Background: an optimization exercise with open tools, aiming at small area. Do not read the settings as production practice.
At most, simulation tests tie the RTL to the original design; equivalence was not proved.
The series may have gaps, and a smaller design here may also do less where the tests do not look.
No functional check of the RTL was part of runs 5 and 6.
Power and IR drop assume default switching activity.

==> flow/design.v <==
`timescale 1ns / 10ps
module InputFSM
#(
parameter	LOCAL_Y		=	4'b0010,
parameter	LOCAL_X		=	4'b0010,
parameter	DATAW		=	66,
parameter	ADDRYX		=	8,
parameter	BWCTRLW		=	3
)
(
input		clk,
input		reset,
input					input_stb_i,
input					input_fwd_i,
input					input_grant_i, 
input	[BWCTRLW-1:0]	input_bwctrl_i, 
input					input_deny_i, 
input	[DATAW-1:0]		input_data_i,
output					input_fwd_o,
output					input_stb_o,
output	[DATAW-1:0]		input_data_o,
output					input_request_o,
output					input_cancel_o,
output					input_suspend_o,
output					input_pack_o,
output					input_fail_o,
output	[ADDRYX-1:0]	input_address_o
);
parameter	PACKPOS		=	0;
parameter	SUSPENDPOS	=	1;
parameter	CANCELPOS	=	2;
parameter	F_IDLE		=	3'b000;
parameter	F_REQ1		=	3'b001;
parameter	F_REQ2		=	3'b010;
parameter	F_PRELOCK	=	3'b011;
parameter	F_LOCK		=	3'b100;
parameter	F_FALL		=	3'b101;
wire	  	 check_pot;
wire[1:0]    multicast;
wire[1:0]	 channel;
reg		     skip_pack_r;
reg	[ADDRYX-1:0]	address_r;
reg					fail_r;
reg					request_r;
reg					pack_r;
reg					suspend_r;
reg					cancel_r;
reg	[2:0]		input_cs;
reg	[2:0]		input_ns;
assign  multicast=(reset)?2'd0:((input_data_i[DATAW-3]==1'b0)?2'd1:(input_data_i[DATAW-3]==1'b1)?2'd2:2'd0);
always@(posedge clk)	begin
	if(reset)
		input_cs<=F_IDLE;
	else
		input_cs<=input_ns;
end	
always@(input_stb_i,input_data_i,input_grant_i,input_bwctrl_i,input_deny_i,input_cs)	begin
	input_ns=input_cs;
	case(input_cs)
		F_IDLE	:	begin
						if(input_stb_i && input_data_i[DATAW-1])
							input_ns=F_REQ1;
						else
							input_ns=F_IDLE;		
					end
		F_REQ1	:	begin
						if(!input_stb_i)
							input_ns=F_IDLE;
						else if(input_deny_i)
							input_ns=F_FALL;
						else if(input_grant_i)
							input_ns=F_PRELOCK;
						else
							input_ns=F_REQ1;
					end
		F_REQ2	:	begin
						if(!input_stb_i)
							input_ns=F_IDLE;
						else if(input_deny_i)
							input_ns=F_FALL;
						else if(input_grant_i)
							input_ns=F_PRELOCK;
						else
							input_ns=F_REQ2;
					end
		F_PRELOCK:	begin
						if(!input_stb_i)
							input_ns=F_IDLE;
						else if(input_deny_i)
							input_ns=F_FALL;
						else if(input_bwctrl_i[PACKPOS] && (!check_pot || skip_pack_r))
							input_ns=F_LOCK;
						else if(input_bwctrl_i[PACKPOS] && check_pot)
							input_ns=F_REQ2;
						else
							input_ns=F_PRELOCK;
					end
		F_LOCK	:	begin
						if(!input_stb_i)
							input_ns=F_IDLE;
 						else if(input_deny_i)
							input_ns=F_FALL;
						else if(input_bwctrl_i[CANCELPOS])
							input_ns=F_IDLE;
						else
							input_ns=F_LOCK;
					end
		F_FALL	:	begin
						if(!input_stb_i)
							input_ns=F_IDLE;
						else
							input_ns=F_FALL;
					end
		default	:	input_ns=F_IDLE;			
	endcase
end
always@(posedge clk)	begin
	if(reset)
		address_r<=8'd0;
	else if(multicast==2'd1)
	  begin
		if(input_ns==F_REQ1 && input_stb_i)
			address_r<=input_data_i[2*ADDRYX-1:ADDRYX];
		else if(input_ns==F_REQ2 && input_stb_i)
			address_r<=input_data_i[3*ADDRYX-1:ADDRYX*2];
		else
			address_r<=8'd0;
	  end
	else if(multicast==2'd2)
	  begin
		if(input_ns==F_REQ1 && input_stb_i)
			address_r[7:4]<=input_data_i[ADDRYX+3:ADDRYX];
		else if(input_ns==F_REQ2 && input_stb_i)
			address_r[7:4]<=input_data_i[2*ADDRYX-1:ADDRYX+4];
		else
			address_r<=8'd0;
	  end  
end
always@(posedge clk)	begin
	if(reset)
		skip_pack_r<=1'd0;
	else if(!input_stb_i)
		skip_pack_r<=1'd0;
	else if(input_ns==F_REQ2 && input_stb_i)
		skip_pack_r<=1'd1;
	else
		skip_pack_r<=skip_pack_r;
end
assign	check_pot	=	input_data_i[DATAW-1:DATAW-2]==2'b10 && ( (multicast==2'd2 && input_data_i[ADDRYX+3:ADDRYX]==LOCAL_Y && |input_data_i[2*ADDRYX-1:ADDRYX+4]) || (multicast==2'd1 && input_data_i[ADDRYX+3:ADDRYX]==LOCAL_X && input_data_i[2*ADDRYX-1:ADDRYX+4]==LOCAL_Y && |input_data_i[3*ADDRYX-1:ADDRYX*2]));
always@(posedge clk)	begin
	if(reset)
		fail_r<=1'b0;
	else if(input_cs!=F_FALL &&	input_ns==F_FALL && input_stb_i)
		fail_r<=1'b1;
	else
		fail_r<=1'b0;
end
always@(posedge clk)	begin
	if(reset)
		request_r<=1'b0;
	else if((input_ns==F_REQ1 || input_ns==F_REQ2)&& input_stb_i)
		request_r<=1'b1;
	else
		request_r<=1'b0;
end
always@(posedge clk)	begin
	if(reset)
		pack_r<=1'b0;
	else
		pack_r<=input_bwctrl_i[PACKPOS];
end
always@(posedge clk)	begin
	if(reset)
		suspend_r<=1'b0;
	else
		suspend_r<=input_bwctrl_i[SUSPENDPOS];
end
always@(posedge clk)	begin
	if(reset)
		cancel_r<=1'b0;
	else
		cancel_r<=input_bwctrl_i[CANCELPOS];
end
assign	input_data_o	=	input_data_i;
assign	input_stb_o		=	input_stb_i;
assign	input_fwd_o		=	input_fwd_i;
assign	input_request_o	=	request_r;
assign	input_address_o	=	address_r;
assign	input_fail_o    = 	fail_r;                              
assign	input_pack_o    = 	pack_r;                              
assign	input_suspend_o = 	suspend_r;                           
assign	input_cancel_o  = 	cancel_r;
endmodule
`timescale 1ns / 10ps
module Priority
#(parameter	PORTS=4)
(
input	[PORTS-1:0]	priority_request_i, 
output	[PORTS-1:0]	priority_request_o
);
wire	[PORTS-1:0]	priority_select;
assign	priority_select	=	priority_request_i[0]?	4'b0001:				 
							priority_request_i[3]?	4'b1000:				 
							priority_request_i[1]?	4'b0010:				 
							priority_request_i[2]?	4'b0100:4'b0000;		 
assign	priority_request_o=priority_select;
endmodule
`timescale 1ns / 10ps
module Decoder
#(
parameter	LOCAL_Y		=	4'b0010,
parameter	LOCAL_X		=	4'b0010,
parameter	PORTS		=	4,
parameter	ADDRYX		=	8,
parameter	ADDRX		=	4,
parameter	ADDRY		=	4,
parameter	IPCOREPOS	=	0,
parameter	BRIDGEPOS	=	3,
parameter	CLKWPOS		=	2,
parameter	ATCLKWPOS	=	1
)
(
input						clk,
input						reset,
input	[PORTS-1:0]			decoder_select_i,   
input	[PORTS*ADDRYX-1:0]	decoder_address_i,	
output	[PORTS-1:0]			decoder_src_o, 
output	[PORTS-1:0]			decoder_dest_o 
);
reg		[PORTS-1:0]		src_r;
reg		[PORTS-1:0]		dest_r;
wire	[ADDRX-1:0]		addr_x_num;
wire	[ADDRY-1:0]		addr_y_num;
wire	[PORTS-1:0]		dest_num;
wire	[ADDRYX-1:0]    address_num;
assign	address_num	=	decoder_select_i[0]?	decoder_address_i[ADDRYX-1:0]: 
						decoder_select_i[1]?	decoder_address_i[2*ADDRYX-1:ADDRYX]:
						decoder_select_i[2]?	decoder_address_i[3*ADDRYX-1:2*ADDRYX]:
						decoder_select_i[3]?	decoder_address_i[4*ADDRYX-1:3*ADDRYX]:{ADDRYX{1'b0}};
assign	addr_y_num	=	address_num[ADDRX+ADDRY-1:ADDRX];				
assign	addr_x_num	=	address_num[ADDRX-1:0];	
reg  CLKW;
reg  ATCLKW;
reg  BRIDGE;
reg [3:0] addr_y_bridge;
wire [3:0] abs;
reg [3:0] abs2;
assign abs=addr_y_num - LOCAL_Y ; 
always@(posedge clk )begin
	if(reset)begin
		CLKW <= 1'b0;
		ATCLKW <= 1'b0;
		BRIDGE <= 1'b0;
		addr_y_bridge <= 4'd0;
	end
	else if(addr_x_num==LOCAL_X && (decoder_select_i[0]==1'b1||decoder_select_i[3]==1'b1))begin	
		if((addr_x_num == 4'd1 && abs <= 8 && abs!=0) || (addr_x_num == 4'd2 && abs <= 4 && abs!=0))begin
				CLKW <= 1'b1;
				ATCLKW <= 1'b0;
				BRIDGE <= 1'b0;
				end
		else begin
				ATCLKW <= 1'b1;
				CLKW <= 1'b0;
				BRIDGE <= 1'b0;
				end
	end
	else if(addr_x_num==LOCAL_X && decoder_select_i[1]==1'b1)begin
			CLKW <= 1'b1;
			ATCLKW <= 1'b0;
			BRIDGE <= 1'b0;
			end
	else if(addr_x_num==LOCAL_X && decoder_select_i[2]==1'b1)begin
			CLKW   <= 1'b0;
			ATCLKW <= 1'b1;
			BRIDGE <= 1'b0;
			end	
	else if(addr_x_num!=LOCAL_X && addr_x_num != 4'd0)begin
		if(LOCAL_X == 4'd2)begin
			case(addr_y_num)
			4'd0: addr_y_bridge <= 4'd1;
			4'd1: addr_y_bridge <= 4'd1;
			4'd2: addr_y_bridge <= 4'd1;
			4'd3: addr_y_bridge <= 4'd1;
			4'd4: addr_y_bridge <= 4'd3;
			4'd5: addr_y_bridge <= 4'd3;
			4'd6: addr_y_bridge <= 4'd3;
			4'd7: addr_y_bridge <= 4'd3;
			4'd8: addr_y_bridge <= 4'd5;
			4'd9: addr_y_bridge <= 4'd5;
			4'd10: addr_y_bridge <= 4'd5;
			4'd11: addr_y_bridge <= 4'd5;
			4'd12: addr_y_bridge <= 4'd7;
			4'd13: addr_y_bridge <= 4'd7;
			4'd14: addr_y_bridge <= 4'd7;
			4'd15: addr_y_bridge <= 4'd7;
			default:;
			endcase
			abs2=addr_y_bridge - LOCAL_Y ;
			if(addr_y_bridge == LOCAL_Y)begin
				BRIDGE <= 1'b1;
				ATCLKW <= 1'b0;
				CLKW <= 1'b0;
			end
			else if(abs2 <= 4 && abs2!=0)begin
				CLKW   <= 1'b1;
				BRIDGE <= 1'b0;
				ATCLKW <= 1'b0;
			end
			else
				begin
				ATCLKW <=1'b1;
				CLKW   <= 1'b0;
				BRIDGE <= 1'b0;
			end
		end
		else if(LOCAL_X == 4'd1)begin
			case(LOCAL_Y)
			4'd0: addr_y_bridge <= 4'd2;
			4'd1: addr_y_bridge <= 4'd2;
			4'd2: addr_y_bridge <= 4'd2;
			4'd3: addr_y_bridge <= 4'd2;
			4'd4: addr_y_bridge <= 4'd6;
			4'd5: addr_y_bridge <= 4'd6;
			4'd6: addr_y_bridge <= 4'd6;
			4'd7: addr_y_bridge <= 4'd6;
			4'd8: addr_y_bridge <= 4'd10;
			4'd9: addr_y_bridge <= 4'd10;
			4'd10: addr_y_bridge <= 4'd10;
			4'd11: addr_y_bridge <= 4'd10;
			4'd12: addr_y_bridge <= 4'd14;
			4'd13: addr_y_bridge <= 4'd14;
			4'd14: addr_y_bridge <= 4'd14;
			4'd15: addr_y_bridge <= 4'd14;
			default:;
			endcase		
			if(addr_y_bridge == LOCAL_Y)begin
				BRIDGE <= 1'b1;
				ATCLKW <= 1'b0;
				CLKW <= 1'b0;
			end
			else if(addr_y_bridge > LOCAL_Y)begin
				CLKW   <= 1'b1;
				BRIDGE <= 1'b0;
				ATCLKW <= 1'b0;
			end
			else if(addr_y_bridge < LOCAL_Y)begin
				ATCLKW <=1'b1;
				CLKW   <= 1'b0;
				BRIDGE <= 1'b0;
			end
		end
	end
end
assign	dest_num[IPCOREPOS]		=	(|decoder_select_i && addr_x_num==LOCAL_X  &&  addr_y_num==LOCAL_Y)?	1'b1:1'b0;
assign	dest_num[BRIDGEPOS]		=	(|decoder_select_i && BRIDGE == 1'b1)?	1'b1:1'b0;
assign	dest_num[CLKWPOS]		=	(|decoder_select_i && CLKW	 == 1'b1)?	1'b1:1'b0;
assign	dest_num[ATCLKWPOS]		=	(|decoder_select_i && ATCLKW == 1'b1)?	1'b1:1'b0;
always@(posedge clk)
	if(reset)
		dest_r<={PORTS{1'b0}};
	else
		dest_r<=dest_num;
reg		[PORTS-1:0]		src_r_delay;
always@(posedge clk)
	if(reset)
		src_r_delay<={PORTS{1'b0}};
	else
		src_r_delay<=decoder_select_i;
always@(posedge clk)
	if(reset)
		src_r<={PORTS{1'b0}};
	else
		src_r<=src_r_delay;	          	
assign	decoder_src_o	=	src_r;
assign	decoder_dest_o	=	dest_r;
endmodule
`timescale 1ns / 10ps
module Arbiter
#(parameter	CONNECTIONW=16,PORTS=4)
(
input						clk,
input						reset,
input	[PORTS-1:0]			arbiter_stb_i,
input	[PORTS-1:0]			arbiter_src_i,
input	[PORTS-1:0]			arbiter_dest_i,
input	[PORTS-1:0]			arbiter_fail_i,
input	[PORTS-1:0]			arbiter_cancel_i,
output	[PORTS-1:0]			arbiter_grant_o, 
output	[PORTS-1:0]			arbiter_deny_o, 
output	[CONNECTIONW-1:0]	arbiter_connections_o,  
output	[PORTS-1:0]			arbiter_occupied_o 
);
reg		[PORTS-1:0]			src_r;
reg		[CONNECTIONW-1:0]	connections_r;
wire	[PORTS-1:0]			grant_int;
wire	[PORTS-1:0]			deny_src_int;
wire	[PORTS-1:0]			deny_int;
wire	[PORTS-1:0]			occupied_int;
wire						src_change_int;
always@(posedge clk)
	if(reset)
		src_r<={PORTS{1'b0}};
	else
		src_r<=arbiter_src_i;
always@(posedge clk)
	if(reset)
		connections_r<={CONNECTIONW{1'b0}};
	else
		begin
			if((|arbiter_cancel_i)||(|arbiter_fail_i))
				begin
					if(arbiter_cancel_i[0]||arbiter_fail_i[0]) 
						connections_r[3:0]<=4'b0;
					if(arbiter_cancel_i[1]||arbiter_fail_i[1])
						connections_r[7:4]<=4'b0;
					if(arbiter_cancel_i[2]||arbiter_fail_i[2])
						connections_r[11:8]<=4'b0;
					if(arbiter_cancel_i[3]||arbiter_fail_i[3])
						connections_r[15:12]<=4'b0;
				end 
			if(src_change_int)
				begin
					if(arbiter_src_i[0]) 
						begin
							if(arbiter_dest_i[0]&&!occupied_int[0]) 
								connections_r[0]<=1'b1;
							else if(arbiter_dest_i[1]&&!occupied_int[1]) 
								connections_r[4]<=1'b1;
							else if(arbiter_dest_i[2]&&!occupied_int[2])
								connections_r[8]<=1'b1;
							else if(arbiter_dest_i[3]&&!occupied_int[3])
								connections_r[12]<=1'b1;						
						end
					if(arbiter_src_i[1])
						begin
							if(arbiter_dest_i[0]&&!occupied_int[0])
								connections_r[1]<=1'b1;
							else if(arbiter_dest_i[1]&&!occupied_int[1])
								connections_r[5]<=1'b1;
							else if(arbiter_dest_i[2]&&!occupied_int[2])
								connections_r[9]<=1'b1;
							else if(arbiter_dest_i[3]&&!occupied_int[3])
								connections_r[13]<=1'b1;							
						end
					if(arbiter_src_i[2])
						begin
							if(arbiter_dest_i[0]&&!occupied_int[0])
								connections_r[2]<=1'b1;
							else if(arbiter_dest_i[1]&&!occupied_int[1])
								connections_r[6]<=1'b1;
							else if(arbiter_dest_i[2]&&!occupied_int[2])
								connections_r[10]<=1'b1;
							else if(arbiter_dest_i[3]&&!occupied_int[3])
								connections_r[14]<=1'b1;
						end
					if(arbiter_src_i[3])
						begin
							if(arbiter_dest_i[0]&&!occupied_int[0])
								connections_r[3]<=1'b1;
							else if(arbiter_dest_i[1]&&!occupied_int[1])
								connections_r[7]<=1'b1;
							else if(arbiter_dest_i[2]&&!occupied_int[2])
								connections_r[11]<=1'b1;
							else if(arbiter_dest_i[3]&&!occupied_int[3])
								connections_r[15]<=1'b1;						
						end
				end
			if(!arbiter_stb_i[0])
				begin
					connections_r[0]<=1'b0;
					connections_r[4]<=1'b0;
					connections_r[8]<=1'b0;
					connections_r[12]<=1'b0;				
				end
			if(!arbiter_stb_i[1])
				begin
					connections_r[1]<=1'b0;
					connections_r[5]<=1'b0;
					connections_r[9]<=1'b0;
					connections_r[13]<=1'b0;
				end
			if(!arbiter_stb_i[2])
				begin
					connections_r[2]<=1'b0;
					connections_r[6]<=1'b0;
					connections_r[10]<=1'b0;
					connections_r[14]<=1'b0;
				end
			if(!arbiter_stb_i[3])
				begin
					connections_r[3]<=1'b0;
					connections_r[7]<=1'b0;
					connections_r[11]<=1'b0;
					connections_r[15]<=1'b0;
				end							
		end
assign	src_change_int	=	(src_r != arbiter_src_i)?	1'b1:1'b0;
assign	occupied_int	=	{	|{connections_r[15:12]},
								|{connections_r[11:8]},
								|{connections_r[7:4]},
								|{connections_r[3:0]} 
							};
assign	grant_int	=	(src_change_int && |((~occupied_int) & arbiter_dest_i))?	arbiter_src_i:{PORTS{1'b0}};
assign	deny_src_int	=	(src_change_int && !(|((~occupied_int) & arbiter_dest_i)))?	arbiter_src_i:{PORTS{1'b0}};
assign	deny_int	=	deny_src_int	|(arbiter_fail_i[0]?	connections_r[3:0]		:4'd0)
										|(arbiter_fail_i[1]?	connections_r[7:4]		:4'd0)
										|(arbiter_fail_i[2]?	connections_r[11:8]		:4'd0)
										|(arbiter_fail_i[3]?	connections_r[15:12]	:4'd0);
assign	arbiter_grant_o			=	grant_int;
assign	arbiter_deny_o			=	deny_int;
assign	arbiter_connections_o	=	connections_r;
assign	arbiter_occupied_o		=	occupied_int;
endmodule
`timescale 1ns / 10ps
module Crossbar
#(
parameter	DATAW			=	66,
parameter	PORTS			=	4,
parameter	CONNECTIONW		=	16,
parameter	FWCTRLW			=	1,
parameter	BWCTRLW			=	3
)
(
input	[CONNECTIONW-1:0]		crossbar_connections_i, 
input	[PORTS*FWCTRLW-1:0]		crossbar_fw_ctrl_i, 
input	[PORTS*BWCTRLW-1:0]		crossbar_bw_ctrl_i, 
input	[PORTS*DATAW-1:0]		crossbar_data_i,
output	[PORTS*FWCTRLW-1:0]		crossbar_fw_ctrl_o, 
output	[PORTS*BWCTRLW-1:0]		crossbar_bw_ctrl_o, 
output	[PORTS*DATAW-1:0]		crossbar_data_o 
);
assign	crossbar_data_o[DATAW-1:0]			=	crossbar_connections_i[0]?crossbar_data_i[DATAW-1:0]			: 
												crossbar_connections_i[1]?crossbar_data_i[DATAW*2-1:DATAW]	    : 
												crossbar_connections_i[2]?crossbar_data_i[DATAW*3-1:DATAW*2]	:
												crossbar_connections_i[3]?crossbar_data_i[DATAW*4-1:DATAW*3]	:	{DATAW{1'b0}};													
assign	crossbar_data_o[DATAW*2-1:DATAW]	=	crossbar_connections_i[4]?crossbar_data_i[DATAW-1:0]			:
												crossbar_connections_i[5]?crossbar_data_i[DATAW*2-1:DATAW]	    :
												crossbar_connections_i[6]?crossbar_data_i[DATAW*3-1:DATAW*2]	:
												crossbar_connections_i[7]?crossbar_data_i[DATAW*4-1:DATAW*3]	:	{DATAW{1'b0}};													
assign	crossbar_data_o[DATAW*3-1:DATAW*2]	=	crossbar_connections_i[8]?crossbar_data_i[DATAW-1:0]			:
												crossbar_connections_i[9]?crossbar_data_i[DATAW*2-1:DATAW]		:
												crossbar_connections_i[10]?crossbar_data_i[DATAW*3-1:DATAW*2]	:
												crossbar_connections_i[11]?crossbar_data_i[DATAW*4-1:DATAW*3]	:	{DATAW{1'b0}};	
assign	crossbar_data_o[DATAW*4-1:DATAW*3]	=	crossbar_connections_i[12]?crossbar_data_i[DATAW-1:0]			:
												crossbar_connections_i[13]?crossbar_data_i[DATAW*2-1:DATAW]		:
												crossbar_connections_i[14]?crossbar_data_i[DATAW*3-1:DATAW*2]	:
												crossbar_connections_i[15]?crossbar_data_i[DATAW*4-1:DATAW*3]	:	{DATAW{1'b0}};												
assign	crossbar_fw_ctrl_o[0]	=	crossbar_connections_i[0]	?	crossbar_fw_ctrl_i[0]	: 
									crossbar_connections_i[1]	?	crossbar_fw_ctrl_i[1]	:
									crossbar_connections_i[2]	?	crossbar_fw_ctrl_i[2]	:	
									crossbar_connections_i[3]	?	crossbar_fw_ctrl_i[3]	:	1'b0;									
assign	crossbar_fw_ctrl_o[1]	=	crossbar_connections_i[4]	?	crossbar_fw_ctrl_i[0]	:
									crossbar_connections_i[5]	?	crossbar_fw_ctrl_i[1]	:
									crossbar_connections_i[6]	?	crossbar_fw_ctrl_i[2]	:	
									crossbar_connections_i[7]	?	crossbar_fw_ctrl_i[3]	:	1'b0;										
assign	crossbar_fw_ctrl_o[2]	=	crossbar_connections_i[8]	?	crossbar_fw_ctrl_i[0]	:
									crossbar_connections_i[9]	?	crossbar_fw_ctrl_i[1]	:
									crossbar_connections_i[10]	?	crossbar_fw_ctrl_i[2]	:	
									crossbar_connections_i[11]	?	crossbar_fw_ctrl_i[3]	:	1'b0;									
assign	crossbar_fw_ctrl_o[3]	=	crossbar_connections_i[12]	?	crossbar_fw_ctrl_i[0]	:
									crossbar_connections_i[13]	?	crossbar_fw_ctrl_i[1]	:
									crossbar_connections_i[14]	?	crossbar_fw_ctrl_i[2]	:
									crossbar_connections_i[15]	?	crossbar_fw_ctrl_i[3]	:	1'b0;
assign	crossbar_bw_ctrl_o[BWCTRLW-1:0]				=	 (crossbar_connections_i[0]		?   crossbar_bw_ctrl_i[BWCTRLW-1:0]				:{BWCTRLW{1'b0}})
														|(crossbar_connections_i[4]		?   crossbar_bw_ctrl_i[BWCTRLW*2-1:BWCTRLW]		:{BWCTRLW{1'b0}})
														|(crossbar_connections_i[8]		?   crossbar_bw_ctrl_i[BWCTRLW*3-1:BWCTRLW*2]	:{BWCTRLW{1'b0}})
														|(crossbar_connections_i[12]	?   crossbar_bw_ctrl_i[BWCTRLW*4-1:BWCTRLW*3]	:{BWCTRLW{1'b0}});
assign	crossbar_bw_ctrl_o[BWCTRLW*2-1:BWCTRLW]		=	 (crossbar_connections_i[1]	 	?	crossbar_bw_ctrl_i[BWCTRLW-1:0]				:{BWCTRLW{1'b0}})
														|(crossbar_connections_i[5]		?	crossbar_bw_ctrl_i[BWCTRLW*2-1:BWCTRLW]		:{BWCTRLW{1'b0}})
														|(crossbar_connections_i[9]		?	crossbar_bw_ctrl_i[BWCTRLW*3-1:BWCTRLW*2]	:{BWCTRLW{1'b0}})
														|(crossbar_connections_i[13]	?   crossbar_bw_ctrl_i[BWCTRLW*4-1:BWCTRLW*3]	:{BWCTRLW{1'b0}});
assign	crossbar_bw_ctrl_o[BWCTRLW*3-1:BWCTRLW*2]	=	 (crossbar_connections_i[2]		?	crossbar_bw_ctrl_i[BWCTRLW-1:0]				:{BWCTRLW{1'b0}})
														|(crossbar_connections_i[6]		?	crossbar_bw_ctrl_i[BWCTRLW*2-1:BWCTRLW]		:{BWCTRLW{1'b0}})
														|(crossbar_connections_i[10]	?	crossbar_bw_ctrl_i[BWCTRLW*3-1:BWCTRLW*2]	:{BWCTRLW{1'b0}})
														|(crossbar_connections_i[14]	?   crossbar_bw_ctrl_i[BWCTRLW*4-1:BWCTRLW*3]	:{BWCTRLW{1'b0}});
assign	crossbar_bw_ctrl_o[BWCTRLW*4-1:BWCTRLW*3]	=	 (crossbar_connections_i[3]		?	crossbar_bw_ctrl_i[BWCTRLW-1:0]				:{BWCTRLW{1'b0}})
														|(crossbar_connections_i[7]		?	crossbar_bw_ctrl_i[BWCTRLW*2-1:BWCTRLW]		:{BWCTRLW{1'b0}})
														|(crossbar_connections_i[11]	?	crossbar_bw_ctrl_i[BWCTRLW*3-1:BWCTRLW*2]	:{BWCTRLW{1'b0}})
														|(crossbar_connections_i[15]	?	crossbar_bw_ctrl_i[BWCTRLW*4-1:BWCTRLW*3]	:{BWCTRLW{1'b0}});
endmodule
`timescale 1ns / 10ps
module OutputFSM
#(
parameter	LOCAL_Y		=	4'b0010,
parameter	LOCAL_X		=	4'b0100,
parameter	DATAW		=	66,
parameter	OFSMNUM		=	0,
parameter	ADDRYX		=	8,
parameter	BWCTRLW		=	3
)
(
input		clk,
input		reset,
input					output_fwd_i, 
input					output_occupied_i, 
input					output_cancel_i,
input					output_suspend_i,
input					output_pack_i,
input					output_fail_i, 
input	[DATAW-1:0]		output_data_i,
output	[BWCTRLW-1:0]	output_bwctrl_o,
output					output_fail_o,
output					output_cancel_o,
output					output_fwd_o,       
output					output_stb_o,       
output	[DATAW-1:0]		output_data_o
);
parameter	F_IDLE		=	2'b01;
parameter	F_LOCK		=	2'b10;
reg	[1:0]	output_cs;
reg	[1:0]	output_ns;
always@(posedge clk)	begin
	if(reset)
		output_cs<=F_IDLE;
	else
		output_cs<=output_ns;
end
always@(output_cs,output_occupied_i) begin
	case(output_cs)
	F_IDLE	:	begin
					if(output_occupied_i)
						output_ns=F_LOCK;
					else
						output_ns=F_IDLE;
				end
	F_LOCK	:	begin
					if(!output_occupied_i)
						output_ns=F_IDLE;
					else
						output_ns=F_LOCK;
				end
	default	:	output_ns=F_IDLE;
	endcase
end
reg				stb_r;
reg				fwd_r;
reg	[DATAW-1:0]	data_r;
reg				fail_r;
reg				cancel_r;
reg				suspend_r;
reg				pack_r;
always@(posedge clk)	begin
	if(reset)
		stb_r<=1'b0;
	else if(output_ns==F_LOCK)
		stb_r<=1'b1;
	else
		stb_r<=1'b0;
end
always@(posedge clk)	begin
	if(reset)
		fwd_r<=1'b0;
	else
		fwd_r<=output_fwd_i;
end
always@(posedge clk)	begin
	if(reset)
		data_r<={DATAW{1'b0}};
	else
		data_r<=output_data_i;
end
always@(posedge clk)	begin
	if(reset)
		fail_r<=1'b0;
	else
		fail_r<=output_fail_i;
end
always@(posedge clk)	begin
	if(reset)
		cancel_r<=1'b0;
	else if(output_data_i[DATAW-1:DATAW-2]==2'b01)
		cancel_r<=output_cancel_i;
	else
		cancel_r<=1'b0;
end
always@(posedge clk)	begin
	if(reset)
		suspend_r<=1'b0;
	else
		suspend_r<=output_suspend_i;
end
always@(posedge clk)	begin
	if(reset)
		pack_r<=1'b0;
	else
		pack_r<=output_pack_i;
end
assign	output_data_o		=	data_r;
assign	output_fwd_o		=	fwd_r;
assign	output_stb_o		=	stb_r;
assign	output_bwctrl_o		=	{cancel_r,suspend_r,pack_r};
assign	output_cancel_o		=	cancel_r;
assign	output_fail_o		=	fail_r;
endmodule
`timescale 1ns / 10ps
module PCC_4op
#(
parameter	LOCAL_Y	=	4'b0010,
parameter	LOCAL_X	=	4'b0001,
parameter	DATAW		=	66,
parameter	PORTS		=	4,
parameter   OUT_PORTS	=	4,
parameter	CONNECTIONW	=	16,
parameter	ADDRYX		=	8,
parameter	FWCTRLW		=	1,
parameter	BWCTRLW		=	3
)
(
input				clk,
input				reset,
input	[DATAW-1:0]	PCC_ip_data_i0,		PCC_ip_data_i1,		PCC_ip_data_i2,		PCC_ip_data_i3,	 
input				PCC_ip_stb_i0,		PCC_ip_stb_i1,		PCC_ip_stb_i2,		PCC_ip_stb_i3,	
input				PCC_ip_fwd_i0,		PCC_ip_fwd_i1,		PCC_ip_fwd_i2,		PCC_ip_fwd_i3,	    	
input				PCC_op_fail_i0,		PCC_op_fail_i1,		PCC_op_fail_i2,		PCC_op_fail_i3,	
input				PCC_op_pack_i0,		PCC_op_pack_i1,		PCC_op_pack_i2,		PCC_op_pack_i3,	
input				PCC_op_suspend_i0,	PCC_op_suspend_i1,	PCC_op_suspend_i2,	PCC_op_suspend_i3,	
input				PCC_op_cancel_i0,	PCC_op_cancel_i1,	PCC_op_cancel_i2,	PCC_op_cancel_i3,	
output	[DATAW-1:0]	PCC_op_data_o0,		PCC_op_data_o1,		PCC_op_data_o2,		PCC_op_data_o3,	
output				PCC_op_stb_o0,		PCC_op_stb_o1,		PCC_op_stb_o2,		PCC_op_stb_o3,	
output				PCC_op_fwd_o0,		PCC_op_fwd_o1,		PCC_op_fwd_o2,		PCC_op_fwd_o3,	
output				PCC_ip_fail_o0,		PCC_ip_fail_o1,		PCC_ip_fail_o2,		PCC_ip_fail_o3,	 
output				PCC_ip_pack_o0,		PCC_ip_pack_o1,		PCC_ip_pack_o2,		PCC_ip_pack_o3,	
output				PCC_ip_suspend_o0,	PCC_ip_suspend_o1,	PCC_ip_suspend_o2,	PCC_ip_suspend_o3,	
output				PCC_ip_cancel_o0,	PCC_ip_cancel_o1,	PCC_ip_cancel_o2,	PCC_ip_cancel_o3
);
wire	[PORTS-1:0]			if_pe_request;
wire	[DATAW*PORTS-1:0]	if_cb_data;
wire	[PORTS-1:0]			if_arb_stb;
wire	[PORTS-1:0]			if_cb_fwd;
wire	[ADDRYX*PORTS-1:0]	if_de_address;
wire	[PORTS-1:0]			pe_de_sel;
wire	[PORTS-1:0]			de_arb_src;
wire	[OUT_PORTS-1:0]		de_arb_dest;
wire	[PORTS-1:0]			arb_if_grant;
wire	[PORTS-1:0]			arb_if_deny;
wire	[CONNECTIONW-1:0]	arb_cb_connections;
wire	[OUT_PORTS-1:0]		arb_of_occupied;
wire	[BWCTRLW*PORTS-1:0]		cb_if_bw;
wire	[DATAW*OUT_PORTS-1:0]	cb_of_data;
wire	[FWCTRLW*OUT_PORTS-1:0]	cb_of_fwd;
wire	[OUT_PORTS-1:0]			of_arb_fail;
wire	[OUT_PORTS-1:0]			of_arb_cancel;
wire	[BWCTRLW*OUT_PORTS-1:0]	of_cb_bw;
InputFSM #(LOCAL_Y,LOCAL_X,DATAW)	InputFSM_IPCORE (
    .clk(clk), 
    .reset(reset), 
    .input_stb_i(PCC_ip_stb_i0), 
    .input_fwd_i(PCC_ip_fwd_i0), 
    .input_grant_i(arb_if_grant[0]), 
    .input_bwctrl_i(cb_if_bw[BWCTRLW-1:0]), 
    .input_deny_i(arb_if_deny[0]), 
    .input_data_i(PCC_ip_data_i0), 
    .input_fwd_o(if_cb_fwd[0]), 
    .input_stb_o(if_arb_stb[0]), 
    .input_data_o(if_cb_data[DATAW-1:0]), 
    .input_request_o(if_pe_request[0]), 
    .input_cancel_o(PCC_ip_cancel_o0), 
    .input_suspend_o(PCC_ip_suspend_o0), 
    .input_pack_o(PCC_ip_pack_o0), 
    .input_fail_o(PCC_ip_fail_o0), 
    .input_address_o(if_de_address[ADDRYX-1:0])
    );
InputFSM #(LOCAL_Y,LOCAL_X,DATAW)	InputFSM_1 (
    .clk(clk), 
    .reset(reset), 
    .input_stb_i(PCC_ip_stb_i1), 
    .input_fwd_i(PCC_ip_fwd_i1), 
    .input_grant_i(arb_if_grant[1]), 
    .input_bwctrl_i(cb_if_bw[BWCTRLW*2-1:BWCTRLW]), 
    .input_deny_i(arb_if_deny[1]), 
    .input_data_i(PCC_ip_data_i1), 
    .input_fwd_o(if_cb_fwd[1]), 
    .input_stb_o(if_arb_stb[1]), 
    .input_data_o(if_cb_data[DATAW*2-1:DATAW]), 
    .input_request_o(if_pe_request[1]), 
    .input_cancel_o(PCC_ip_cancel_o1), 
    .input_suspend_o(PCC_ip_suspend_o1), 
    .input_pack_o(PCC_ip_pack_o1), 
    .input_fail_o(PCC_ip_fail_o1), 
    .input_address_o(if_de_address[ADDRYX*2-1:ADDRYX])
    );
InputFSM #(LOCAL_Y,LOCAL_X,DATAW)	InputFSM_2 (
    .clk(clk), 
    .reset(reset), 
    .input_stb_i(PCC_ip_stb_i2), 
    .input_fwd_i(PCC_ip_fwd_i2), 
    .input_grant_i(arb_if_grant[2]), 
    .input_bwctrl_i(cb_if_bw[BWCTRLW*3-1:BWCTRLW*2]), 
    .input_deny_i(arb_if_deny[2]), 
    .input_data_i(PCC_ip_data_i2), 
    .input_fwd_o(if_cb_fwd[2]), 
    .input_stb_o(if_arb_stb[2]), 
    .input_data_o(if_cb_data[DATAW*3-1:DATAW*2]), 
    .input_request_o(if_pe_request[2]), 
    .input_cancel_o(PCC_ip_cancel_o2), 
    .input_suspend_o(PCC_ip_suspend_o2), 
    .input_pack_o(PCC_ip_pack_o2), 
    .input_fail_o(PCC_ip_fail_o2), 
    .input_address_o(if_de_address[ADDRYX*3-1:ADDRYX*2])
    );
InputFSM #(LOCAL_Y,LOCAL_X,DATAW)	InputFSM_BRIDGE (
    .clk(clk), 
    .reset(reset), 
    .input_stb_i(PCC_ip_stb_i3), 
    .input_fwd_i(PCC_ip_fwd_i3), 
    .input_grant_i(arb_if_grant[3]), 
    .input_bwctrl_i(cb_if_bw[BWCTRLW*4-1:BWCTRLW*3]), 
    .input_deny_i(arb_if_deny[3]), 
    .input_data_i(PCC_ip_data_i3), 
    .input_fwd_o(if_cb_fwd[3]), 
    .input_stb_o(if_arb_stb[3]), 
    .input_data_o(if_cb_data[DATAW*4-1:DATAW*3]), 
    .input_request_o(if_pe_request[3]), 
    .input_cancel_o(PCC_ip_cancel_o3), 
    .input_suspend_o(PCC_ip_suspend_o3), 
    .input_pack_o(PCC_ip_pack_o3), 
    .input_fail_o(PCC_ip_fail_o3), 
    .input_address_o(if_de_address[ADDRYX*4-1:ADDRYX*3])
    );
Priority Priority (
    .priority_request_i(if_pe_request), 
    .priority_request_o(pe_de_sel)
    );
Decoder #(LOCAL_Y,LOCAL_X,PORTS)	Decoder (
    .clk(clk), 
    .reset(reset), 
    .decoder_select_i(pe_de_sel), 
    .decoder_address_i(if_de_address),
    .decoder_src_o(de_arb_src), 
    .decoder_dest_o(de_arb_dest)
    );	
Arbiter Arbiter (
    .clk(clk), 
    .reset(reset), 
    .arbiter_stb_i(if_arb_stb), 
    .arbiter_src_i(de_arb_src), 
    .arbiter_dest_i(de_arb_dest), 
    .arbiter_fail_i(of_arb_fail), 
    .arbiter_cancel_i(of_arb_cancel),
    .arbiter_grant_o(arb_if_grant), 
    .arbiter_deny_o(arb_if_deny), 
    .arbiter_connections_o(arb_cb_connections), 
    .arbiter_occupied_o(arb_of_occupied)
    );
Crossbar #(DATAW)	Crossbar (
    .crossbar_connections_i(arb_cb_connections), 
    .crossbar_fw_ctrl_i(if_cb_fwd), 
    .crossbar_bw_ctrl_i(of_cb_bw), 
    .crossbar_data_i(if_cb_data), 
    .crossbar_fw_ctrl_o(cb_of_fwd), 
    .crossbar_bw_ctrl_o(cb_if_bw), 
    .crossbar_data_o(cb_of_data)
    );
OutputFSM #(LOCAL_Y,LOCAL_X,DATAW,3'd0)	OutputFSM_IPCORE (
    .clk(clk), 
    .reset(reset), 
    .output_fwd_i(cb_of_fwd[0]), 
    .output_occupied_i(arb_of_occupied[0]), 
    .output_cancel_i(PCC_op_cancel_i0), 
    .output_suspend_i(PCC_op_suspend_i0), 
    .output_pack_i(PCC_op_pack_i0), 
    .output_fail_i(PCC_op_fail_i0), 
    .output_data_i(cb_of_data[DATAW-1:0]), 
    .output_bwctrl_o(of_cb_bw[BWCTRLW-1:0]), 
    .output_fail_o(of_arb_fail[0]), 
    .output_cancel_o(of_arb_cancel[0]), 
    .output_fwd_o(PCC_op_fwd_o0), 
    .output_stb_o(PCC_op_stb_o0), 
    .output_data_o(PCC_op_data_o0)
    );
OutputFSM #(LOCAL_Y,LOCAL_X,DATAW,3'd1)	OutputFSM_1 (
    .clk(clk), 
    .reset(reset), 
    .output_fwd_i(cb_of_fwd[1]), 
    .output_occupied_i(arb_of_occupied[1]), 
    .output_cancel_i(PCC_op_cancel_i1), 
    .output_suspend_i(PCC_op_suspend_i1), 
    .output_pack_i(PCC_op_pack_i1), 
    .output_fail_i(PCC_op_fail_i1), 
    .output_data_i(cb_of_data[DATAW*2-1:DATAW]), 
    .output_bwctrl_o(of_cb_bw[BWCTRLW*2-1:BWCTRLW]), 
    .output_fail_o(of_arb_fail[1]), 
    .output_cancel_o(of_arb_cancel[1]), 
    .output_fwd_o(PCC_op_fwd_o1), 
    .output_stb_o(PCC_op_stb_o1), 
    .output_data_o(PCC_op_data_o1)
    );
OutputFSM #(LOCAL_Y,LOCAL_X,DATAW,3'd2)	OutputFSM_2 (
    .clk(clk), 
    .reset(reset), 
    .output_fwd_i(cb_of_fwd[2]), 
    .output_occupied_i(arb_of_occupied[2]), 
    .output_cancel_i(PCC_op_cancel_i2), 
    .output_suspend_i(PCC_op_suspend_i2), 
    .output_pack_i(PCC_op_pack_i2), 
    .output_fail_i(PCC_op_fail_i2), 
    .output_data_i(cb_of_data[DATAW*3-1:DATAW*2]), 
    .output_bwctrl_o(of_cb_bw[BWCTRLW*3-1:BWCTRLW*2]), 
    .output_fail_o(of_arb_fail[2]), 
    .output_cancel_o(of_arb_cancel[2]), 
    .output_fwd_o(PCC_op_fwd_o2), 
    .output_stb_o(PCC_op_stb_o2), 
    .output_data_o(PCC_op_data_o2)
    );
OutputFSM #(LOCAL_Y,LOCAL_X,DATAW,3'd3)	OutputFSM_BRIDGE (
    .clk(clk), 
    .reset(reset), 
    .output_fwd_i(cb_of_fwd[3]), 
    .output_occupied_i(arb_of_occupied[3]), 
    .output_cancel_i(PCC_op_cancel_i3), 
    .output_suspend_i(PCC_op_suspend_i3), 
    .output_pack_i(PCC_op_pack_i3), 
    .output_fail_i(PCC_op_fail_i3), 
    .output_data_i(cb_of_data[DATAW*4-1:DATAW*3]),
    .output_bwctrl_o(of_cb_bw[BWCTRLW*4-1:BWCTRLW*3]), 
    .output_fail_o(of_arb_fail[3]), 
    .output_cancel_o(of_arb_cancel[3]), 
    .output_fwd_o(PCC_op_fwd_o3), 
    .output_stb_o(PCC_op_stb_o3), 
    .output_data_o(PCC_op_data_o3)
    );
endmodule
==> flow/run.sh <==
#!/bin/bash
# synth_recipe.tcl (not shown) runs the flow's synth.tcl, then flattens the netlist and writes it again
# the make line also repeats each setting of config.mk as NAME=value (left out here)
make -C /OpenROAD-flow-scripts/flow DESIGN_CONFIG=/design/flow/config.mk WORK_HOME=/design/flow/orfs CLKGATE_MAP_FILE= SYNTH_SCRIPT=/design/flow/synth_recipe.tcl finish
==> flow/config.mk <==
export PLATFORM = sky130hd
export DESIGN_NAME = PCC_4op
export DESIGN_NICKNAME = PCC_4op
export VERILOG_FILES = /design/flow/design.v
export SDC_FILE = /design/flow/constraint.sdc
export NUM_CORES = 4
export LEC_CHECK = 0
export CAP_MARGIN = 20
export CORE_MARGIN = 2
export CORE_UTILIZATION = 40
export SLEW_MARGIN = 20
==> flow/constraint.sdc <==
create_clock -name core_clock -period 4.0 [get_ports {clk}]
set_input_delay 0.8000 -clock core_clock [delete_from_list [all_inputs] [get_ports {clk}]]
set_output_delay 0.8000 -clock core_clock [all_outputs]
set_load 0.01 [all_outputs]
==> metrics.md, run 1 <==
| Metric | Value |
|---|---|
| Grt peak-use layer | `met2` |
| Layout area overhead | `38.8%` |
| Async S/R FF share, synth | `0` |
| Cell Area, Synth | `21,100 um^2` |
| Ys flop type | `dfxtp_1` |
| Required time of the worst setup path | `4.49 ns` |
| Status | `complete, no violations` |
| Fin crit period | `3.49 ns` |
| Clk_skew | `0.0303 ns` |
| Synth top area share | `0.376` |
| Slew Limit Headroom | `0.256` |
| Measured slew at the worst slew-check pin | `1.12 ns` |
| Leak | `11.8 nW` |
| Final Hold Fails | `0` |
| Vias/cell | `5.78` |
| Commonest non-fill, non-tap cells in the layout | `nor2_1, a21oi_1, clkdlybuf4s50_1` |
| Post-DR wirelength/cell | `23.7 um` |
| Reg area | `7980 um^2` |
| Post-Place Setup Slack | `0.0194 ns` |
| Post-synth EDFFs | `0` |
| Leading area contributor after synthesis | `dfxtp_1` |
| GRT met1 Usage | `0.469` |
| Met3 Track Usage GR | `0.0938` |
| Crit path max-delay family | `compound AO/OA/AOI/OAI gates` |
| Int Power | `7.15 mW` |
| Global-route wire length before repair | `149,000 um` |
| Routability congestion estimate | `1.02` |
| Reg2Reg Depth | `9` |
| Gate power share | `0.078` |
| Worst hold path type | `register to register` |
| Multi-input logic area | `12,000 um^2` |
| Met2 Use GR | `0.567` |
| Hold_buf cts | `0` |
| # DRC | `0` |
| Core box area | `52,300 um^2` |
| Crit path depth | `10` |
| Switch share | `0.236` |
| Met3 WL | `11,100 um` |
| DP Area | `27,500 um^2` |
| Clock share of power | `0.496` |
| CTS resizes | `0` |
| Mean Syn Cell Area | `6.70 um^2` |
| Num rows | `84` |
| Pwr Density | `320 nW/um^2` |
| Final setup TNS | `0 ns` |
| Setup-violating endpoint count in the final report | `0` |
| DR pass1 iterations | `8` |
| CTS clk-pin slew, worst paths | `0.06 ns` |
| Warnings, synthesis | `7` |
| Buf+Inv Stages, Crit Path | `2` |
| Worst setup SP type | `input pin` |
| Post-synthesis register bit count | `396` |
| Die extent in y | `233 um` |
| Worst Path Max Fanout | `6` |
| CP cell instances | `clkdlybuf4s50_1, nor4_1, a211oi_1, a311o_1, o21a_1, o2111ai_1, buf_4, or2_1, a21oi_2, a221o_1` |
| Worst setup margin | `0.505 ns` |
| Total power | `9.36 mW` |
[run 1: cell type report]
cell class | instances | area share
multi-input combinational | 2457 | 0.412
sequential | 396 | 0.273
timing repair buffer | 679 | 0.224
clock buffer | 59 | 0.0442
tap | 688 | 0.0295
clock inverter | 23 | 0.0119
inverter | 29 | 0.00372
antenna | 19 | 0.00163
[run 1: cells by family after synthesis]
group	after synthesis	synth area share
fa+ha+maj	2	0.00119
flops	396	0.376
xor+xnor	10	0.00416
simple gates	1441	0.286
buf+inv	288	0.0526
compound gates	1000	0.278
mux	4	0.00190
[run 1: power by group through the flow]
stage	logic, mW	registers (mW)	clock network [mW]
2_1_floorplan	0.158	4.07	0
3_3_place_gp	0.703	4.07	0
3_5_place_dp	0.711	4.07	0
4_1_cts	0.715	3.98	4.69
5_1_grt	0.763	3.98	4.85
6_report	0.733	3.98	4.64
[run 1: cells in the mapped netlist (18+ instances only)]
cell and n:
clkbuf_1 169, a22oi_1 103, a22o_1 18, dfxtp_1 396, o21ai_0 21, buf_1 80
nand2_1 230, a221oi_1 27, nor2_1 1025, nor3_1 31, nor4_1 20, a21oi_1 723
inv_1 29, nor2b_1 50
==> run_1/hierarchy.png <==
The bar under the picture is 50 um long.
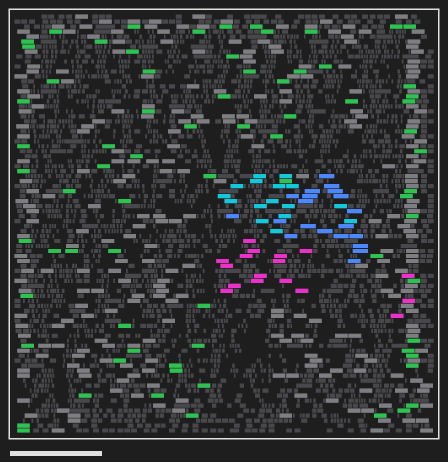
legend:
  `Decoder`:
    colour: cyan
    placed_flops: 16
  `OutputFSM_IPCORE`:
    colour: green
    placed_flops: 73
    where: spread over the die
  `InputFSM_2`:
    colour: magenta
    placed_flops: 17
  `Arbiter`:
    colour: blue
    placed_flops: 20
    where: middle right
not coloured: 270
DIE AREA: 54,500 um^2
Layout Utilization: 0.558
Final Non-Filler Cells: 4,350

==> run_1/met3.png <==
The bar under the picture is 50 um long.
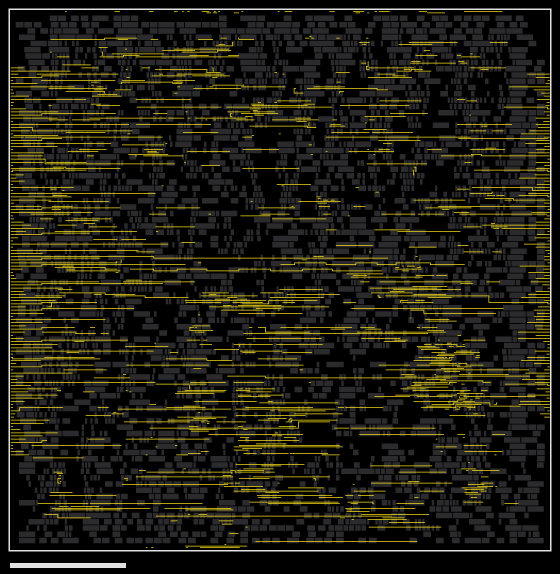
share of all routed wire: 11%
longest straight run: 102 um
nets with wire on the layer: 571
main direction: horizontal

==> run_1/drive_strength.png <==
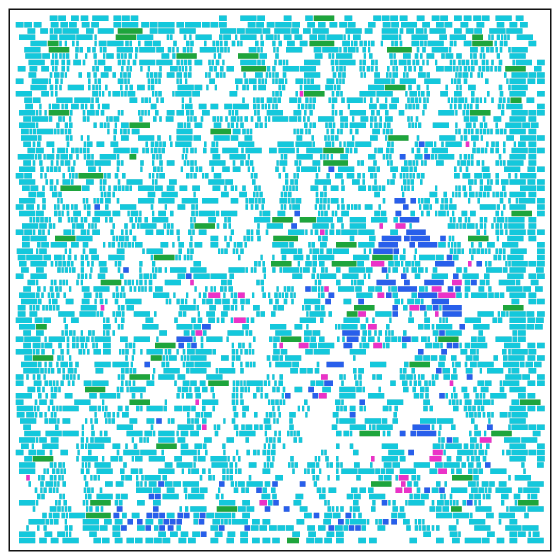
legend:
  drive 2:
    colour: magenta
    cells: 41
  drive 3 to 4:
    colour: blue
    cells: 128
  drive 6 and up:
    colour: green
    cells: 66
  drive 1 or less:
    colour: cyan
    cells: 3,408

==> run_1/density.png <==
The bar under the picture is 50 um long. 23 x 23 tiles, from white (low) to dark blue (high), 0 to 100% covered.
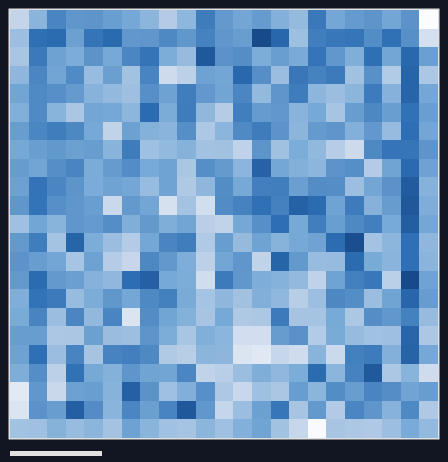

## Run 2: files that changed since run 1, shown whole
==> flow/design.v <==
`timescale 1ns / 10ps
module PCC_4op
#(
parameter	LOCAL_Y	=	4'b0010,
parameter	LOCAL_X	=	4'b0001,
parameter	DATAW		=	66,
parameter	PORTS		=	4,
parameter   OUT_PORTS	=	4,
parameter	CONNECTIONW	=	16,
parameter	ADDRYX		=	8,
parameter	FWCTRLW		=	1,
parameter	BWCTRLW		=	3
)
(
input				clk,
input				reset,
input	[DATAW-1:0]	PCC_ip_data_i0,		PCC_ip_data_i1,		PCC_ip_data_i2,		PCC_ip_data_i3,	 
input				PCC_ip_stb_i0,		PCC_ip_stb_i1,		PCC_ip_stb_i2,		PCC_ip_stb_i3,	
input				PCC_ip_fwd_i0,		PCC_ip_fwd_i1,		PCC_ip_fwd_i2,		PCC_ip_fwd_i3,	    	
input				PCC_op_fail_i0,		PCC_op_fail_i1,		PCC_op_fail_i2,		PCC_op_fail_i3,	
input				PCC_op_pack_i0,		PCC_op_pack_i1,		PCC_op_pack_i2,		PCC_op_pack_i3,	
input				PCC_op_suspend_i0,	PCC_op_suspend_i1,	PCC_op_suspend_i2,	PCC_op_suspend_i3,	
input				PCC_op_cancel_i0,	PCC_op_cancel_i1,	PCC_op_cancel_i2,	PCC_op_cancel_i3,	
output	[DATAW-1:0]	PCC_op_data_o0,		PCC_op_data_o1,		PCC_op_data_o2,		PCC_op_data_o3,	
output				PCC_op_stb_o0,		PCC_op_stb_o1,		PCC_op_stb_o2,		PCC_op_stb_o3,	
output				PCC_op_fwd_o0,		PCC_op_fwd_o1,		PCC_op_fwd_o2,		PCC_op_fwd_o3,	
output				PCC_ip_fail_o0,		PCC_ip_fail_o1,		PCC_ip_fail_o2,		PCC_ip_fail_o3,	 
output				PCC_ip_pack_o0,		PCC_ip_pack_o1,		PCC_ip_pack_o2,		PCC_ip_pack_o3,	
output				PCC_ip_suspend_o0,	PCC_ip_suspend_o1,	PCC_ip_suspend_o2,	PCC_ip_suspend_o3,	
output				PCC_ip_cancel_o0,	PCC_ip_cancel_o1,	PCC_ip_cancel_o2,	PCC_ip_cancel_o3
);
localparam [2:0] S_IDLE = 3'd0, S_REQ1 = 3'd1, S_REQ2 = 3'd2,
                 S_PRE  = 3'd3, S_LOCK = 3'd4, S_FALL = 3'd5;
wire nr = ~reset;
wire [DATAW-1:0] din [0:3];
assign din[0] = PCC_ip_data_i0;
assign din[1] = PCC_ip_data_i1;
assign din[2] = PCC_ip_data_i2;
assign din[3] = PCC_ip_data_i3;
wire [3:0] stb_i   = {PCC_ip_stb_i3, PCC_ip_stb_i2, PCC_ip_stb_i1, PCC_ip_stb_i0};
wire [3:0] fwd_i   = {PCC_ip_fwd_i3, PCC_ip_fwd_i2, PCC_ip_fwd_i1, PCC_ip_fwd_i0};
wire [3:0] ofail_i = {PCC_op_fail_i3, PCC_op_fail_i2, PCC_op_fail_i1, PCC_op_fail_i0};
wire [3:0] opack_i = {PCC_op_pack_i3, PCC_op_pack_i2, PCC_op_pack_i1, PCC_op_pack_i0};
wire [3:0] osusp_i = {PCC_op_suspend_i3, PCC_op_suspend_i2, PCC_op_suspend_i1, PCC_op_suspend_i0};
wire [3:0] ocanc_i = {PCC_op_cancel_i3, PCC_op_cancel_i2, PCC_op_cancel_i1, PCC_op_cancel_i0};
reg  [15:0] conn;
reg  [4*DATAW-1:0] odata;
reg  [3:0]  ostb, ofwd, ofail, ocanc, osusp, opack;
reg  [3:0]  ipack, isusp, icanc, ifail, ireq, iskip;
reg  [11:0] ics;
reg  [3:0]  ax_eq, ax_off;           
reg  [3:0]  ay_loc, ay_cw;           
reg  [3:0]  sel_d1, sel_d2;          
reg         chg;                     
reg  [3:0]  dest_r;
reg         dir_a, dir_b, dir_c, ybr;
wire [3:0] occ = {|conn[15:12], |conn[11:8], |conn[7:4], |conn[3:0]};
wire [15:0] csel = conn & {16{nr}};
wire [DATAW-1:0] xd [0:3];
wire [3:0] xfwd;
wire [3:0] bw_pack, bw_susp, bw_canc;
genvar j, k;
generate
for (j = 0; j < 4; j = j + 1) begin : g_out
    assign xd[j] = ({DATAW{conn[4*j  ]}} & din[0]) | ({DATAW{conn[4*j+1]}} & din[1])
                 | ({DATAW{conn[4*j+2]}} & din[2]) | ({DATAW{conn[4*j+3]}} & din[3]);
    assign xfwd[j] = |(conn[4*j+:4] & fwd_i);
    always @(posedge clk) begin
        odata[DATAW*j+:DATAW] <= ({DATAW{csel[4*j  ]}} & din[0]) | ({DATAW{csel[4*j+1]}} & din[1])
                  | ({DATAW{csel[4*j+2]}} & din[2]) | ({DATAW{csel[4*j+3]}} & din[3]);
        ofwd[j]  <= nr & xfwd[j];
        ostb[j]  <= nr & occ[j];
        ofail[j] <= nr & ofail_i[j];
        opack[j] <= nr & opack_i[j];
        osusp[j] <= nr & osusp_i[j];
        ocanc[j] <= nr & ocanc_i[j] & ~xd[j][DATAW-1] & xd[j][DATAW-2];
    end
end
for (k = 0; k < 4; k = k + 1) begin : g_bw
    wire [3:0] col = {conn[12+k], conn[8+k], conn[4+k], conn[k]};
    assign bw_pack[k] = |(col & opack);
    assign bw_susp[k] = |(col & osusp);
    assign bw_canc[k] = |(col & ocanc);
end
endgenerate
wire [3:0] sel = ireq[0] ? 4'b0001 : ireq[3] ? 4'b1000 :
                 ireq[1] ? 4'b0010 : ireq[2] ? 4'b0100 : 4'b0000;
wire any_sel = |ireq;
wire s_xeq  = |(sel & ax_eq);
wire s_xoff = |(sel & ax_off);
wire s_yloc = |(sel & ay_loc);
wire s_ycw  = |(sel & ay_cw);
always @(posedge clk) begin
    sel_d1 <= sel & {4{nr}};
    sel_d2 <= sel_d1 & {4{nr}};
    chg    <= nr & (sel_d1 != sel_d2);
    dest_r <= {4{nr}} & {any_sel & dir_b, any_sel & dir_c, any_sel & dir_a, s_xeq & s_yloc};
    if (reset) begin
        dir_a <= 1'b0; dir_b <= 1'b0; dir_c <= 1'b0; ybr <= 1'b0;
    end else if (s_xeq) begin
        if (sel[1] || ((sel[0] || sel[3]) && s_ycw)) begin
            dir_c <= 1'b1; dir_a <= 1'b0; dir_b <= 1'b0;
        end else begin
            dir_c <= 1'b0; dir_a <= 1'b1; dir_b <= 1'b0;
        end
    end else if (s_xoff) begin
        dir_b <= ybr; dir_a <= ~ybr; dir_c <= 1'b0; ybr <= 1'b1;
    end
end
wire [3:0] src = sel_d2;
wire [3:0] freed = dest_r & ~occ;
wire anyfree = |freed;
wire [3:0] first = {freed[3] & ~|freed[2:0], freed[2] & ~|freed[1:0], freed[1] & ~freed[0], freed[0]};
wire [3:0] grant = (chg & anyfree) ? src : 4'b0;
wire [3:0] deny  = ((chg & ~anyfree) ? src : 4'b0)
                 | (ofail[0] ? conn[3:0]   : 4'b0) | (ofail[1] ? conn[7:4]   : 4'b0)
                 | (ofail[2] ? conn[11:8]  : 4'b0) | (ofail[3] ? conn[15:12] : 4'b0);
generate
for (j = 0; j < 4; j = j + 1) begin : g_conn_j
    for (k = 0; k < 4; k = k + 1) begin : g_conn_k
        always @(posedge clk)
            conn[4*j+k] <= nr & stb_i[k] &
                ((conn[4*j+k] & ~(ocanc[j] | ofail[j])) | (chg & src[k] & first[j]));
    end
end
endgenerate
function [1:0] xcls;    
    input [3:0] x;
    xcls = {x != LOCAL_X && x != 4'd0, x == LOCAL_X};
endfunction
function [1:0] ycls;    
    input [3:0] y;
    reg [3:0] d;
    begin
        d = y - LOCAL_Y;
        ycls = {(LOCAL_X == 4'd1 && d <= 4'd8 && d != 4'd0) || (LOCAL_X == 4'd2 && d <= 4'd4 && d != 4'd0),
                y == LOCAL_Y};
    end
endfunction
generate
for (k = 0; k < 4; k = k + 1) begin : g_in
    wire [DATAW-1:0] d = din[k];
    wire stb = stb_i[k];
    wire [2:0] cs = ics[3*k+:3];
    wire mc2 = d[DATAW-3];
    wire check_pot = d[DATAW-1:DATAW-2] == 2'b10 &&
        ((mc2 && d[11:8] == LOCAL_Y && |d[15:12]) ||
         (!mc2 && d[11:8] == LOCAL_X && d[15:12] == LOCAL_Y && |d[23:16]));
    reg [2:0] ns;
    always @(*) begin
        case (cs)
        S_IDLE: ns = (stb && d[DATAW-1]) ? S_REQ1 : S_IDLE;
        S_REQ1: ns = !stb ? S_IDLE : deny[k] ? S_FALL : grant[k] ? S_PRE : S_REQ1;
        S_REQ2: ns = !stb ? S_IDLE : deny[k] ? S_FALL : grant[k] ? S_PRE : S_REQ2;
        S_PRE:  ns = !stb ? S_IDLE : deny[k] ? S_FALL :
                     !bw_pack[k] ? S_PRE : (!check_pot || iskip[k]) ? S_LOCK : S_REQ2;
        S_LOCK: ns = !stb ? S_IDLE : deny[k] ? S_FALL : bw_canc[k] ? S_IDLE : S_LOCK;
        S_FALL: ns = !stb ? S_IDLE : S_FALL;
        default: ns = S_IDLE;
        endcase
    end
    wire ld1 = ns == S_REQ1;
    wire ld2 = ns == S_REQ2;
    wire [1:0] xc = ld1 ? xcls(d[11:8]) : xcls(d[19:16]);
    wire [1:0] yc = !mc2 ? (ld2 ? ycls(d[23:20]) : ycls(d[15:12]))
                         : (ld2 ? ycls(d[15:12]) : ycls(d[11:8]));
    always @(posedge clk) begin
        ics[3*k+:3] <= reset ? S_IDLE : ns;
        ifail[k] <= nr & (cs != S_FALL) & (ns == S_FALL);
        ireq[k]  <= nr & (ld1 | ld2);
        iskip[k] <= nr & stb & (ld2 | iskip[k]);
        ipack[k] <= nr & bw_pack[k];
        isusp[k] <= nr & bw_susp[k];
        icanc[k] <= nr & bw_canc[k];
        if (!nr || !(ld1 || ld2)) begin
            ax_eq[k] <= 1'b0; ax_off[k] <= 1'b0;
        end else if (!mc2) begin
            ax_eq[k] <= xc[0]; ax_off[k] <= xc[1];
        end
        ay_loc[k] <= yc[0];
        ay_cw[k]  <= yc[1];
    end
end
endgenerate
assign PCC_op_data_o0 = odata[DATAW*0+:DATAW];
assign PCC_op_data_o1 = odata[DATAW*1+:DATAW];
assign PCC_op_data_o2 = odata[DATAW*2+:DATAW];
assign PCC_op_data_o3 = odata[DATAW*3+:DATAW];
assign {PCC_op_stb_o3, PCC_op_stb_o2, PCC_op_stb_o1, PCC_op_stb_o0} = ostb;
assign {PCC_op_fwd_o3, PCC_op_fwd_o2, PCC_op_fwd_o1, PCC_op_fwd_o0} = ofwd;
assign {PCC_ip_fail_o3, PCC_ip_fail_o2, PCC_ip_fail_o1, PCC_ip_fail_o0} = ifail;
assign {PCC_ip_pack_o3, PCC_ip_pack_o2, PCC_ip_pack_o1, PCC_ip_pack_o0} = ipack;
assign {PCC_ip_suspend_o3, PCC_ip_suspend_o2, PCC_ip_suspend_o1, PCC_ip_suspend_o0} = isusp;
assign {PCC_ip_cancel_o3, PCC_ip_cancel_o2, PCC_ip_cancel_o1, PCC_ip_cancel_o0} = icanc;
endmodule
==> run_2/density.png <==
The bar under the picture is 50 um long. 21 x 21 tiles, from white (low) to dark blue (high), 0 to 100% covered.
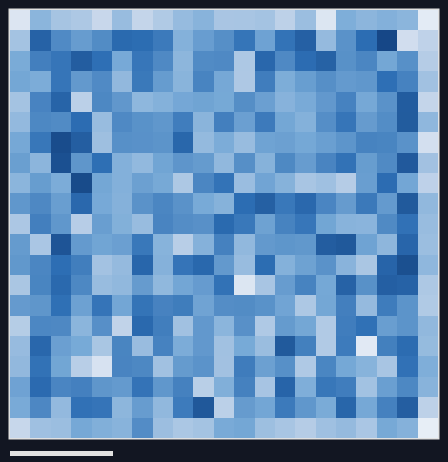
fullest tile: 91%
mean over tiles: 55%
tiles over 75% full: 11%

==> run_2/drive_strength.png <==
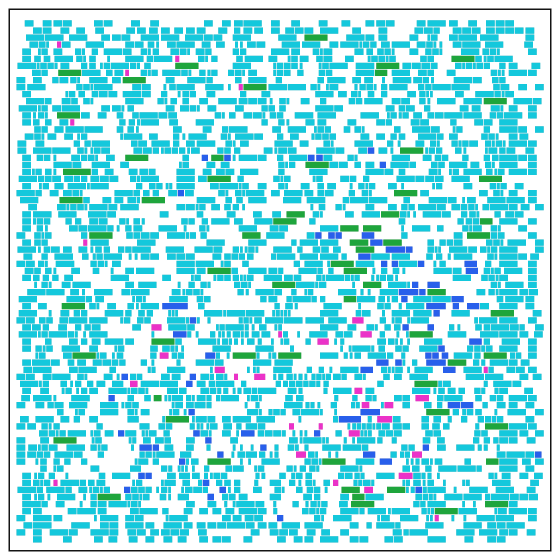
legend:
  drive 1 or less:
    colour: cyan
    cells: 2,232
  drive 3 to 4:
    colour: blue
    cells: 77
  drive 6 and up:
    colour: green
    cells: 64
  drive 2:
    colour: magenta
    cells: 32

==> run 2 against run 1 <==
Global-route usage is 1.1 points higher. Flip-flop and latch count decreased by 25. First-iteration DRC count decreased by 12%. Die area decreased by 21%. Critical endpoint is now ax_eq[2]. Highest routed layer unchanged.
==> metrics.md, run 2 <==
| Metric | Value |
|---|---|
| Slew Limit Headroom | `0.414` |
| Core box area | `40,900 um^2` |
| Num rows | `74` |
| Leading area contributor after synthesis | `dfxtp_1` |
| Most frequent cells after synthesis | `a22oi_1, dfxtp_1, nand2_1, clkbuf_1, nor2_1` |
| Worst Path Max Fanout | `11` |
| CP cell instances | `nor4_4, a22oi_2, nand2_1, and3_1, o2111ai_1, and4_4, mux2_4, a2111oi_4` |
| Vias/cell | `6.31` |
| P_comb | `0.657 mW` |
| Fin crit period | `3.48 ns` |
| Gate power share | `0.081` |
| Multi-input comb cells | `1,291` |
| Post-Place Setup Slack | `0.148 ns` |
| Layout area overhead | `46.8%` |
| Warnings, synthesis | `1` |
| Clock buffers | `55` |
| Worst hold path type | `register to register` |
| Total power | `8.14 mW` |
| Global-route wire length before repair | `123,000 um` |
| Post-synth EDFFs | `0` |
| Diode count | `6` |
| Largest class | `multi-input combinational cells` |
| Reg2Reg Depth | `8` |
| Routability congestion estimate | `0.992` |
| Post-DR wirelength/cell | `28.6 um` |
| Seq group | `3.75 mW` |
| Non-clk invs | `35` |
| CTS resizes | `0` |
| Reg area | `7430 um^2` |
| # DRC | `0` |
| Setup-violating endpoint count in the final report | `0` |
| Sequential cell count | `371` |
| Crit path max-delay family | `compound AO/OA/AOI/OAI gates` |
| Worst setup SP type | `register` |
| Measured slew at the worst slew-check pin | `0.867 ns` |
| Plain + repair buffers | `638` |
| Clk_skew | `0.0156 ns` |
| Final Non-Filler Cells | `2,943` |
| Multi-input logic area | `8480 um^2` |
| Status | `complete, no violations` |
| Worst setup margin | `0.524 ns` |
| Layout Utilization | `0.596` |
| Final setup TNS | `0 ns` |
| Post-synthesis register bit count | `371` |
| Async S/R FF share, synth | `0` |
| Clock Power | `3.74 mW` |
| Number of well taps | `532` |
| Fraction of area in multi-input gates | `0.348` |
-- run 2: routing by layer --
layer | global-route usage | part of all wire | vias to the layer above
li1 | - | - | 8016
met1 | 0.471 | 0.38 | 8887
met2 | 0.592 | 0.45 | 1435
met3 | 0.112 | 0.12 | 232
met4 | 0.161 | 0.045 | 6
met5 | 0 | 0.00052 | -
-- run 2: logic make-up (layout without fill, tap and decap cells) --
logic type	Yosys count	in the layout	synth area share
other	0	6	0
muxes	13	13	0.00851
buffers and inverters	205	743	0.0501
xor gates and xnor gates	16	16	0.00843
adders and majority gates	18	18	0.0136
AOI/OAI and AO/OA	710	710	0.321
DFF	371	371	0.447
and+or+nand+nor	534	534	0.152
-- run 2: how the worst max path moves through the flow --
stage | endpoint | cells after the start | from | slack (ns)
after floorplan | ax_eq[2] | 9 | PCC_ip_data_i2[11] | 1.07
after detailed placement | ax_eq[2] | 9 | PCC_ip_data_i2[21] | 0.15
after global placement | ax_eq[2] | 9 | PCC_ip_data_i2[21] | 0.24
final | ax_eq[2] | 8 | conn[14] | 0.52
after CTS | ax_eq[2] | 8 | conn[14] | 0.59
after global routing | ax_eq[2] | 8 | conn[14] | 0.40
==> run_2/met3.png <==
The bar under the picture is 50 um long.
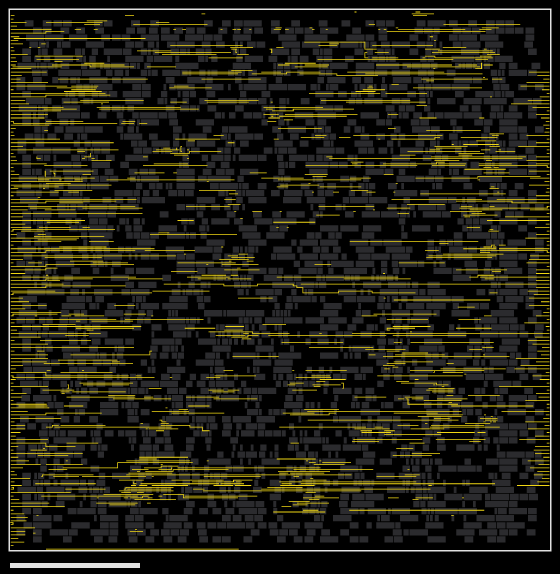

==> run 2 -> run 3 <==
--- a/flow/config.mk
+++ b/flow/config.mk
@@ -7,2 +7,3 @@
 export LEC_CHECK = 0
+export ABC_AREA = 1
 export CAP_MARGIN = 20
==> run_3/met3.png <==
The bar under the picture is 50 um long.
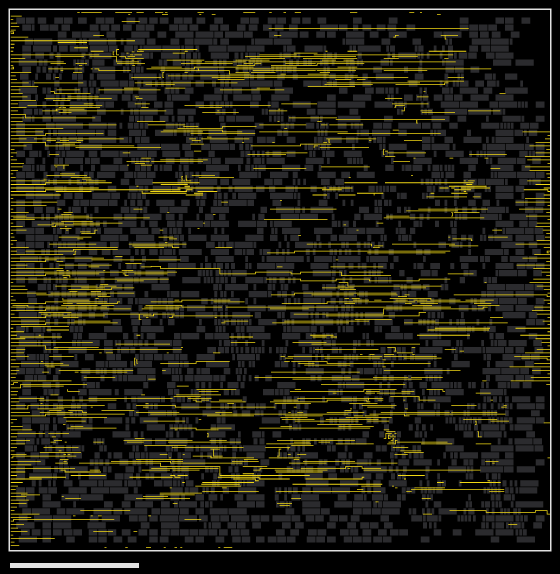
main direction: horizontal
share of all routed wire: 11%
nets with wire on the layer: 573

==> run 3 against run 2 <==
Utilization decreased by 0.24 points. Die area increased by 1.6%. Clock power increased by 8.6%. Wire length increased by 9.8%. Critical endpoint is now ax_off[2]. Largest power group is now the clock network.
==> metrics.md, run 3 <==
| Metric | Value |
|---|---|
| CTS resizes | `0` |
| Top-count cell post-synth | `nand2_1` |
| Seq group | `3.74 mW` |
| Diode count | `6` |
| CTS clk-pin slew, worst paths | `0.06 ns` |
| Most frequent cells after synthesis | `nand2_1, dfxtp_1, inv_1, o21ai_0, a21oi_1` |
| Sum of routed wire segments on met1 | `35,100 um` |
| Worst hold path type | `register to register` |
| Seq/total area | `0.299` |
| Clock buffers | `61` |
| # DRC | `0` |
| Worst setup SP type | `input pin` |
| CP cell instances | `clkdlybuf4s50_1, inv_1, ha_1, nor3b_1, nand2_1, nor2_1, nand2_1, nand2_1, nand2_1, nand2_1, nand2_1, nand2_1, nand2_1, nor2_2, inv_2, nand2_1, nand3_1, nor2_1` |
| Adder-cell share of the synthesized area | `0.0133` |
| Leading area contributor after synthesis | `dfxtp_1` |
| Synth Area in Compound Gates | `0.266` |
| Clock share of power | `0.477` |
| Commonest non-fill, non-tap cells in the layout | `clkdlybuf4s50_1, nand2_1, dfxtp_1` |
| Fraction of area in multi-input gates | `0.317` |
| Slew Limit Headroom | `0.381` |
| Clk_skew | `0.0275 ns` |
| Clock Power | `4.06 mW` |
| Synth top area share | `0.440` |
| Mux contribution to synthesized area | `0` |
| Vias/cell | `5.89` |
| Measured slew at the worst slew-check pin | `0.928 ns` |
| Met3 Track Usage GR | `0.0977` |
| Multi-input logic area | `7880 um^2` |
| Num rows | `75` |
| Buf+Inv Stages, Crit Path | `3` |
| Crit path max-delay family | `simple AND/OR/NAND/NOR gates` |
| Switch share | `0.244` |
| Status | `complete, no violations` |
| Setup-violating endpoint count in the final report | `0` |
| Hold_buf cts | `0` |
| Post-synthesis register bit count | `371` |
| Reg2Reg Depth | `13` |
| Multi-input comb cells | `1,514` |
| DIE AREA | `43,900 um^2` |
| DR pass1 iterations | `8` |
| Largest Pwr Group | `the clock network` |
| Met2 Use GR | `0.638` |
==> run_3/density.png <==
The bar under the picture is 50 um long. 21 x 21 tiles, from white (low) to dark blue (high), 0 to 100% covered.
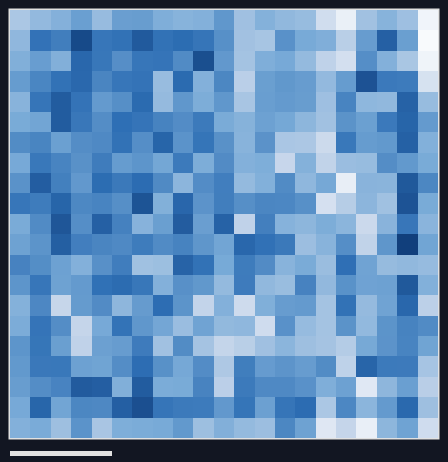
Initial Utilization: 0.403
core box area: 41,900 um^2

==> run 3: changes by cell type in the layout (fill, tap and decap cells not counted), moves of 26 or more <==
cell	before	now
a22oi_1	564	0
inv_1	35	305
o21ai_0	16	260
a21oi_1	39	243
o22ai_1	1	199
nand2_1	293	391
nand3_1	8	55
nor2_1	94	141
nand4_1	1	33
a221o_1	2	29
nor2b_1	26	0
==> run 3: worst max-delay path by stage <==
stage,start,to,slack (ns),cells after the start
after floorplan,PCC_ip_data_i2[14],ax_eq[2],1.68,17
after detailed placement,PCC_ip_data_i0[63],ay_cw[0],0.77,16
after global placement,PCC_ip_data_i1[14],ax_eq[1],0.88,20
final,PCC_ip_data_i2[14],ax_off[2],1.29,18
after global routing,PCC_ip_data_i2[14],ax_eq[2],0.97,18
after CTS,PCC_ip_data_i0[63],ax_eq[0],1.37,16
==> run 3: per-stage QoR <==
step	std cells	setup slack (ns)	area, um^2
after floorplan	2318	1.68	16900
after global placement	3371	0.878	23400
after detailed placement	3371	0.773	23400
after CTS	3449	1.37	24800
after global routing	3452	0.973	24800
final	3455	1.29	24900
==> run_3/registers.png <==
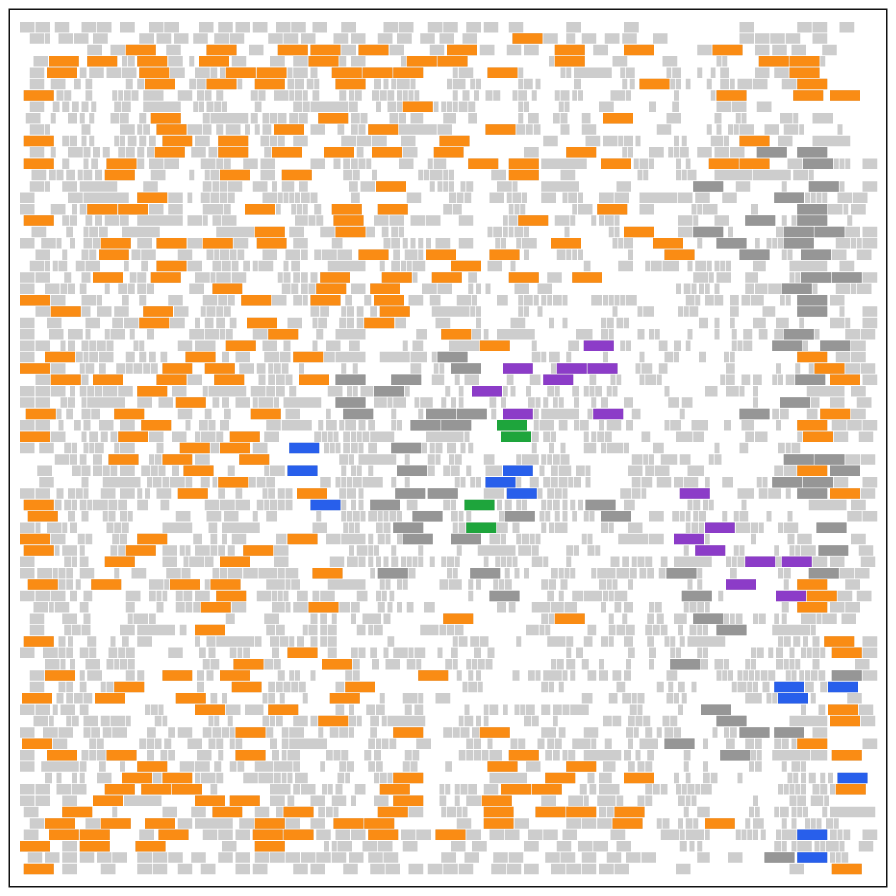

==> run 3 -> run 4 <==
==> flow/flow/run.sh (new file) <==
#!/bin/bash
# Standard ORFS layout, with the smallest buffer for the port buffers and
# smaller clock-tree buffers without dummy loads.
set -euo pipefail
bash standard.sh \
  "BUFFER_PORTS_ARGS=-buffer_cell sky130_fd_sc_hd__buf_1" \
  "CTS_ARGS=-sink_clustering_enable -repair_clock_nets -dont_use_dummy_load -buf_list {sky130_fd_sc_hd__clkbuf_4 sky130_fd_sc_hd__clkbuf_8}" \
  finish > flow_make.log 2>&1
==> flow/standard.sh (new file) <==
#!/bin/bash
# synth_recipe.tcl (not shown) runs the flow's synth.tcl, then flattens the netlist and writes it again
# the make line also repeats each setting of config.mk as NAME=value (left out here)
make -C /OpenROAD-flow-scripts/flow DESIGN_CONFIG=/design/flow/config.mk WORK_HOME=/design/flow/orfs CLKGATE_MAP_FILE= SYNTH_SCRIPT=/design/flow/synth_recipe.tcl "${@:-finish}"
--- a/flow/config.mk
+++ b/flow/config.mk
@@ -7,3 +7,2 @@
 export LEC_CHECK = 0
-export ABC_AREA = 1
 export CAP_MARGIN = 20
removed: flow/run.sh
==> run_4/registers.png <==
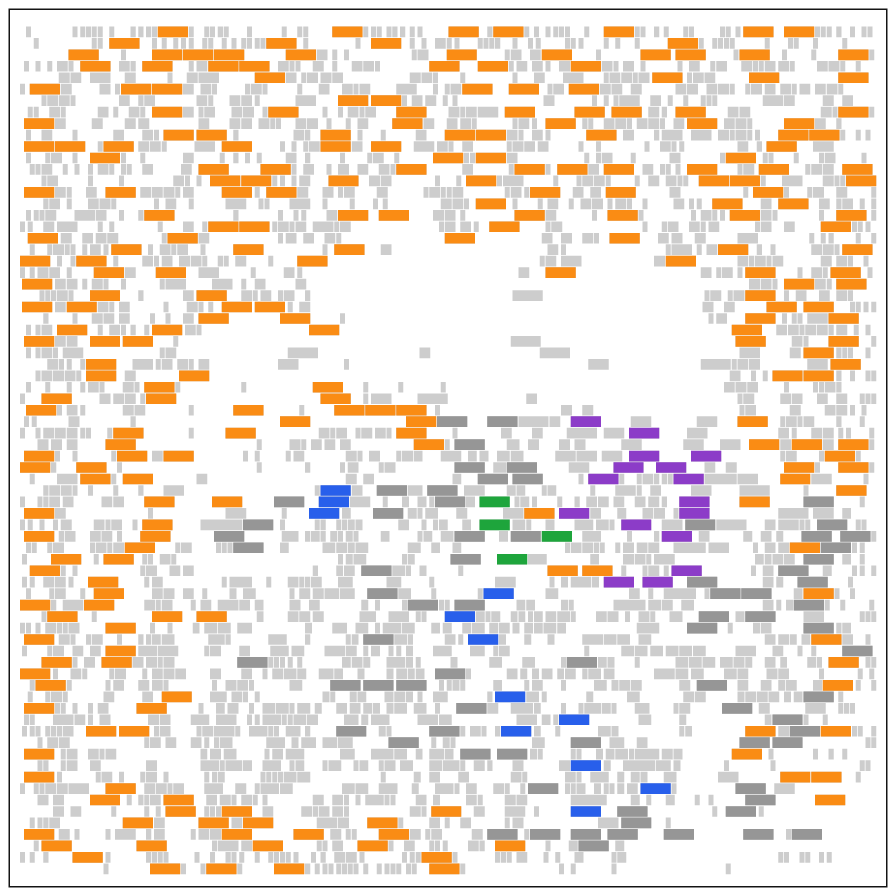
legend:
  `odata`:
    colour: orange
    placed_flops: 264
    where: spread over the die
  `dest_r`:
    colour: green
    placed_flops: 4
    where: centre
  `conn`:
    colour: purple
    placed_flops: 16
    where: middle right
  `ics`:
    colour: blue
    placed_flops: 12

==> run_4/drive_strength.png <==
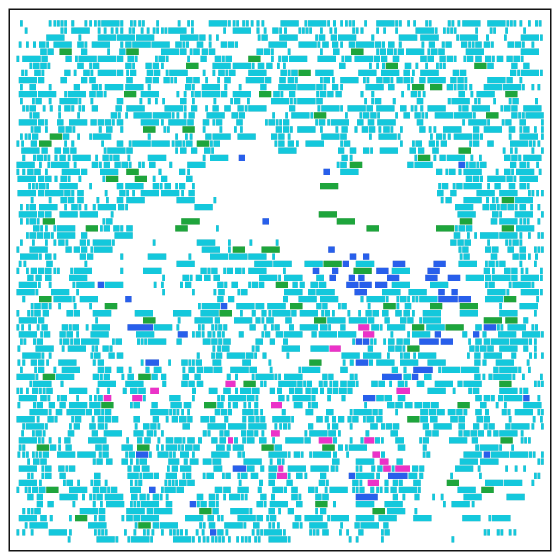
legend:
  drive 2:
    colour: magenta
    cells: 20
  drive 6 and up:
    colour: green
    cells: 80
  drive 1 or less:
    colour: cyan
    cells: 2,226
  drive 3 to 4:
    colour: blue
    cells: 56
post-route cell area: 20,300 um^2
Layout area overhead: 21.9%
worst setup margin: 0.947 ns
Plain + repair buffers: 616

==> run 4 against run 3 <==
Wire length decreased by 15%. Fmax fell by 11%. Cell count fell by 16%. Flip-flop and latch count did not move. Worst hold slack got worse by 0.034 ns. Utilization down 9.9 points. Worst setup slack worse by 0.35 ns. Cell area decreased by 18%. Global-route usage down 5.6 points. Area after synthesis is 1.6% lower. Critical path type is now register to register. Highest routed layer unchanged.
==> metrics.md, run 4 <==
| Metric | Value |
|---|---|
| Num rows | `74` |
| Clock buffers | `69` |
| Leak | `7.82 nW` |
| P_comb | `0.456 mW` |
| Seq/total area | `0.366` |
| Multi-input comb cells | `1,291` |
| DR pass1 iterations | `8` |
| # DRC | `0` |
| Pwr Density | `356 nW/um^2` |
| Clk_skew | `0.0584 ns` |
| Reg2Reg Depth | `8` |
| Clock Power | `3.00 mW` |
| Final Hold Fails | `0` |
| Switch share | `0.254` |
| Post-Place Setup Slack | `0.522 ns` |
| Final setup TNS | `0 ns` |
| Setup-violating endpoint count in the final report | `0` |
| Int Power | `5.38 mW` |
| Fin crit period | `3.05 ns` |
| Synth top area share | `0.447` |
| Multi-input logic area | `8480 um^2` |
| Non-clk invs | `35` |
| Worst Path Max Fanout | `10` |
| Number of well taps | `532` |
| Seq group | `3.75 mW` |
| Measured slew at the worst slew-check pin | `0.914 ns` |
| DIE AREA | `43,200 um^2` |
| Commonest non-fill, non-tap cells in the layout | `buf_1, a22oi_1, dfxtp_1` |
| Required time of the worst setup path | `4.50 ns` |
| Vias/cell | `6.31` |
| Ys flop type | `dfxtp_1` |
| Clock share of power | `0.416` |
| CP cell instances | `a22o_1, o21ai_0, a211oi_1, nor2_1, o2111ai_1, and4_4, mux2_4, a2111oi_4` |
| CP endpoint | `ax_eq[2]` |
| Initial Utilization | `0.406` |
| Crit path max-delay family | `compound AO/OA/AOI/OAI gates` |
| Status | `complete, no violations` |
| Routability congestion estimate | `0.970` |
| Slew Limit Headroom | `0.390` |
| Global-route wire length before repair | `116,000 um` |
| Worst setup SP type | `register` |
| Mean Syn Cell Area | `8.90 um^2` |
run 4: cell count changes after synthesis, moves of 32 or more:
cell / change
a21oi_1: -204
a22oi_1: +564
inv_1: -273
nand2_1: -98
nand3_1: -47
nand4_1: -32
nor2_1: -59
nor2b_1: +42
o21ai_0: -244
o22ai_1: -198
run 4: cell families after synthesis:
logic type / share of synthesized area
adders and majority gates: 0.0136
DFF: 0.447
xor gates and xnor gates: 0.00843
and+or+nand+nor: 0.152
AOI/OAI and AO/OA: 0.321
buffers and inverters: 0.0501
muxes: 0.00851
run 4: stage by stage:
stage	instances	power [mW]	cell area, um^2	utilization	hold WS [ns]
after floorplan	1867	3.96	16600	-	0.429
after global placement	2845	4.25	19300	0.472	0.454
after detailed placement	2845	4.26	19300	0.472	0.455
after CTS	2914	7.24	20300	0.495	0.363
after global routing	2917	7.45	20300	0.495	0.401
final	2919	7.21	20300	0.495	0.402
run 4: layer usage:
layer  GRT usage  share of wire  up-vias
met2       0.542           0.45     1436
met3      0.0882           0.12      218
met1       0.450           0.39     8762
met4       0.166          0.043        4
li1            -              -     7988
met5           0        0.00032        -
==> run_4/density.png <==
The bar under the picture is 50 um long. 21 x 21 tiles, from white (low) to dark blue (high), 0 to 100% covered.
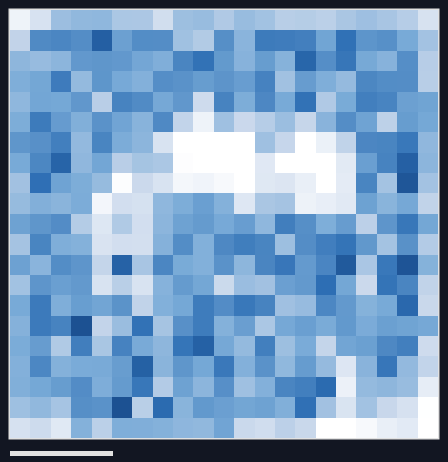

==> run 4 -> run 5 <==
--- a/flow/design.v
+++ b/flow/design.v
@@ -31,4 +31,4 @@
 );
-localparam [2:0] S_IDLE = 3'd0, S_REQ1 = 3'd1, S_REQ2 = 3'd2,
-                 S_PRE  = 3'd3, S_LOCK = 3'd4, S_FALL = 3'd5;
+localparam [2:0] S_IDLE = 3'b000, S_PRE  = 3'b001, S_LOCK = 3'b010,
+                 S_FALL = 3'b011, S_REQ1 = 3'b100, S_REQ2 = 3'b101;
 wire nr = ~reset;
@@ -48,3 +48,3 @@
 reg  [3:0]  ostb, ofwd, ofail, ocanc, osusp, opack;
-reg  [3:0]  ipack, isusp, icanc, ifail, ireq, iskip;
+reg  [3:0]  ipack, isusp, icanc, ifail, iskip;
 reg  [11:0] ics;
@@ -56,6 +56,4 @@
 reg         dir_a, dir_b, dir_c, ybr;
-wire [3:0] occ = {|conn[15:12], |conn[11:8], |conn[7:4], |conn[3:0]};
-wire [15:0] csel = conn & {16{nr}};
-wire [DATAW-1:0] xd [0:3];
-wire [3:0] xfwd;
+wire [15:0] cs_ = conn & {16{nr}};
+wire [3:0] occ = {|cs_[15:12], |cs_[11:8], |cs_[7:4], |cs_[3:0]};
 wire [3:0] bw_pack, bw_susp, bw_canc;
@@ -64,14 +62,12 @@
 for (j = 0; j < 4; j = j + 1) begin : g_out
-    assign xd[j] = ({DATAW{conn[4*j  ]}} & din[0]) | ({DATAW{conn[4*j+1]}} & din[1])
-                 | ({DATAW{conn[4*j+2]}} & din[2]) | ({DATAW{conn[4*j+3]}} & din[3]);
-    assign xfwd[j] = |(conn[4*j+:4] & fwd_i);
+    wire [DATAW-1:0] xd = ({DATAW{cs_[4*j  ]}} & din[0]) | ({DATAW{cs_[4*j+1]}} & din[1])
+                        | ({DATAW{cs_[4*j+2]}} & din[2]) | ({DATAW{cs_[4*j+3]}} & din[3]);
     always @(posedge clk) begin
-        odata[DATAW*j+:DATAW] <= ({DATAW{csel[4*j  ]}} & din[0]) | ({DATAW{csel[4*j+1]}} & din[1])
-                  | ({DATAW{csel[4*j+2]}} & din[2]) | ({DATAW{csel[4*j+3]}} & din[3]);
-        ofwd[j]  <= nr & xfwd[j];
-        ostb[j]  <= nr & occ[j];
-        ofail[j] <= nr & ofail_i[j];
-        opack[j] <= nr & opack_i[j];
-        osusp[j] <= nr & osusp_i[j];
-        ocanc[j] <= nr & ocanc_i[j] & ~xd[j][DATAW-1] & xd[j][DATAW-2];
+        odata[DATAW*j+:DATAW] <= xd;
+        ofwd[j]  <= |(cs_[4*j+:4] & fwd_i);
+        ostb[j]  <= occ[j];
+        ofail[j] <= ofail_i[j];
+        opack[j] <= opack_i[j];
+        osusp[j] <= osusp_i[j];
+        ocanc[j] <= ocanc_i[j] & ~xd[DATAW-1] & xd[DATAW-2];
     end
@@ -79,3 +75,3 @@
 for (k = 0; k < 4; k = k + 1) begin : g_bw
-    wire [3:0] col = {conn[12+k], conn[8+k], conn[4+k], conn[k]};
+    wire [3:0] col = {cs_[12+k], cs_[8+k], cs_[4+k], cs_[k]};
     assign bw_pack[k] = |(col & opack);
@@ -85,2 +81,3 @@
 endgenerate
+wire [3:0] ireq = {ics[11], ics[8], ics[5], ics[2]};
 wire [3:0] sel = ireq[0] ? 4'b0001 : ireq[3] ? 4'b1000 :
@@ -96,3 +93,3 @@
     chg    <= nr & (sel_d1 != sel_d2);
-    dest_r <= {4{nr}} & {any_sel & dir_b, any_sel & dir_c, any_sel & dir_a, s_xeq & s_yloc};
+    dest_r <= {any_sel & dir_b, any_sel & dir_c, any_sel & dir_a, s_xeq & s_yloc};
     if (reset) begin
@@ -115,4 +112,4 @@
 wire [3:0] deny  = ((chg & ~anyfree) ? src : 4'b0)
-                 | (ofail[0] ? conn[3:0]   : 4'b0) | (ofail[1] ? conn[7:4]   : 4'b0)
-                 | (ofail[2] ? conn[11:8]  : 4'b0) | (ofail[3] ? conn[15:12] : 4'b0);
+                 | (ofail[0] ? cs_[3:0]   : 4'b0) | (ofail[1] ? cs_[7:4]   : 4'b0)
+                 | (ofail[2] ? cs_[11:8]  : 4'b0) | (ofail[3] ? cs_[15:12] : 4'b0);
 generate
@@ -130,10 +127,18 @@
 endfunction
+function [15:0] cw_table;
+    input dummy;
+    integer i;
+    reg [3:0] d;
+    begin
+        for (i = 0; i < 16; i = i + 1) begin
+            d = i - LOCAL_Y;
+            cw_table[i] = (LOCAL_X == 4'd1 && d <= 4'd8 && d != 4'd0) ||
+                          (LOCAL_X == 4'd2 && d <= 4'd4 && d != 4'd0);
+        end
+    end
+endfunction
+localparam [15:0] CW_TAB = cw_table(1'b0);
 function [1:0] ycls;    
     input [3:0] y;
-    reg [3:0] d;
-    begin
-        d = y - LOCAL_Y;
-        ycls = {(LOCAL_X == 4'd1 && d <= 4'd8 && d != 4'd0) || (LOCAL_X == 4'd2 && d <= 4'd4 && d != 4'd0),
-                y == LOCAL_Y};
-    end
+    ycls = {CW_TAB[y], y == LOCAL_Y};
 endfunction
@@ -169,7 +174,6 @@
         ifail[k] <= nr & (cs != S_FALL) & (ns == S_FALL);
-        ireq[k]  <= nr & (ld1 | ld2);
         iskip[k] <= nr & stb & (ld2 | iskip[k]);
-        ipack[k] <= nr & bw_pack[k];
-        isusp[k] <= nr & bw_susp[k];
-        icanc[k] <= nr & bw_canc[k];
+        ipack[k] <= bw_pack[k];
+        isusp[k] <= bw_susp[k];
+        icanc[k] <= bw_canc[k];
         if (!nr || !(ld1 || ld2)) begin
==> flow/flow/run.sh (replaced) <==
#!/bin/bash
# Standard ORFS layout, with the smallest buffer for the port buffers and
# a coarser clock tree without dummy loads.
set -euo pipefail
bash standard.sh \
  "BUFFER_PORTS_ARGS=-buffer_cell sky130_fd_sc_hd__buf_1" \
  "CTS_ARGS=-sink_clustering_enable -repair_clock_nets -dont_use_dummy_load -sink_clustering_size 26 -sink_clustering_max_diameter 80 -buf_list {sky130_fd_sc_hd__clkbuf_16}" \
  finish > flow_make.log 2>&1
--- a/flow/config.mk
+++ b/flow/config.mk
@@ -7,5 +7,5 @@
 export LEC_CHECK = 0
-export CAP_MARGIN = 20
+export CAP_MARGIN = 0
 export CORE_MARGIN = 2
 export CORE_UTILIZATION = 40
-export SLEW_MARGIN = 20
+export SLEW_MARGIN = 0
==> run_5/density.png <==
The bar under the picture is 50 um long. 20 x 20 tiles, from white (low) to dark blue (high), 0 to 100% covered.
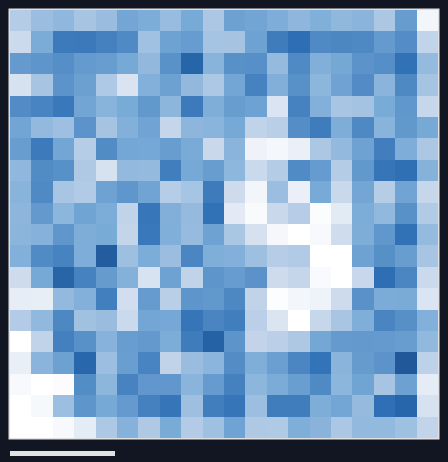
Initial Utilization: 0.403
Layout Utilization: 0.488
core box area: 39,500 um^2

==> run 5 against run 4 <==
Still clean on timing, DRC and antenna. Wire length fell by 1.3%. Fmax grew 1.3%. Total power shrank 9.5%. Clock skew is 0.00099 ns lower. Cell area shrank 5.0%. Area after synthesis is 4.3% lower. Non-clock buffer count is 6 higher. First-iteration DRC count decreased by 8.9%. Global-route usage grew 0.67 points. Highest routed layer is now met4.
==> metrics.md, run 5 <==
| Metric | Value |
|---|---|
| Clk_skew | `0.0575 ns` |
| Largest Pwr Group | `sequential cells` |
| Plain + repair buffers | `622` |
| Worst Path Max Fanout | `6` |
| Cell Area, Synth | `15,900 um^2` |
| Final Hold Fails | `0` |
| Multi-input logic area | `7980 um^2` |
| Non-clock buffer share | `0.131` |
| Mean Syn Cell Area | `8.78 um^2` |
| Synth top area share | `0.462` |
| Worst setup startpoint | `conn[8]` |
| DIE AREA | `41,400 um^2` |
| Slew Limit Headroom | `0.225` |
| Fraction of area in multi-input gates | `0.414` |
| Clock share of power | `0.368` |
| Post-route cell area | `19,300 um^2` |
| Global-route wire length before repair | `111,000 um` |
| Async S/R FF share, synth | `0` |
| Setup-violating endpoint count in the final report | `0` |
| P_comb | `0.431 mW` |
| Post-Place Setup Slack | `0.548 ns` |
| Clock Power | `2.40 mW` |
| Worst setup margin | `0.988 ns` |
| # DRC | `0` |
| Multi-input comb cells | `1,265` |
| Status | `complete, no violations` |
| Final setup TNS | `0 ns` |
| Post-DR wirelength/cell | `27.3 um` |
| Switch share | `0.249` |
| Layout area overhead | `21.1%` |
| Top-count cell post-synth | `a22oi_1` |
| Measured slew at the worst slew-check pin | `1.16 ns` |
| Leak | `7.40 nW` |
| Num rows | `73` |
| Most frequent cells after synthesis | `a22oi_1, dfxtp_1, nand2_1, clkbuf_1, nor2_1` |
| Leading area contributor after synthesis | `dfxtp_1` |
| Non-clk invs | `23` |
==> run_5/registers.png <==
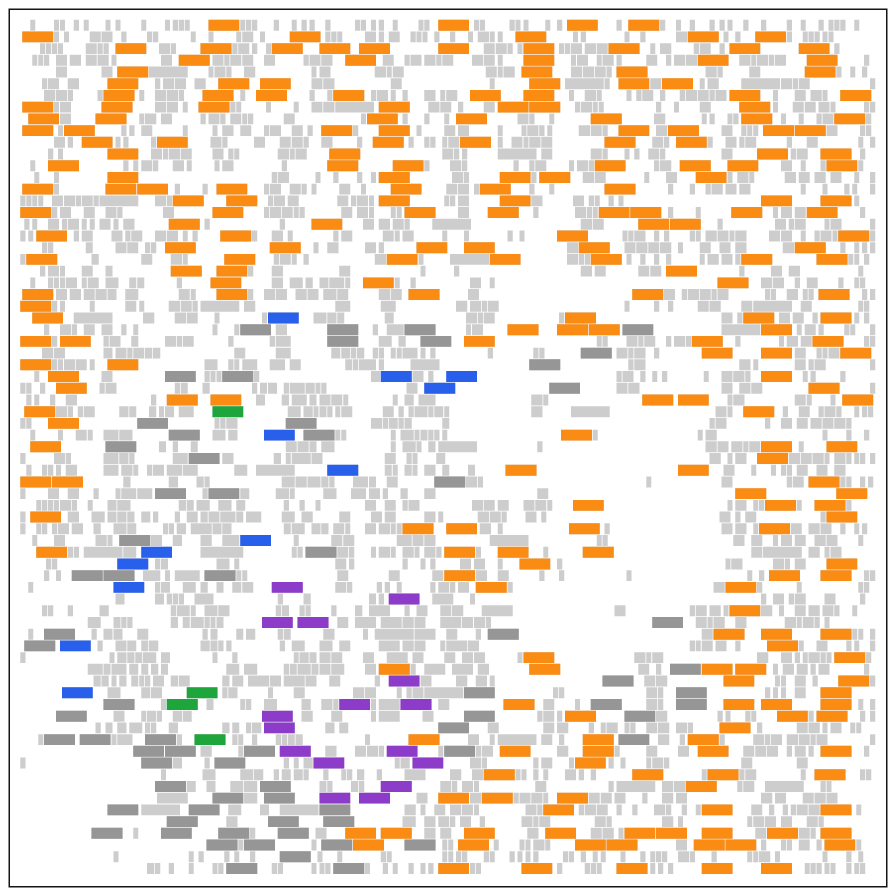
Reg area: 7350 um^2
Seq group: 3.69 mW

run 5: metal layers:
metal	vias to the layer above	routed length [um]	global-route usage
met5	-	0	0
met4	0	3800	0.166
met3	227	9220	0.0940
met2	1293	35000	0.554
met1	8373	29700	0.457
li1	7765	-	-
run 5: logic make-up (layout without fill, tap and decap cells):
logic type      after synthesis  count (layout)  synth area share
simple gates                544             544             0.155
flops                       367             367             0.462
xor+xnor                     10              10           0.00550
compound gates              694             694             0.322
buf+inv                     181             670            0.0444
mux                          17              17            0.0109
other cells                   0              15                 0
run 5: worst max-delay path: stages (launching register included):
cell and delay, ns:
dfxtp_1 0.36, nor4_1 0.52, o21ai_0 0.28, and4_1 0.39, a21oi_1 0.34, a41oi_1 0.29
nor3b_4 0.30, mux2_2 0.36, o21ai_1 0.11
run 5: per-stage QoR:
stage	instances	total power, mW	utilization
4_1_cts	2827	6.53	0.487
3_3_place_gp	2802	4.18	0.471
6_report	2842	6.52	0.488
5_1_grt	2836	6.71	0.488
3_5_place_dp	2802	4.19	0.471
2_1_floorplan	1813	3.88	-
==> run_5/met3.png <==
The bar under the picture is 50 um long.
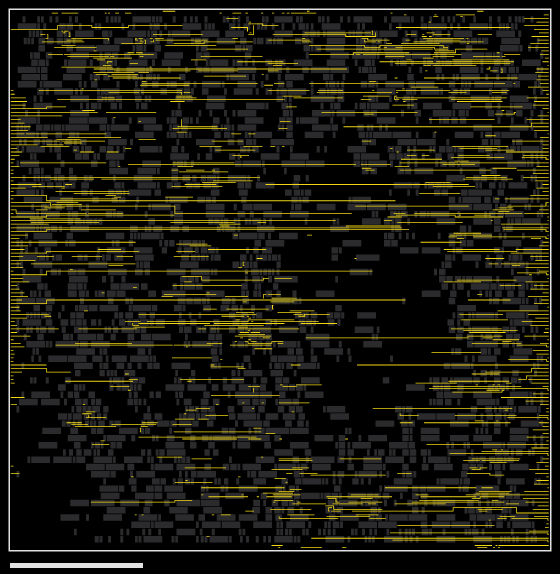

==> run 5 -> run 6 <==
==> flow/flow/run.sh (replaced) <==
#!/bin/bash
# Standard ORFS layout, with the smallest buffer for the port buffers and
# a coarser clock tree without dummy loads.
set -euo pipefail
bash standard.sh \
  "BUFFER_PORTS_ARGS=-buffer_cell sky130_fd_sc_hd__buf_1" \
  "CTS_ARGS=-sink_clustering_enable -repair_clock_nets -dont_use_dummy_load -sink_clustering_size 14 -sink_clustering_max_diameter 60 -buf_list {sky130_fd_sc_hd__clkbuf_8}" \
  finish > flow_make.log 2>&1
==> run_6/met3.png <==
The bar under the picture is 50 um long.
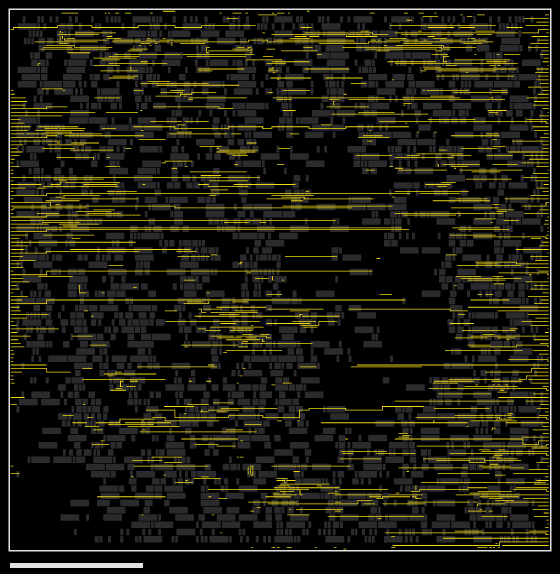
longest straight run: 147 um
main direction: horizontal
nets with wire on the layer: 512
share of all routed wire: 12%
wire length on this layer: 9,170 um

==> run 6 against run 5 <==
Clock power decreased by 13%. Via count increased by 0.65%. Worst hold slack got worse by 0.058 ns. Synthesized cell count unchanged. Sequential power about the same. Wire length increased by 0.41%. Utilization decreased by 0.36 points. Clock skew increased by 0.0082 ns. First-iteration DRC count increased by 2.0%. Die area unchanged. Sequential share of layout area increased by 0.28 points. Worst setup slack got worse by 0.032 ns.
==> metrics.md, run 6 <==
| Metric | Value |
|---|---|
| Layout Utilization | `0.485` |
| Sum of routed wire segments on met1 | `29,600 um` |
| Vias/cell | `6.24` |
| Hold WS | `0.253 ns` |
| Setup-violating endpoint count in the final report | `0` |
| CTS resizes | `0` |
| Post-Place Setup Slack | `0.548 ns` |
| Layout area overhead | `20.2%` |
| Mean Syn Cell Area | `8.78 um^2` |
| Hold_buf cts | `0` |
| Synth top area share | `0.462` |
| Post-Synth Simple-Gate Area | `0.155` |
| Final Hold Fails | `0` |
| Worst path max stage delay | `0.47 ns` |
| Met3 WL | `9170 um` |
| Met2 Use GR | `0.559` |
| DIE AREA | `41,400 um^2` |
| Worst setup margin | `0.956 ns` |
| Worst hold path type | `input pin to register` |
| Slowest CP cell | `nor4_1` |
| Most frequent cells after synthesis | `a22oi_1, dfxtp_1, nand2_1, clkbuf_1, nor2_1` |
| Pwr Density | `325 nW/um^2` |
| Ys flop type | `dfxtp_1` |
| Fin crit period | `3.04 ns` |
| Adder-cell share of the synthesized area | `0` |
| Post-synth EDFFs | `0` |
| Met3 Track Usage GR | `0.0978` |
| Global-route wire length before repair | `111,000 um` |
| DP Area | `18,600 um^2` |
| Num rows | `73` |
| Crit path depth | `8` |
| Initial Utilization | `0.403` |
| Core box area | `39,500 um^2` |
| Post-route cell area | `19,100 um^2` |
| Switch share | `0.259` |
| Status | `complete, no violations` |
| Final Non-Filler Cells | `2,849` |
| GRT met1 Usage | `0.456` |
| Post-synthesis register bit count | `367` |
| DR pass1 iterations | `7` |
| Total power | `6.21 mW` |
| Routability congestion estimate | `0.978` |
| Int Power | `4.60 mW` |
| Crit path max-delay family | `simple AND/OR/NAND/NOR gates` |
| Placed insts | `2,802` |
| Met2 wire len | `35,300 um` |
| Clock share of power | `0.336` |
| CP endpoint | `ay_loc[2]` |
| Cell Area, Synth | `15,900 um^2` |
| Leading area contributor after synthesis | `dfxtp_1` |
| Commonest non-fill, non-tap cells in the layout | `buf_1, a22oi_1, dfxtp_1` |
| Die extent in y | `203 um` |
==> run_6/density.png <==
The bar under the picture is 50 um long. 20 x 20 tiles, from white (low) to dark blue (high), 0 to 100% covered.
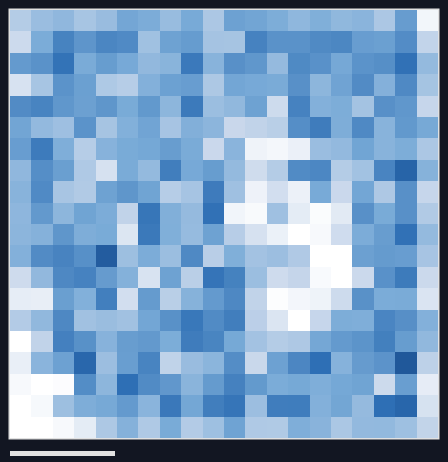
tiles over 75% full: 1.3%
mean over tiles: 45%
nearly empty tiles: 3.0%
fullest tile: 84%

[run 6: cell counts after synthesis]
Identical to the previous run, type by type.
[run 6: power groups by stage]
stage,logic (mW),registers [mW],clock network [mW]
2_1_floorplan,0.118,3.76,0
3_3_place_gp,0.407,3.78,0
3_5_place_dp,0.413,3.78,0
4_1_cts,0.415,3.69,2.12
5_1_grt,0.459,3.69,2.25
6_report,0.431,3.69,2.09
[run 6: worst min-delay path by stage]
| stage | slack, ns | to | start | cells past startpoint |
|---|---|---|---|---|
| 2_1_floorplan | 0.43 | iskip[0] | iskip[0] | 2 |
| 4_1_cts | 0.23 | opack[3] | PCC_op_pack_i3 | 1 |
| 3_3_place_gp | 0.44 | iskip[0] | iskip[0] | 2 |
| 3_5_place_dp | 0.46 | iskip[1] | iskip[1] | 2 |
| 5_1_grt | 0.23 | opack[3] | PCC_op_pack_i3 | 1 |
| 6_report | 0.25 | opack[3] | PCC_op_pack_i3 | 1 |
[run 6: cell type report]
class	instances	area (um^2)	area share
sequential	367	7350	0.384
tap	525	657	0.0344
timing repair buffer	622	2530	0.132
antenna	11	27.5	0.00144
clock buffer	36	495	0.0259
multi-input combinational	1265	7980	0.417
inverter	23	86.3	0.00452
==> run_6/registers.png <==
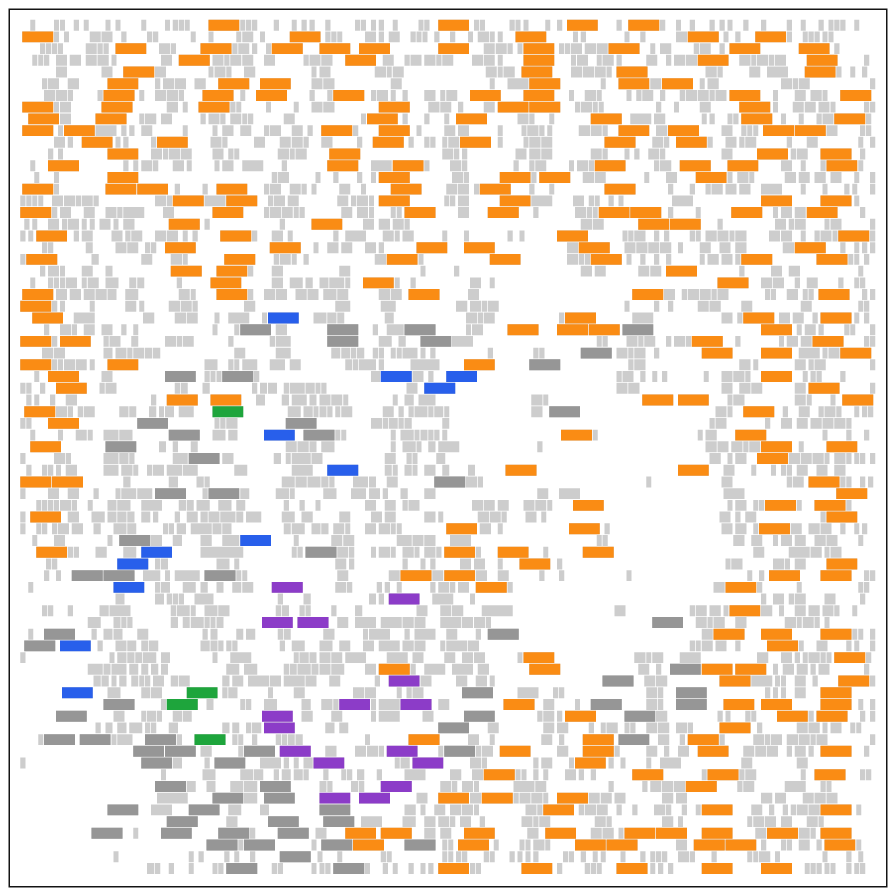

==> run 6 -> run 7 <==
--- a/flow/design.v
+++ b/flow/design.v
@@ -50,4 +50,4 @@
 reg  [11:0] ics;
-reg  [3:0]  ax_eq, ax_off;           
-reg  [3:0]  ay_loc, ay_cw;           
+reg  [7:0]  act;
+reg  [3:0]  loc;
 reg  [3:0]  sel_d1, sel_d2;          
@@ -55,3 +55,4 @@
 reg  [3:0]  dest_r;
-reg         dir_a, dir_b, dir_c, ybr;
+reg  [1:0]  dir;                     
+reg         ybr;                     
 wire [15:0] cs_ = conn & {16{nr}};
@@ -85,6 +86,5 @@
 wire any_sel = |ireq;
-wire s_xeq  = |(sel & ax_eq);
-wire s_xoff = |(sel & ax_off);
-wire s_yloc = |(sel & ay_loc);
-wire s_ycw  = |(sel & ay_cw);
+wire [1:0] s_act = ({2{sel[0]}} & act[1:0]) | ({2{sel[1]}} & act[3:2])
+                 | ({2{sel[2]}} & act[5:4]) | ({2{sel[3]}} & act[7:6]);
+wire s_loc = |(sel & loc);
 always @(posedge clk) begin
@@ -93,13 +93,9 @@
     chg    <= nr & (sel_d1 != sel_d2);
-    dest_r <= {any_sel & dir_b, any_sel & dir_c, any_sel & dir_a, s_xeq & s_yloc};
+    dest_r <= {any_sel & (dir == 2'b11), any_sel & (dir == 2'b10), any_sel & (dir == 2'b01), s_loc};
     if (reset) begin
-        dir_a <= 1'b0; dir_b <= 1'b0; dir_c <= 1'b0; ybr <= 1'b0;
-    end else if (s_xeq) begin
-        if (sel[1] || ((sel[0] || sel[3]) && s_ycw)) begin
-            dir_c <= 1'b1; dir_a <= 1'b0; dir_b <= 1'b0;
-        end else begin
-            dir_c <= 1'b0; dir_a <= 1'b1; dir_b <= 1'b0;
-        end
-    end else if (s_xoff) begin
-        dir_b <= ybr; dir_a <= ~ybr; dir_c <= 1'b0; ybr <= 1'b1;
+        dir <= 2'b00; ybr <= 1'b0;
+    end else if (s_act == 2'b11) begin
+        dir <= {ybr, 1'b1}; ybr <= 1'b1;
+    end else if (s_act != 2'b00) begin
+        dir <= s_act;
     end
@@ -168,3 +164,5 @@
     wire ld2 = ns == S_REQ2;
-    wire [1:0] xc = ld1 ? xcls(d[11:8]) : xcls(d[19:16]);
+    wire [1:0] xn = ld1 ? xcls(d[11:8]) : xcls(d[19:16]);
+    wire [1:0] xo = {act[2*k+1] & act[2*k], act[2*k+1] ^ act[2*k]};
+    wire [1:0] xc = mc2 ? xo : xn;
     wire [1:0] yc = !mc2 ? (ld2 ? ycls(d[23:20]) : ycls(d[15:12]))
@@ -178,9 +176,11 @@
         icanc[k] <= bw_canc[k];
-        if (!nr || !(ld1 || ld2)) begin
-            ax_eq[k] <= 1'b0; ax_off[k] <= 1'b0;
-        end else if (!mc2) begin
-            ax_eq[k] <= xc[0]; ax_off[k] <= xc[1];
-        end
-        ay_loc[k] <= yc[0];
-        ay_cw[k]  <= yc[1];
+        if (!nr || !(ld1 || ld2))
+            act[2*k+:2] <= 2'b00;
+        else if (xc[1])
+            act[2*k+:2] <= 2'b11;
+        else if (xc[0])
+            act[2*k+:2] <= (k == 1 || ((k == 0 || k == 3) && yc[1])) ? 2'b10 : 2'b01;
+        else
+            act[2*k+:2] <= 2'b00;
+        loc[k] <= xc[0] & yc[0];
     end
==> run_7/registers.png <==
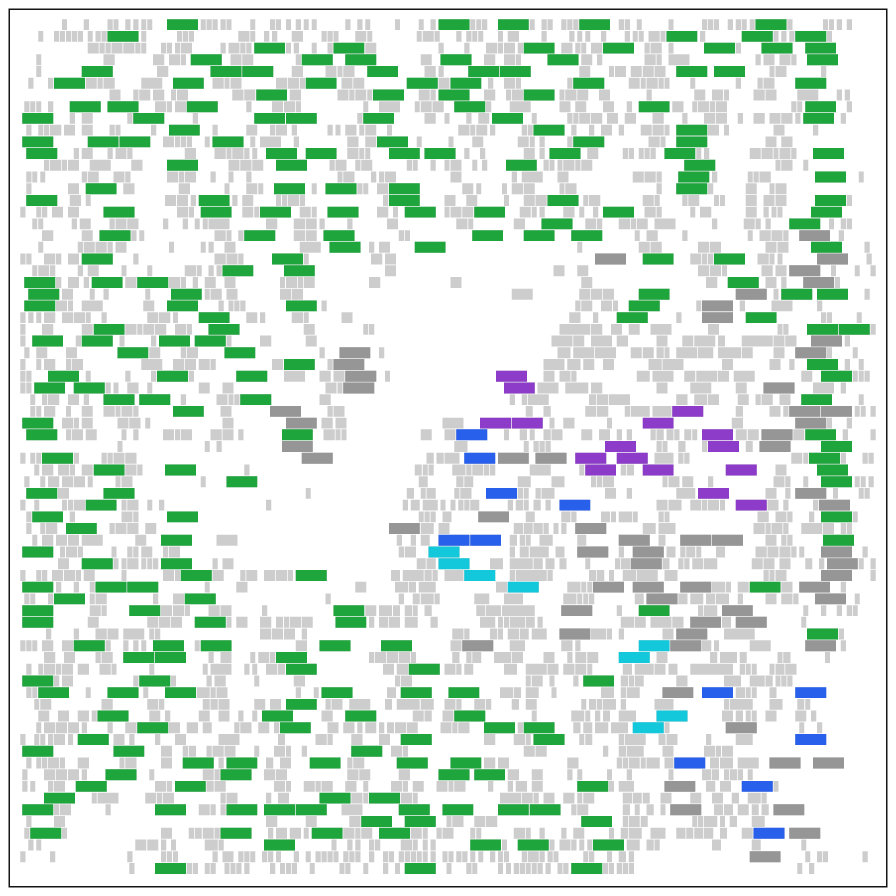
legend:
  `conn`:
    colour: purple
    placed_flops: 16
    where: middle right
  `ics`:
    colour: blue
    placed_flops: 12
  `odata`:
    colour: green
    placed_flops: 264
    where: spread over the die
  `act`:
    colour: cyan
    placed_flops: 8
not coloured: 64

==> run_7/met3.png <==
The bar under the picture is 50 um long.
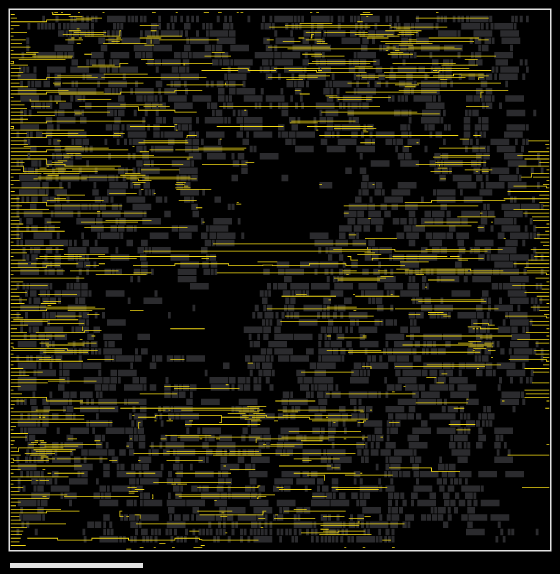
longest straight run: 124 um
wire length on this layer: 8,580 um
main direction: horizontal
share of all routed wire: 11%
nets with wire on the layer: 457
total wire length: 75,800 um
met3 Track Usage GR: 0.0920

==> run 7 against run 6 <==
Fmax up 13%. Critical path type unchanged. Clock skew down 0.017 ns. Largest power group unchanged. Cell count down 1.3%. Global-route usage down 0.65 points. Die area down 0.12%.
==> metrics.md, run 7 <==
| Metric | Value |
|---|---|
| Fin crit period | `2.70 ns` |
| Post-DR wirelength/cell | `27.0 um` |
| Most frequent cells after synthesis | `a22oi_1, dfxtp_1, nand2_1, clkbuf_1, nor2_1` |
| Sum of routed wire segments on met1 | `28,800 um` |
| CP cell instances | `nor4_2, o21ai_1, nand4_1, o211ai_2, a211oi_4, mux2i_1, mux2i_1, a31o_1` |
| Post-synthesis register bit count | `364` |
| Setup-violating endpoint count in the final report | `0` |
| Int Power | `4.58 mW` |
| Crit path max-delay family | `compound AO/OA/AOI/OAI gates` |
| # DRC | `0` |
| Clk_skew | `0.0489 ns` |
| DIE AREA | `41,300 um^2` |
| Switch share | `0.260` |
| Slowest CP cell | `nor4_2` |
| Mean Syn Cell Area | `8.86 um^2` |
| Hold WS | `0.296 ns` |
| Grt peak-use layer | `met2` |
| Initial Utilization | `0.403` |
| Hold_buf cts | `0` |
| Worst path max stage delay | `0.47 ns` |
| Final Hold Fails | `0` |
| Cell Area, Synth | `15,900 um^2` |
| Top-count cell post-synth | `a22oi_1` |
| Layout Utilization | `0.480` |
| Status | `complete, no violations` |
| Post-synth EDFFs | `0` |
| Async S/R FF share, synth | `0` |
| Global-route wire length before repair | `109,000 um` |
| Gate power share | `0.068` |
| GRT met1 Usage | `0.437` |
| Core box area | `39,500 um^2` |
| Seq group | `3.66 mW` |
| Pwr Density | `327 nW/um^2` |
| Worst setup SP type | `register` |
| Met2 wire len | `34,700 um` |
| Measured slew at the worst slew-check pin | `1.34 ns` |
| Final setup TNS | `0 ns` |
| Clock share of power | `0.341` |
| DP Area | `18,400 um^2` |
| Routability congestion estimate | `0.954` |
| Max layer used | `met5` |
| Clock Power | `2.11 mW` |
| CTS clk-pin slew, worst paths | `0.10 ns` |
| Final Non-Filler Cells | `2,811` |
==> run 7: cell types whose count changed after synthesis, moves of 7 or more <==
cell | previous run | this run
nor4_1 | 11 | 4
inv_1 | 22 | 14
mux2i_1 | 15 | 7
nand2_1 | 314 | 323
==> run 7: layout make-up <==
type                    instances  area (um^2)  share of cell area
multi-input cells            1259         8010               0.422
flip-flops and latches        364         7290               0.384
repair buffers                610         2440               0.129
well taps                     525          657              0.0347
clock buffers                  37          509              0.0269
inverters                      14         52.6             0.00277
diodes                          2         5.00            0.000264
==> run 7: logic make-up after synthesis <==
kind of cell / after synthesis / synth area share
xor gates and xnor gates: 10 / 0.00551
buffers and inverters: 170 / 0.0448
muxes: 13 / 0.00890
AOI/OAI and AO/OA: 693 / 0.326
DFF: 364 / 0.459
adders and majority gates: 4 / 0.00315
and+or+nand+nor: 539 / 0.153
==> run 7: path summary, 6_finish.rpt <==
| check | startpoint | endpoint | slack [ns] | cells after the start |
|---|---|---|---|---|
| max | conn[8] | act[1] | 1.30 | 8 |
| min | PCC_op_suspend_i2 | osusp[2] | 0.30 | 1 |
| max reg2reg | conn[8] | act[1] | 1.30 | 8 |
| min reg2reg | dir[0] | dest_r[1] | 0.46 | 2 |
==> run_7/drive_strength.png <==
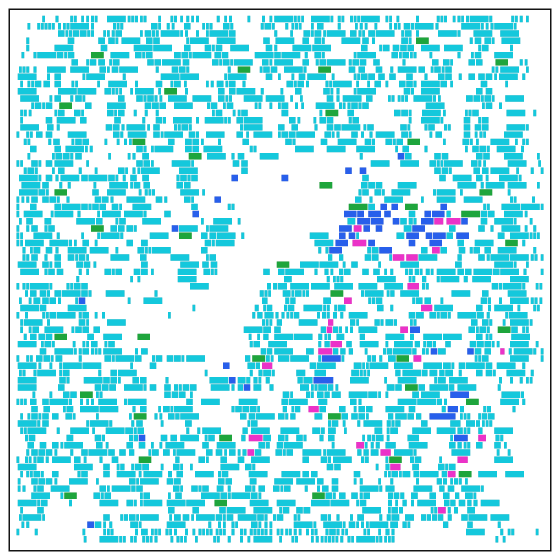

==> run 7 -> run 8 <==
--- a/flow/design.v
+++ b/flow/design.v
@@ -31,4 +31,5 @@
 );
-localparam [2:0] S_IDLE = 3'b000, S_PRE  = 3'b001, S_LOCK = 3'b010,
-                 S_FALL = 3'b011, S_REQ1 = 3'b100, S_REQ2 = 3'b101;
+localparam [2:0] S_IDLE  = 3'd1, S_PRE  = 3'd2, S_LOCK  = 3'd0,
+                 S_FAIL2 = 3'd5, S_REQ1 = 3'd4, S_REQ2 = 3'd6,
+                 S_FAIL1 = 3'd3;
 wire nr = ~reset;
@@ -48,3 +49,4 @@
 reg  [3:0]  ostb, ofwd, ofail, ocanc, osusp, opack;
-reg  [3:0]  ipack, isusp, icanc, ifail, iskip;
+reg  [3:0]  ipack, isusp, icanc, iskip;
+wire [3:0]  ifail;
 reg  [11:0] ics;
@@ -63,4 +65,7 @@
 for (j = 0; j < 4; j = j + 1) begin : g_out
-    wire [DATAW-1:0] xd = ({DATAW{cs_[4*j  ]}} & din[0]) | ({DATAW{cs_[4*j+1]}} & din[1])
-                        | ({DATAW{cs_[4*j+2]}} & din[2]) | ({DATAW{cs_[4*j+3]}} & din[3]);
+    wire [DATAW-1:0] xd, xn, tn;
+    PCC_xb3 u_xb3 (.a(din[0]), .b(din[1]), .c(din[2]),
+                   .sa(cs_[4*j]), .sb(cs_[4*j+1]), .sc(cs_[4*j+2]), .yn(xn));
+    PCC_xn2 u_xn2 (.a(din[3]), .s(cs_[4*j+3]), .yn(tn));
+    PCC_xb1 u_xb1 (.an(xn), .bn(tn), .y(xd));
     always @(posedge clk) begin
@@ -82,3 +87,8 @@
 endgenerate
-wire [3:0] ireq = {ics[11], ics[8], ics[5], ics[2]};
+wire [3:0] ireq;
+generate
+for (k = 0; k < 4; k = k + 1) begin : g_req
+    assign ireq[k] = ics[3*k+:3] == S_REQ1 || ics[3*k+:3] == S_REQ2;
+end
+endgenerate
 wire [3:0] sel = ireq[0] ? 4'b0001 : ireq[3] ? 4'b1000 :
@@ -153,8 +163,8 @@
         S_IDLE: ns = (stb && d[DATAW-1]) ? S_REQ1 : S_IDLE;
-        S_REQ1: ns = !stb ? S_IDLE : deny[k] ? S_FALL : grant[k] ? S_PRE : S_REQ1;
-        S_REQ2: ns = !stb ? S_IDLE : deny[k] ? S_FALL : grant[k] ? S_PRE : S_REQ2;
-        S_PRE:  ns = !stb ? S_IDLE : deny[k] ? S_FALL :
+        S_REQ1: ns = !stb ? S_IDLE : deny[k] ? S_FAIL1 : grant[k] ? S_PRE : S_REQ1;
+        S_REQ2: ns = !stb ? S_IDLE : deny[k] ? S_FAIL1 : grant[k] ? S_PRE : S_REQ2;
+        S_PRE:  ns = !stb ? S_IDLE : deny[k] ? S_FAIL1 :
                      !bw_pack[k] ? S_PRE : (!check_pot || iskip[k]) ? S_LOCK : S_REQ2;
-        S_LOCK: ns = !stb ? S_IDLE : deny[k] ? S_FALL : bw_canc[k] ? S_IDLE : S_LOCK;
-        S_FALL: ns = !stb ? S_IDLE : S_FALL;
+        S_LOCK: ns = !stb ? S_IDLE : deny[k] ? S_FAIL1 : bw_canc[k] ? S_IDLE : S_LOCK;
+        S_FAIL1, S_FAIL2: ns = !stb ? S_IDLE : S_FAIL2;
         default: ns = S_IDLE;
@@ -162,2 +172,3 @@
     end
+    assign ifail[k] = cs == S_FAIL1;
     wire ld1 = ns == S_REQ1;
@@ -171,3 +182,2 @@
         ics[3*k+:3] <= reset ? S_IDLE : ns;
-        ifail[k] <= nr & (cs != S_FALL) & (ns == S_FALL);
         iskip[k] <= nr & stb & (ld2 | iskip[k]);
@@ -199 +209,10 @@
 endmodule
+module PCC_xb3 (input [65:0] a, b, c, input sa, sb, sc, output [65:0] yn);
+assign yn = ~(({66{sa}} & a) | ({66{sb}} & b) | ({66{sc}} & c));
+endmodule
+module PCC_xn2 (input [65:0] a, input s, output [65:0] yn);
+assign yn = ~({66{s}} & a);
+endmodule
+module PCC_xb1 (input [65:0] an, bn, output [65:0] y);
+assign y = ~(an & bn);
+endmodule
--- a/flow/config.mk
+++ b/flow/config.mk
@@ -11 +11,2 @@
 export SLEW_MARGIN = 0
+export SYNTH_HIERARCHICAL = 1
==> run_8/drive_strength.png <==
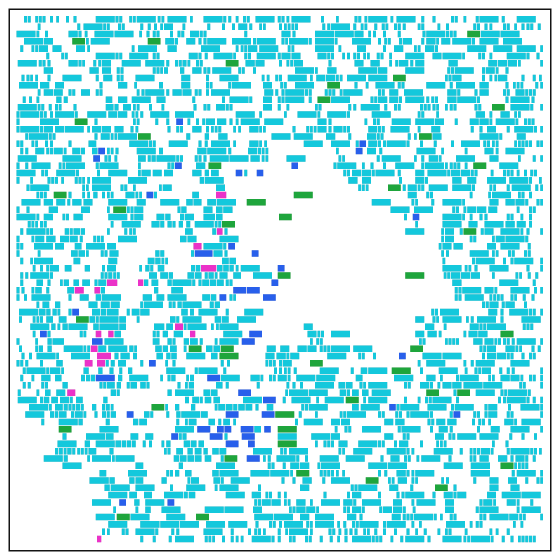
legend:
  drive 2:
    colour: magenta
    cells: 18
  drive 3 to 4:
    colour: blue
    cells: 49
  drive 6 and up:
    colour: green
    cells: 46
  drive 1 or less:
    colour: cyan
    cells: 2,151

==> run 8 against run 7 <==
Flip-flop and latch count down 4. First-iteration DRC count is 69% higher. Combinational power shrank 3%. Die area is 2.6% lower. Synthesized cell count shrank 2.8%. Sequential power down 1%. Cell count shrank 0.78%. Clock skew fell by 0.0018 ns. Utilization rose by 0.14 points. Critical path depth is 2 higher. Count of clock-buffer cells in the layout grew 1. Area after synthesis shrank 2.6%. Critical path type unchanged. Largest power group unchanged.
==> metrics.md, run 8 <==
| Metric | Value |
|---|---|
| Status | `complete, no violations` |
| Reg2Reg Depth | `10` |
| Sequential cell count | `360` |
| CTS clk-pin slew, worst paths | `0.08 ns` |
| Worst setup margin | `0.927 ns` |
| Synth top area share | `0.466` |
| DIE AREA | `40,300 um^2` |
| Largest class | `multi-input combinational cells` |
| Slowest CP cell | `nor4_1` |
| Hold_buf cts | `0` |
| HP Start | `PCC_op_pack_i1` |
| Cell Area, Synth | `15,500 um^2` |
| WHS Path Cells | `1` |
| Initial Utilization | `0.403` |
| Warnings, synthesis | `7` |
| Buf+Inv Stages, Crit Path | `1` |
| Num rows | `72` |
| Final Non-Filler Cells | `2,789` |
| Leading area contributor after synthesis | `dfxtp_1` |
| Routability congestion estimate | `1.00` |
| Hold WS | `0.295 ns` |
| Total power | `6.14 mW` |
| Clk_skew | `0.0471 ns` |
| Post-synthesis register bit count | `360` |
| Worst setup SP type | `register` |
| Die extent in y | `201 um` |
| Vias/cell | `6.30` |
| Measured slew at the worst slew-check pin | `1.21 ns` |
| Worst Path Max Fanout | `6` |
| Final Hold Fails | `0` |
| Diode count | `7` |
| Register-to-Register Setup Slack | `0.93 ns` |
| Reg area | `7210 um^2` |
| Non-clock buffer share | `0.138` |
| Seq/total area | `0.390` |
| Top-count cell post-synth | `nand2_1` |
| Crit path top cell by count | `mux2i_1` |
| Required time of the worst setup path | `4.47 ns` |
| Most frequent cells after synthesis | `nand2_1, dfxtp_1, a222oi_1, nor2_1, a22oi_1` |
| CP cell instances | `nor4_1, o21ai_1, and4_1, buf_4, a21oi_1, o2111ai_2, a211oi_4, mux2i_1, mux2i_1, o2bb2ai_1` |
| Worst setup startpoint | `conn[4]` |
| Multi-input comb cells | `1,242` |
| Layout area overhead | `19.5%` |
| Fin crit period | `3.07 ns` |
| Core box area | `38,400 um^2` |
| Layout Utilization | `0.482` |
| Total wire length | `72,700 um` |
| Crit path max-delay family | `compound AO/OA/AOI/OAI gates` |
| Leak | `7.42 nW` |
==> run_8/density.png <==
The bar under the picture is 50 um long. 20 x 20 tiles, from white (low) to dark blue (high), 0 to 100% covered.
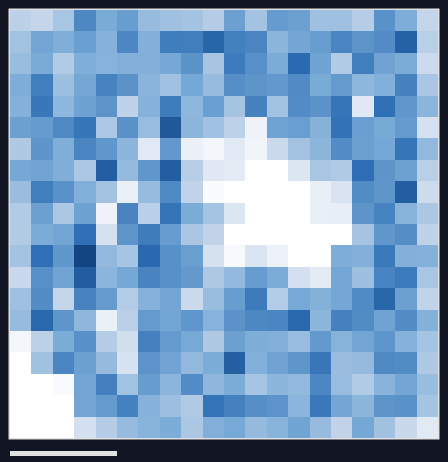
nearly empty tiles: 6.5%
mean over tiles: 44%
tiles over 75% full: 3.5%
fullest tile: 92%
emptiest ninth of the die: centre

-- run 8: cell count changes in the layout (fill, tap and decap cells not counted), sizes merged, moves of 8 or more --
cell / delta
nor3b: -8
nand2: +251
o21ai: -9
a222oi: +264
a22oi: -519
nor3: +10
-- run 8: cell families (layout without fill, tap and decap cells) --
family,after synthesis,in the layout,synth area share
multiplexers,13,13,0.00857
adder cells (fa/ha/maj),4,4,0.00323
AO/OA/AOI/OAI,422,422,0.244
XOR/XNOR,11,11,0.00623
AND/OR/NAND/NOR,792,792,0.216
other,0,7,0
buffers and inverters,141,662,0.0565
flip-flops,360,360,0.466
-- run 8: metal layers --
layer,global-route usage,routed length [um],vias up
met1,0.428,26100,8234
met4,0.174,4090,0
met5,0,0,-
met2,0.560,33600,1447
met3,0.0818,8960,246
li1,-,-,7646
-- run 8: report_power, final --
group          internal, mW  total (mW)  switching, mW
logic                 0.116       0.409          0.293
registers              3.59        3.61         0.0202
clock network         0.849        2.11           1.26
total                  4.56        6.14           1.58
-- run 8: modules after synthesis (local to each module, per instance) --
module,copies in the design,cells inside,flops+latches,area (um^2)
PCC_4op,1,839,360,10100
PCC_xb3,4,87,0,801
PCC_xn2,4,73,0,295
PCC_xb1,4,66,0,248
==> run_8/met3.png <==
The bar under the picture is 50 um long.
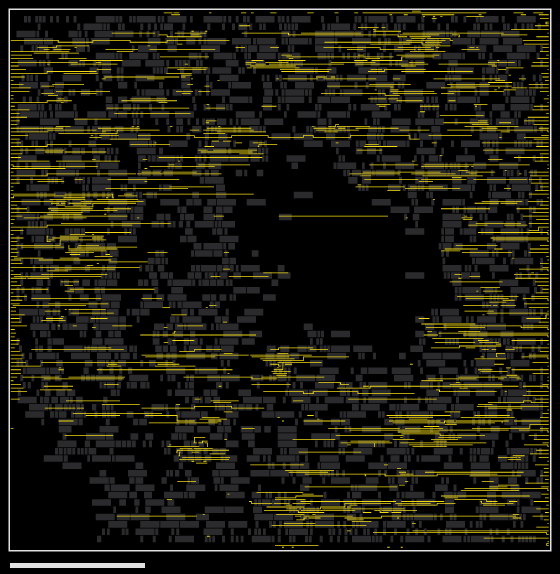

==> run 8 -> run 9 <==
==> flow/flow/run.sh (replaced) <==
#!/bin/bash
# Standard ORFS layout, with the smallest buffer for the port buffers and
# a coarser clock tree without dummy loads.
set -euo pipefail
bash standard.sh \
  "BUFFER_PORTS_ARGS=-buffer_cell sky130_fd_sc_hd__buf_1" \
  "CTS_ARGS=-sink_clustering_enable -repair_clock_nets -dont_use_dummy_load -sink_clustering_size 18 -sink_clustering_max_diameter 70 -buf_list {sky130_fd_sc_hd__clkbuf_8}" \
  RECOVER_POWER=100 \
  finish > flow_make.log 2>&1
==> run_9/met3.png <==
The bar under the picture is 50 um long.
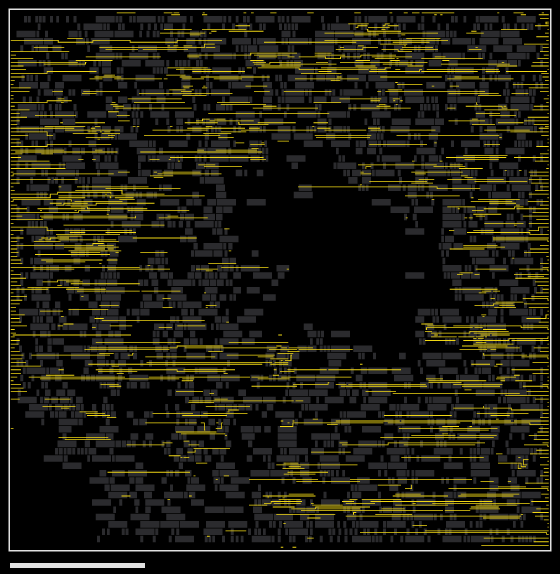
met3 Track Usage GR: 0.0635
vias post-DR: 17.6k
total wire length: 72,800 um

==> run 9 against run 8 <==
Now fails the layout checks on capacitance limit, slew limit. Utilization decreased by 0.50 points. Global-route usage shrank 0.27 points. Die area stayed put. Register-to-register slack worse by 0.18 ns. Highest routed layer unchanged.
==> metrics.md, run 9 <==
| Metric | Value |
|---|---|
| Slew Limit Headroom | `-0.436` |
| Buf+Inv Stages, Crit Path | `3` |
| DIE AREA | `40,300 um^2` |
| Warnings, synthesis | `7` |
| Max-cap violations | `4` |
| Measured slew at the worst slew-check pin | `2.15 ns` |
| Reg2Reg Launch Point | `conn[12]` |
| Vias/cell | `6.32` |
| Routability congestion estimate | `1.00` |
| Layout Check Failures | `capacitance limit, slew limit` |
| Clk_skew | `0.0538 ns` |
| Sequential share of power | `0.610` |
| Crit path max-delay family | `buffers and inverters` |
| Post-DR wirelength/cell | `26.2 um` |
| Status | `finished with violations` |
| Ys flop type | `dfxtp_1` |
| CTS resizes | `0` |
| CP cell instances | `clkbuf_1, buf_4, nor2b_1, clkbuf_1, a222oi_1, nand2_1` |
| Fin crit period | `3.47 ns` |
| Layout Utilization | `0.477` |
| Hold WS | `0.249 ns` |
| Num rows | `72` |
| # DRC | `0` |
| Hold_buf cts | `0` |
| Post-synth EDFFs | `0` |
| Synth top area share | `0.466` |
| Crit path top cell by count | `clkbuf_1` |
| Final Non-Filler Cells | `2,780` |
| Final Hold Fails | `0` |
| Setup-violating endpoint count in the final report | `0` |
| R2r endpoint | `odata[218]` |
| Final Max Tran Viols | `203` |
| Global-route wire length before repair | `107,000 um` |
| Most frequent cells after synthesis | `nand2_1, dfxtp_1, a222oi_1, nor2_1, a22oi_1` |
==> run_9/drive_strength.png <==
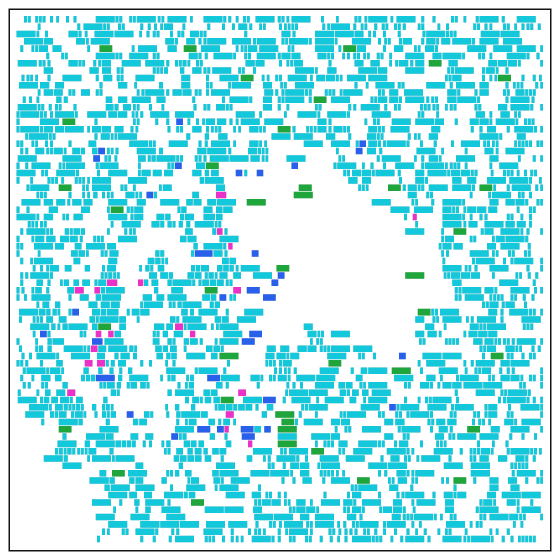
worst setup margin: 0.532 ns
Plain + repair buffers: 615
post-route cell area: 18,300 um^2
Layout area overhead: 18.3%

## run 9: cell families after synthesis
group	count (synthesis)	synth area share
and+or+nand+nor	792	0.216
adders and majority gates	4	0.00323
AOI/OAI and AO/OA	422	0.244
muxes	13	0.00857
buffers and inverters	141	0.0565
xor gates and xnor gates	11	0.00623
DFF	360	0.466
## run 9: area by class of cell
| type | instances | area (um^2) |
|---|---|---|
| fillers | 3927 | 20100 |
| inverters | 9 | 33.8 |
| repair buffers | 615 | 2530 |
| multi-input cells | 1242 | 7450 |
| flip-flops and latches | 360 | 7210 |
| well taps | 518 | 648 |
| diodes | 5 | 12.5 |
| clock buffers | 31 | 427 |
## run 9: per-layer routing
metal / track usage / vias to the layer above / part of all wire
met2: 0.562 / 1461 / 0.46
met1: 0.431 / 8232 / 0.36
met4: 0.173 / 0 / 0.057
met3: 0.0635 / 252 / 0.12
met5: 0 / - / 0
li1: - / 7631 / -
## run 9: power by group through the flow
stage	combinational, mW	sequential [mW]	clock (mW)
after global routing	0.432	3.62	2.06
after floorplan	0.101	3.69	0
after global placement	0.386	3.70	0
after CTS	0.395	3.61	1.93
after detailed placement	0.392	3.70	0
final	0.407	3.61	1.90
==> run_9/density.png <==
The bar under the picture is 50 um long. 20 x 20 tiles, from white (low) to dark blue (high), 0 to 100% covered.
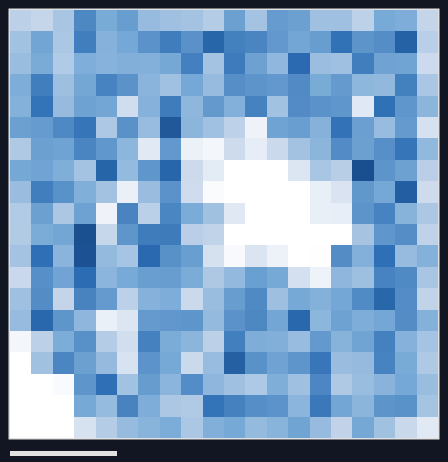

==> run 9 -> run 10 <==
--- a/flow/design.v
+++ b/flow/design.v
@@ -103,8 +103,8 @@
     chg    <= nr & (sel_d1 != sel_d2);
-    dest_r <= {any_sel & (dir == 2'b11), any_sel & (dir == 2'b10), any_sel & (dir == 2'b01), s_loc};
+    dest_r <= {any_sel & (dir == 2'b01), any_sel & (dir == 2'b11), any_sel & (dir == 2'b10), s_loc};
     if (reset) begin
         dir <= 2'b00; ybr <= 1'b0;
-    end else if (s_act == 2'b11) begin
-        dir <= {ybr, 1'b1}; ybr <= 1'b1;
-    end else if (s_act != 2'b00) begin
+    end else if (s_act == 2'b01) begin
+        dir <= {~ybr, ybr}; ybr <= 1'b1;
+    end else if (s_act[1]) begin
         dir <= s_act;
@@ -176,3 +176,3 @@
     wire [1:0] xn = ld1 ? xcls(d[11:8]) : xcls(d[19:16]);
-    wire [1:0] xo = {act[2*k+1] & act[2*k], act[2*k+1] ^ act[2*k]};
+    wire [1:0] xo = {~act[2*k+1] & act[2*k], act[2*k+1]};
     wire [1:0] xc = mc2 ? xo : xn;
@@ -189,5 +189,5 @@
         else if (xc[1])
-            act[2*k+:2] <= 2'b11;
+            act[2*k+:2] <= 2'b01;
         else if (xc[0])
-            act[2*k+:2] <= (k == 1 || ((k == 0 || k == 3) && yc[1])) ? 2'b10 : 2'b01;
+            act[2*k+:2] <= (k == 1 || ((k == 0 || k == 3) && yc[1])) ? 2'b11 : 2'b10;
         else
==> flow/flow/run.sh (replaced) <==
#!/bin/bash
# Standard ORFS layout, with the smallest buffer for the port buffers and
# a coarser clock tree without dummy loads.
set -euo pipefail
bash standard.sh \
  "BUFFER_PORTS_ARGS=-buffer_cell sky130_fd_sc_hd__buf_1" \
  "CTS_ARGS=-sink_clustering_enable -repair_clock_nets -dont_use_dummy_load -sink_clustering_size 14 -sink_clustering_max_diameter 60 -buf_list {sky130_fd_sc_hd__clkbuf_8}" \
  finish > flow_make.log 2>&1
--- a/flow/config.mk
+++ b/flow/config.mk
@@ -8,2 +8,3 @@
 export CAP_MARGIN = 0
+export CELL_PAD_IN_SITES_DETAIL_PLACEMENT = 1
 export CORE_MARGIN = 2
==> run_10/density.png <==
The bar under the picture is 50 um long. 20 x 20 tiles, from white (low) to dark blue (high), 0 to 100% covered.
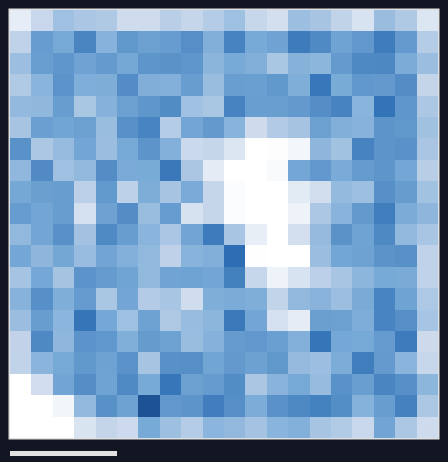
core box area: 37,800 um^2
Layout Utilization: 0.485
Initial Utilization: 0.407

==> run 10 against run 9 <==
Now clean on timing, DRC and antenna. Non-clock buffer count unchanged. Sequential share of layout area about the same. Combinational power increased by 3%. Clock skew decreased by 0.011 ns. Utilization increased by 0.79 points. Wire length increased by 6.7%. Clock power increased by 9%. Total power increased by 3.3%. Count of clock-buffer cells in the layout increased by 5. Cell count decreased by 0.32%. Global-route usage increased by 3.2 points. Critical path depth increased by 3. Critical path type is now register to register. Highest routed layer is now met5.
==> metrics.md, run 10 <==
| Metric | Value |
|---|---|
| Crit path max-delay family | `simple AND/OR/NAND/NOR gates` |
| Sequential share of power | `0.591` |
| DR pass1 iterations | `14` |
| Gate power share | `0.068` |
| Ys flop type | `dfxtp_1` |
| Slew Limit Headroom | `0.120` |
| # DRC | `0` |
| CTS clk-pin slew, worst paths | `0.09 ns` |
| P_comb | `0.418 mW` |
| CP cell instances | `nor4_1, o21ai_0, nand4_2, o21ai_0, a21boi_0, nor3b_4, mux2i_1, mux2i_1, a22o_1` |
| Max layer used | `met5` |
| Final setup TNS | `0 ns` |
| Switch share | `0.262` |
| GRT met1 Usage | `0.447` |
| Layout area overhead | `19.2%` |
| Required time of the worst setup path | `4.49 ns` |
| Synth Area in XOR/XNOR | `0.00570` |
| Register-to-Register Setup Slack | `0.81 ns` |
| Global-route wire length before repair | `112,000 um` |
| Clk_skew | `0.0425 ns` |
| Leak | `7.35 nW` |
| Psw | `1.60 mW` |
| Post-route cell area | `18,300 um^2` |
| Vias/cell | `6.40` |
| Die extent in y | `200 um` |
| Async S/R FF share, synth | `0` |
| Met2 wire len | `35,400 um` |
| Measured slew at the worst slew-check pin | `1.32 ns` |
| Met3 WL | `8460 um` |
| Worst hold path type | `input pin to register` |
| Met2 Use GR | `0.593` |
| Status | `complete, no violations` |
| DP Area | `17,800 um^2` |
| Buf+Inv Stages, Crit Path | `0` |
| Leading area contributor after synthesis | `dfxtp_1` |
| Post-DR wirelength/cell | `28.0 um` |
| Setup-violating endpoint count in the final report | `0` |
| Clock Power | `2.08 mW` |
| Clock share of power | `0.341` |
| DIE AREA | `40,000 um^2` |
| Worst Path Max Fanout | `10` |
==> run_10/met3.png <==
The bar under the picture is 50 um long.
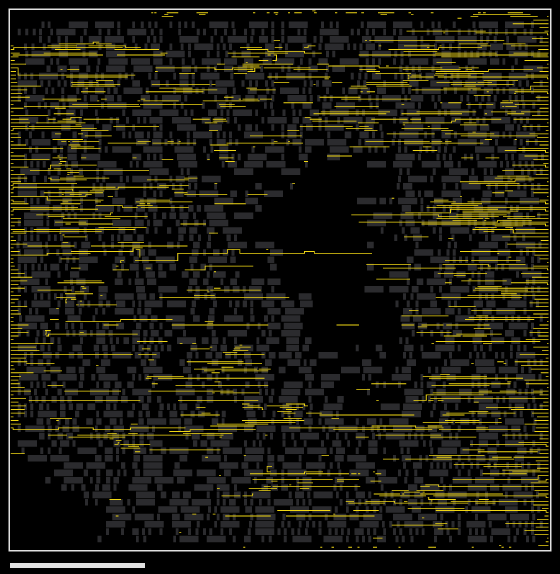
vias post-DR: 17.7k
met3 Track Usage GR: 0.0894
total wire length: 77,700 um

-- run 10: path summary, 6_finish.rpt --
path | startpoint | endpoint | cells after the start
min | PCC_op_suspend_i1 | osusp[1] | 1
max reg2reg | conn[8] | act[0] | 9
min reg2reg | dir[1] | dest_r[1] | 2
max | conn[8] | act[0] | 9
-- run 10: area by class of cell --
type	count	area [um^2]
Antenna cell	2	5.00
Clock buffer	36	495
Fill cell	4746	19400
Inverter	16	60.1
Multi-Input combinational cell	1231	7380
Sequential cell	360	7210
Tap cell	511	639
Timing Repair Buffer	615	2510
-- run 10: stage by stage --
stage / power [mW] / cells / util / worst slack (ns)
2_1_floorplan: 3.78 / 1734 / - / 1.14
3_3_place_gp: 4.08 / 2733 / 0.472 / 0.767
3_5_place_dp: 4.09 / 2733 / 0.472 / 0.650
4_1_cts: 6.12 / 2769 / 0.485 / 0.844
5_1_grt: 6.29 / 2771 / 0.485 / 0.641
6_report: 6.12 / 2771 / 0.485 / 0.814
==> run 10 -> run 11 <==
--- a/flow/config.mk
+++ b/flow/config.mk
@@ -10,3 +10,3 @@
 export CORE_MARGIN = 2
-export CORE_UTILIZATION = 40
+export CORE_UTILIZATION = 60
 export SLEW_MARGIN = 0
==> run 11 against run 10 <==
The flow now stops in 3_5_place_dp. Synthesized cell count did not move. Area after synthesis stayed put.
==> metrics.md, run 11 <==
| Metric | Value |
|---|---|
| Status | `stopped before the end` |
| Async S/R FF share, synth | `0` |
| Leading area contributor after synthesis | `dfxtp_1` |
| Initial Utilization | `0.610` |
| Ys flop type | `dfxtp_1` |
| Mean Syn Cell Area | `8.85 um^2` |
| Sequential area share after synthesis | `0.469` |
| Most frequent cells after synthesis | `nand2_1, dfxtp_1, a222oi_1, nor2_1, a21oi_1` |
| Post-synth EDFFs | `0` |
| Tool error message | `[ERROR DPL-0033] detailed placement checks failed during check placement.` |
| Routability congestion estimate | `1.06` |
| Die width | `164 um` |
| Num rows | `58` |
| Synth top area share | `0.469` |
| Top-count cell post-synth | `nand2_1` |
| Post-DP HPWL | `71,100 um` |
| Die extent in y | `164 um` |
| Top post-synthesis cells by area | `dfxtp_1, a222oi_1, nand2_1` |
| Warnings, synthesis | `7` |
| Synth Net Count | `2,024` |
| Netlist cell types | `68` |
| Ports | `578` |
| Post-Synthesis Cells | `1,734` |
| Post-synthesis register bit count | `360` |
| Cell Area, Synth | `15,400 um^2` |
| PortBufs | `577` |
| Halt Stage | `3_5_place_dp` |
-- run 11: how the worst max path moves through the flow --
stage | from | end | slack, ns | cells past startpoint
floorplan | PCC_ip_data_i3[63] | act[6] | 1.14 | 10
global placement | PCC_ip_data_i0[65] | act[0] | 0.77 | 10
-- run 11: Yosys stat by module, one instance, submodules excluded --
module   copies in the design  cell area (um^2)  cells inside
PCC_4op                     1              9980           830
PCC_xn2                     4               295            73
PCC_xb3                     4               801            87
PCC_xb1                     4               248            66
-- run 11: per-stage QoR --
stage	std cells	setup WS [ns]	cell area [um^2]	hold slack, ns	power [mW]
after floorplan	1734	1.14	15400	0.416	3.78
after global placement	2554	0.767	17600	0.436	4.07
-- run 11: logic make-up after synthesis --
logic type	Yosys count	share of synthesized area
compound gates	423	0.241
simple gates	782	0.216
buf+inv	143	0.0575
mux	16	0.0106
xor+xnor	10	0.00570
flops	360	0.469
-- run 11: power groups by stage --
stage          Combinational (mW)  Clock (mW)  Sequential [mW]
3_3_place_gp                0.369           0             3.70
2_1_floorplan              0.0921           0             3.69
==> run 11 -> run 12 <==
--- a/flow/config.mk
+++ b/flow/config.mk
@@ -8,5 +8,4 @@
 export CAP_MARGIN = 0
-export CELL_PAD_IN_SITES_DETAIL_PLACEMENT = 1
 export CORE_MARGIN = 2
-export CORE_UTILIZATION = 60
+export CORE_UTILIZATION = 40
 export SLEW_MARGIN = 0
==> run_12/met3.png <==
The bar under the picture is 50 um long.
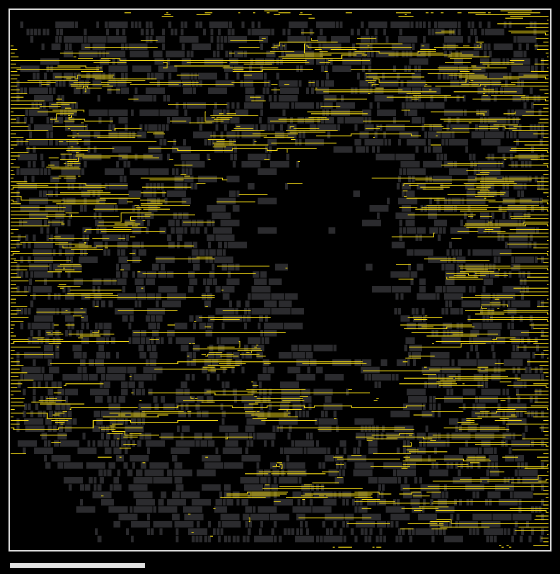
longest straight run: 69.0 um
share of all routed wire: 13%

==> run 12 against run 11 <==
The run now finishes clean. Synthesized cell count unchanged. Area after synthesis is the same.
==> metrics.md, run 12 <==
| Metric | Value |
|---|---|
| Synth Net Count | `2,024` |
| Measured slew at the worst slew-check pin | `1.31 ns` |
| CTS clk-pin slew, worst paths | `0.08 ns` |
| Post-DR wirelength/cell | `26.7 um` |
| Reg2Reg Launch Point | `conn[8]` |
| Met2 wire len | `33,800 um` |
| Total wire length | `74,000 um` |
| Hold WS | `0.276 ns` |
| Largest family of logic cells by synthesized area | `compound AO/OA/AOI/OAI gates` |
| Die width | `200 um` |
| Synth top area share | `0.469` |
| Met3 WL | `9470 um` |
| PortBufs | `577` |
| Netlist cell types | `68` |
| DIE AREA | `40,000 um^2` |
| P_comb | `0.410 mW` |
| Setup-violating endpoint count in the final report | `0` |
| Final Hold Fails | `0` |
| Slew Limit Headroom | `0.125` |
| Total power | `6.09 mW` |
| Max-cap violations | `0` |
| Register-to-Register Setup Slack | `0.66 ns` |
| CP endpoint | `act[0]` |
| Adder-cell share of the synthesized area | `0` |
| Top-count cell post-synth | `nand2_1` |
| Largest Pwr Group | `sequential cells` |
| Switch share | `0.260` |
| Mux contribution to synthesized area | `0.0106` |
| DR pass1 iterations | `12` |
| Reg2Reg Depth | `9` |
| Int Power | `4.51 mW` |
| Required time of the worst setup path | `4.49 ns` |
| # DRC | `0` |
| Grt peak-use layer | `met2` |
| Layout Utilization | `0.485` |
| Met3 Track Usage GR | `0.0914` |
| Sum of routed wire segments on met1 | `26,300 um` |
| Worst setup margin | `0.659 ns` |
| Post-synth EDFFs | `0` |
| Placed insts | `2,733` |
| Post-Synth Simple-Gate Area | `0.216` |
| Status | `complete, no violations` |
| Fin crit period | `3.34 ns` |
| Worst hold path type | `input pin to register` |
| Leak | `7.35 nW` |
| Sequential area share after synthesis | `0.469` |
| Sequential share of power | `0.593` |
| Vias/cell | `6.35` |
| Cell Area, Synth | `15,400 um^2` |
==> run_12/drive_strength.png <==
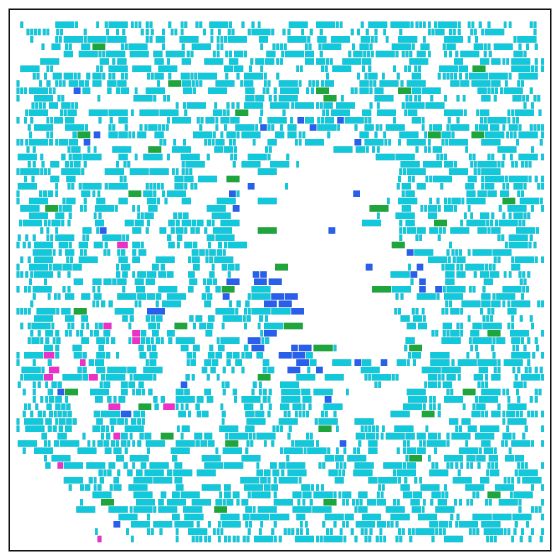
legend:
  drive 2:
    colour: magenta
    cells: 14
  drive 1 or less:
    colour: cyan
    cells: 2,152
  drive 3 to 4:
    colour: blue
    cells: 51
  drive 6 and up:
    colour: green
    cells: 41

[run 12: cells by family after synthesis]
group / count (synthesis)
DFF: 360
xor gates and xnor gates: 10
muxes: 16
and+or+nand+nor: 782
AOI/OAI and AO/OA: 423
buffers and inverters: 143
[run 12: cell type report]
type | instances | area (um^2) | share of cell area
inverter | 16 | 60.1 | 0.00328
timing repair buffer | 615 | 2510 | 0.137
tap | 511 | 639 | 0.0349
multi-input combinational | 1231 | 7380 | 0.403
clock buffer | 36 | 495 | 0.0271
sequential | 360 | 7210 | 0.394
antenna | 3 | 7.51 | 0.000410
[run 12: worst min-delay path by stage]
stage	endpoint	start
3_3_place_gp	iskip[3]	iskip[3]
3_5_place_dp	iskip[3]	iskip[3]
5_1_grt	osusp[1]	PCC_op_suspend_i1
2_1_floorplan	dest_r[1]	dir[0]
4_1_cts	opack[3]	PCC_op_pack_i3
6_report	opack[3]	PCC_op_pack_i3
[run 12: critical path, stage by stage (launching register included)]
cell      delay, ns
dfxtp_1        0.39
nor4_1         0.78
o21ai_0        0.34
nand4_2        0.32
o21ai_0        0.11
a21boi_0       0.37
nor3b_4        0.41
mux2i_1        0.22
mux2i_1        0.09
a22o_1         0.20
==> run_12/density.png <==
The bar under the picture is 50 um long. 20 x 20 tiles, from white (low) to dark blue (high), 0 to 100% covered.
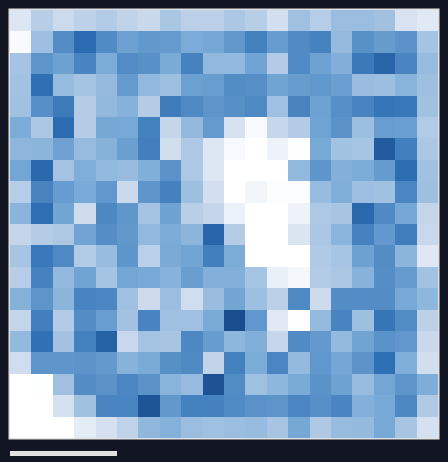

==> run 12 -> run 13 <==
==> flow/flow/run.sh (replaced) <==
#!/bin/bash
# Standard ORFS layout, with the smallest buffer for the port buffers and
# a coarser clock tree without dummy loads.
set -euo pipefail
bash standard.sh \
  "BUFFER_PORTS_ARGS=-buffer_cell sky130_fd_sc_hd__buf_1" \
  "CTS_ARGS=-sink_clustering_enable -repair_clock_nets -dont_use_dummy_load -sink_clustering_size 8 -sink_clustering_max_diameter 40 -buf_list {sky130_fd_sc_hd__clkbuf_4 sky130_fd_sc_hd__clkbuf_8} -sink_clustering_buffer sky130_fd_sc_hd__clkbuf_4" \
  finish > flow_make.log 2>&1
--- a/flow/config.mk
+++ b/flow/config.mk
@@ -8,2 +8,3 @@
 export CAP_MARGIN = 0
+export CELL_PAD_IN_SITES_DETAIL_PLACEMENT = 1
 export CORE_MARGIN = 2
==> run_13/density.png <==
The bar under the picture is 50 um long. 20 x 20 tiles, from white (low) to dark blue (high), 0 to 100% covered.
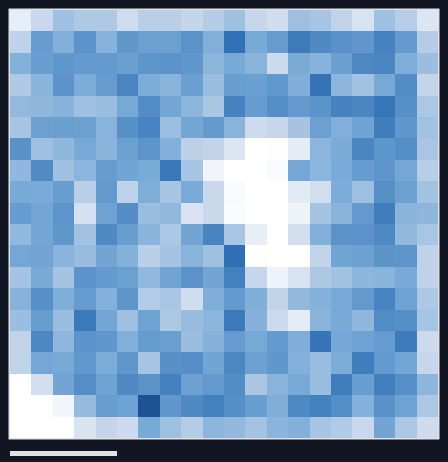
fullest tile: 86%
nearly empty tiles: 4.5%
mean over tiles: 44%
emptiest ninth of the die: centre
tiles over 75% full: 0.30%

==> run 13 against run 12 <==
Still clean. Sequential share of layout area fell by 0.13 points. First-iteration DRC count down 9.5%. Area after synthesis unchanged. Count of clock-buffer cells in the layout is 30 higher. Clock skew grew 0.015 ns. Combinational power is 2% higher. Critical path depth unchanged. Clock power up 6%. Critical path type unchanged. Largest cell class unchanged. Largest power group unchanged.
==> metrics.md, run 13 <==
| Metric | Value |
|---|---|
| HP Start | `PCC_op_suspend_i1` |
| Int Power | `4.57 mW` |
| WHS Path Cells | `1` |
| Max layer used | `met5` |
| Synth top area share | `0.469` |
| Post-Synthesis Cells | `1,734` |
| DP Area | `17,800 um^2` |
| CTS resizes | `0` |
| Post-route cell area | `18,400 um^2` |
| Reg area | `7210 um^2` |
| Worst setup margin | `0.866 ns` |
| Final setup TNS | `0 ns` |
| Global-route wire length before repair | `113,000 um` |
| Netlist cell types | `68` |
| Met3 WL | `9270 um` |
| Switch share | `0.267` |
| Status | `complete, no violations` |
| Synth Net Count | `2,024` |
| Initial Utilization | `0.407` |
| Cell Area, Synth | `15,400 um^2` |
| Clock share of power | `0.353` |
| Placed insts | `2,733` |
| Async S/R FF share, synth | `0` |
| Die width | `200 um` |
| Most frequent cells after synthesis | `nand2_1, dfxtp_1, a222oi_1, nor2_1, a21oi_1` |
| Ys flop type | `dfxtp_1` |
| Synth Area in XOR/XNOR | `0.00570` |
| Max-cap violations | `0` |
| Worst setup SP type | `register` |
| Ports | `578` |
| Gate power share | `0.067` |
| Vias/cell | `6.40` |
| Layout area overhead | `19.6%` |
| Met2 wire len | `35,800 um` |
| Leak | `7.42 nW` |
| Fin crit period | `3.13 ns` |
| # DRC | `0` |
| Hold_buf cts | `0` |
| DIE AREA | `40,000 um^2` |
| Leading area contributor after synthesis | `dfxtp_1` |
| Reg2Reg Depth | `9` |
| Post-DP HPWL | `54,600 um` |
| Vias post-DR | `17.9k` |
| Sum of routed wire segments on met1 | `28,000 um` |
| Top post-synthesis cells by area | `dfxtp_1, a222oi_1, nand2_1` |
| GRT met1 Usage | `0.449` |
| Top-count cell post-synth | `nand2_1` |
| Largest family of logic cells by synthesized area | `compound AO/OA/AOI/OAI gates` |
| Grt peak-use layer | `met2` |
| Commonest non-fill, non-tap cells in the layout | `buf_1, nand2_1, dfxtp_1` |
==> run_13/met3.png <==
The bar under the picture is 50 um long.
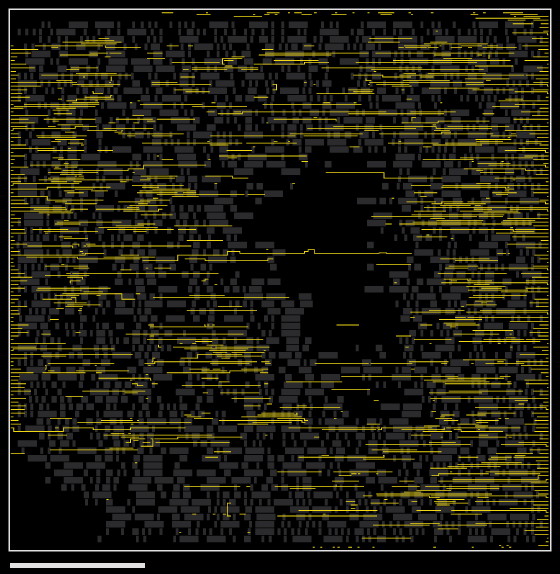
total wire length: 78,400 um
met3 Track Usage GR: 0.0951

[run 13: cell counts after synthesis]
Identical to the previous run, type by type.
[run 13: cell type report]
| cell class | instances | share of cell area |
|---|---|---|
| antenna | 4 | 0.000545 |
| clock buffer | 66 | 0.0300 |
| inverter | 16 | 0.00327 |
| multi-input combinational | 1231 | 0.402 |
| sequential | 360 | 0.392 |
| tap | 511 | 0.0348 |
| timing repair buffer | 615 | 0.137 |
[run 13: critical path: stages (launching register included)]
cell and delay (ns):
dfxtp_1 0.40, nor4_1 0.66, o21ai_0 0.30, nand4_2 0.28
o21ai_0 0.12, a21boi_0 0.36, nor3b_4 0.40, mux2i_1 0.22
mux2i_1 0.09, a22o_1 0.20
[run 13: power groups by stage]
stage | clock, mW | sequential, mW | combinational, mW
final | 2.20 | 3.61 | 0.417
after global routing | 2.38 | 3.62 | 0.441
after CTS | 2.23 | 3.61 | 0.400
after detailed placement | 0 | 3.70 | 0.398
after global placement | 0 | 3.70 | 0.383
after floorplan | 0 | 3.69 | 0.0921
[run 13: per-module statistics from Yosys, one instance, submodules excluded]
module   cell area, um^2  cells inside
PCC_4op             9980           830
PCC_xb1              248            66
PCC_xb3              801            87
PCC_xn2              295            73
==> run_13/drive_strength.png <==
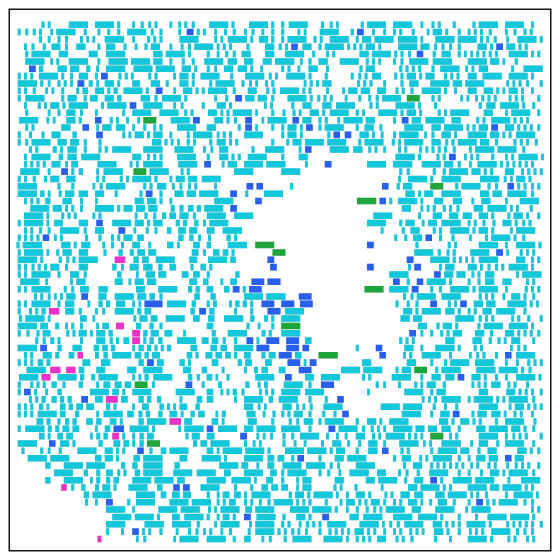

==> run 13 -> run 14 <==
--- a/flow/design.v
+++ b/flow/design.v
@@ -54,3 +54,3 @@
 reg  [3:0]  loc;
-reg  [3:0]  sel_d1, sel_d2;          
+reg  [2:0]  sel_d1, sel_d2;          
 reg         chg;                     
@@ -100,5 +100,5 @@
 always @(posedge clk) begin
-    sel_d1 <= sel & {4{nr}};
-    sel_d2 <= sel_d1 & {4{nr}};
-    chg    <= nr & (sel_d1 != sel_d2);
+    sel_d1 <= {nr & any_sel, ~ireq[0] & (ireq[3] | ~ireq[1]), ~ireq[0] & (ireq[3] | ireq[1])};
+    sel_d2 <= {nr & sel_d1[2], sel_d1[1:0]};
+    chg    <= nr & (sel_d1[2] != sel_d2[2] || (sel_d1[2] && sel_d1[1:0] != sel_d2[1:0]));
     dest_r <= {any_sel & (dir == 2'b01), any_sel & (dir == 2'b11), any_sel & (dir == 2'b10), s_loc};
@@ -112,3 +112,3 @@
 end
-wire [3:0] src = sel_d2;
+wire [3:0] src = {4{sel_d2[2]}} & (4'b0001 << sel_d2[1:0]);
 wire [3:0] freed = dest_r & ~occ;
==> run_14/drive_strength.png <==
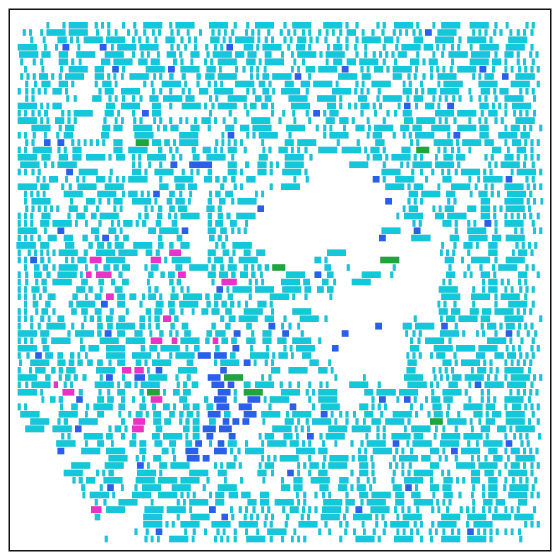
legend:
  drive 6 and up:
    colour: green
    cells: 8
  drive 2:
    colour: magenta
    cells: 20
  drive 1 or less:
    colour: cyan
    cells: 2,143
  drive 3 to 4:
    colour: blue
    cells: 98
worst setup margin: 1.29 ns
Plain + repair buffers: 607
post-route cell area: 18,200 um^2

==> run 14 against run 13 <==
Non-clock buffer count shrank 8. Still clean on timing, DRC and antenna. Cell count shrank 0.57%. Count of clock-buffer cells in the layout shrank 8. Area after synthesis grew 0.20%. Worst setup slack gained 0.42 ns. Fmax grew 15%. Cell area shrank 0.74%.
==> metrics.md, run 14 <==
| Metric | Value |
|---|---|
| Status | `complete, no violations` |
| Vias post-DR | `18.0k` |
| Die width | `200 um` |
| Grt peak-use layer | `met2` |
| Slew Limit Headroom | `0.227` |
| Hold WS | `0.266 ns` |
| Total wire length | `76,500 um` |
| Final setup TNS | `0 ns` |
| Fin crit period | `2.71 ns` |
| Total power | `6.02 mW` |
| Worst path max stage delay | `0.56 ns` |
| Slowest CP cell | `a2111oi_1` |
| Worst Path Max Fanout | `8` |
| PortBufs | `577` |
| Async S/R FF share, synth | `0` |
| Buf+Inv Stages, Crit Path | `1` |
| Initial Utilization | `0.407` |
| CTS resizes | `0` |
| Diode count | `7` |
| Layout area overhead | `18.5%` |
| Placed insts | `2,722` |
| Num rows | `71` |
| Leading area contributor after synthesis | `dfxtp_1` |
| Mean Syn Cell Area | `8.88 um^2` |
| Core box area | `37,800 um^2` |
| Cell Area, Synth | `15,400 um^2` |
| Die extent in y | `200 um` |
| Seq/total area | `0.393` |
| Measured slew at the worst slew-check pin | `1.16 ns` |
| Vias/cell | `6.47` |
| Final Max Tran Viols | `0` |
| Most frequent cells after synthesis | `nand2_1, dfxtp_1, a222oi_1, nor2_1, a22oi_1` |
| CTS clk-pin slew, worst paths | `0.09 ns` |
==> run_14/met3.png <==
The bar under the picture is 50 um long.
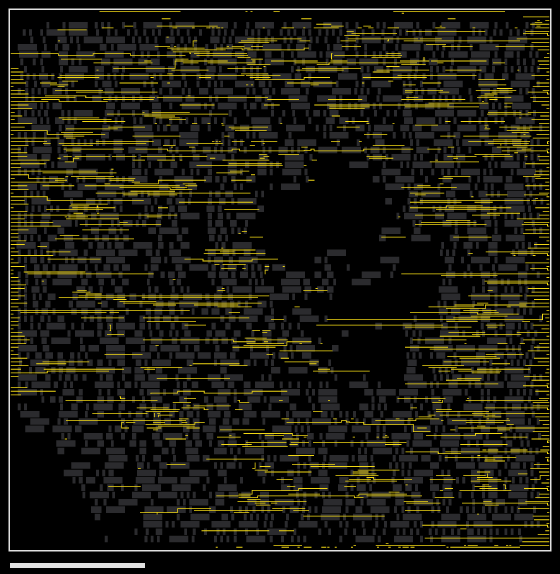
main direction: horizontal
wire length on this layer: 8,620 um
nets with wire on the layer: 533
longest straight run: 79.8 um

-- run 14: modules after synthesis (local to each module, per instance) --
module   area (um^2)  times used  cells
PCC_4op        10000           1    829
PCC_xb3          801           4     87
PCC_xn2          295           4     73
PCC_xb1          248           4     66
-- run 14: final timing paths --
path	startpoint	to	slack (ns)	depth (start not counted)
setup / recovery	PCC_ip_data_i1[65]	loc[1]	1.29	7
hold reg to reg	sel_d1[0]	sel_d2[0]	0.36	0
setup reg to reg	conn[0]	act[6]	1.32	8
hold / removal	PCC_op_fail_i0	ofail[0]	0.27	1
-- run 14: power by group --
| group | internal (mW) | switching [mW] | leakage (nW) |
|---|---|---|---|
| clock | 0.724 | 1.28 | 0.280 |
| combinational | 0.114 | 0.301 | 4.18 |
| sequential | 3.57 | 0.0207 | 2.89 |
-- run 14: metal layers --
| layer | vias to the layer above | share of wire |
|---|---|---|
| met5 | - | 0.00039 |
| met3 | 278 | 0.11 |
| li1 | 7667 | - |
| met2 | 1383 | 0.47 |
| met4 | 4 | 0.063 |
| met1 | 8697 | 0.36 |
==> run_14/density.png <==
The bar under the picture is 50 um long. 20 x 20 tiles, from white (low) to dark blue (high), 0 to 100% covered.
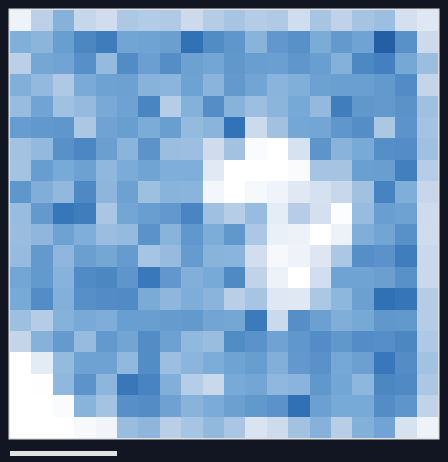

==> run 14 -> run 15 <==
==> flow/flow/run.sh (replaced) <==
#!/bin/bash
# Standard ORFS layout, with the smallest buffer for the port buffers and
# a coarser clock tree without dummy loads.
set -euo pipefail
bash standard.sh \
  "BUFFER_PORTS_ARGS=-buffer_cell sky130_fd_sc_hd__buf_1" \
  "CTS_ARGS=-sink_clustering_enable -repair_clock_nets -dont_use_dummy_load -sink_clustering_size 14 -sink_clustering_max_diameter 60 -buf_list {sky130_fd_sc_hd__clkbuf_8}" \
  finish > flow_make.log 2>&1
==> run_15/density.png <==
The bar under the picture is 50 um long. 20 x 20 tiles, from white (low) to dark blue (high), 0 to 100% covered.
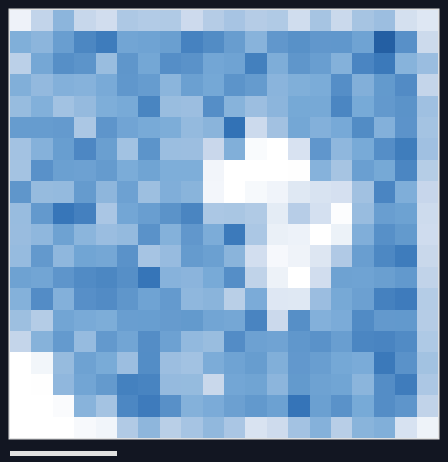
fullest tile: 81%
emptiest ninth of the die: centre
mean over tiles: 44%
nearly empty tiles: 4.3%
tiles over 75% full: 0.30%
Layout Utilization: 0.484
Initial Utilization: 0.407

==> run_15/met3.png <==
The bar under the picture is 50 um long.
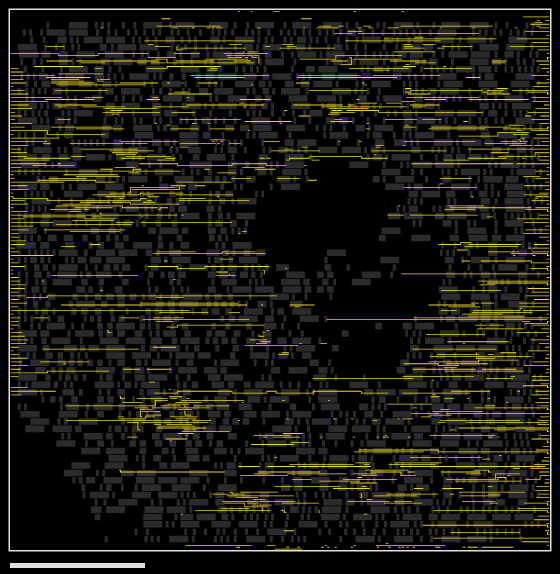
main direction: horizontal
nets with wire on the layer: 524
wire length on this layer: 8,160 um
share of all routed wire: 11%

==> run 15 against run 14 <==
Clock power up 4%. Worst hold slack better by 0.035 ns. Utilization up 0.12 points. Sequential share of layout area down 0.097 points. Clock skew down 0.016 ns. Critical endpoint is now act[6]. Largest power group unchanged.
==> metrics.md, run 15 <==
| Metric | Value |
|---|---|
| Clock Power | `2.09 mW` |
| Largest class | `multi-input combinational cells` |
| CP endpoint | `act[6]` |
| Status | `complete, no violations` |
| Diode count | `8` |
| Clock share of power | `0.343` |
| Reg area | `7170 um^2` |
| Register-to-Register Setup Slack | `1.28 ns` |
| GRT met1 Usage | `0.445` |
| Plain + repair buffers | `607` |
| # DRC | `0` |
| Placed insts | `2,722` |
| Routability congestion estimate | `0.963` |
| Worst setup SP type | `input pin` |
| Post-DR wirelength/cell | `27.7 um` |
| Crit path max-delay family | `compound AO/OA/AOI/OAI gates` |
| Hold_buf cts | `0` |
| Required time of the worst setup path | `4.55 ns` |
| Worst path max stage delay | `0.56 ns` |
| Multi-input logic area | `7470 um^2` |
| WHS Path Cells | `1` |
| Grt peak-use layer | `met2` |
| Reg2Reg Launch Point | `conn[1]` |
| DIE AREA | `40,000 um^2` |
| Clk_skew | `0.0694 ns` |
| Gate power share | `0.068` |
| Switch share | `0.260` |
| Multi-input comb cells | `1,236` |
| Clk tree area frac | `0.0279` |
| Clock buffers | `37` |
==> run 15: stage by stage <==
step	util	setup WS, ns	hold WS, ns	power [mW]	cell area [um^2]
after floorplan	-	1.44	0.350	3.76	15400
after global placement	0.470	0.690	0.356	4.06	17700
after detailed placement	0.470	0.643	0.359	4.07	17700
after CTS	0.484	1.30	0.267	6.11	18300
after global routing	0.484	1.01	0.266	6.29	18300
final	0.484	1.23	0.301	6.10	18300
==> run 15: cells by family after synthesis <==
kind of cell              after synthesis  share of synthesized area
AOI/OAI and AO/OA                     428                      0.249
xor gates and xnor gates                8                    0.00455
buffers and inverters                 139                     0.0562
DFF                                   358                      0.466
muxes                                   7                    0.00472
and+or+nand+nor                       793                      0.219
==> run 15: per-module statistics from Yosys (local to each module, per instance) <==
module / flops+latches / copies in the design / cells
PCC_4op: 358 / 1 / 829
PCC_xb1: 0 / 4 / 66
PCC_xb3: 0 / 4 / 87
PCC_xn2: 0 / 4 / 73
==> run 15: per-layer routing <==
metal	vias to the layer above	wire (um)	part of all wire
li1	7589	-	-
met1	8672	28200	0.37
met2	1316	35700	0.47
met3	255	8160	0.11
met4	0	4560	0.060
met5	-	0	0
==> run_15/drive_strength.png <==
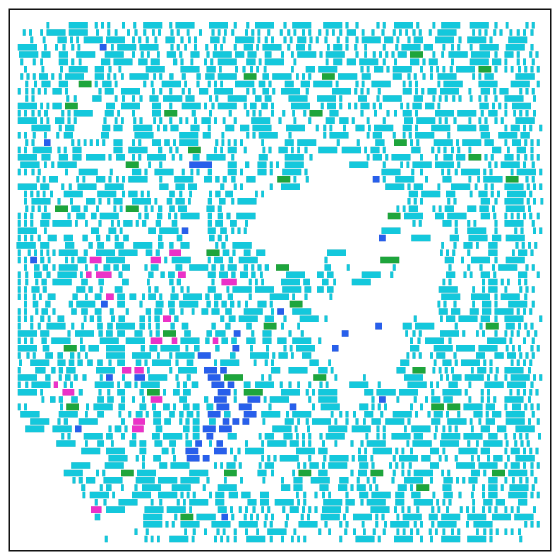

==> run 15 -> run 16 <==
==> flow/flow/run.sh (replaced) <==
#!/bin/bash
# Standard ORFS layout, with the smallest buffer for the port buffers and
# a coarser clock tree without dummy loads.
set -euo pipefail
bash standard.sh \
  "BUFFER_PORTS_ARGS=-buffer_cell sky130_fd_sc_hd__buf_1" \
  "CTS_ARGS=-sink_clustering_enable -repair_clock_nets -dont_use_dummy_load -sink_clustering_size 16 -sink_clustering_max_diameter 60 -buf_list {sky130_fd_sc_hd__clkbuf_8}" \
  finish > flow_make.log 2>&1
==> run_16/drive_strength.png <==
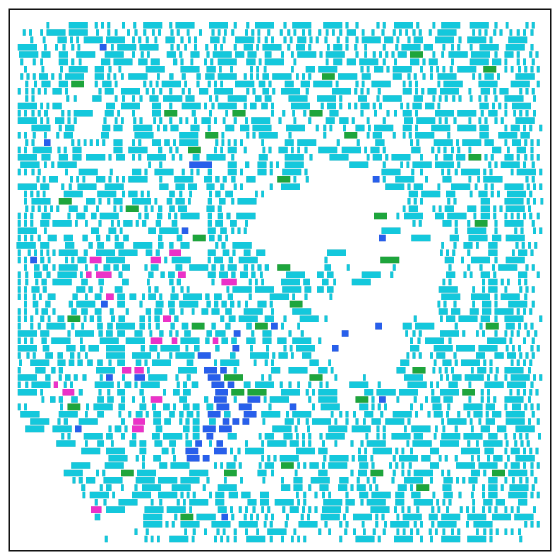
worst setup margin: 1.16 ns
Layout area overhead: 18.7%

==> run_16/density.png <==
The bar under the picture is 50 um long. 20 x 20 tiles, from white (low) to dark blue (high), 0 to 100% covered.
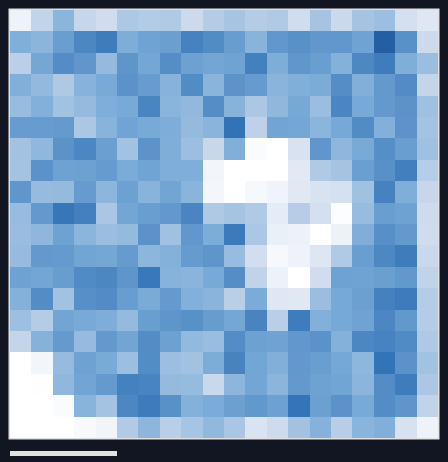
fullest tile: 81%
tiles over 75% full: 0.30%
nearly empty tiles: 4.0%
Layout Utilization: 0.484

==> run 16 against run 15 <==
Count of clock-buffer cells in the layout fell by 1. Worst setup slack lost 0.064 ns. Critical path type unchanged. Largest cell class unchanged. Highest routed layer is now met5. Still clean on timing, DRC and antenna. Clock power is 2% lower. Register-to-register slack worse by 0.04 ns. Sequential share of layout area barely moved. Utilization hardly changed. Critical endpoint unchanged.
==> metrics.md, run 16 <==
| Metric | Value |
|---|---|
| Status | `complete, no violations` |
| Clk tree area frac | `0.0271` |
| Max-cap violations | `0` |
| Post-DR wirelength/cell | `27.5 um` |
| Commonest non-fill, non-tap cells in the layout | `nand2_1, buf_1, dfxtp_1` |
| Plain + repair buffers | `607` |
| DR pass1 iterations | `12` |
| Diode count | `7` |
| Fraction of area in multi-input gates | `0.409` |
| Hold path endpoint | `opack[2]` |
| Post-synthesis register bit count | `358` |
| Psw | `1.56 mW` |
| Post-DP HPWL | `52,500 um` |
| Seq/total area | `0.393` |
| Setup-violating endpoint count in the final report | `0` |
| Initial Utilization | `0.407` |
| PortBufs | `577` |
| CTS resizes | `0` |
| Clk_skew | `0.0525 ns` |
| Max layer used | `met5` |
| Largest class | `multi-input combinational cells` |
| GRT met1 Usage | `0.442` |
| Async S/R FF share, synth | `0` |
| Sequential area share after synthesis | `0.466` |
| # DRC | `0` |
| CTS clk-pin slew, worst paths | `0.09 ns` |
| Multi-input comb cells | `1,236` |
| Switch share | `0.258` |
| Worst setup SP type | `input pin` |
| # fillers | `4,747` |
| Worst setup startpoint | `reset` |
| Clock share of power | `0.338` |
| Reg2Reg Depth | `8` |
| Fin crit period | `2.84 ns` |
| Netlist cell types | `69` |
| HP Start | `PCC_op_pack_i2` |
| Hold_buf cts | `0` |
| Reg area | `7170 um^2` |
-- run 16: cells by family after synthesis --
| group | count (synthesis) | share of synthesized area |
|---|---|---|
| compound gates | 428 | 0.249 |
| simple gates | 793 | 0.219 |
| flops | 358 | 0.466 |
| mux | 7 | 0.00472 |
| xor+xnor | 8 | 0.00455 |
| buf+inv | 139 | 0.0562 |
-- run 16: critical path, cell delays in order --
cell       delay, ns
clkbuf_2        0.37
o21ai_1         0.35
and4_1          0.56
a21oi_1         0.20
a41oi_2         0.36
o21ai_1         0.12
a2111oi_1       0.39
a211o_1         0.15
-- run 16: through the flow --
step | utilization | power, mW | cell area (um^2) | hold WS [ns] | setup slack [ns]
2_1_floorplan | - | 3.76 | 15400 | 0.350 | 1.44
3_3_place_gp | 0.470 | 4.06 | 17700 | 0.356 | 0.690
3_5_place_dp | 0.470 | 4.07 | 17700 | 0.359 | 0.643
4_1_cts | 0.483 | 6.06 | 18200 | 0.279 | 1.26
5_1_grt | 0.483 | 6.25 | 18200 | 0.277 | 0.964
6_report | 0.484 | 6.06 | 18300 | 0.305 | 1.16
==> run_16/met3.png <==
The bar under the picture is 50 um long.
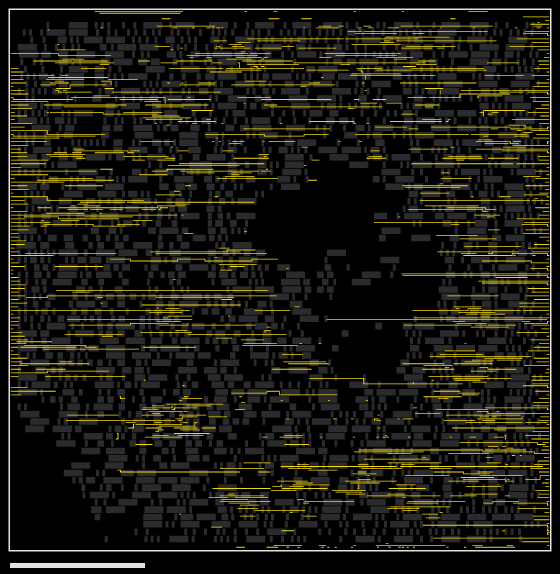

==> run 16 -> run 17 <==
--- a/flow/design.v
+++ b/flow/design.v
@@ -175,10 +175,11 @@
     wire ld2 = ns == S_REQ2;
-    wire [1:0] xn = ld1 ? xcls(d[11:8]) : xcls(d[19:16]);
+    wire two = cs == S_PRE || cs == S_REQ2;
+    wire [1:0] xn = !two ? xcls(d[11:8]) : xcls(d[19:16]);
     wire [1:0] xo = {~act[2*k+1] & act[2*k], act[2*k+1]};
     wire [1:0] xc = mc2 ? xo : xn;
-    wire [1:0] yc = !mc2 ? (ld2 ? ycls(d[23:20]) : ycls(d[15:12]))
-                         : (ld2 ? ycls(d[15:12]) : ycls(d[11:8]));
+    wire [1:0] yc = !mc2 ? (two ? ycls(d[23:20]) : ycls(d[15:12]))
+                         : (two ? ycls(d[15:12]) : ycls(d[11:8]));
     always @(posedge clk) begin
         ics[3*k+:3] <= reset ? S_IDLE : ns;
-        iskip[k] <= nr & stb & (ld2 | iskip[k]);
+        iskip[k] <= nr & stb & (iskip[k] | (cs == S_PRE && !deny[k] && bw_pack[k] && check_pot));
         ipack[k] <= bw_pack[k];
==> run_17/met3.png <==
The bar under the picture is 50 um long.
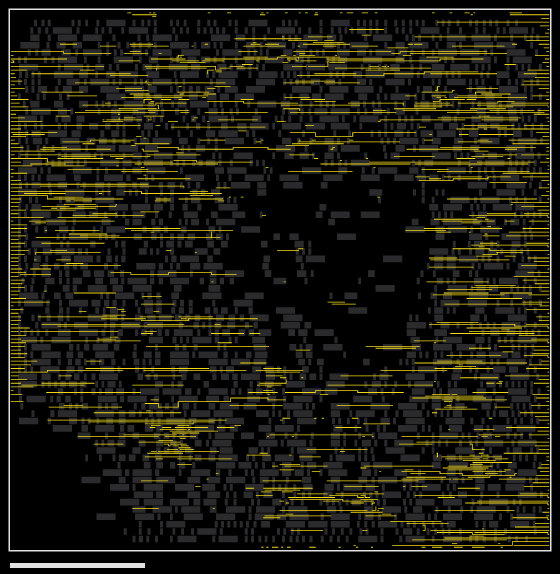
longest straight run: 71.8 um
nets with wire on the layer: 570
met3 Track Usage GR: 0.0991
vias post-DR: 17.8k
total wire length: 76,500 um

==> run_17/drive_strength.png <==
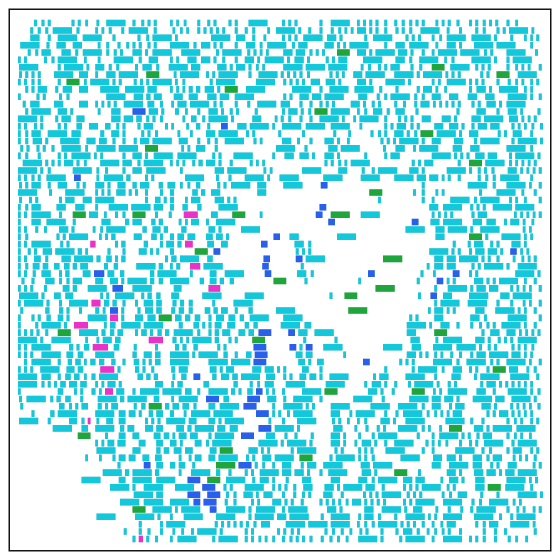
legend:
  drive 2:
    colour: magenta
    cells: 14
  drive 1 or less:
    colour: cyan
    cells: 2,138
  drive 3 to 4:
    colour: blue
    cells: 48
  drive 6 and up:
    colour: green
    cells: 39

==> run 17 against run 16 <==
Non-clock buffer count rose by 3. Count of clock-buffer cells in the layout is 2 lower. Die area down 0.81%. Sequential share of layout area rose by 0.24 points. Flip-flop and latch count stayed put. Critical path depth shrank 3. Cell count down 0.22%. Combinational power shrank 3%. Area after synthesis decreased by 0.82%. Global-route usage increased by 0.49 points. Sequential power hardly changed.
==> metrics.md, run 17 <==
| Metric | Value |
|---|---|
| Status | `complete, no violations` |
| Top-count cell post-synth | `nand2_1` |
| Final setup TNS | `0 ns` |
| Final Max Tran Viols | `0` |
| Die width | `199 um` |
| Post-Synthesis Cells | `1,726` |
| Number of well taps | `511` |
| Pwr Density | `332 nW/um^2` |
| CTS clk-pin slew, worst paths | `0.10 ns` |
| Sequential cell count | `358` |
| Placed insts | `2,716` |
| WHS Path Cells | `1` |
| Warnings, synthesis | `7` |
| Multi-input comb cells | `1,229` |
| Post-synth EDFFs | `0` |
| Netlist cell types | `68` |
| Cell Area, Synth | `15,300 um^2` |
| Worst hold path type | `input pin to register` |
| Hold path endpoint | `ofail[3]` |
| Leading area contributor after synthesis | `dfxtp_1` |
| Register-to-Register Setup Slack | `1.46 ns` |
| Post-DR wirelength/cell | `27.7 um` |
| Die extent in y | `199 um` |
| Measured slew at the worst slew-check pin | `1.29 ns` |
| Worst setup margin | `1.39 ns` |
[run 17: power by group]
group	leakage (nW)	switching, mW	internal [mW]	total, mW
Combinational	4.07	0.299	0.104	0.404
Sequential	2.89	0.0231	3.58	3.60
Clock	0.245	1.26	0.763	2.02
Total	7.20	1.58	4.44	6.02
[run 17: how the worst max path moves through the flow]
stage,from,end,cells after the start
after floorplan,reset,ocanc[1],10
after global placement,reset,odata[195],5
after detailed placement,reset,odata[70],5
after CTS,reset,odata[195],5
after global routing,reset,odata[74],5
final,reset,odata[98],5
[run 17: worst max-delay path, cell delays in order]
cell and delay (ns):
clkbuf_2 0.33, nor2b_4 1.04, buf_4 0.56, a222oi_1 0.21, nand2_1 0.12
[run 17: layer usage]
| layer | part of all wire | vias up | global-route usage |
|---|---|---|---|
| li1 | - | 7576 | - |
| met1 | 0.36 | 8559 | 0.439 |
| met2 | 0.46 | 1349 | 0.584 |
| met3 | 0.12 | 270 | 0.0991 |
| met4 | 0.059 | 0 | 0.232 |
| met5 | 0 | - | 0 |
[run 17: modules after synthesis, one instance, submodules excluded]
module   flip-flops and latches  cell area [um^2]
PCC_xb1                       0               248
PCC_4op                     358              9880
PCC_xb3                       0               801
PCC_xn2                       0               295
==> run_17/density.png <==
The bar under the picture is 50 um long. 20 x 20 tiles, from white (low) to dark blue (high), 0 to 100% covered.
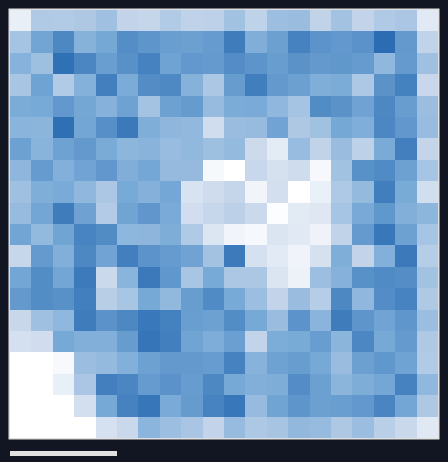

==> run 17 -> run 18 <==
==> flow/flow/run.sh (replaced) <==
#!/bin/bash
# Standard ORFS layout, with the smallest buffer for the port buffers and
# a coarser clock tree without dummy loads.
set -euo pipefail
bash standard.sh \
  "BUFFER_PORTS_ARGS=-buffer_cell sky130_fd_sc_hd__buf_1" \
  "CTS_ARGS=-sink_clustering_enable -repair_clock_nets -dont_use_dummy_load -sink_clustering_size 8 -sink_clustering_max_diameter 40 -buf_list {sky130_fd_sc_hd__clkbuf_4 sky130_fd_sc_hd__clkbuf_8} -sink_clustering_buffer sky130_fd_sc_hd__clkbuf_4" \
  finish > flow_make.log 2>&1
==> run_18/density.png <==
The bar under the picture is 50 um long. 20 x 20 tiles, from white (low) to dark blue (high), 0 to 100% covered.
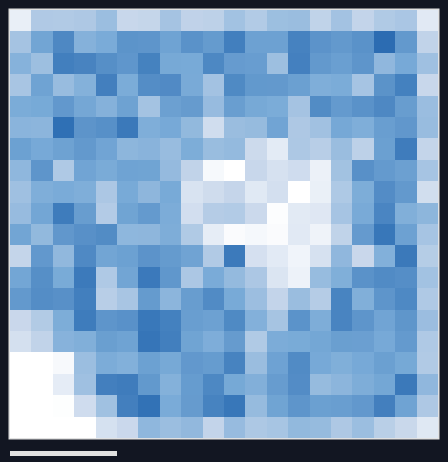
Initial Utilization: 0.406
core box area: 37,600 um^2

==> run 18 against run 17 <==
Utilization about the same. Wire length is 0.54% higher. Cell count increased by 0.98%. Cell area hardly changed. Critical path depth unchanged. Sequential power hardly changed. Total power grew 0.67%. Still clean on timing, DRC and antenna. Synthesized cell count unchanged. Global-route usage grew 0.29 points.
==> metrics.md, run 18 <==
| Metric | Value |
|---|---|
| Number of well taps | `511` |
| Final Hold Fails | `0` |
| Diode count | `10` |
| Clock share of power | `0.340` |
| Total wire length | `76,900 um` |
| Die width | `199 um` |
| Die extent in y | `199 um` |
| Pwr Density | `334 nW/um^2` |
| Layout area overhead | `19.1%` |
| Ports | `578` |
| Synth top area share | `0.470` |
| Synth Area in XOR/XNOR | `0.00459` |
| Post-synthesis register bit count | `358` |
| Post-DR wirelength/cell | `27.6 um` |
| Clock buffers | `60` |
| Worst setup margin | `1.45 ns` |
| Clk tree area frac | `0.0265` |
| Post-route cell area | `18,200 um^2` |
| Sequential share of power | `0.594` |
| Sequential cell count | `358` |
| Fin crit period | `2.55 ns` |
| Measured slew at the worst slew-check pin | `1.26 ns` |
| Final Non-Filler Cells | `2,786` |
| Largest class | `multi-input combinational cells` |
| Status | `complete, no violations` |
| DP Area | `17,700 um^2` |
| Post-synth EDFFs | `0` |
| DR pass1 iterations | `14` |
| Commonest non-fill, non-tap cells in the layout | `nand2_1, buf_1, dfxtp_1` |
| Clk_skew | `0.0682 ns` |
| Synth Area in Compound Gates | `0.249` |
| Hold_buf cts | `0` |
| Vias/cell | `6.46` |
| Vias post-DR | `18.0k` |
| Mux contribution to synthesized area | `0.000656` |
| Fraction of area in multi-input gates | `0.404` |
| Setup-violating endpoint count in the final report | `0` |
==> run_18/registers.png <==
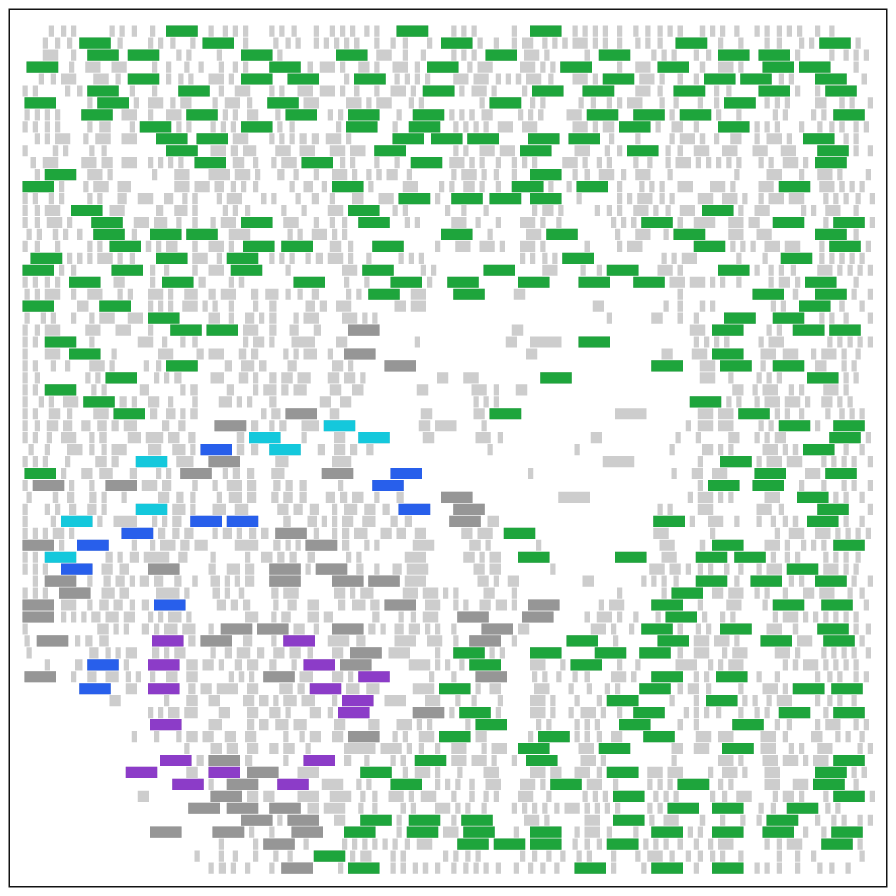
legend:
  `odata`:
    colour: green
    placed_flops: 264
    where: spread over the die
  `conn`:
    colour: purple
    placed_flops: 16
  `ics`:
    colour: blue
    placed_flops: 12
    where: middle left
  `act`:
    colour: cyan
    placed_flops: 8
    where: middle left
not coloured: 58
Reg area: 7170 um^2
Seq/total area: 0.395
Layout Utilization: 0.483
Seq group: 3.60 mW

run 18: cell counts after synthesis:
No cell type changed its count.
run 18: path summary, 6_finish.rpt:
kind | start | endpoint | slack [ns] | cells after the start
max reg2reg | conn[9] | odata[195] | 1.46 | 4
min reg2reg | sel_d1[1] | sel_d2[1] | 0.38 | 0
max | reset | odata[70] | 1.45 | 5
min | PCC_op_fail_i3 | ofail[3] | 0.26 | 1
run 18: per-layer routing:
| metal | routed length, um | global-route usage | up-vias |
|---|---|---|---|
| met2 | 35900 | 0.593 | 1375 |
| met1 | 27600 | 0.437 | 8713 |
| met4 | 4270 | 0.229 | 0 |
| li1 | - | - | 7650 |
| met3 | 9200 | 0.107 | 270 |
| met5 | 0 | 0 | - |
run 18: worst max-delay path, cell delays in order:
cell and delay, ns:
clkbuf_2 0.32, nor2b_4 1.05, buf_4 0.56, a222oi_1 0.21
nand2_1 0.12
run 18: power by group through the flow:
stage | logic (mW) | clock network, mW | registers (mW)
final | 0.403 | 2.06 | 3.60
after global routing | 0.424 | 2.23 | 3.60
after CTS | 0.387 | 2.09 | 3.60
after detailed placement | 0.385 | 0 | 3.68
after global placement | 0.374 | 0 | 3.68
after floorplan | 0.0854 | 0 | 3.67

## Gallery

Sequential cells coloured by netlist name.
shot_01.png
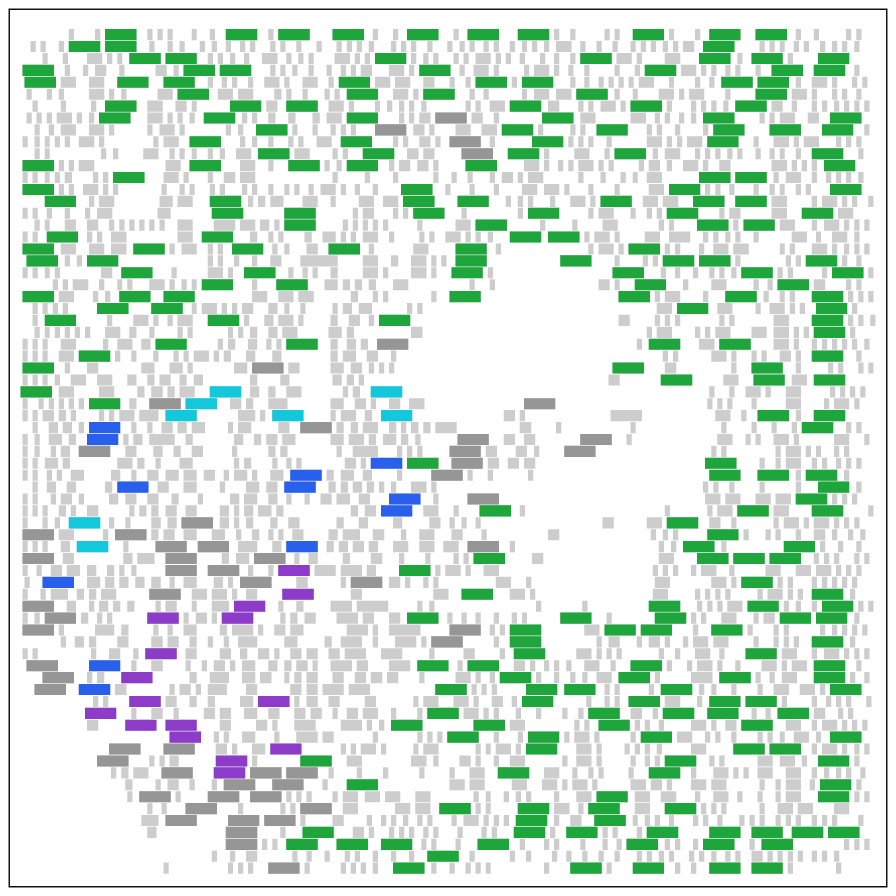
shot_02.png
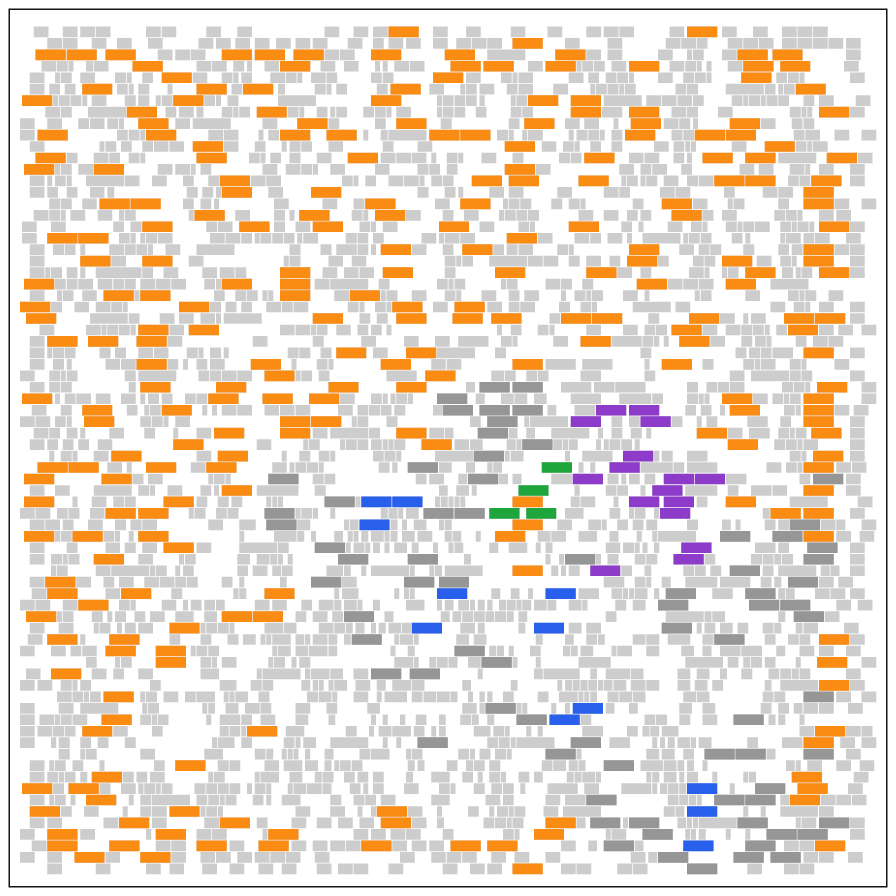
| from | picture |
|---|---|
| run 2 | shot_02.png |
| run 14 | shot_01.png |

Key to shot_02.png:
legend:
  `dest_r`:
    colour: green
    placed_flops: 4
    where: centre
  `ics`:
    colour: blue
    placed_flops: 12
  `conn`:
    colour: purple
    placed_flops: 16
    where: middle right
  `odata`:
    colour: orange
    placed_flops: 264
    where: spread over the die


==> screenshots <==
Cell sizes after repair.
(a)
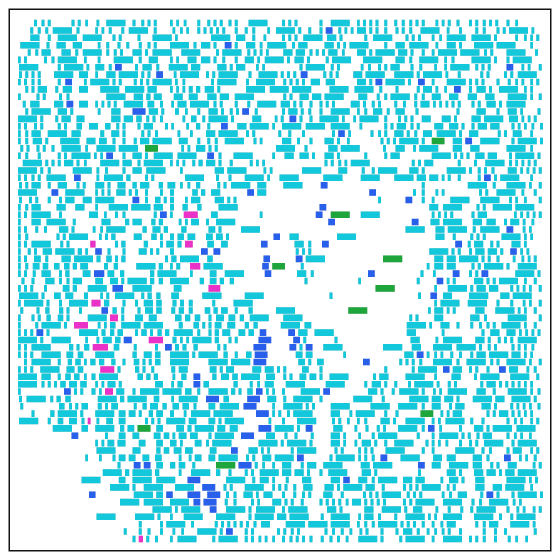
(b)
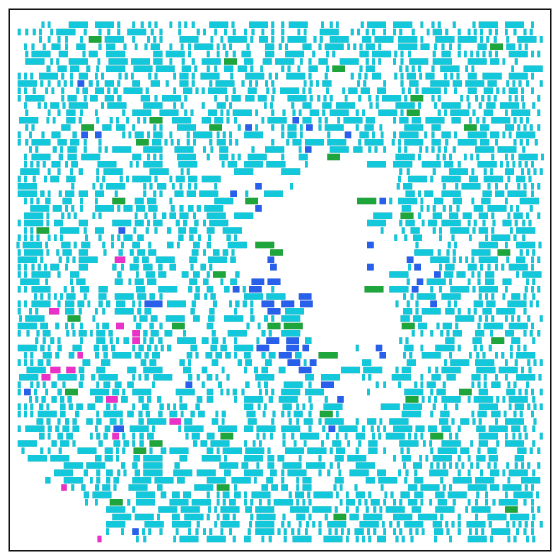
(c)
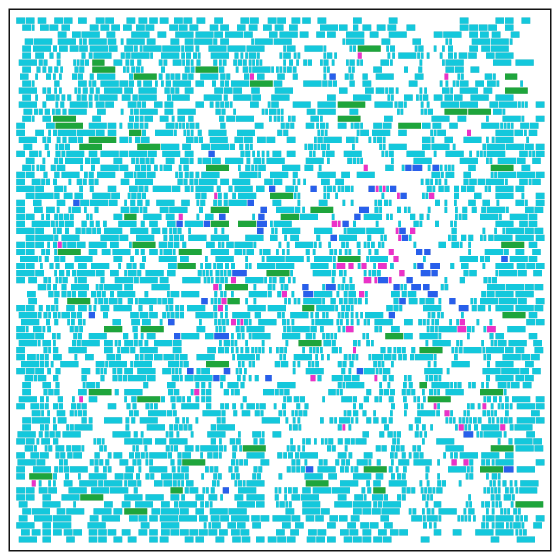
run 18: (a)
run 10: (b)
run 3: (c)
The one with the most cells is (c).

-- separate check: timing with driven ports --
The flow's constraints put no driver on any port. The routed layouts listed below were extracted and timed again, unchanged, in two steps. Step 1 (the two cells are an assumption about what drives the block):
set clk [get_ports {clk}]
set_driving_cell -lib_cell sky130_fd_sc_hd__clkbuf_16 $clk
set_driving_cell -lib_cell sky130_fd_sc_hd__buf_2 [delete_from_list [all_inputs] $clk]
Step 2 times the ports against the registers' clock, not the clock port: input delays grow and output delays shrink by t, the midpoint of the rising clock arrivals with the driver on. Slacks: ideal / step 1 / step 2; pairs: ideal / step 1.
run	shift t [ns]	setup slack, ns	worst register clock-pin slew, ns	cell pins on the clock port's net
run 1	0.655	0.505 / 0.544 / -0.110	0.06 / 0.06	1
run 2	0.617	0.524 / 0.524 / 0.058	0.06 / 0.06	1
run 3	0.633	1.293 / 1.333 / 0.700	0.07 / 0.07	1
run 4	0.642	0.947 / 0.947 / 0.447	0.06 / 0.06	1
run 5	0.631	0.988 / 0.988 / 0.510	0.10 / 0.10	1
run 6	0.659	0.956 / 0.956 / 0.466	0.10 / 0.10	1
run 7	0.639	1.298 / 1.298 / 0.687	0.10 / 0.10	1
run 8	0.647	0.927 / 0.927 / 0.416	0.10 / 0.10	1
run 9	0.692	0.532 / 0.565 / -0.127	0.11 / 0.11	1
run 10	0.658	0.814 / 0.814 / 0.613	0.10 / 0.10	1
run 12	0.642	0.659 / 0.659 / 0.584	0.09 / 0.09	1
run 13	0.637	0.866 / 0.866 / 0.606	0.10 / 0.10	1
run 14	0.669	1.286 / 1.310 / 0.641	0.11 / 0.11	1
run 15	0.647	1.226 / 1.247 / 0.600	0.10 / 0.10	1
run 16	0.614	1.162 / 1.185 / 0.571	0.11 / 0.11	1
run 17	0.646	1.387 / 1.417 / 0.771	0.11 / 0.11	1
run 18	0.664	1.453 / 1.461 / 0.818	0.10 / 0.10	1
For run 9, which loses most, drivers alone change the setup slack by +0.033 ns; drivers and shift together by -0.659 ns.
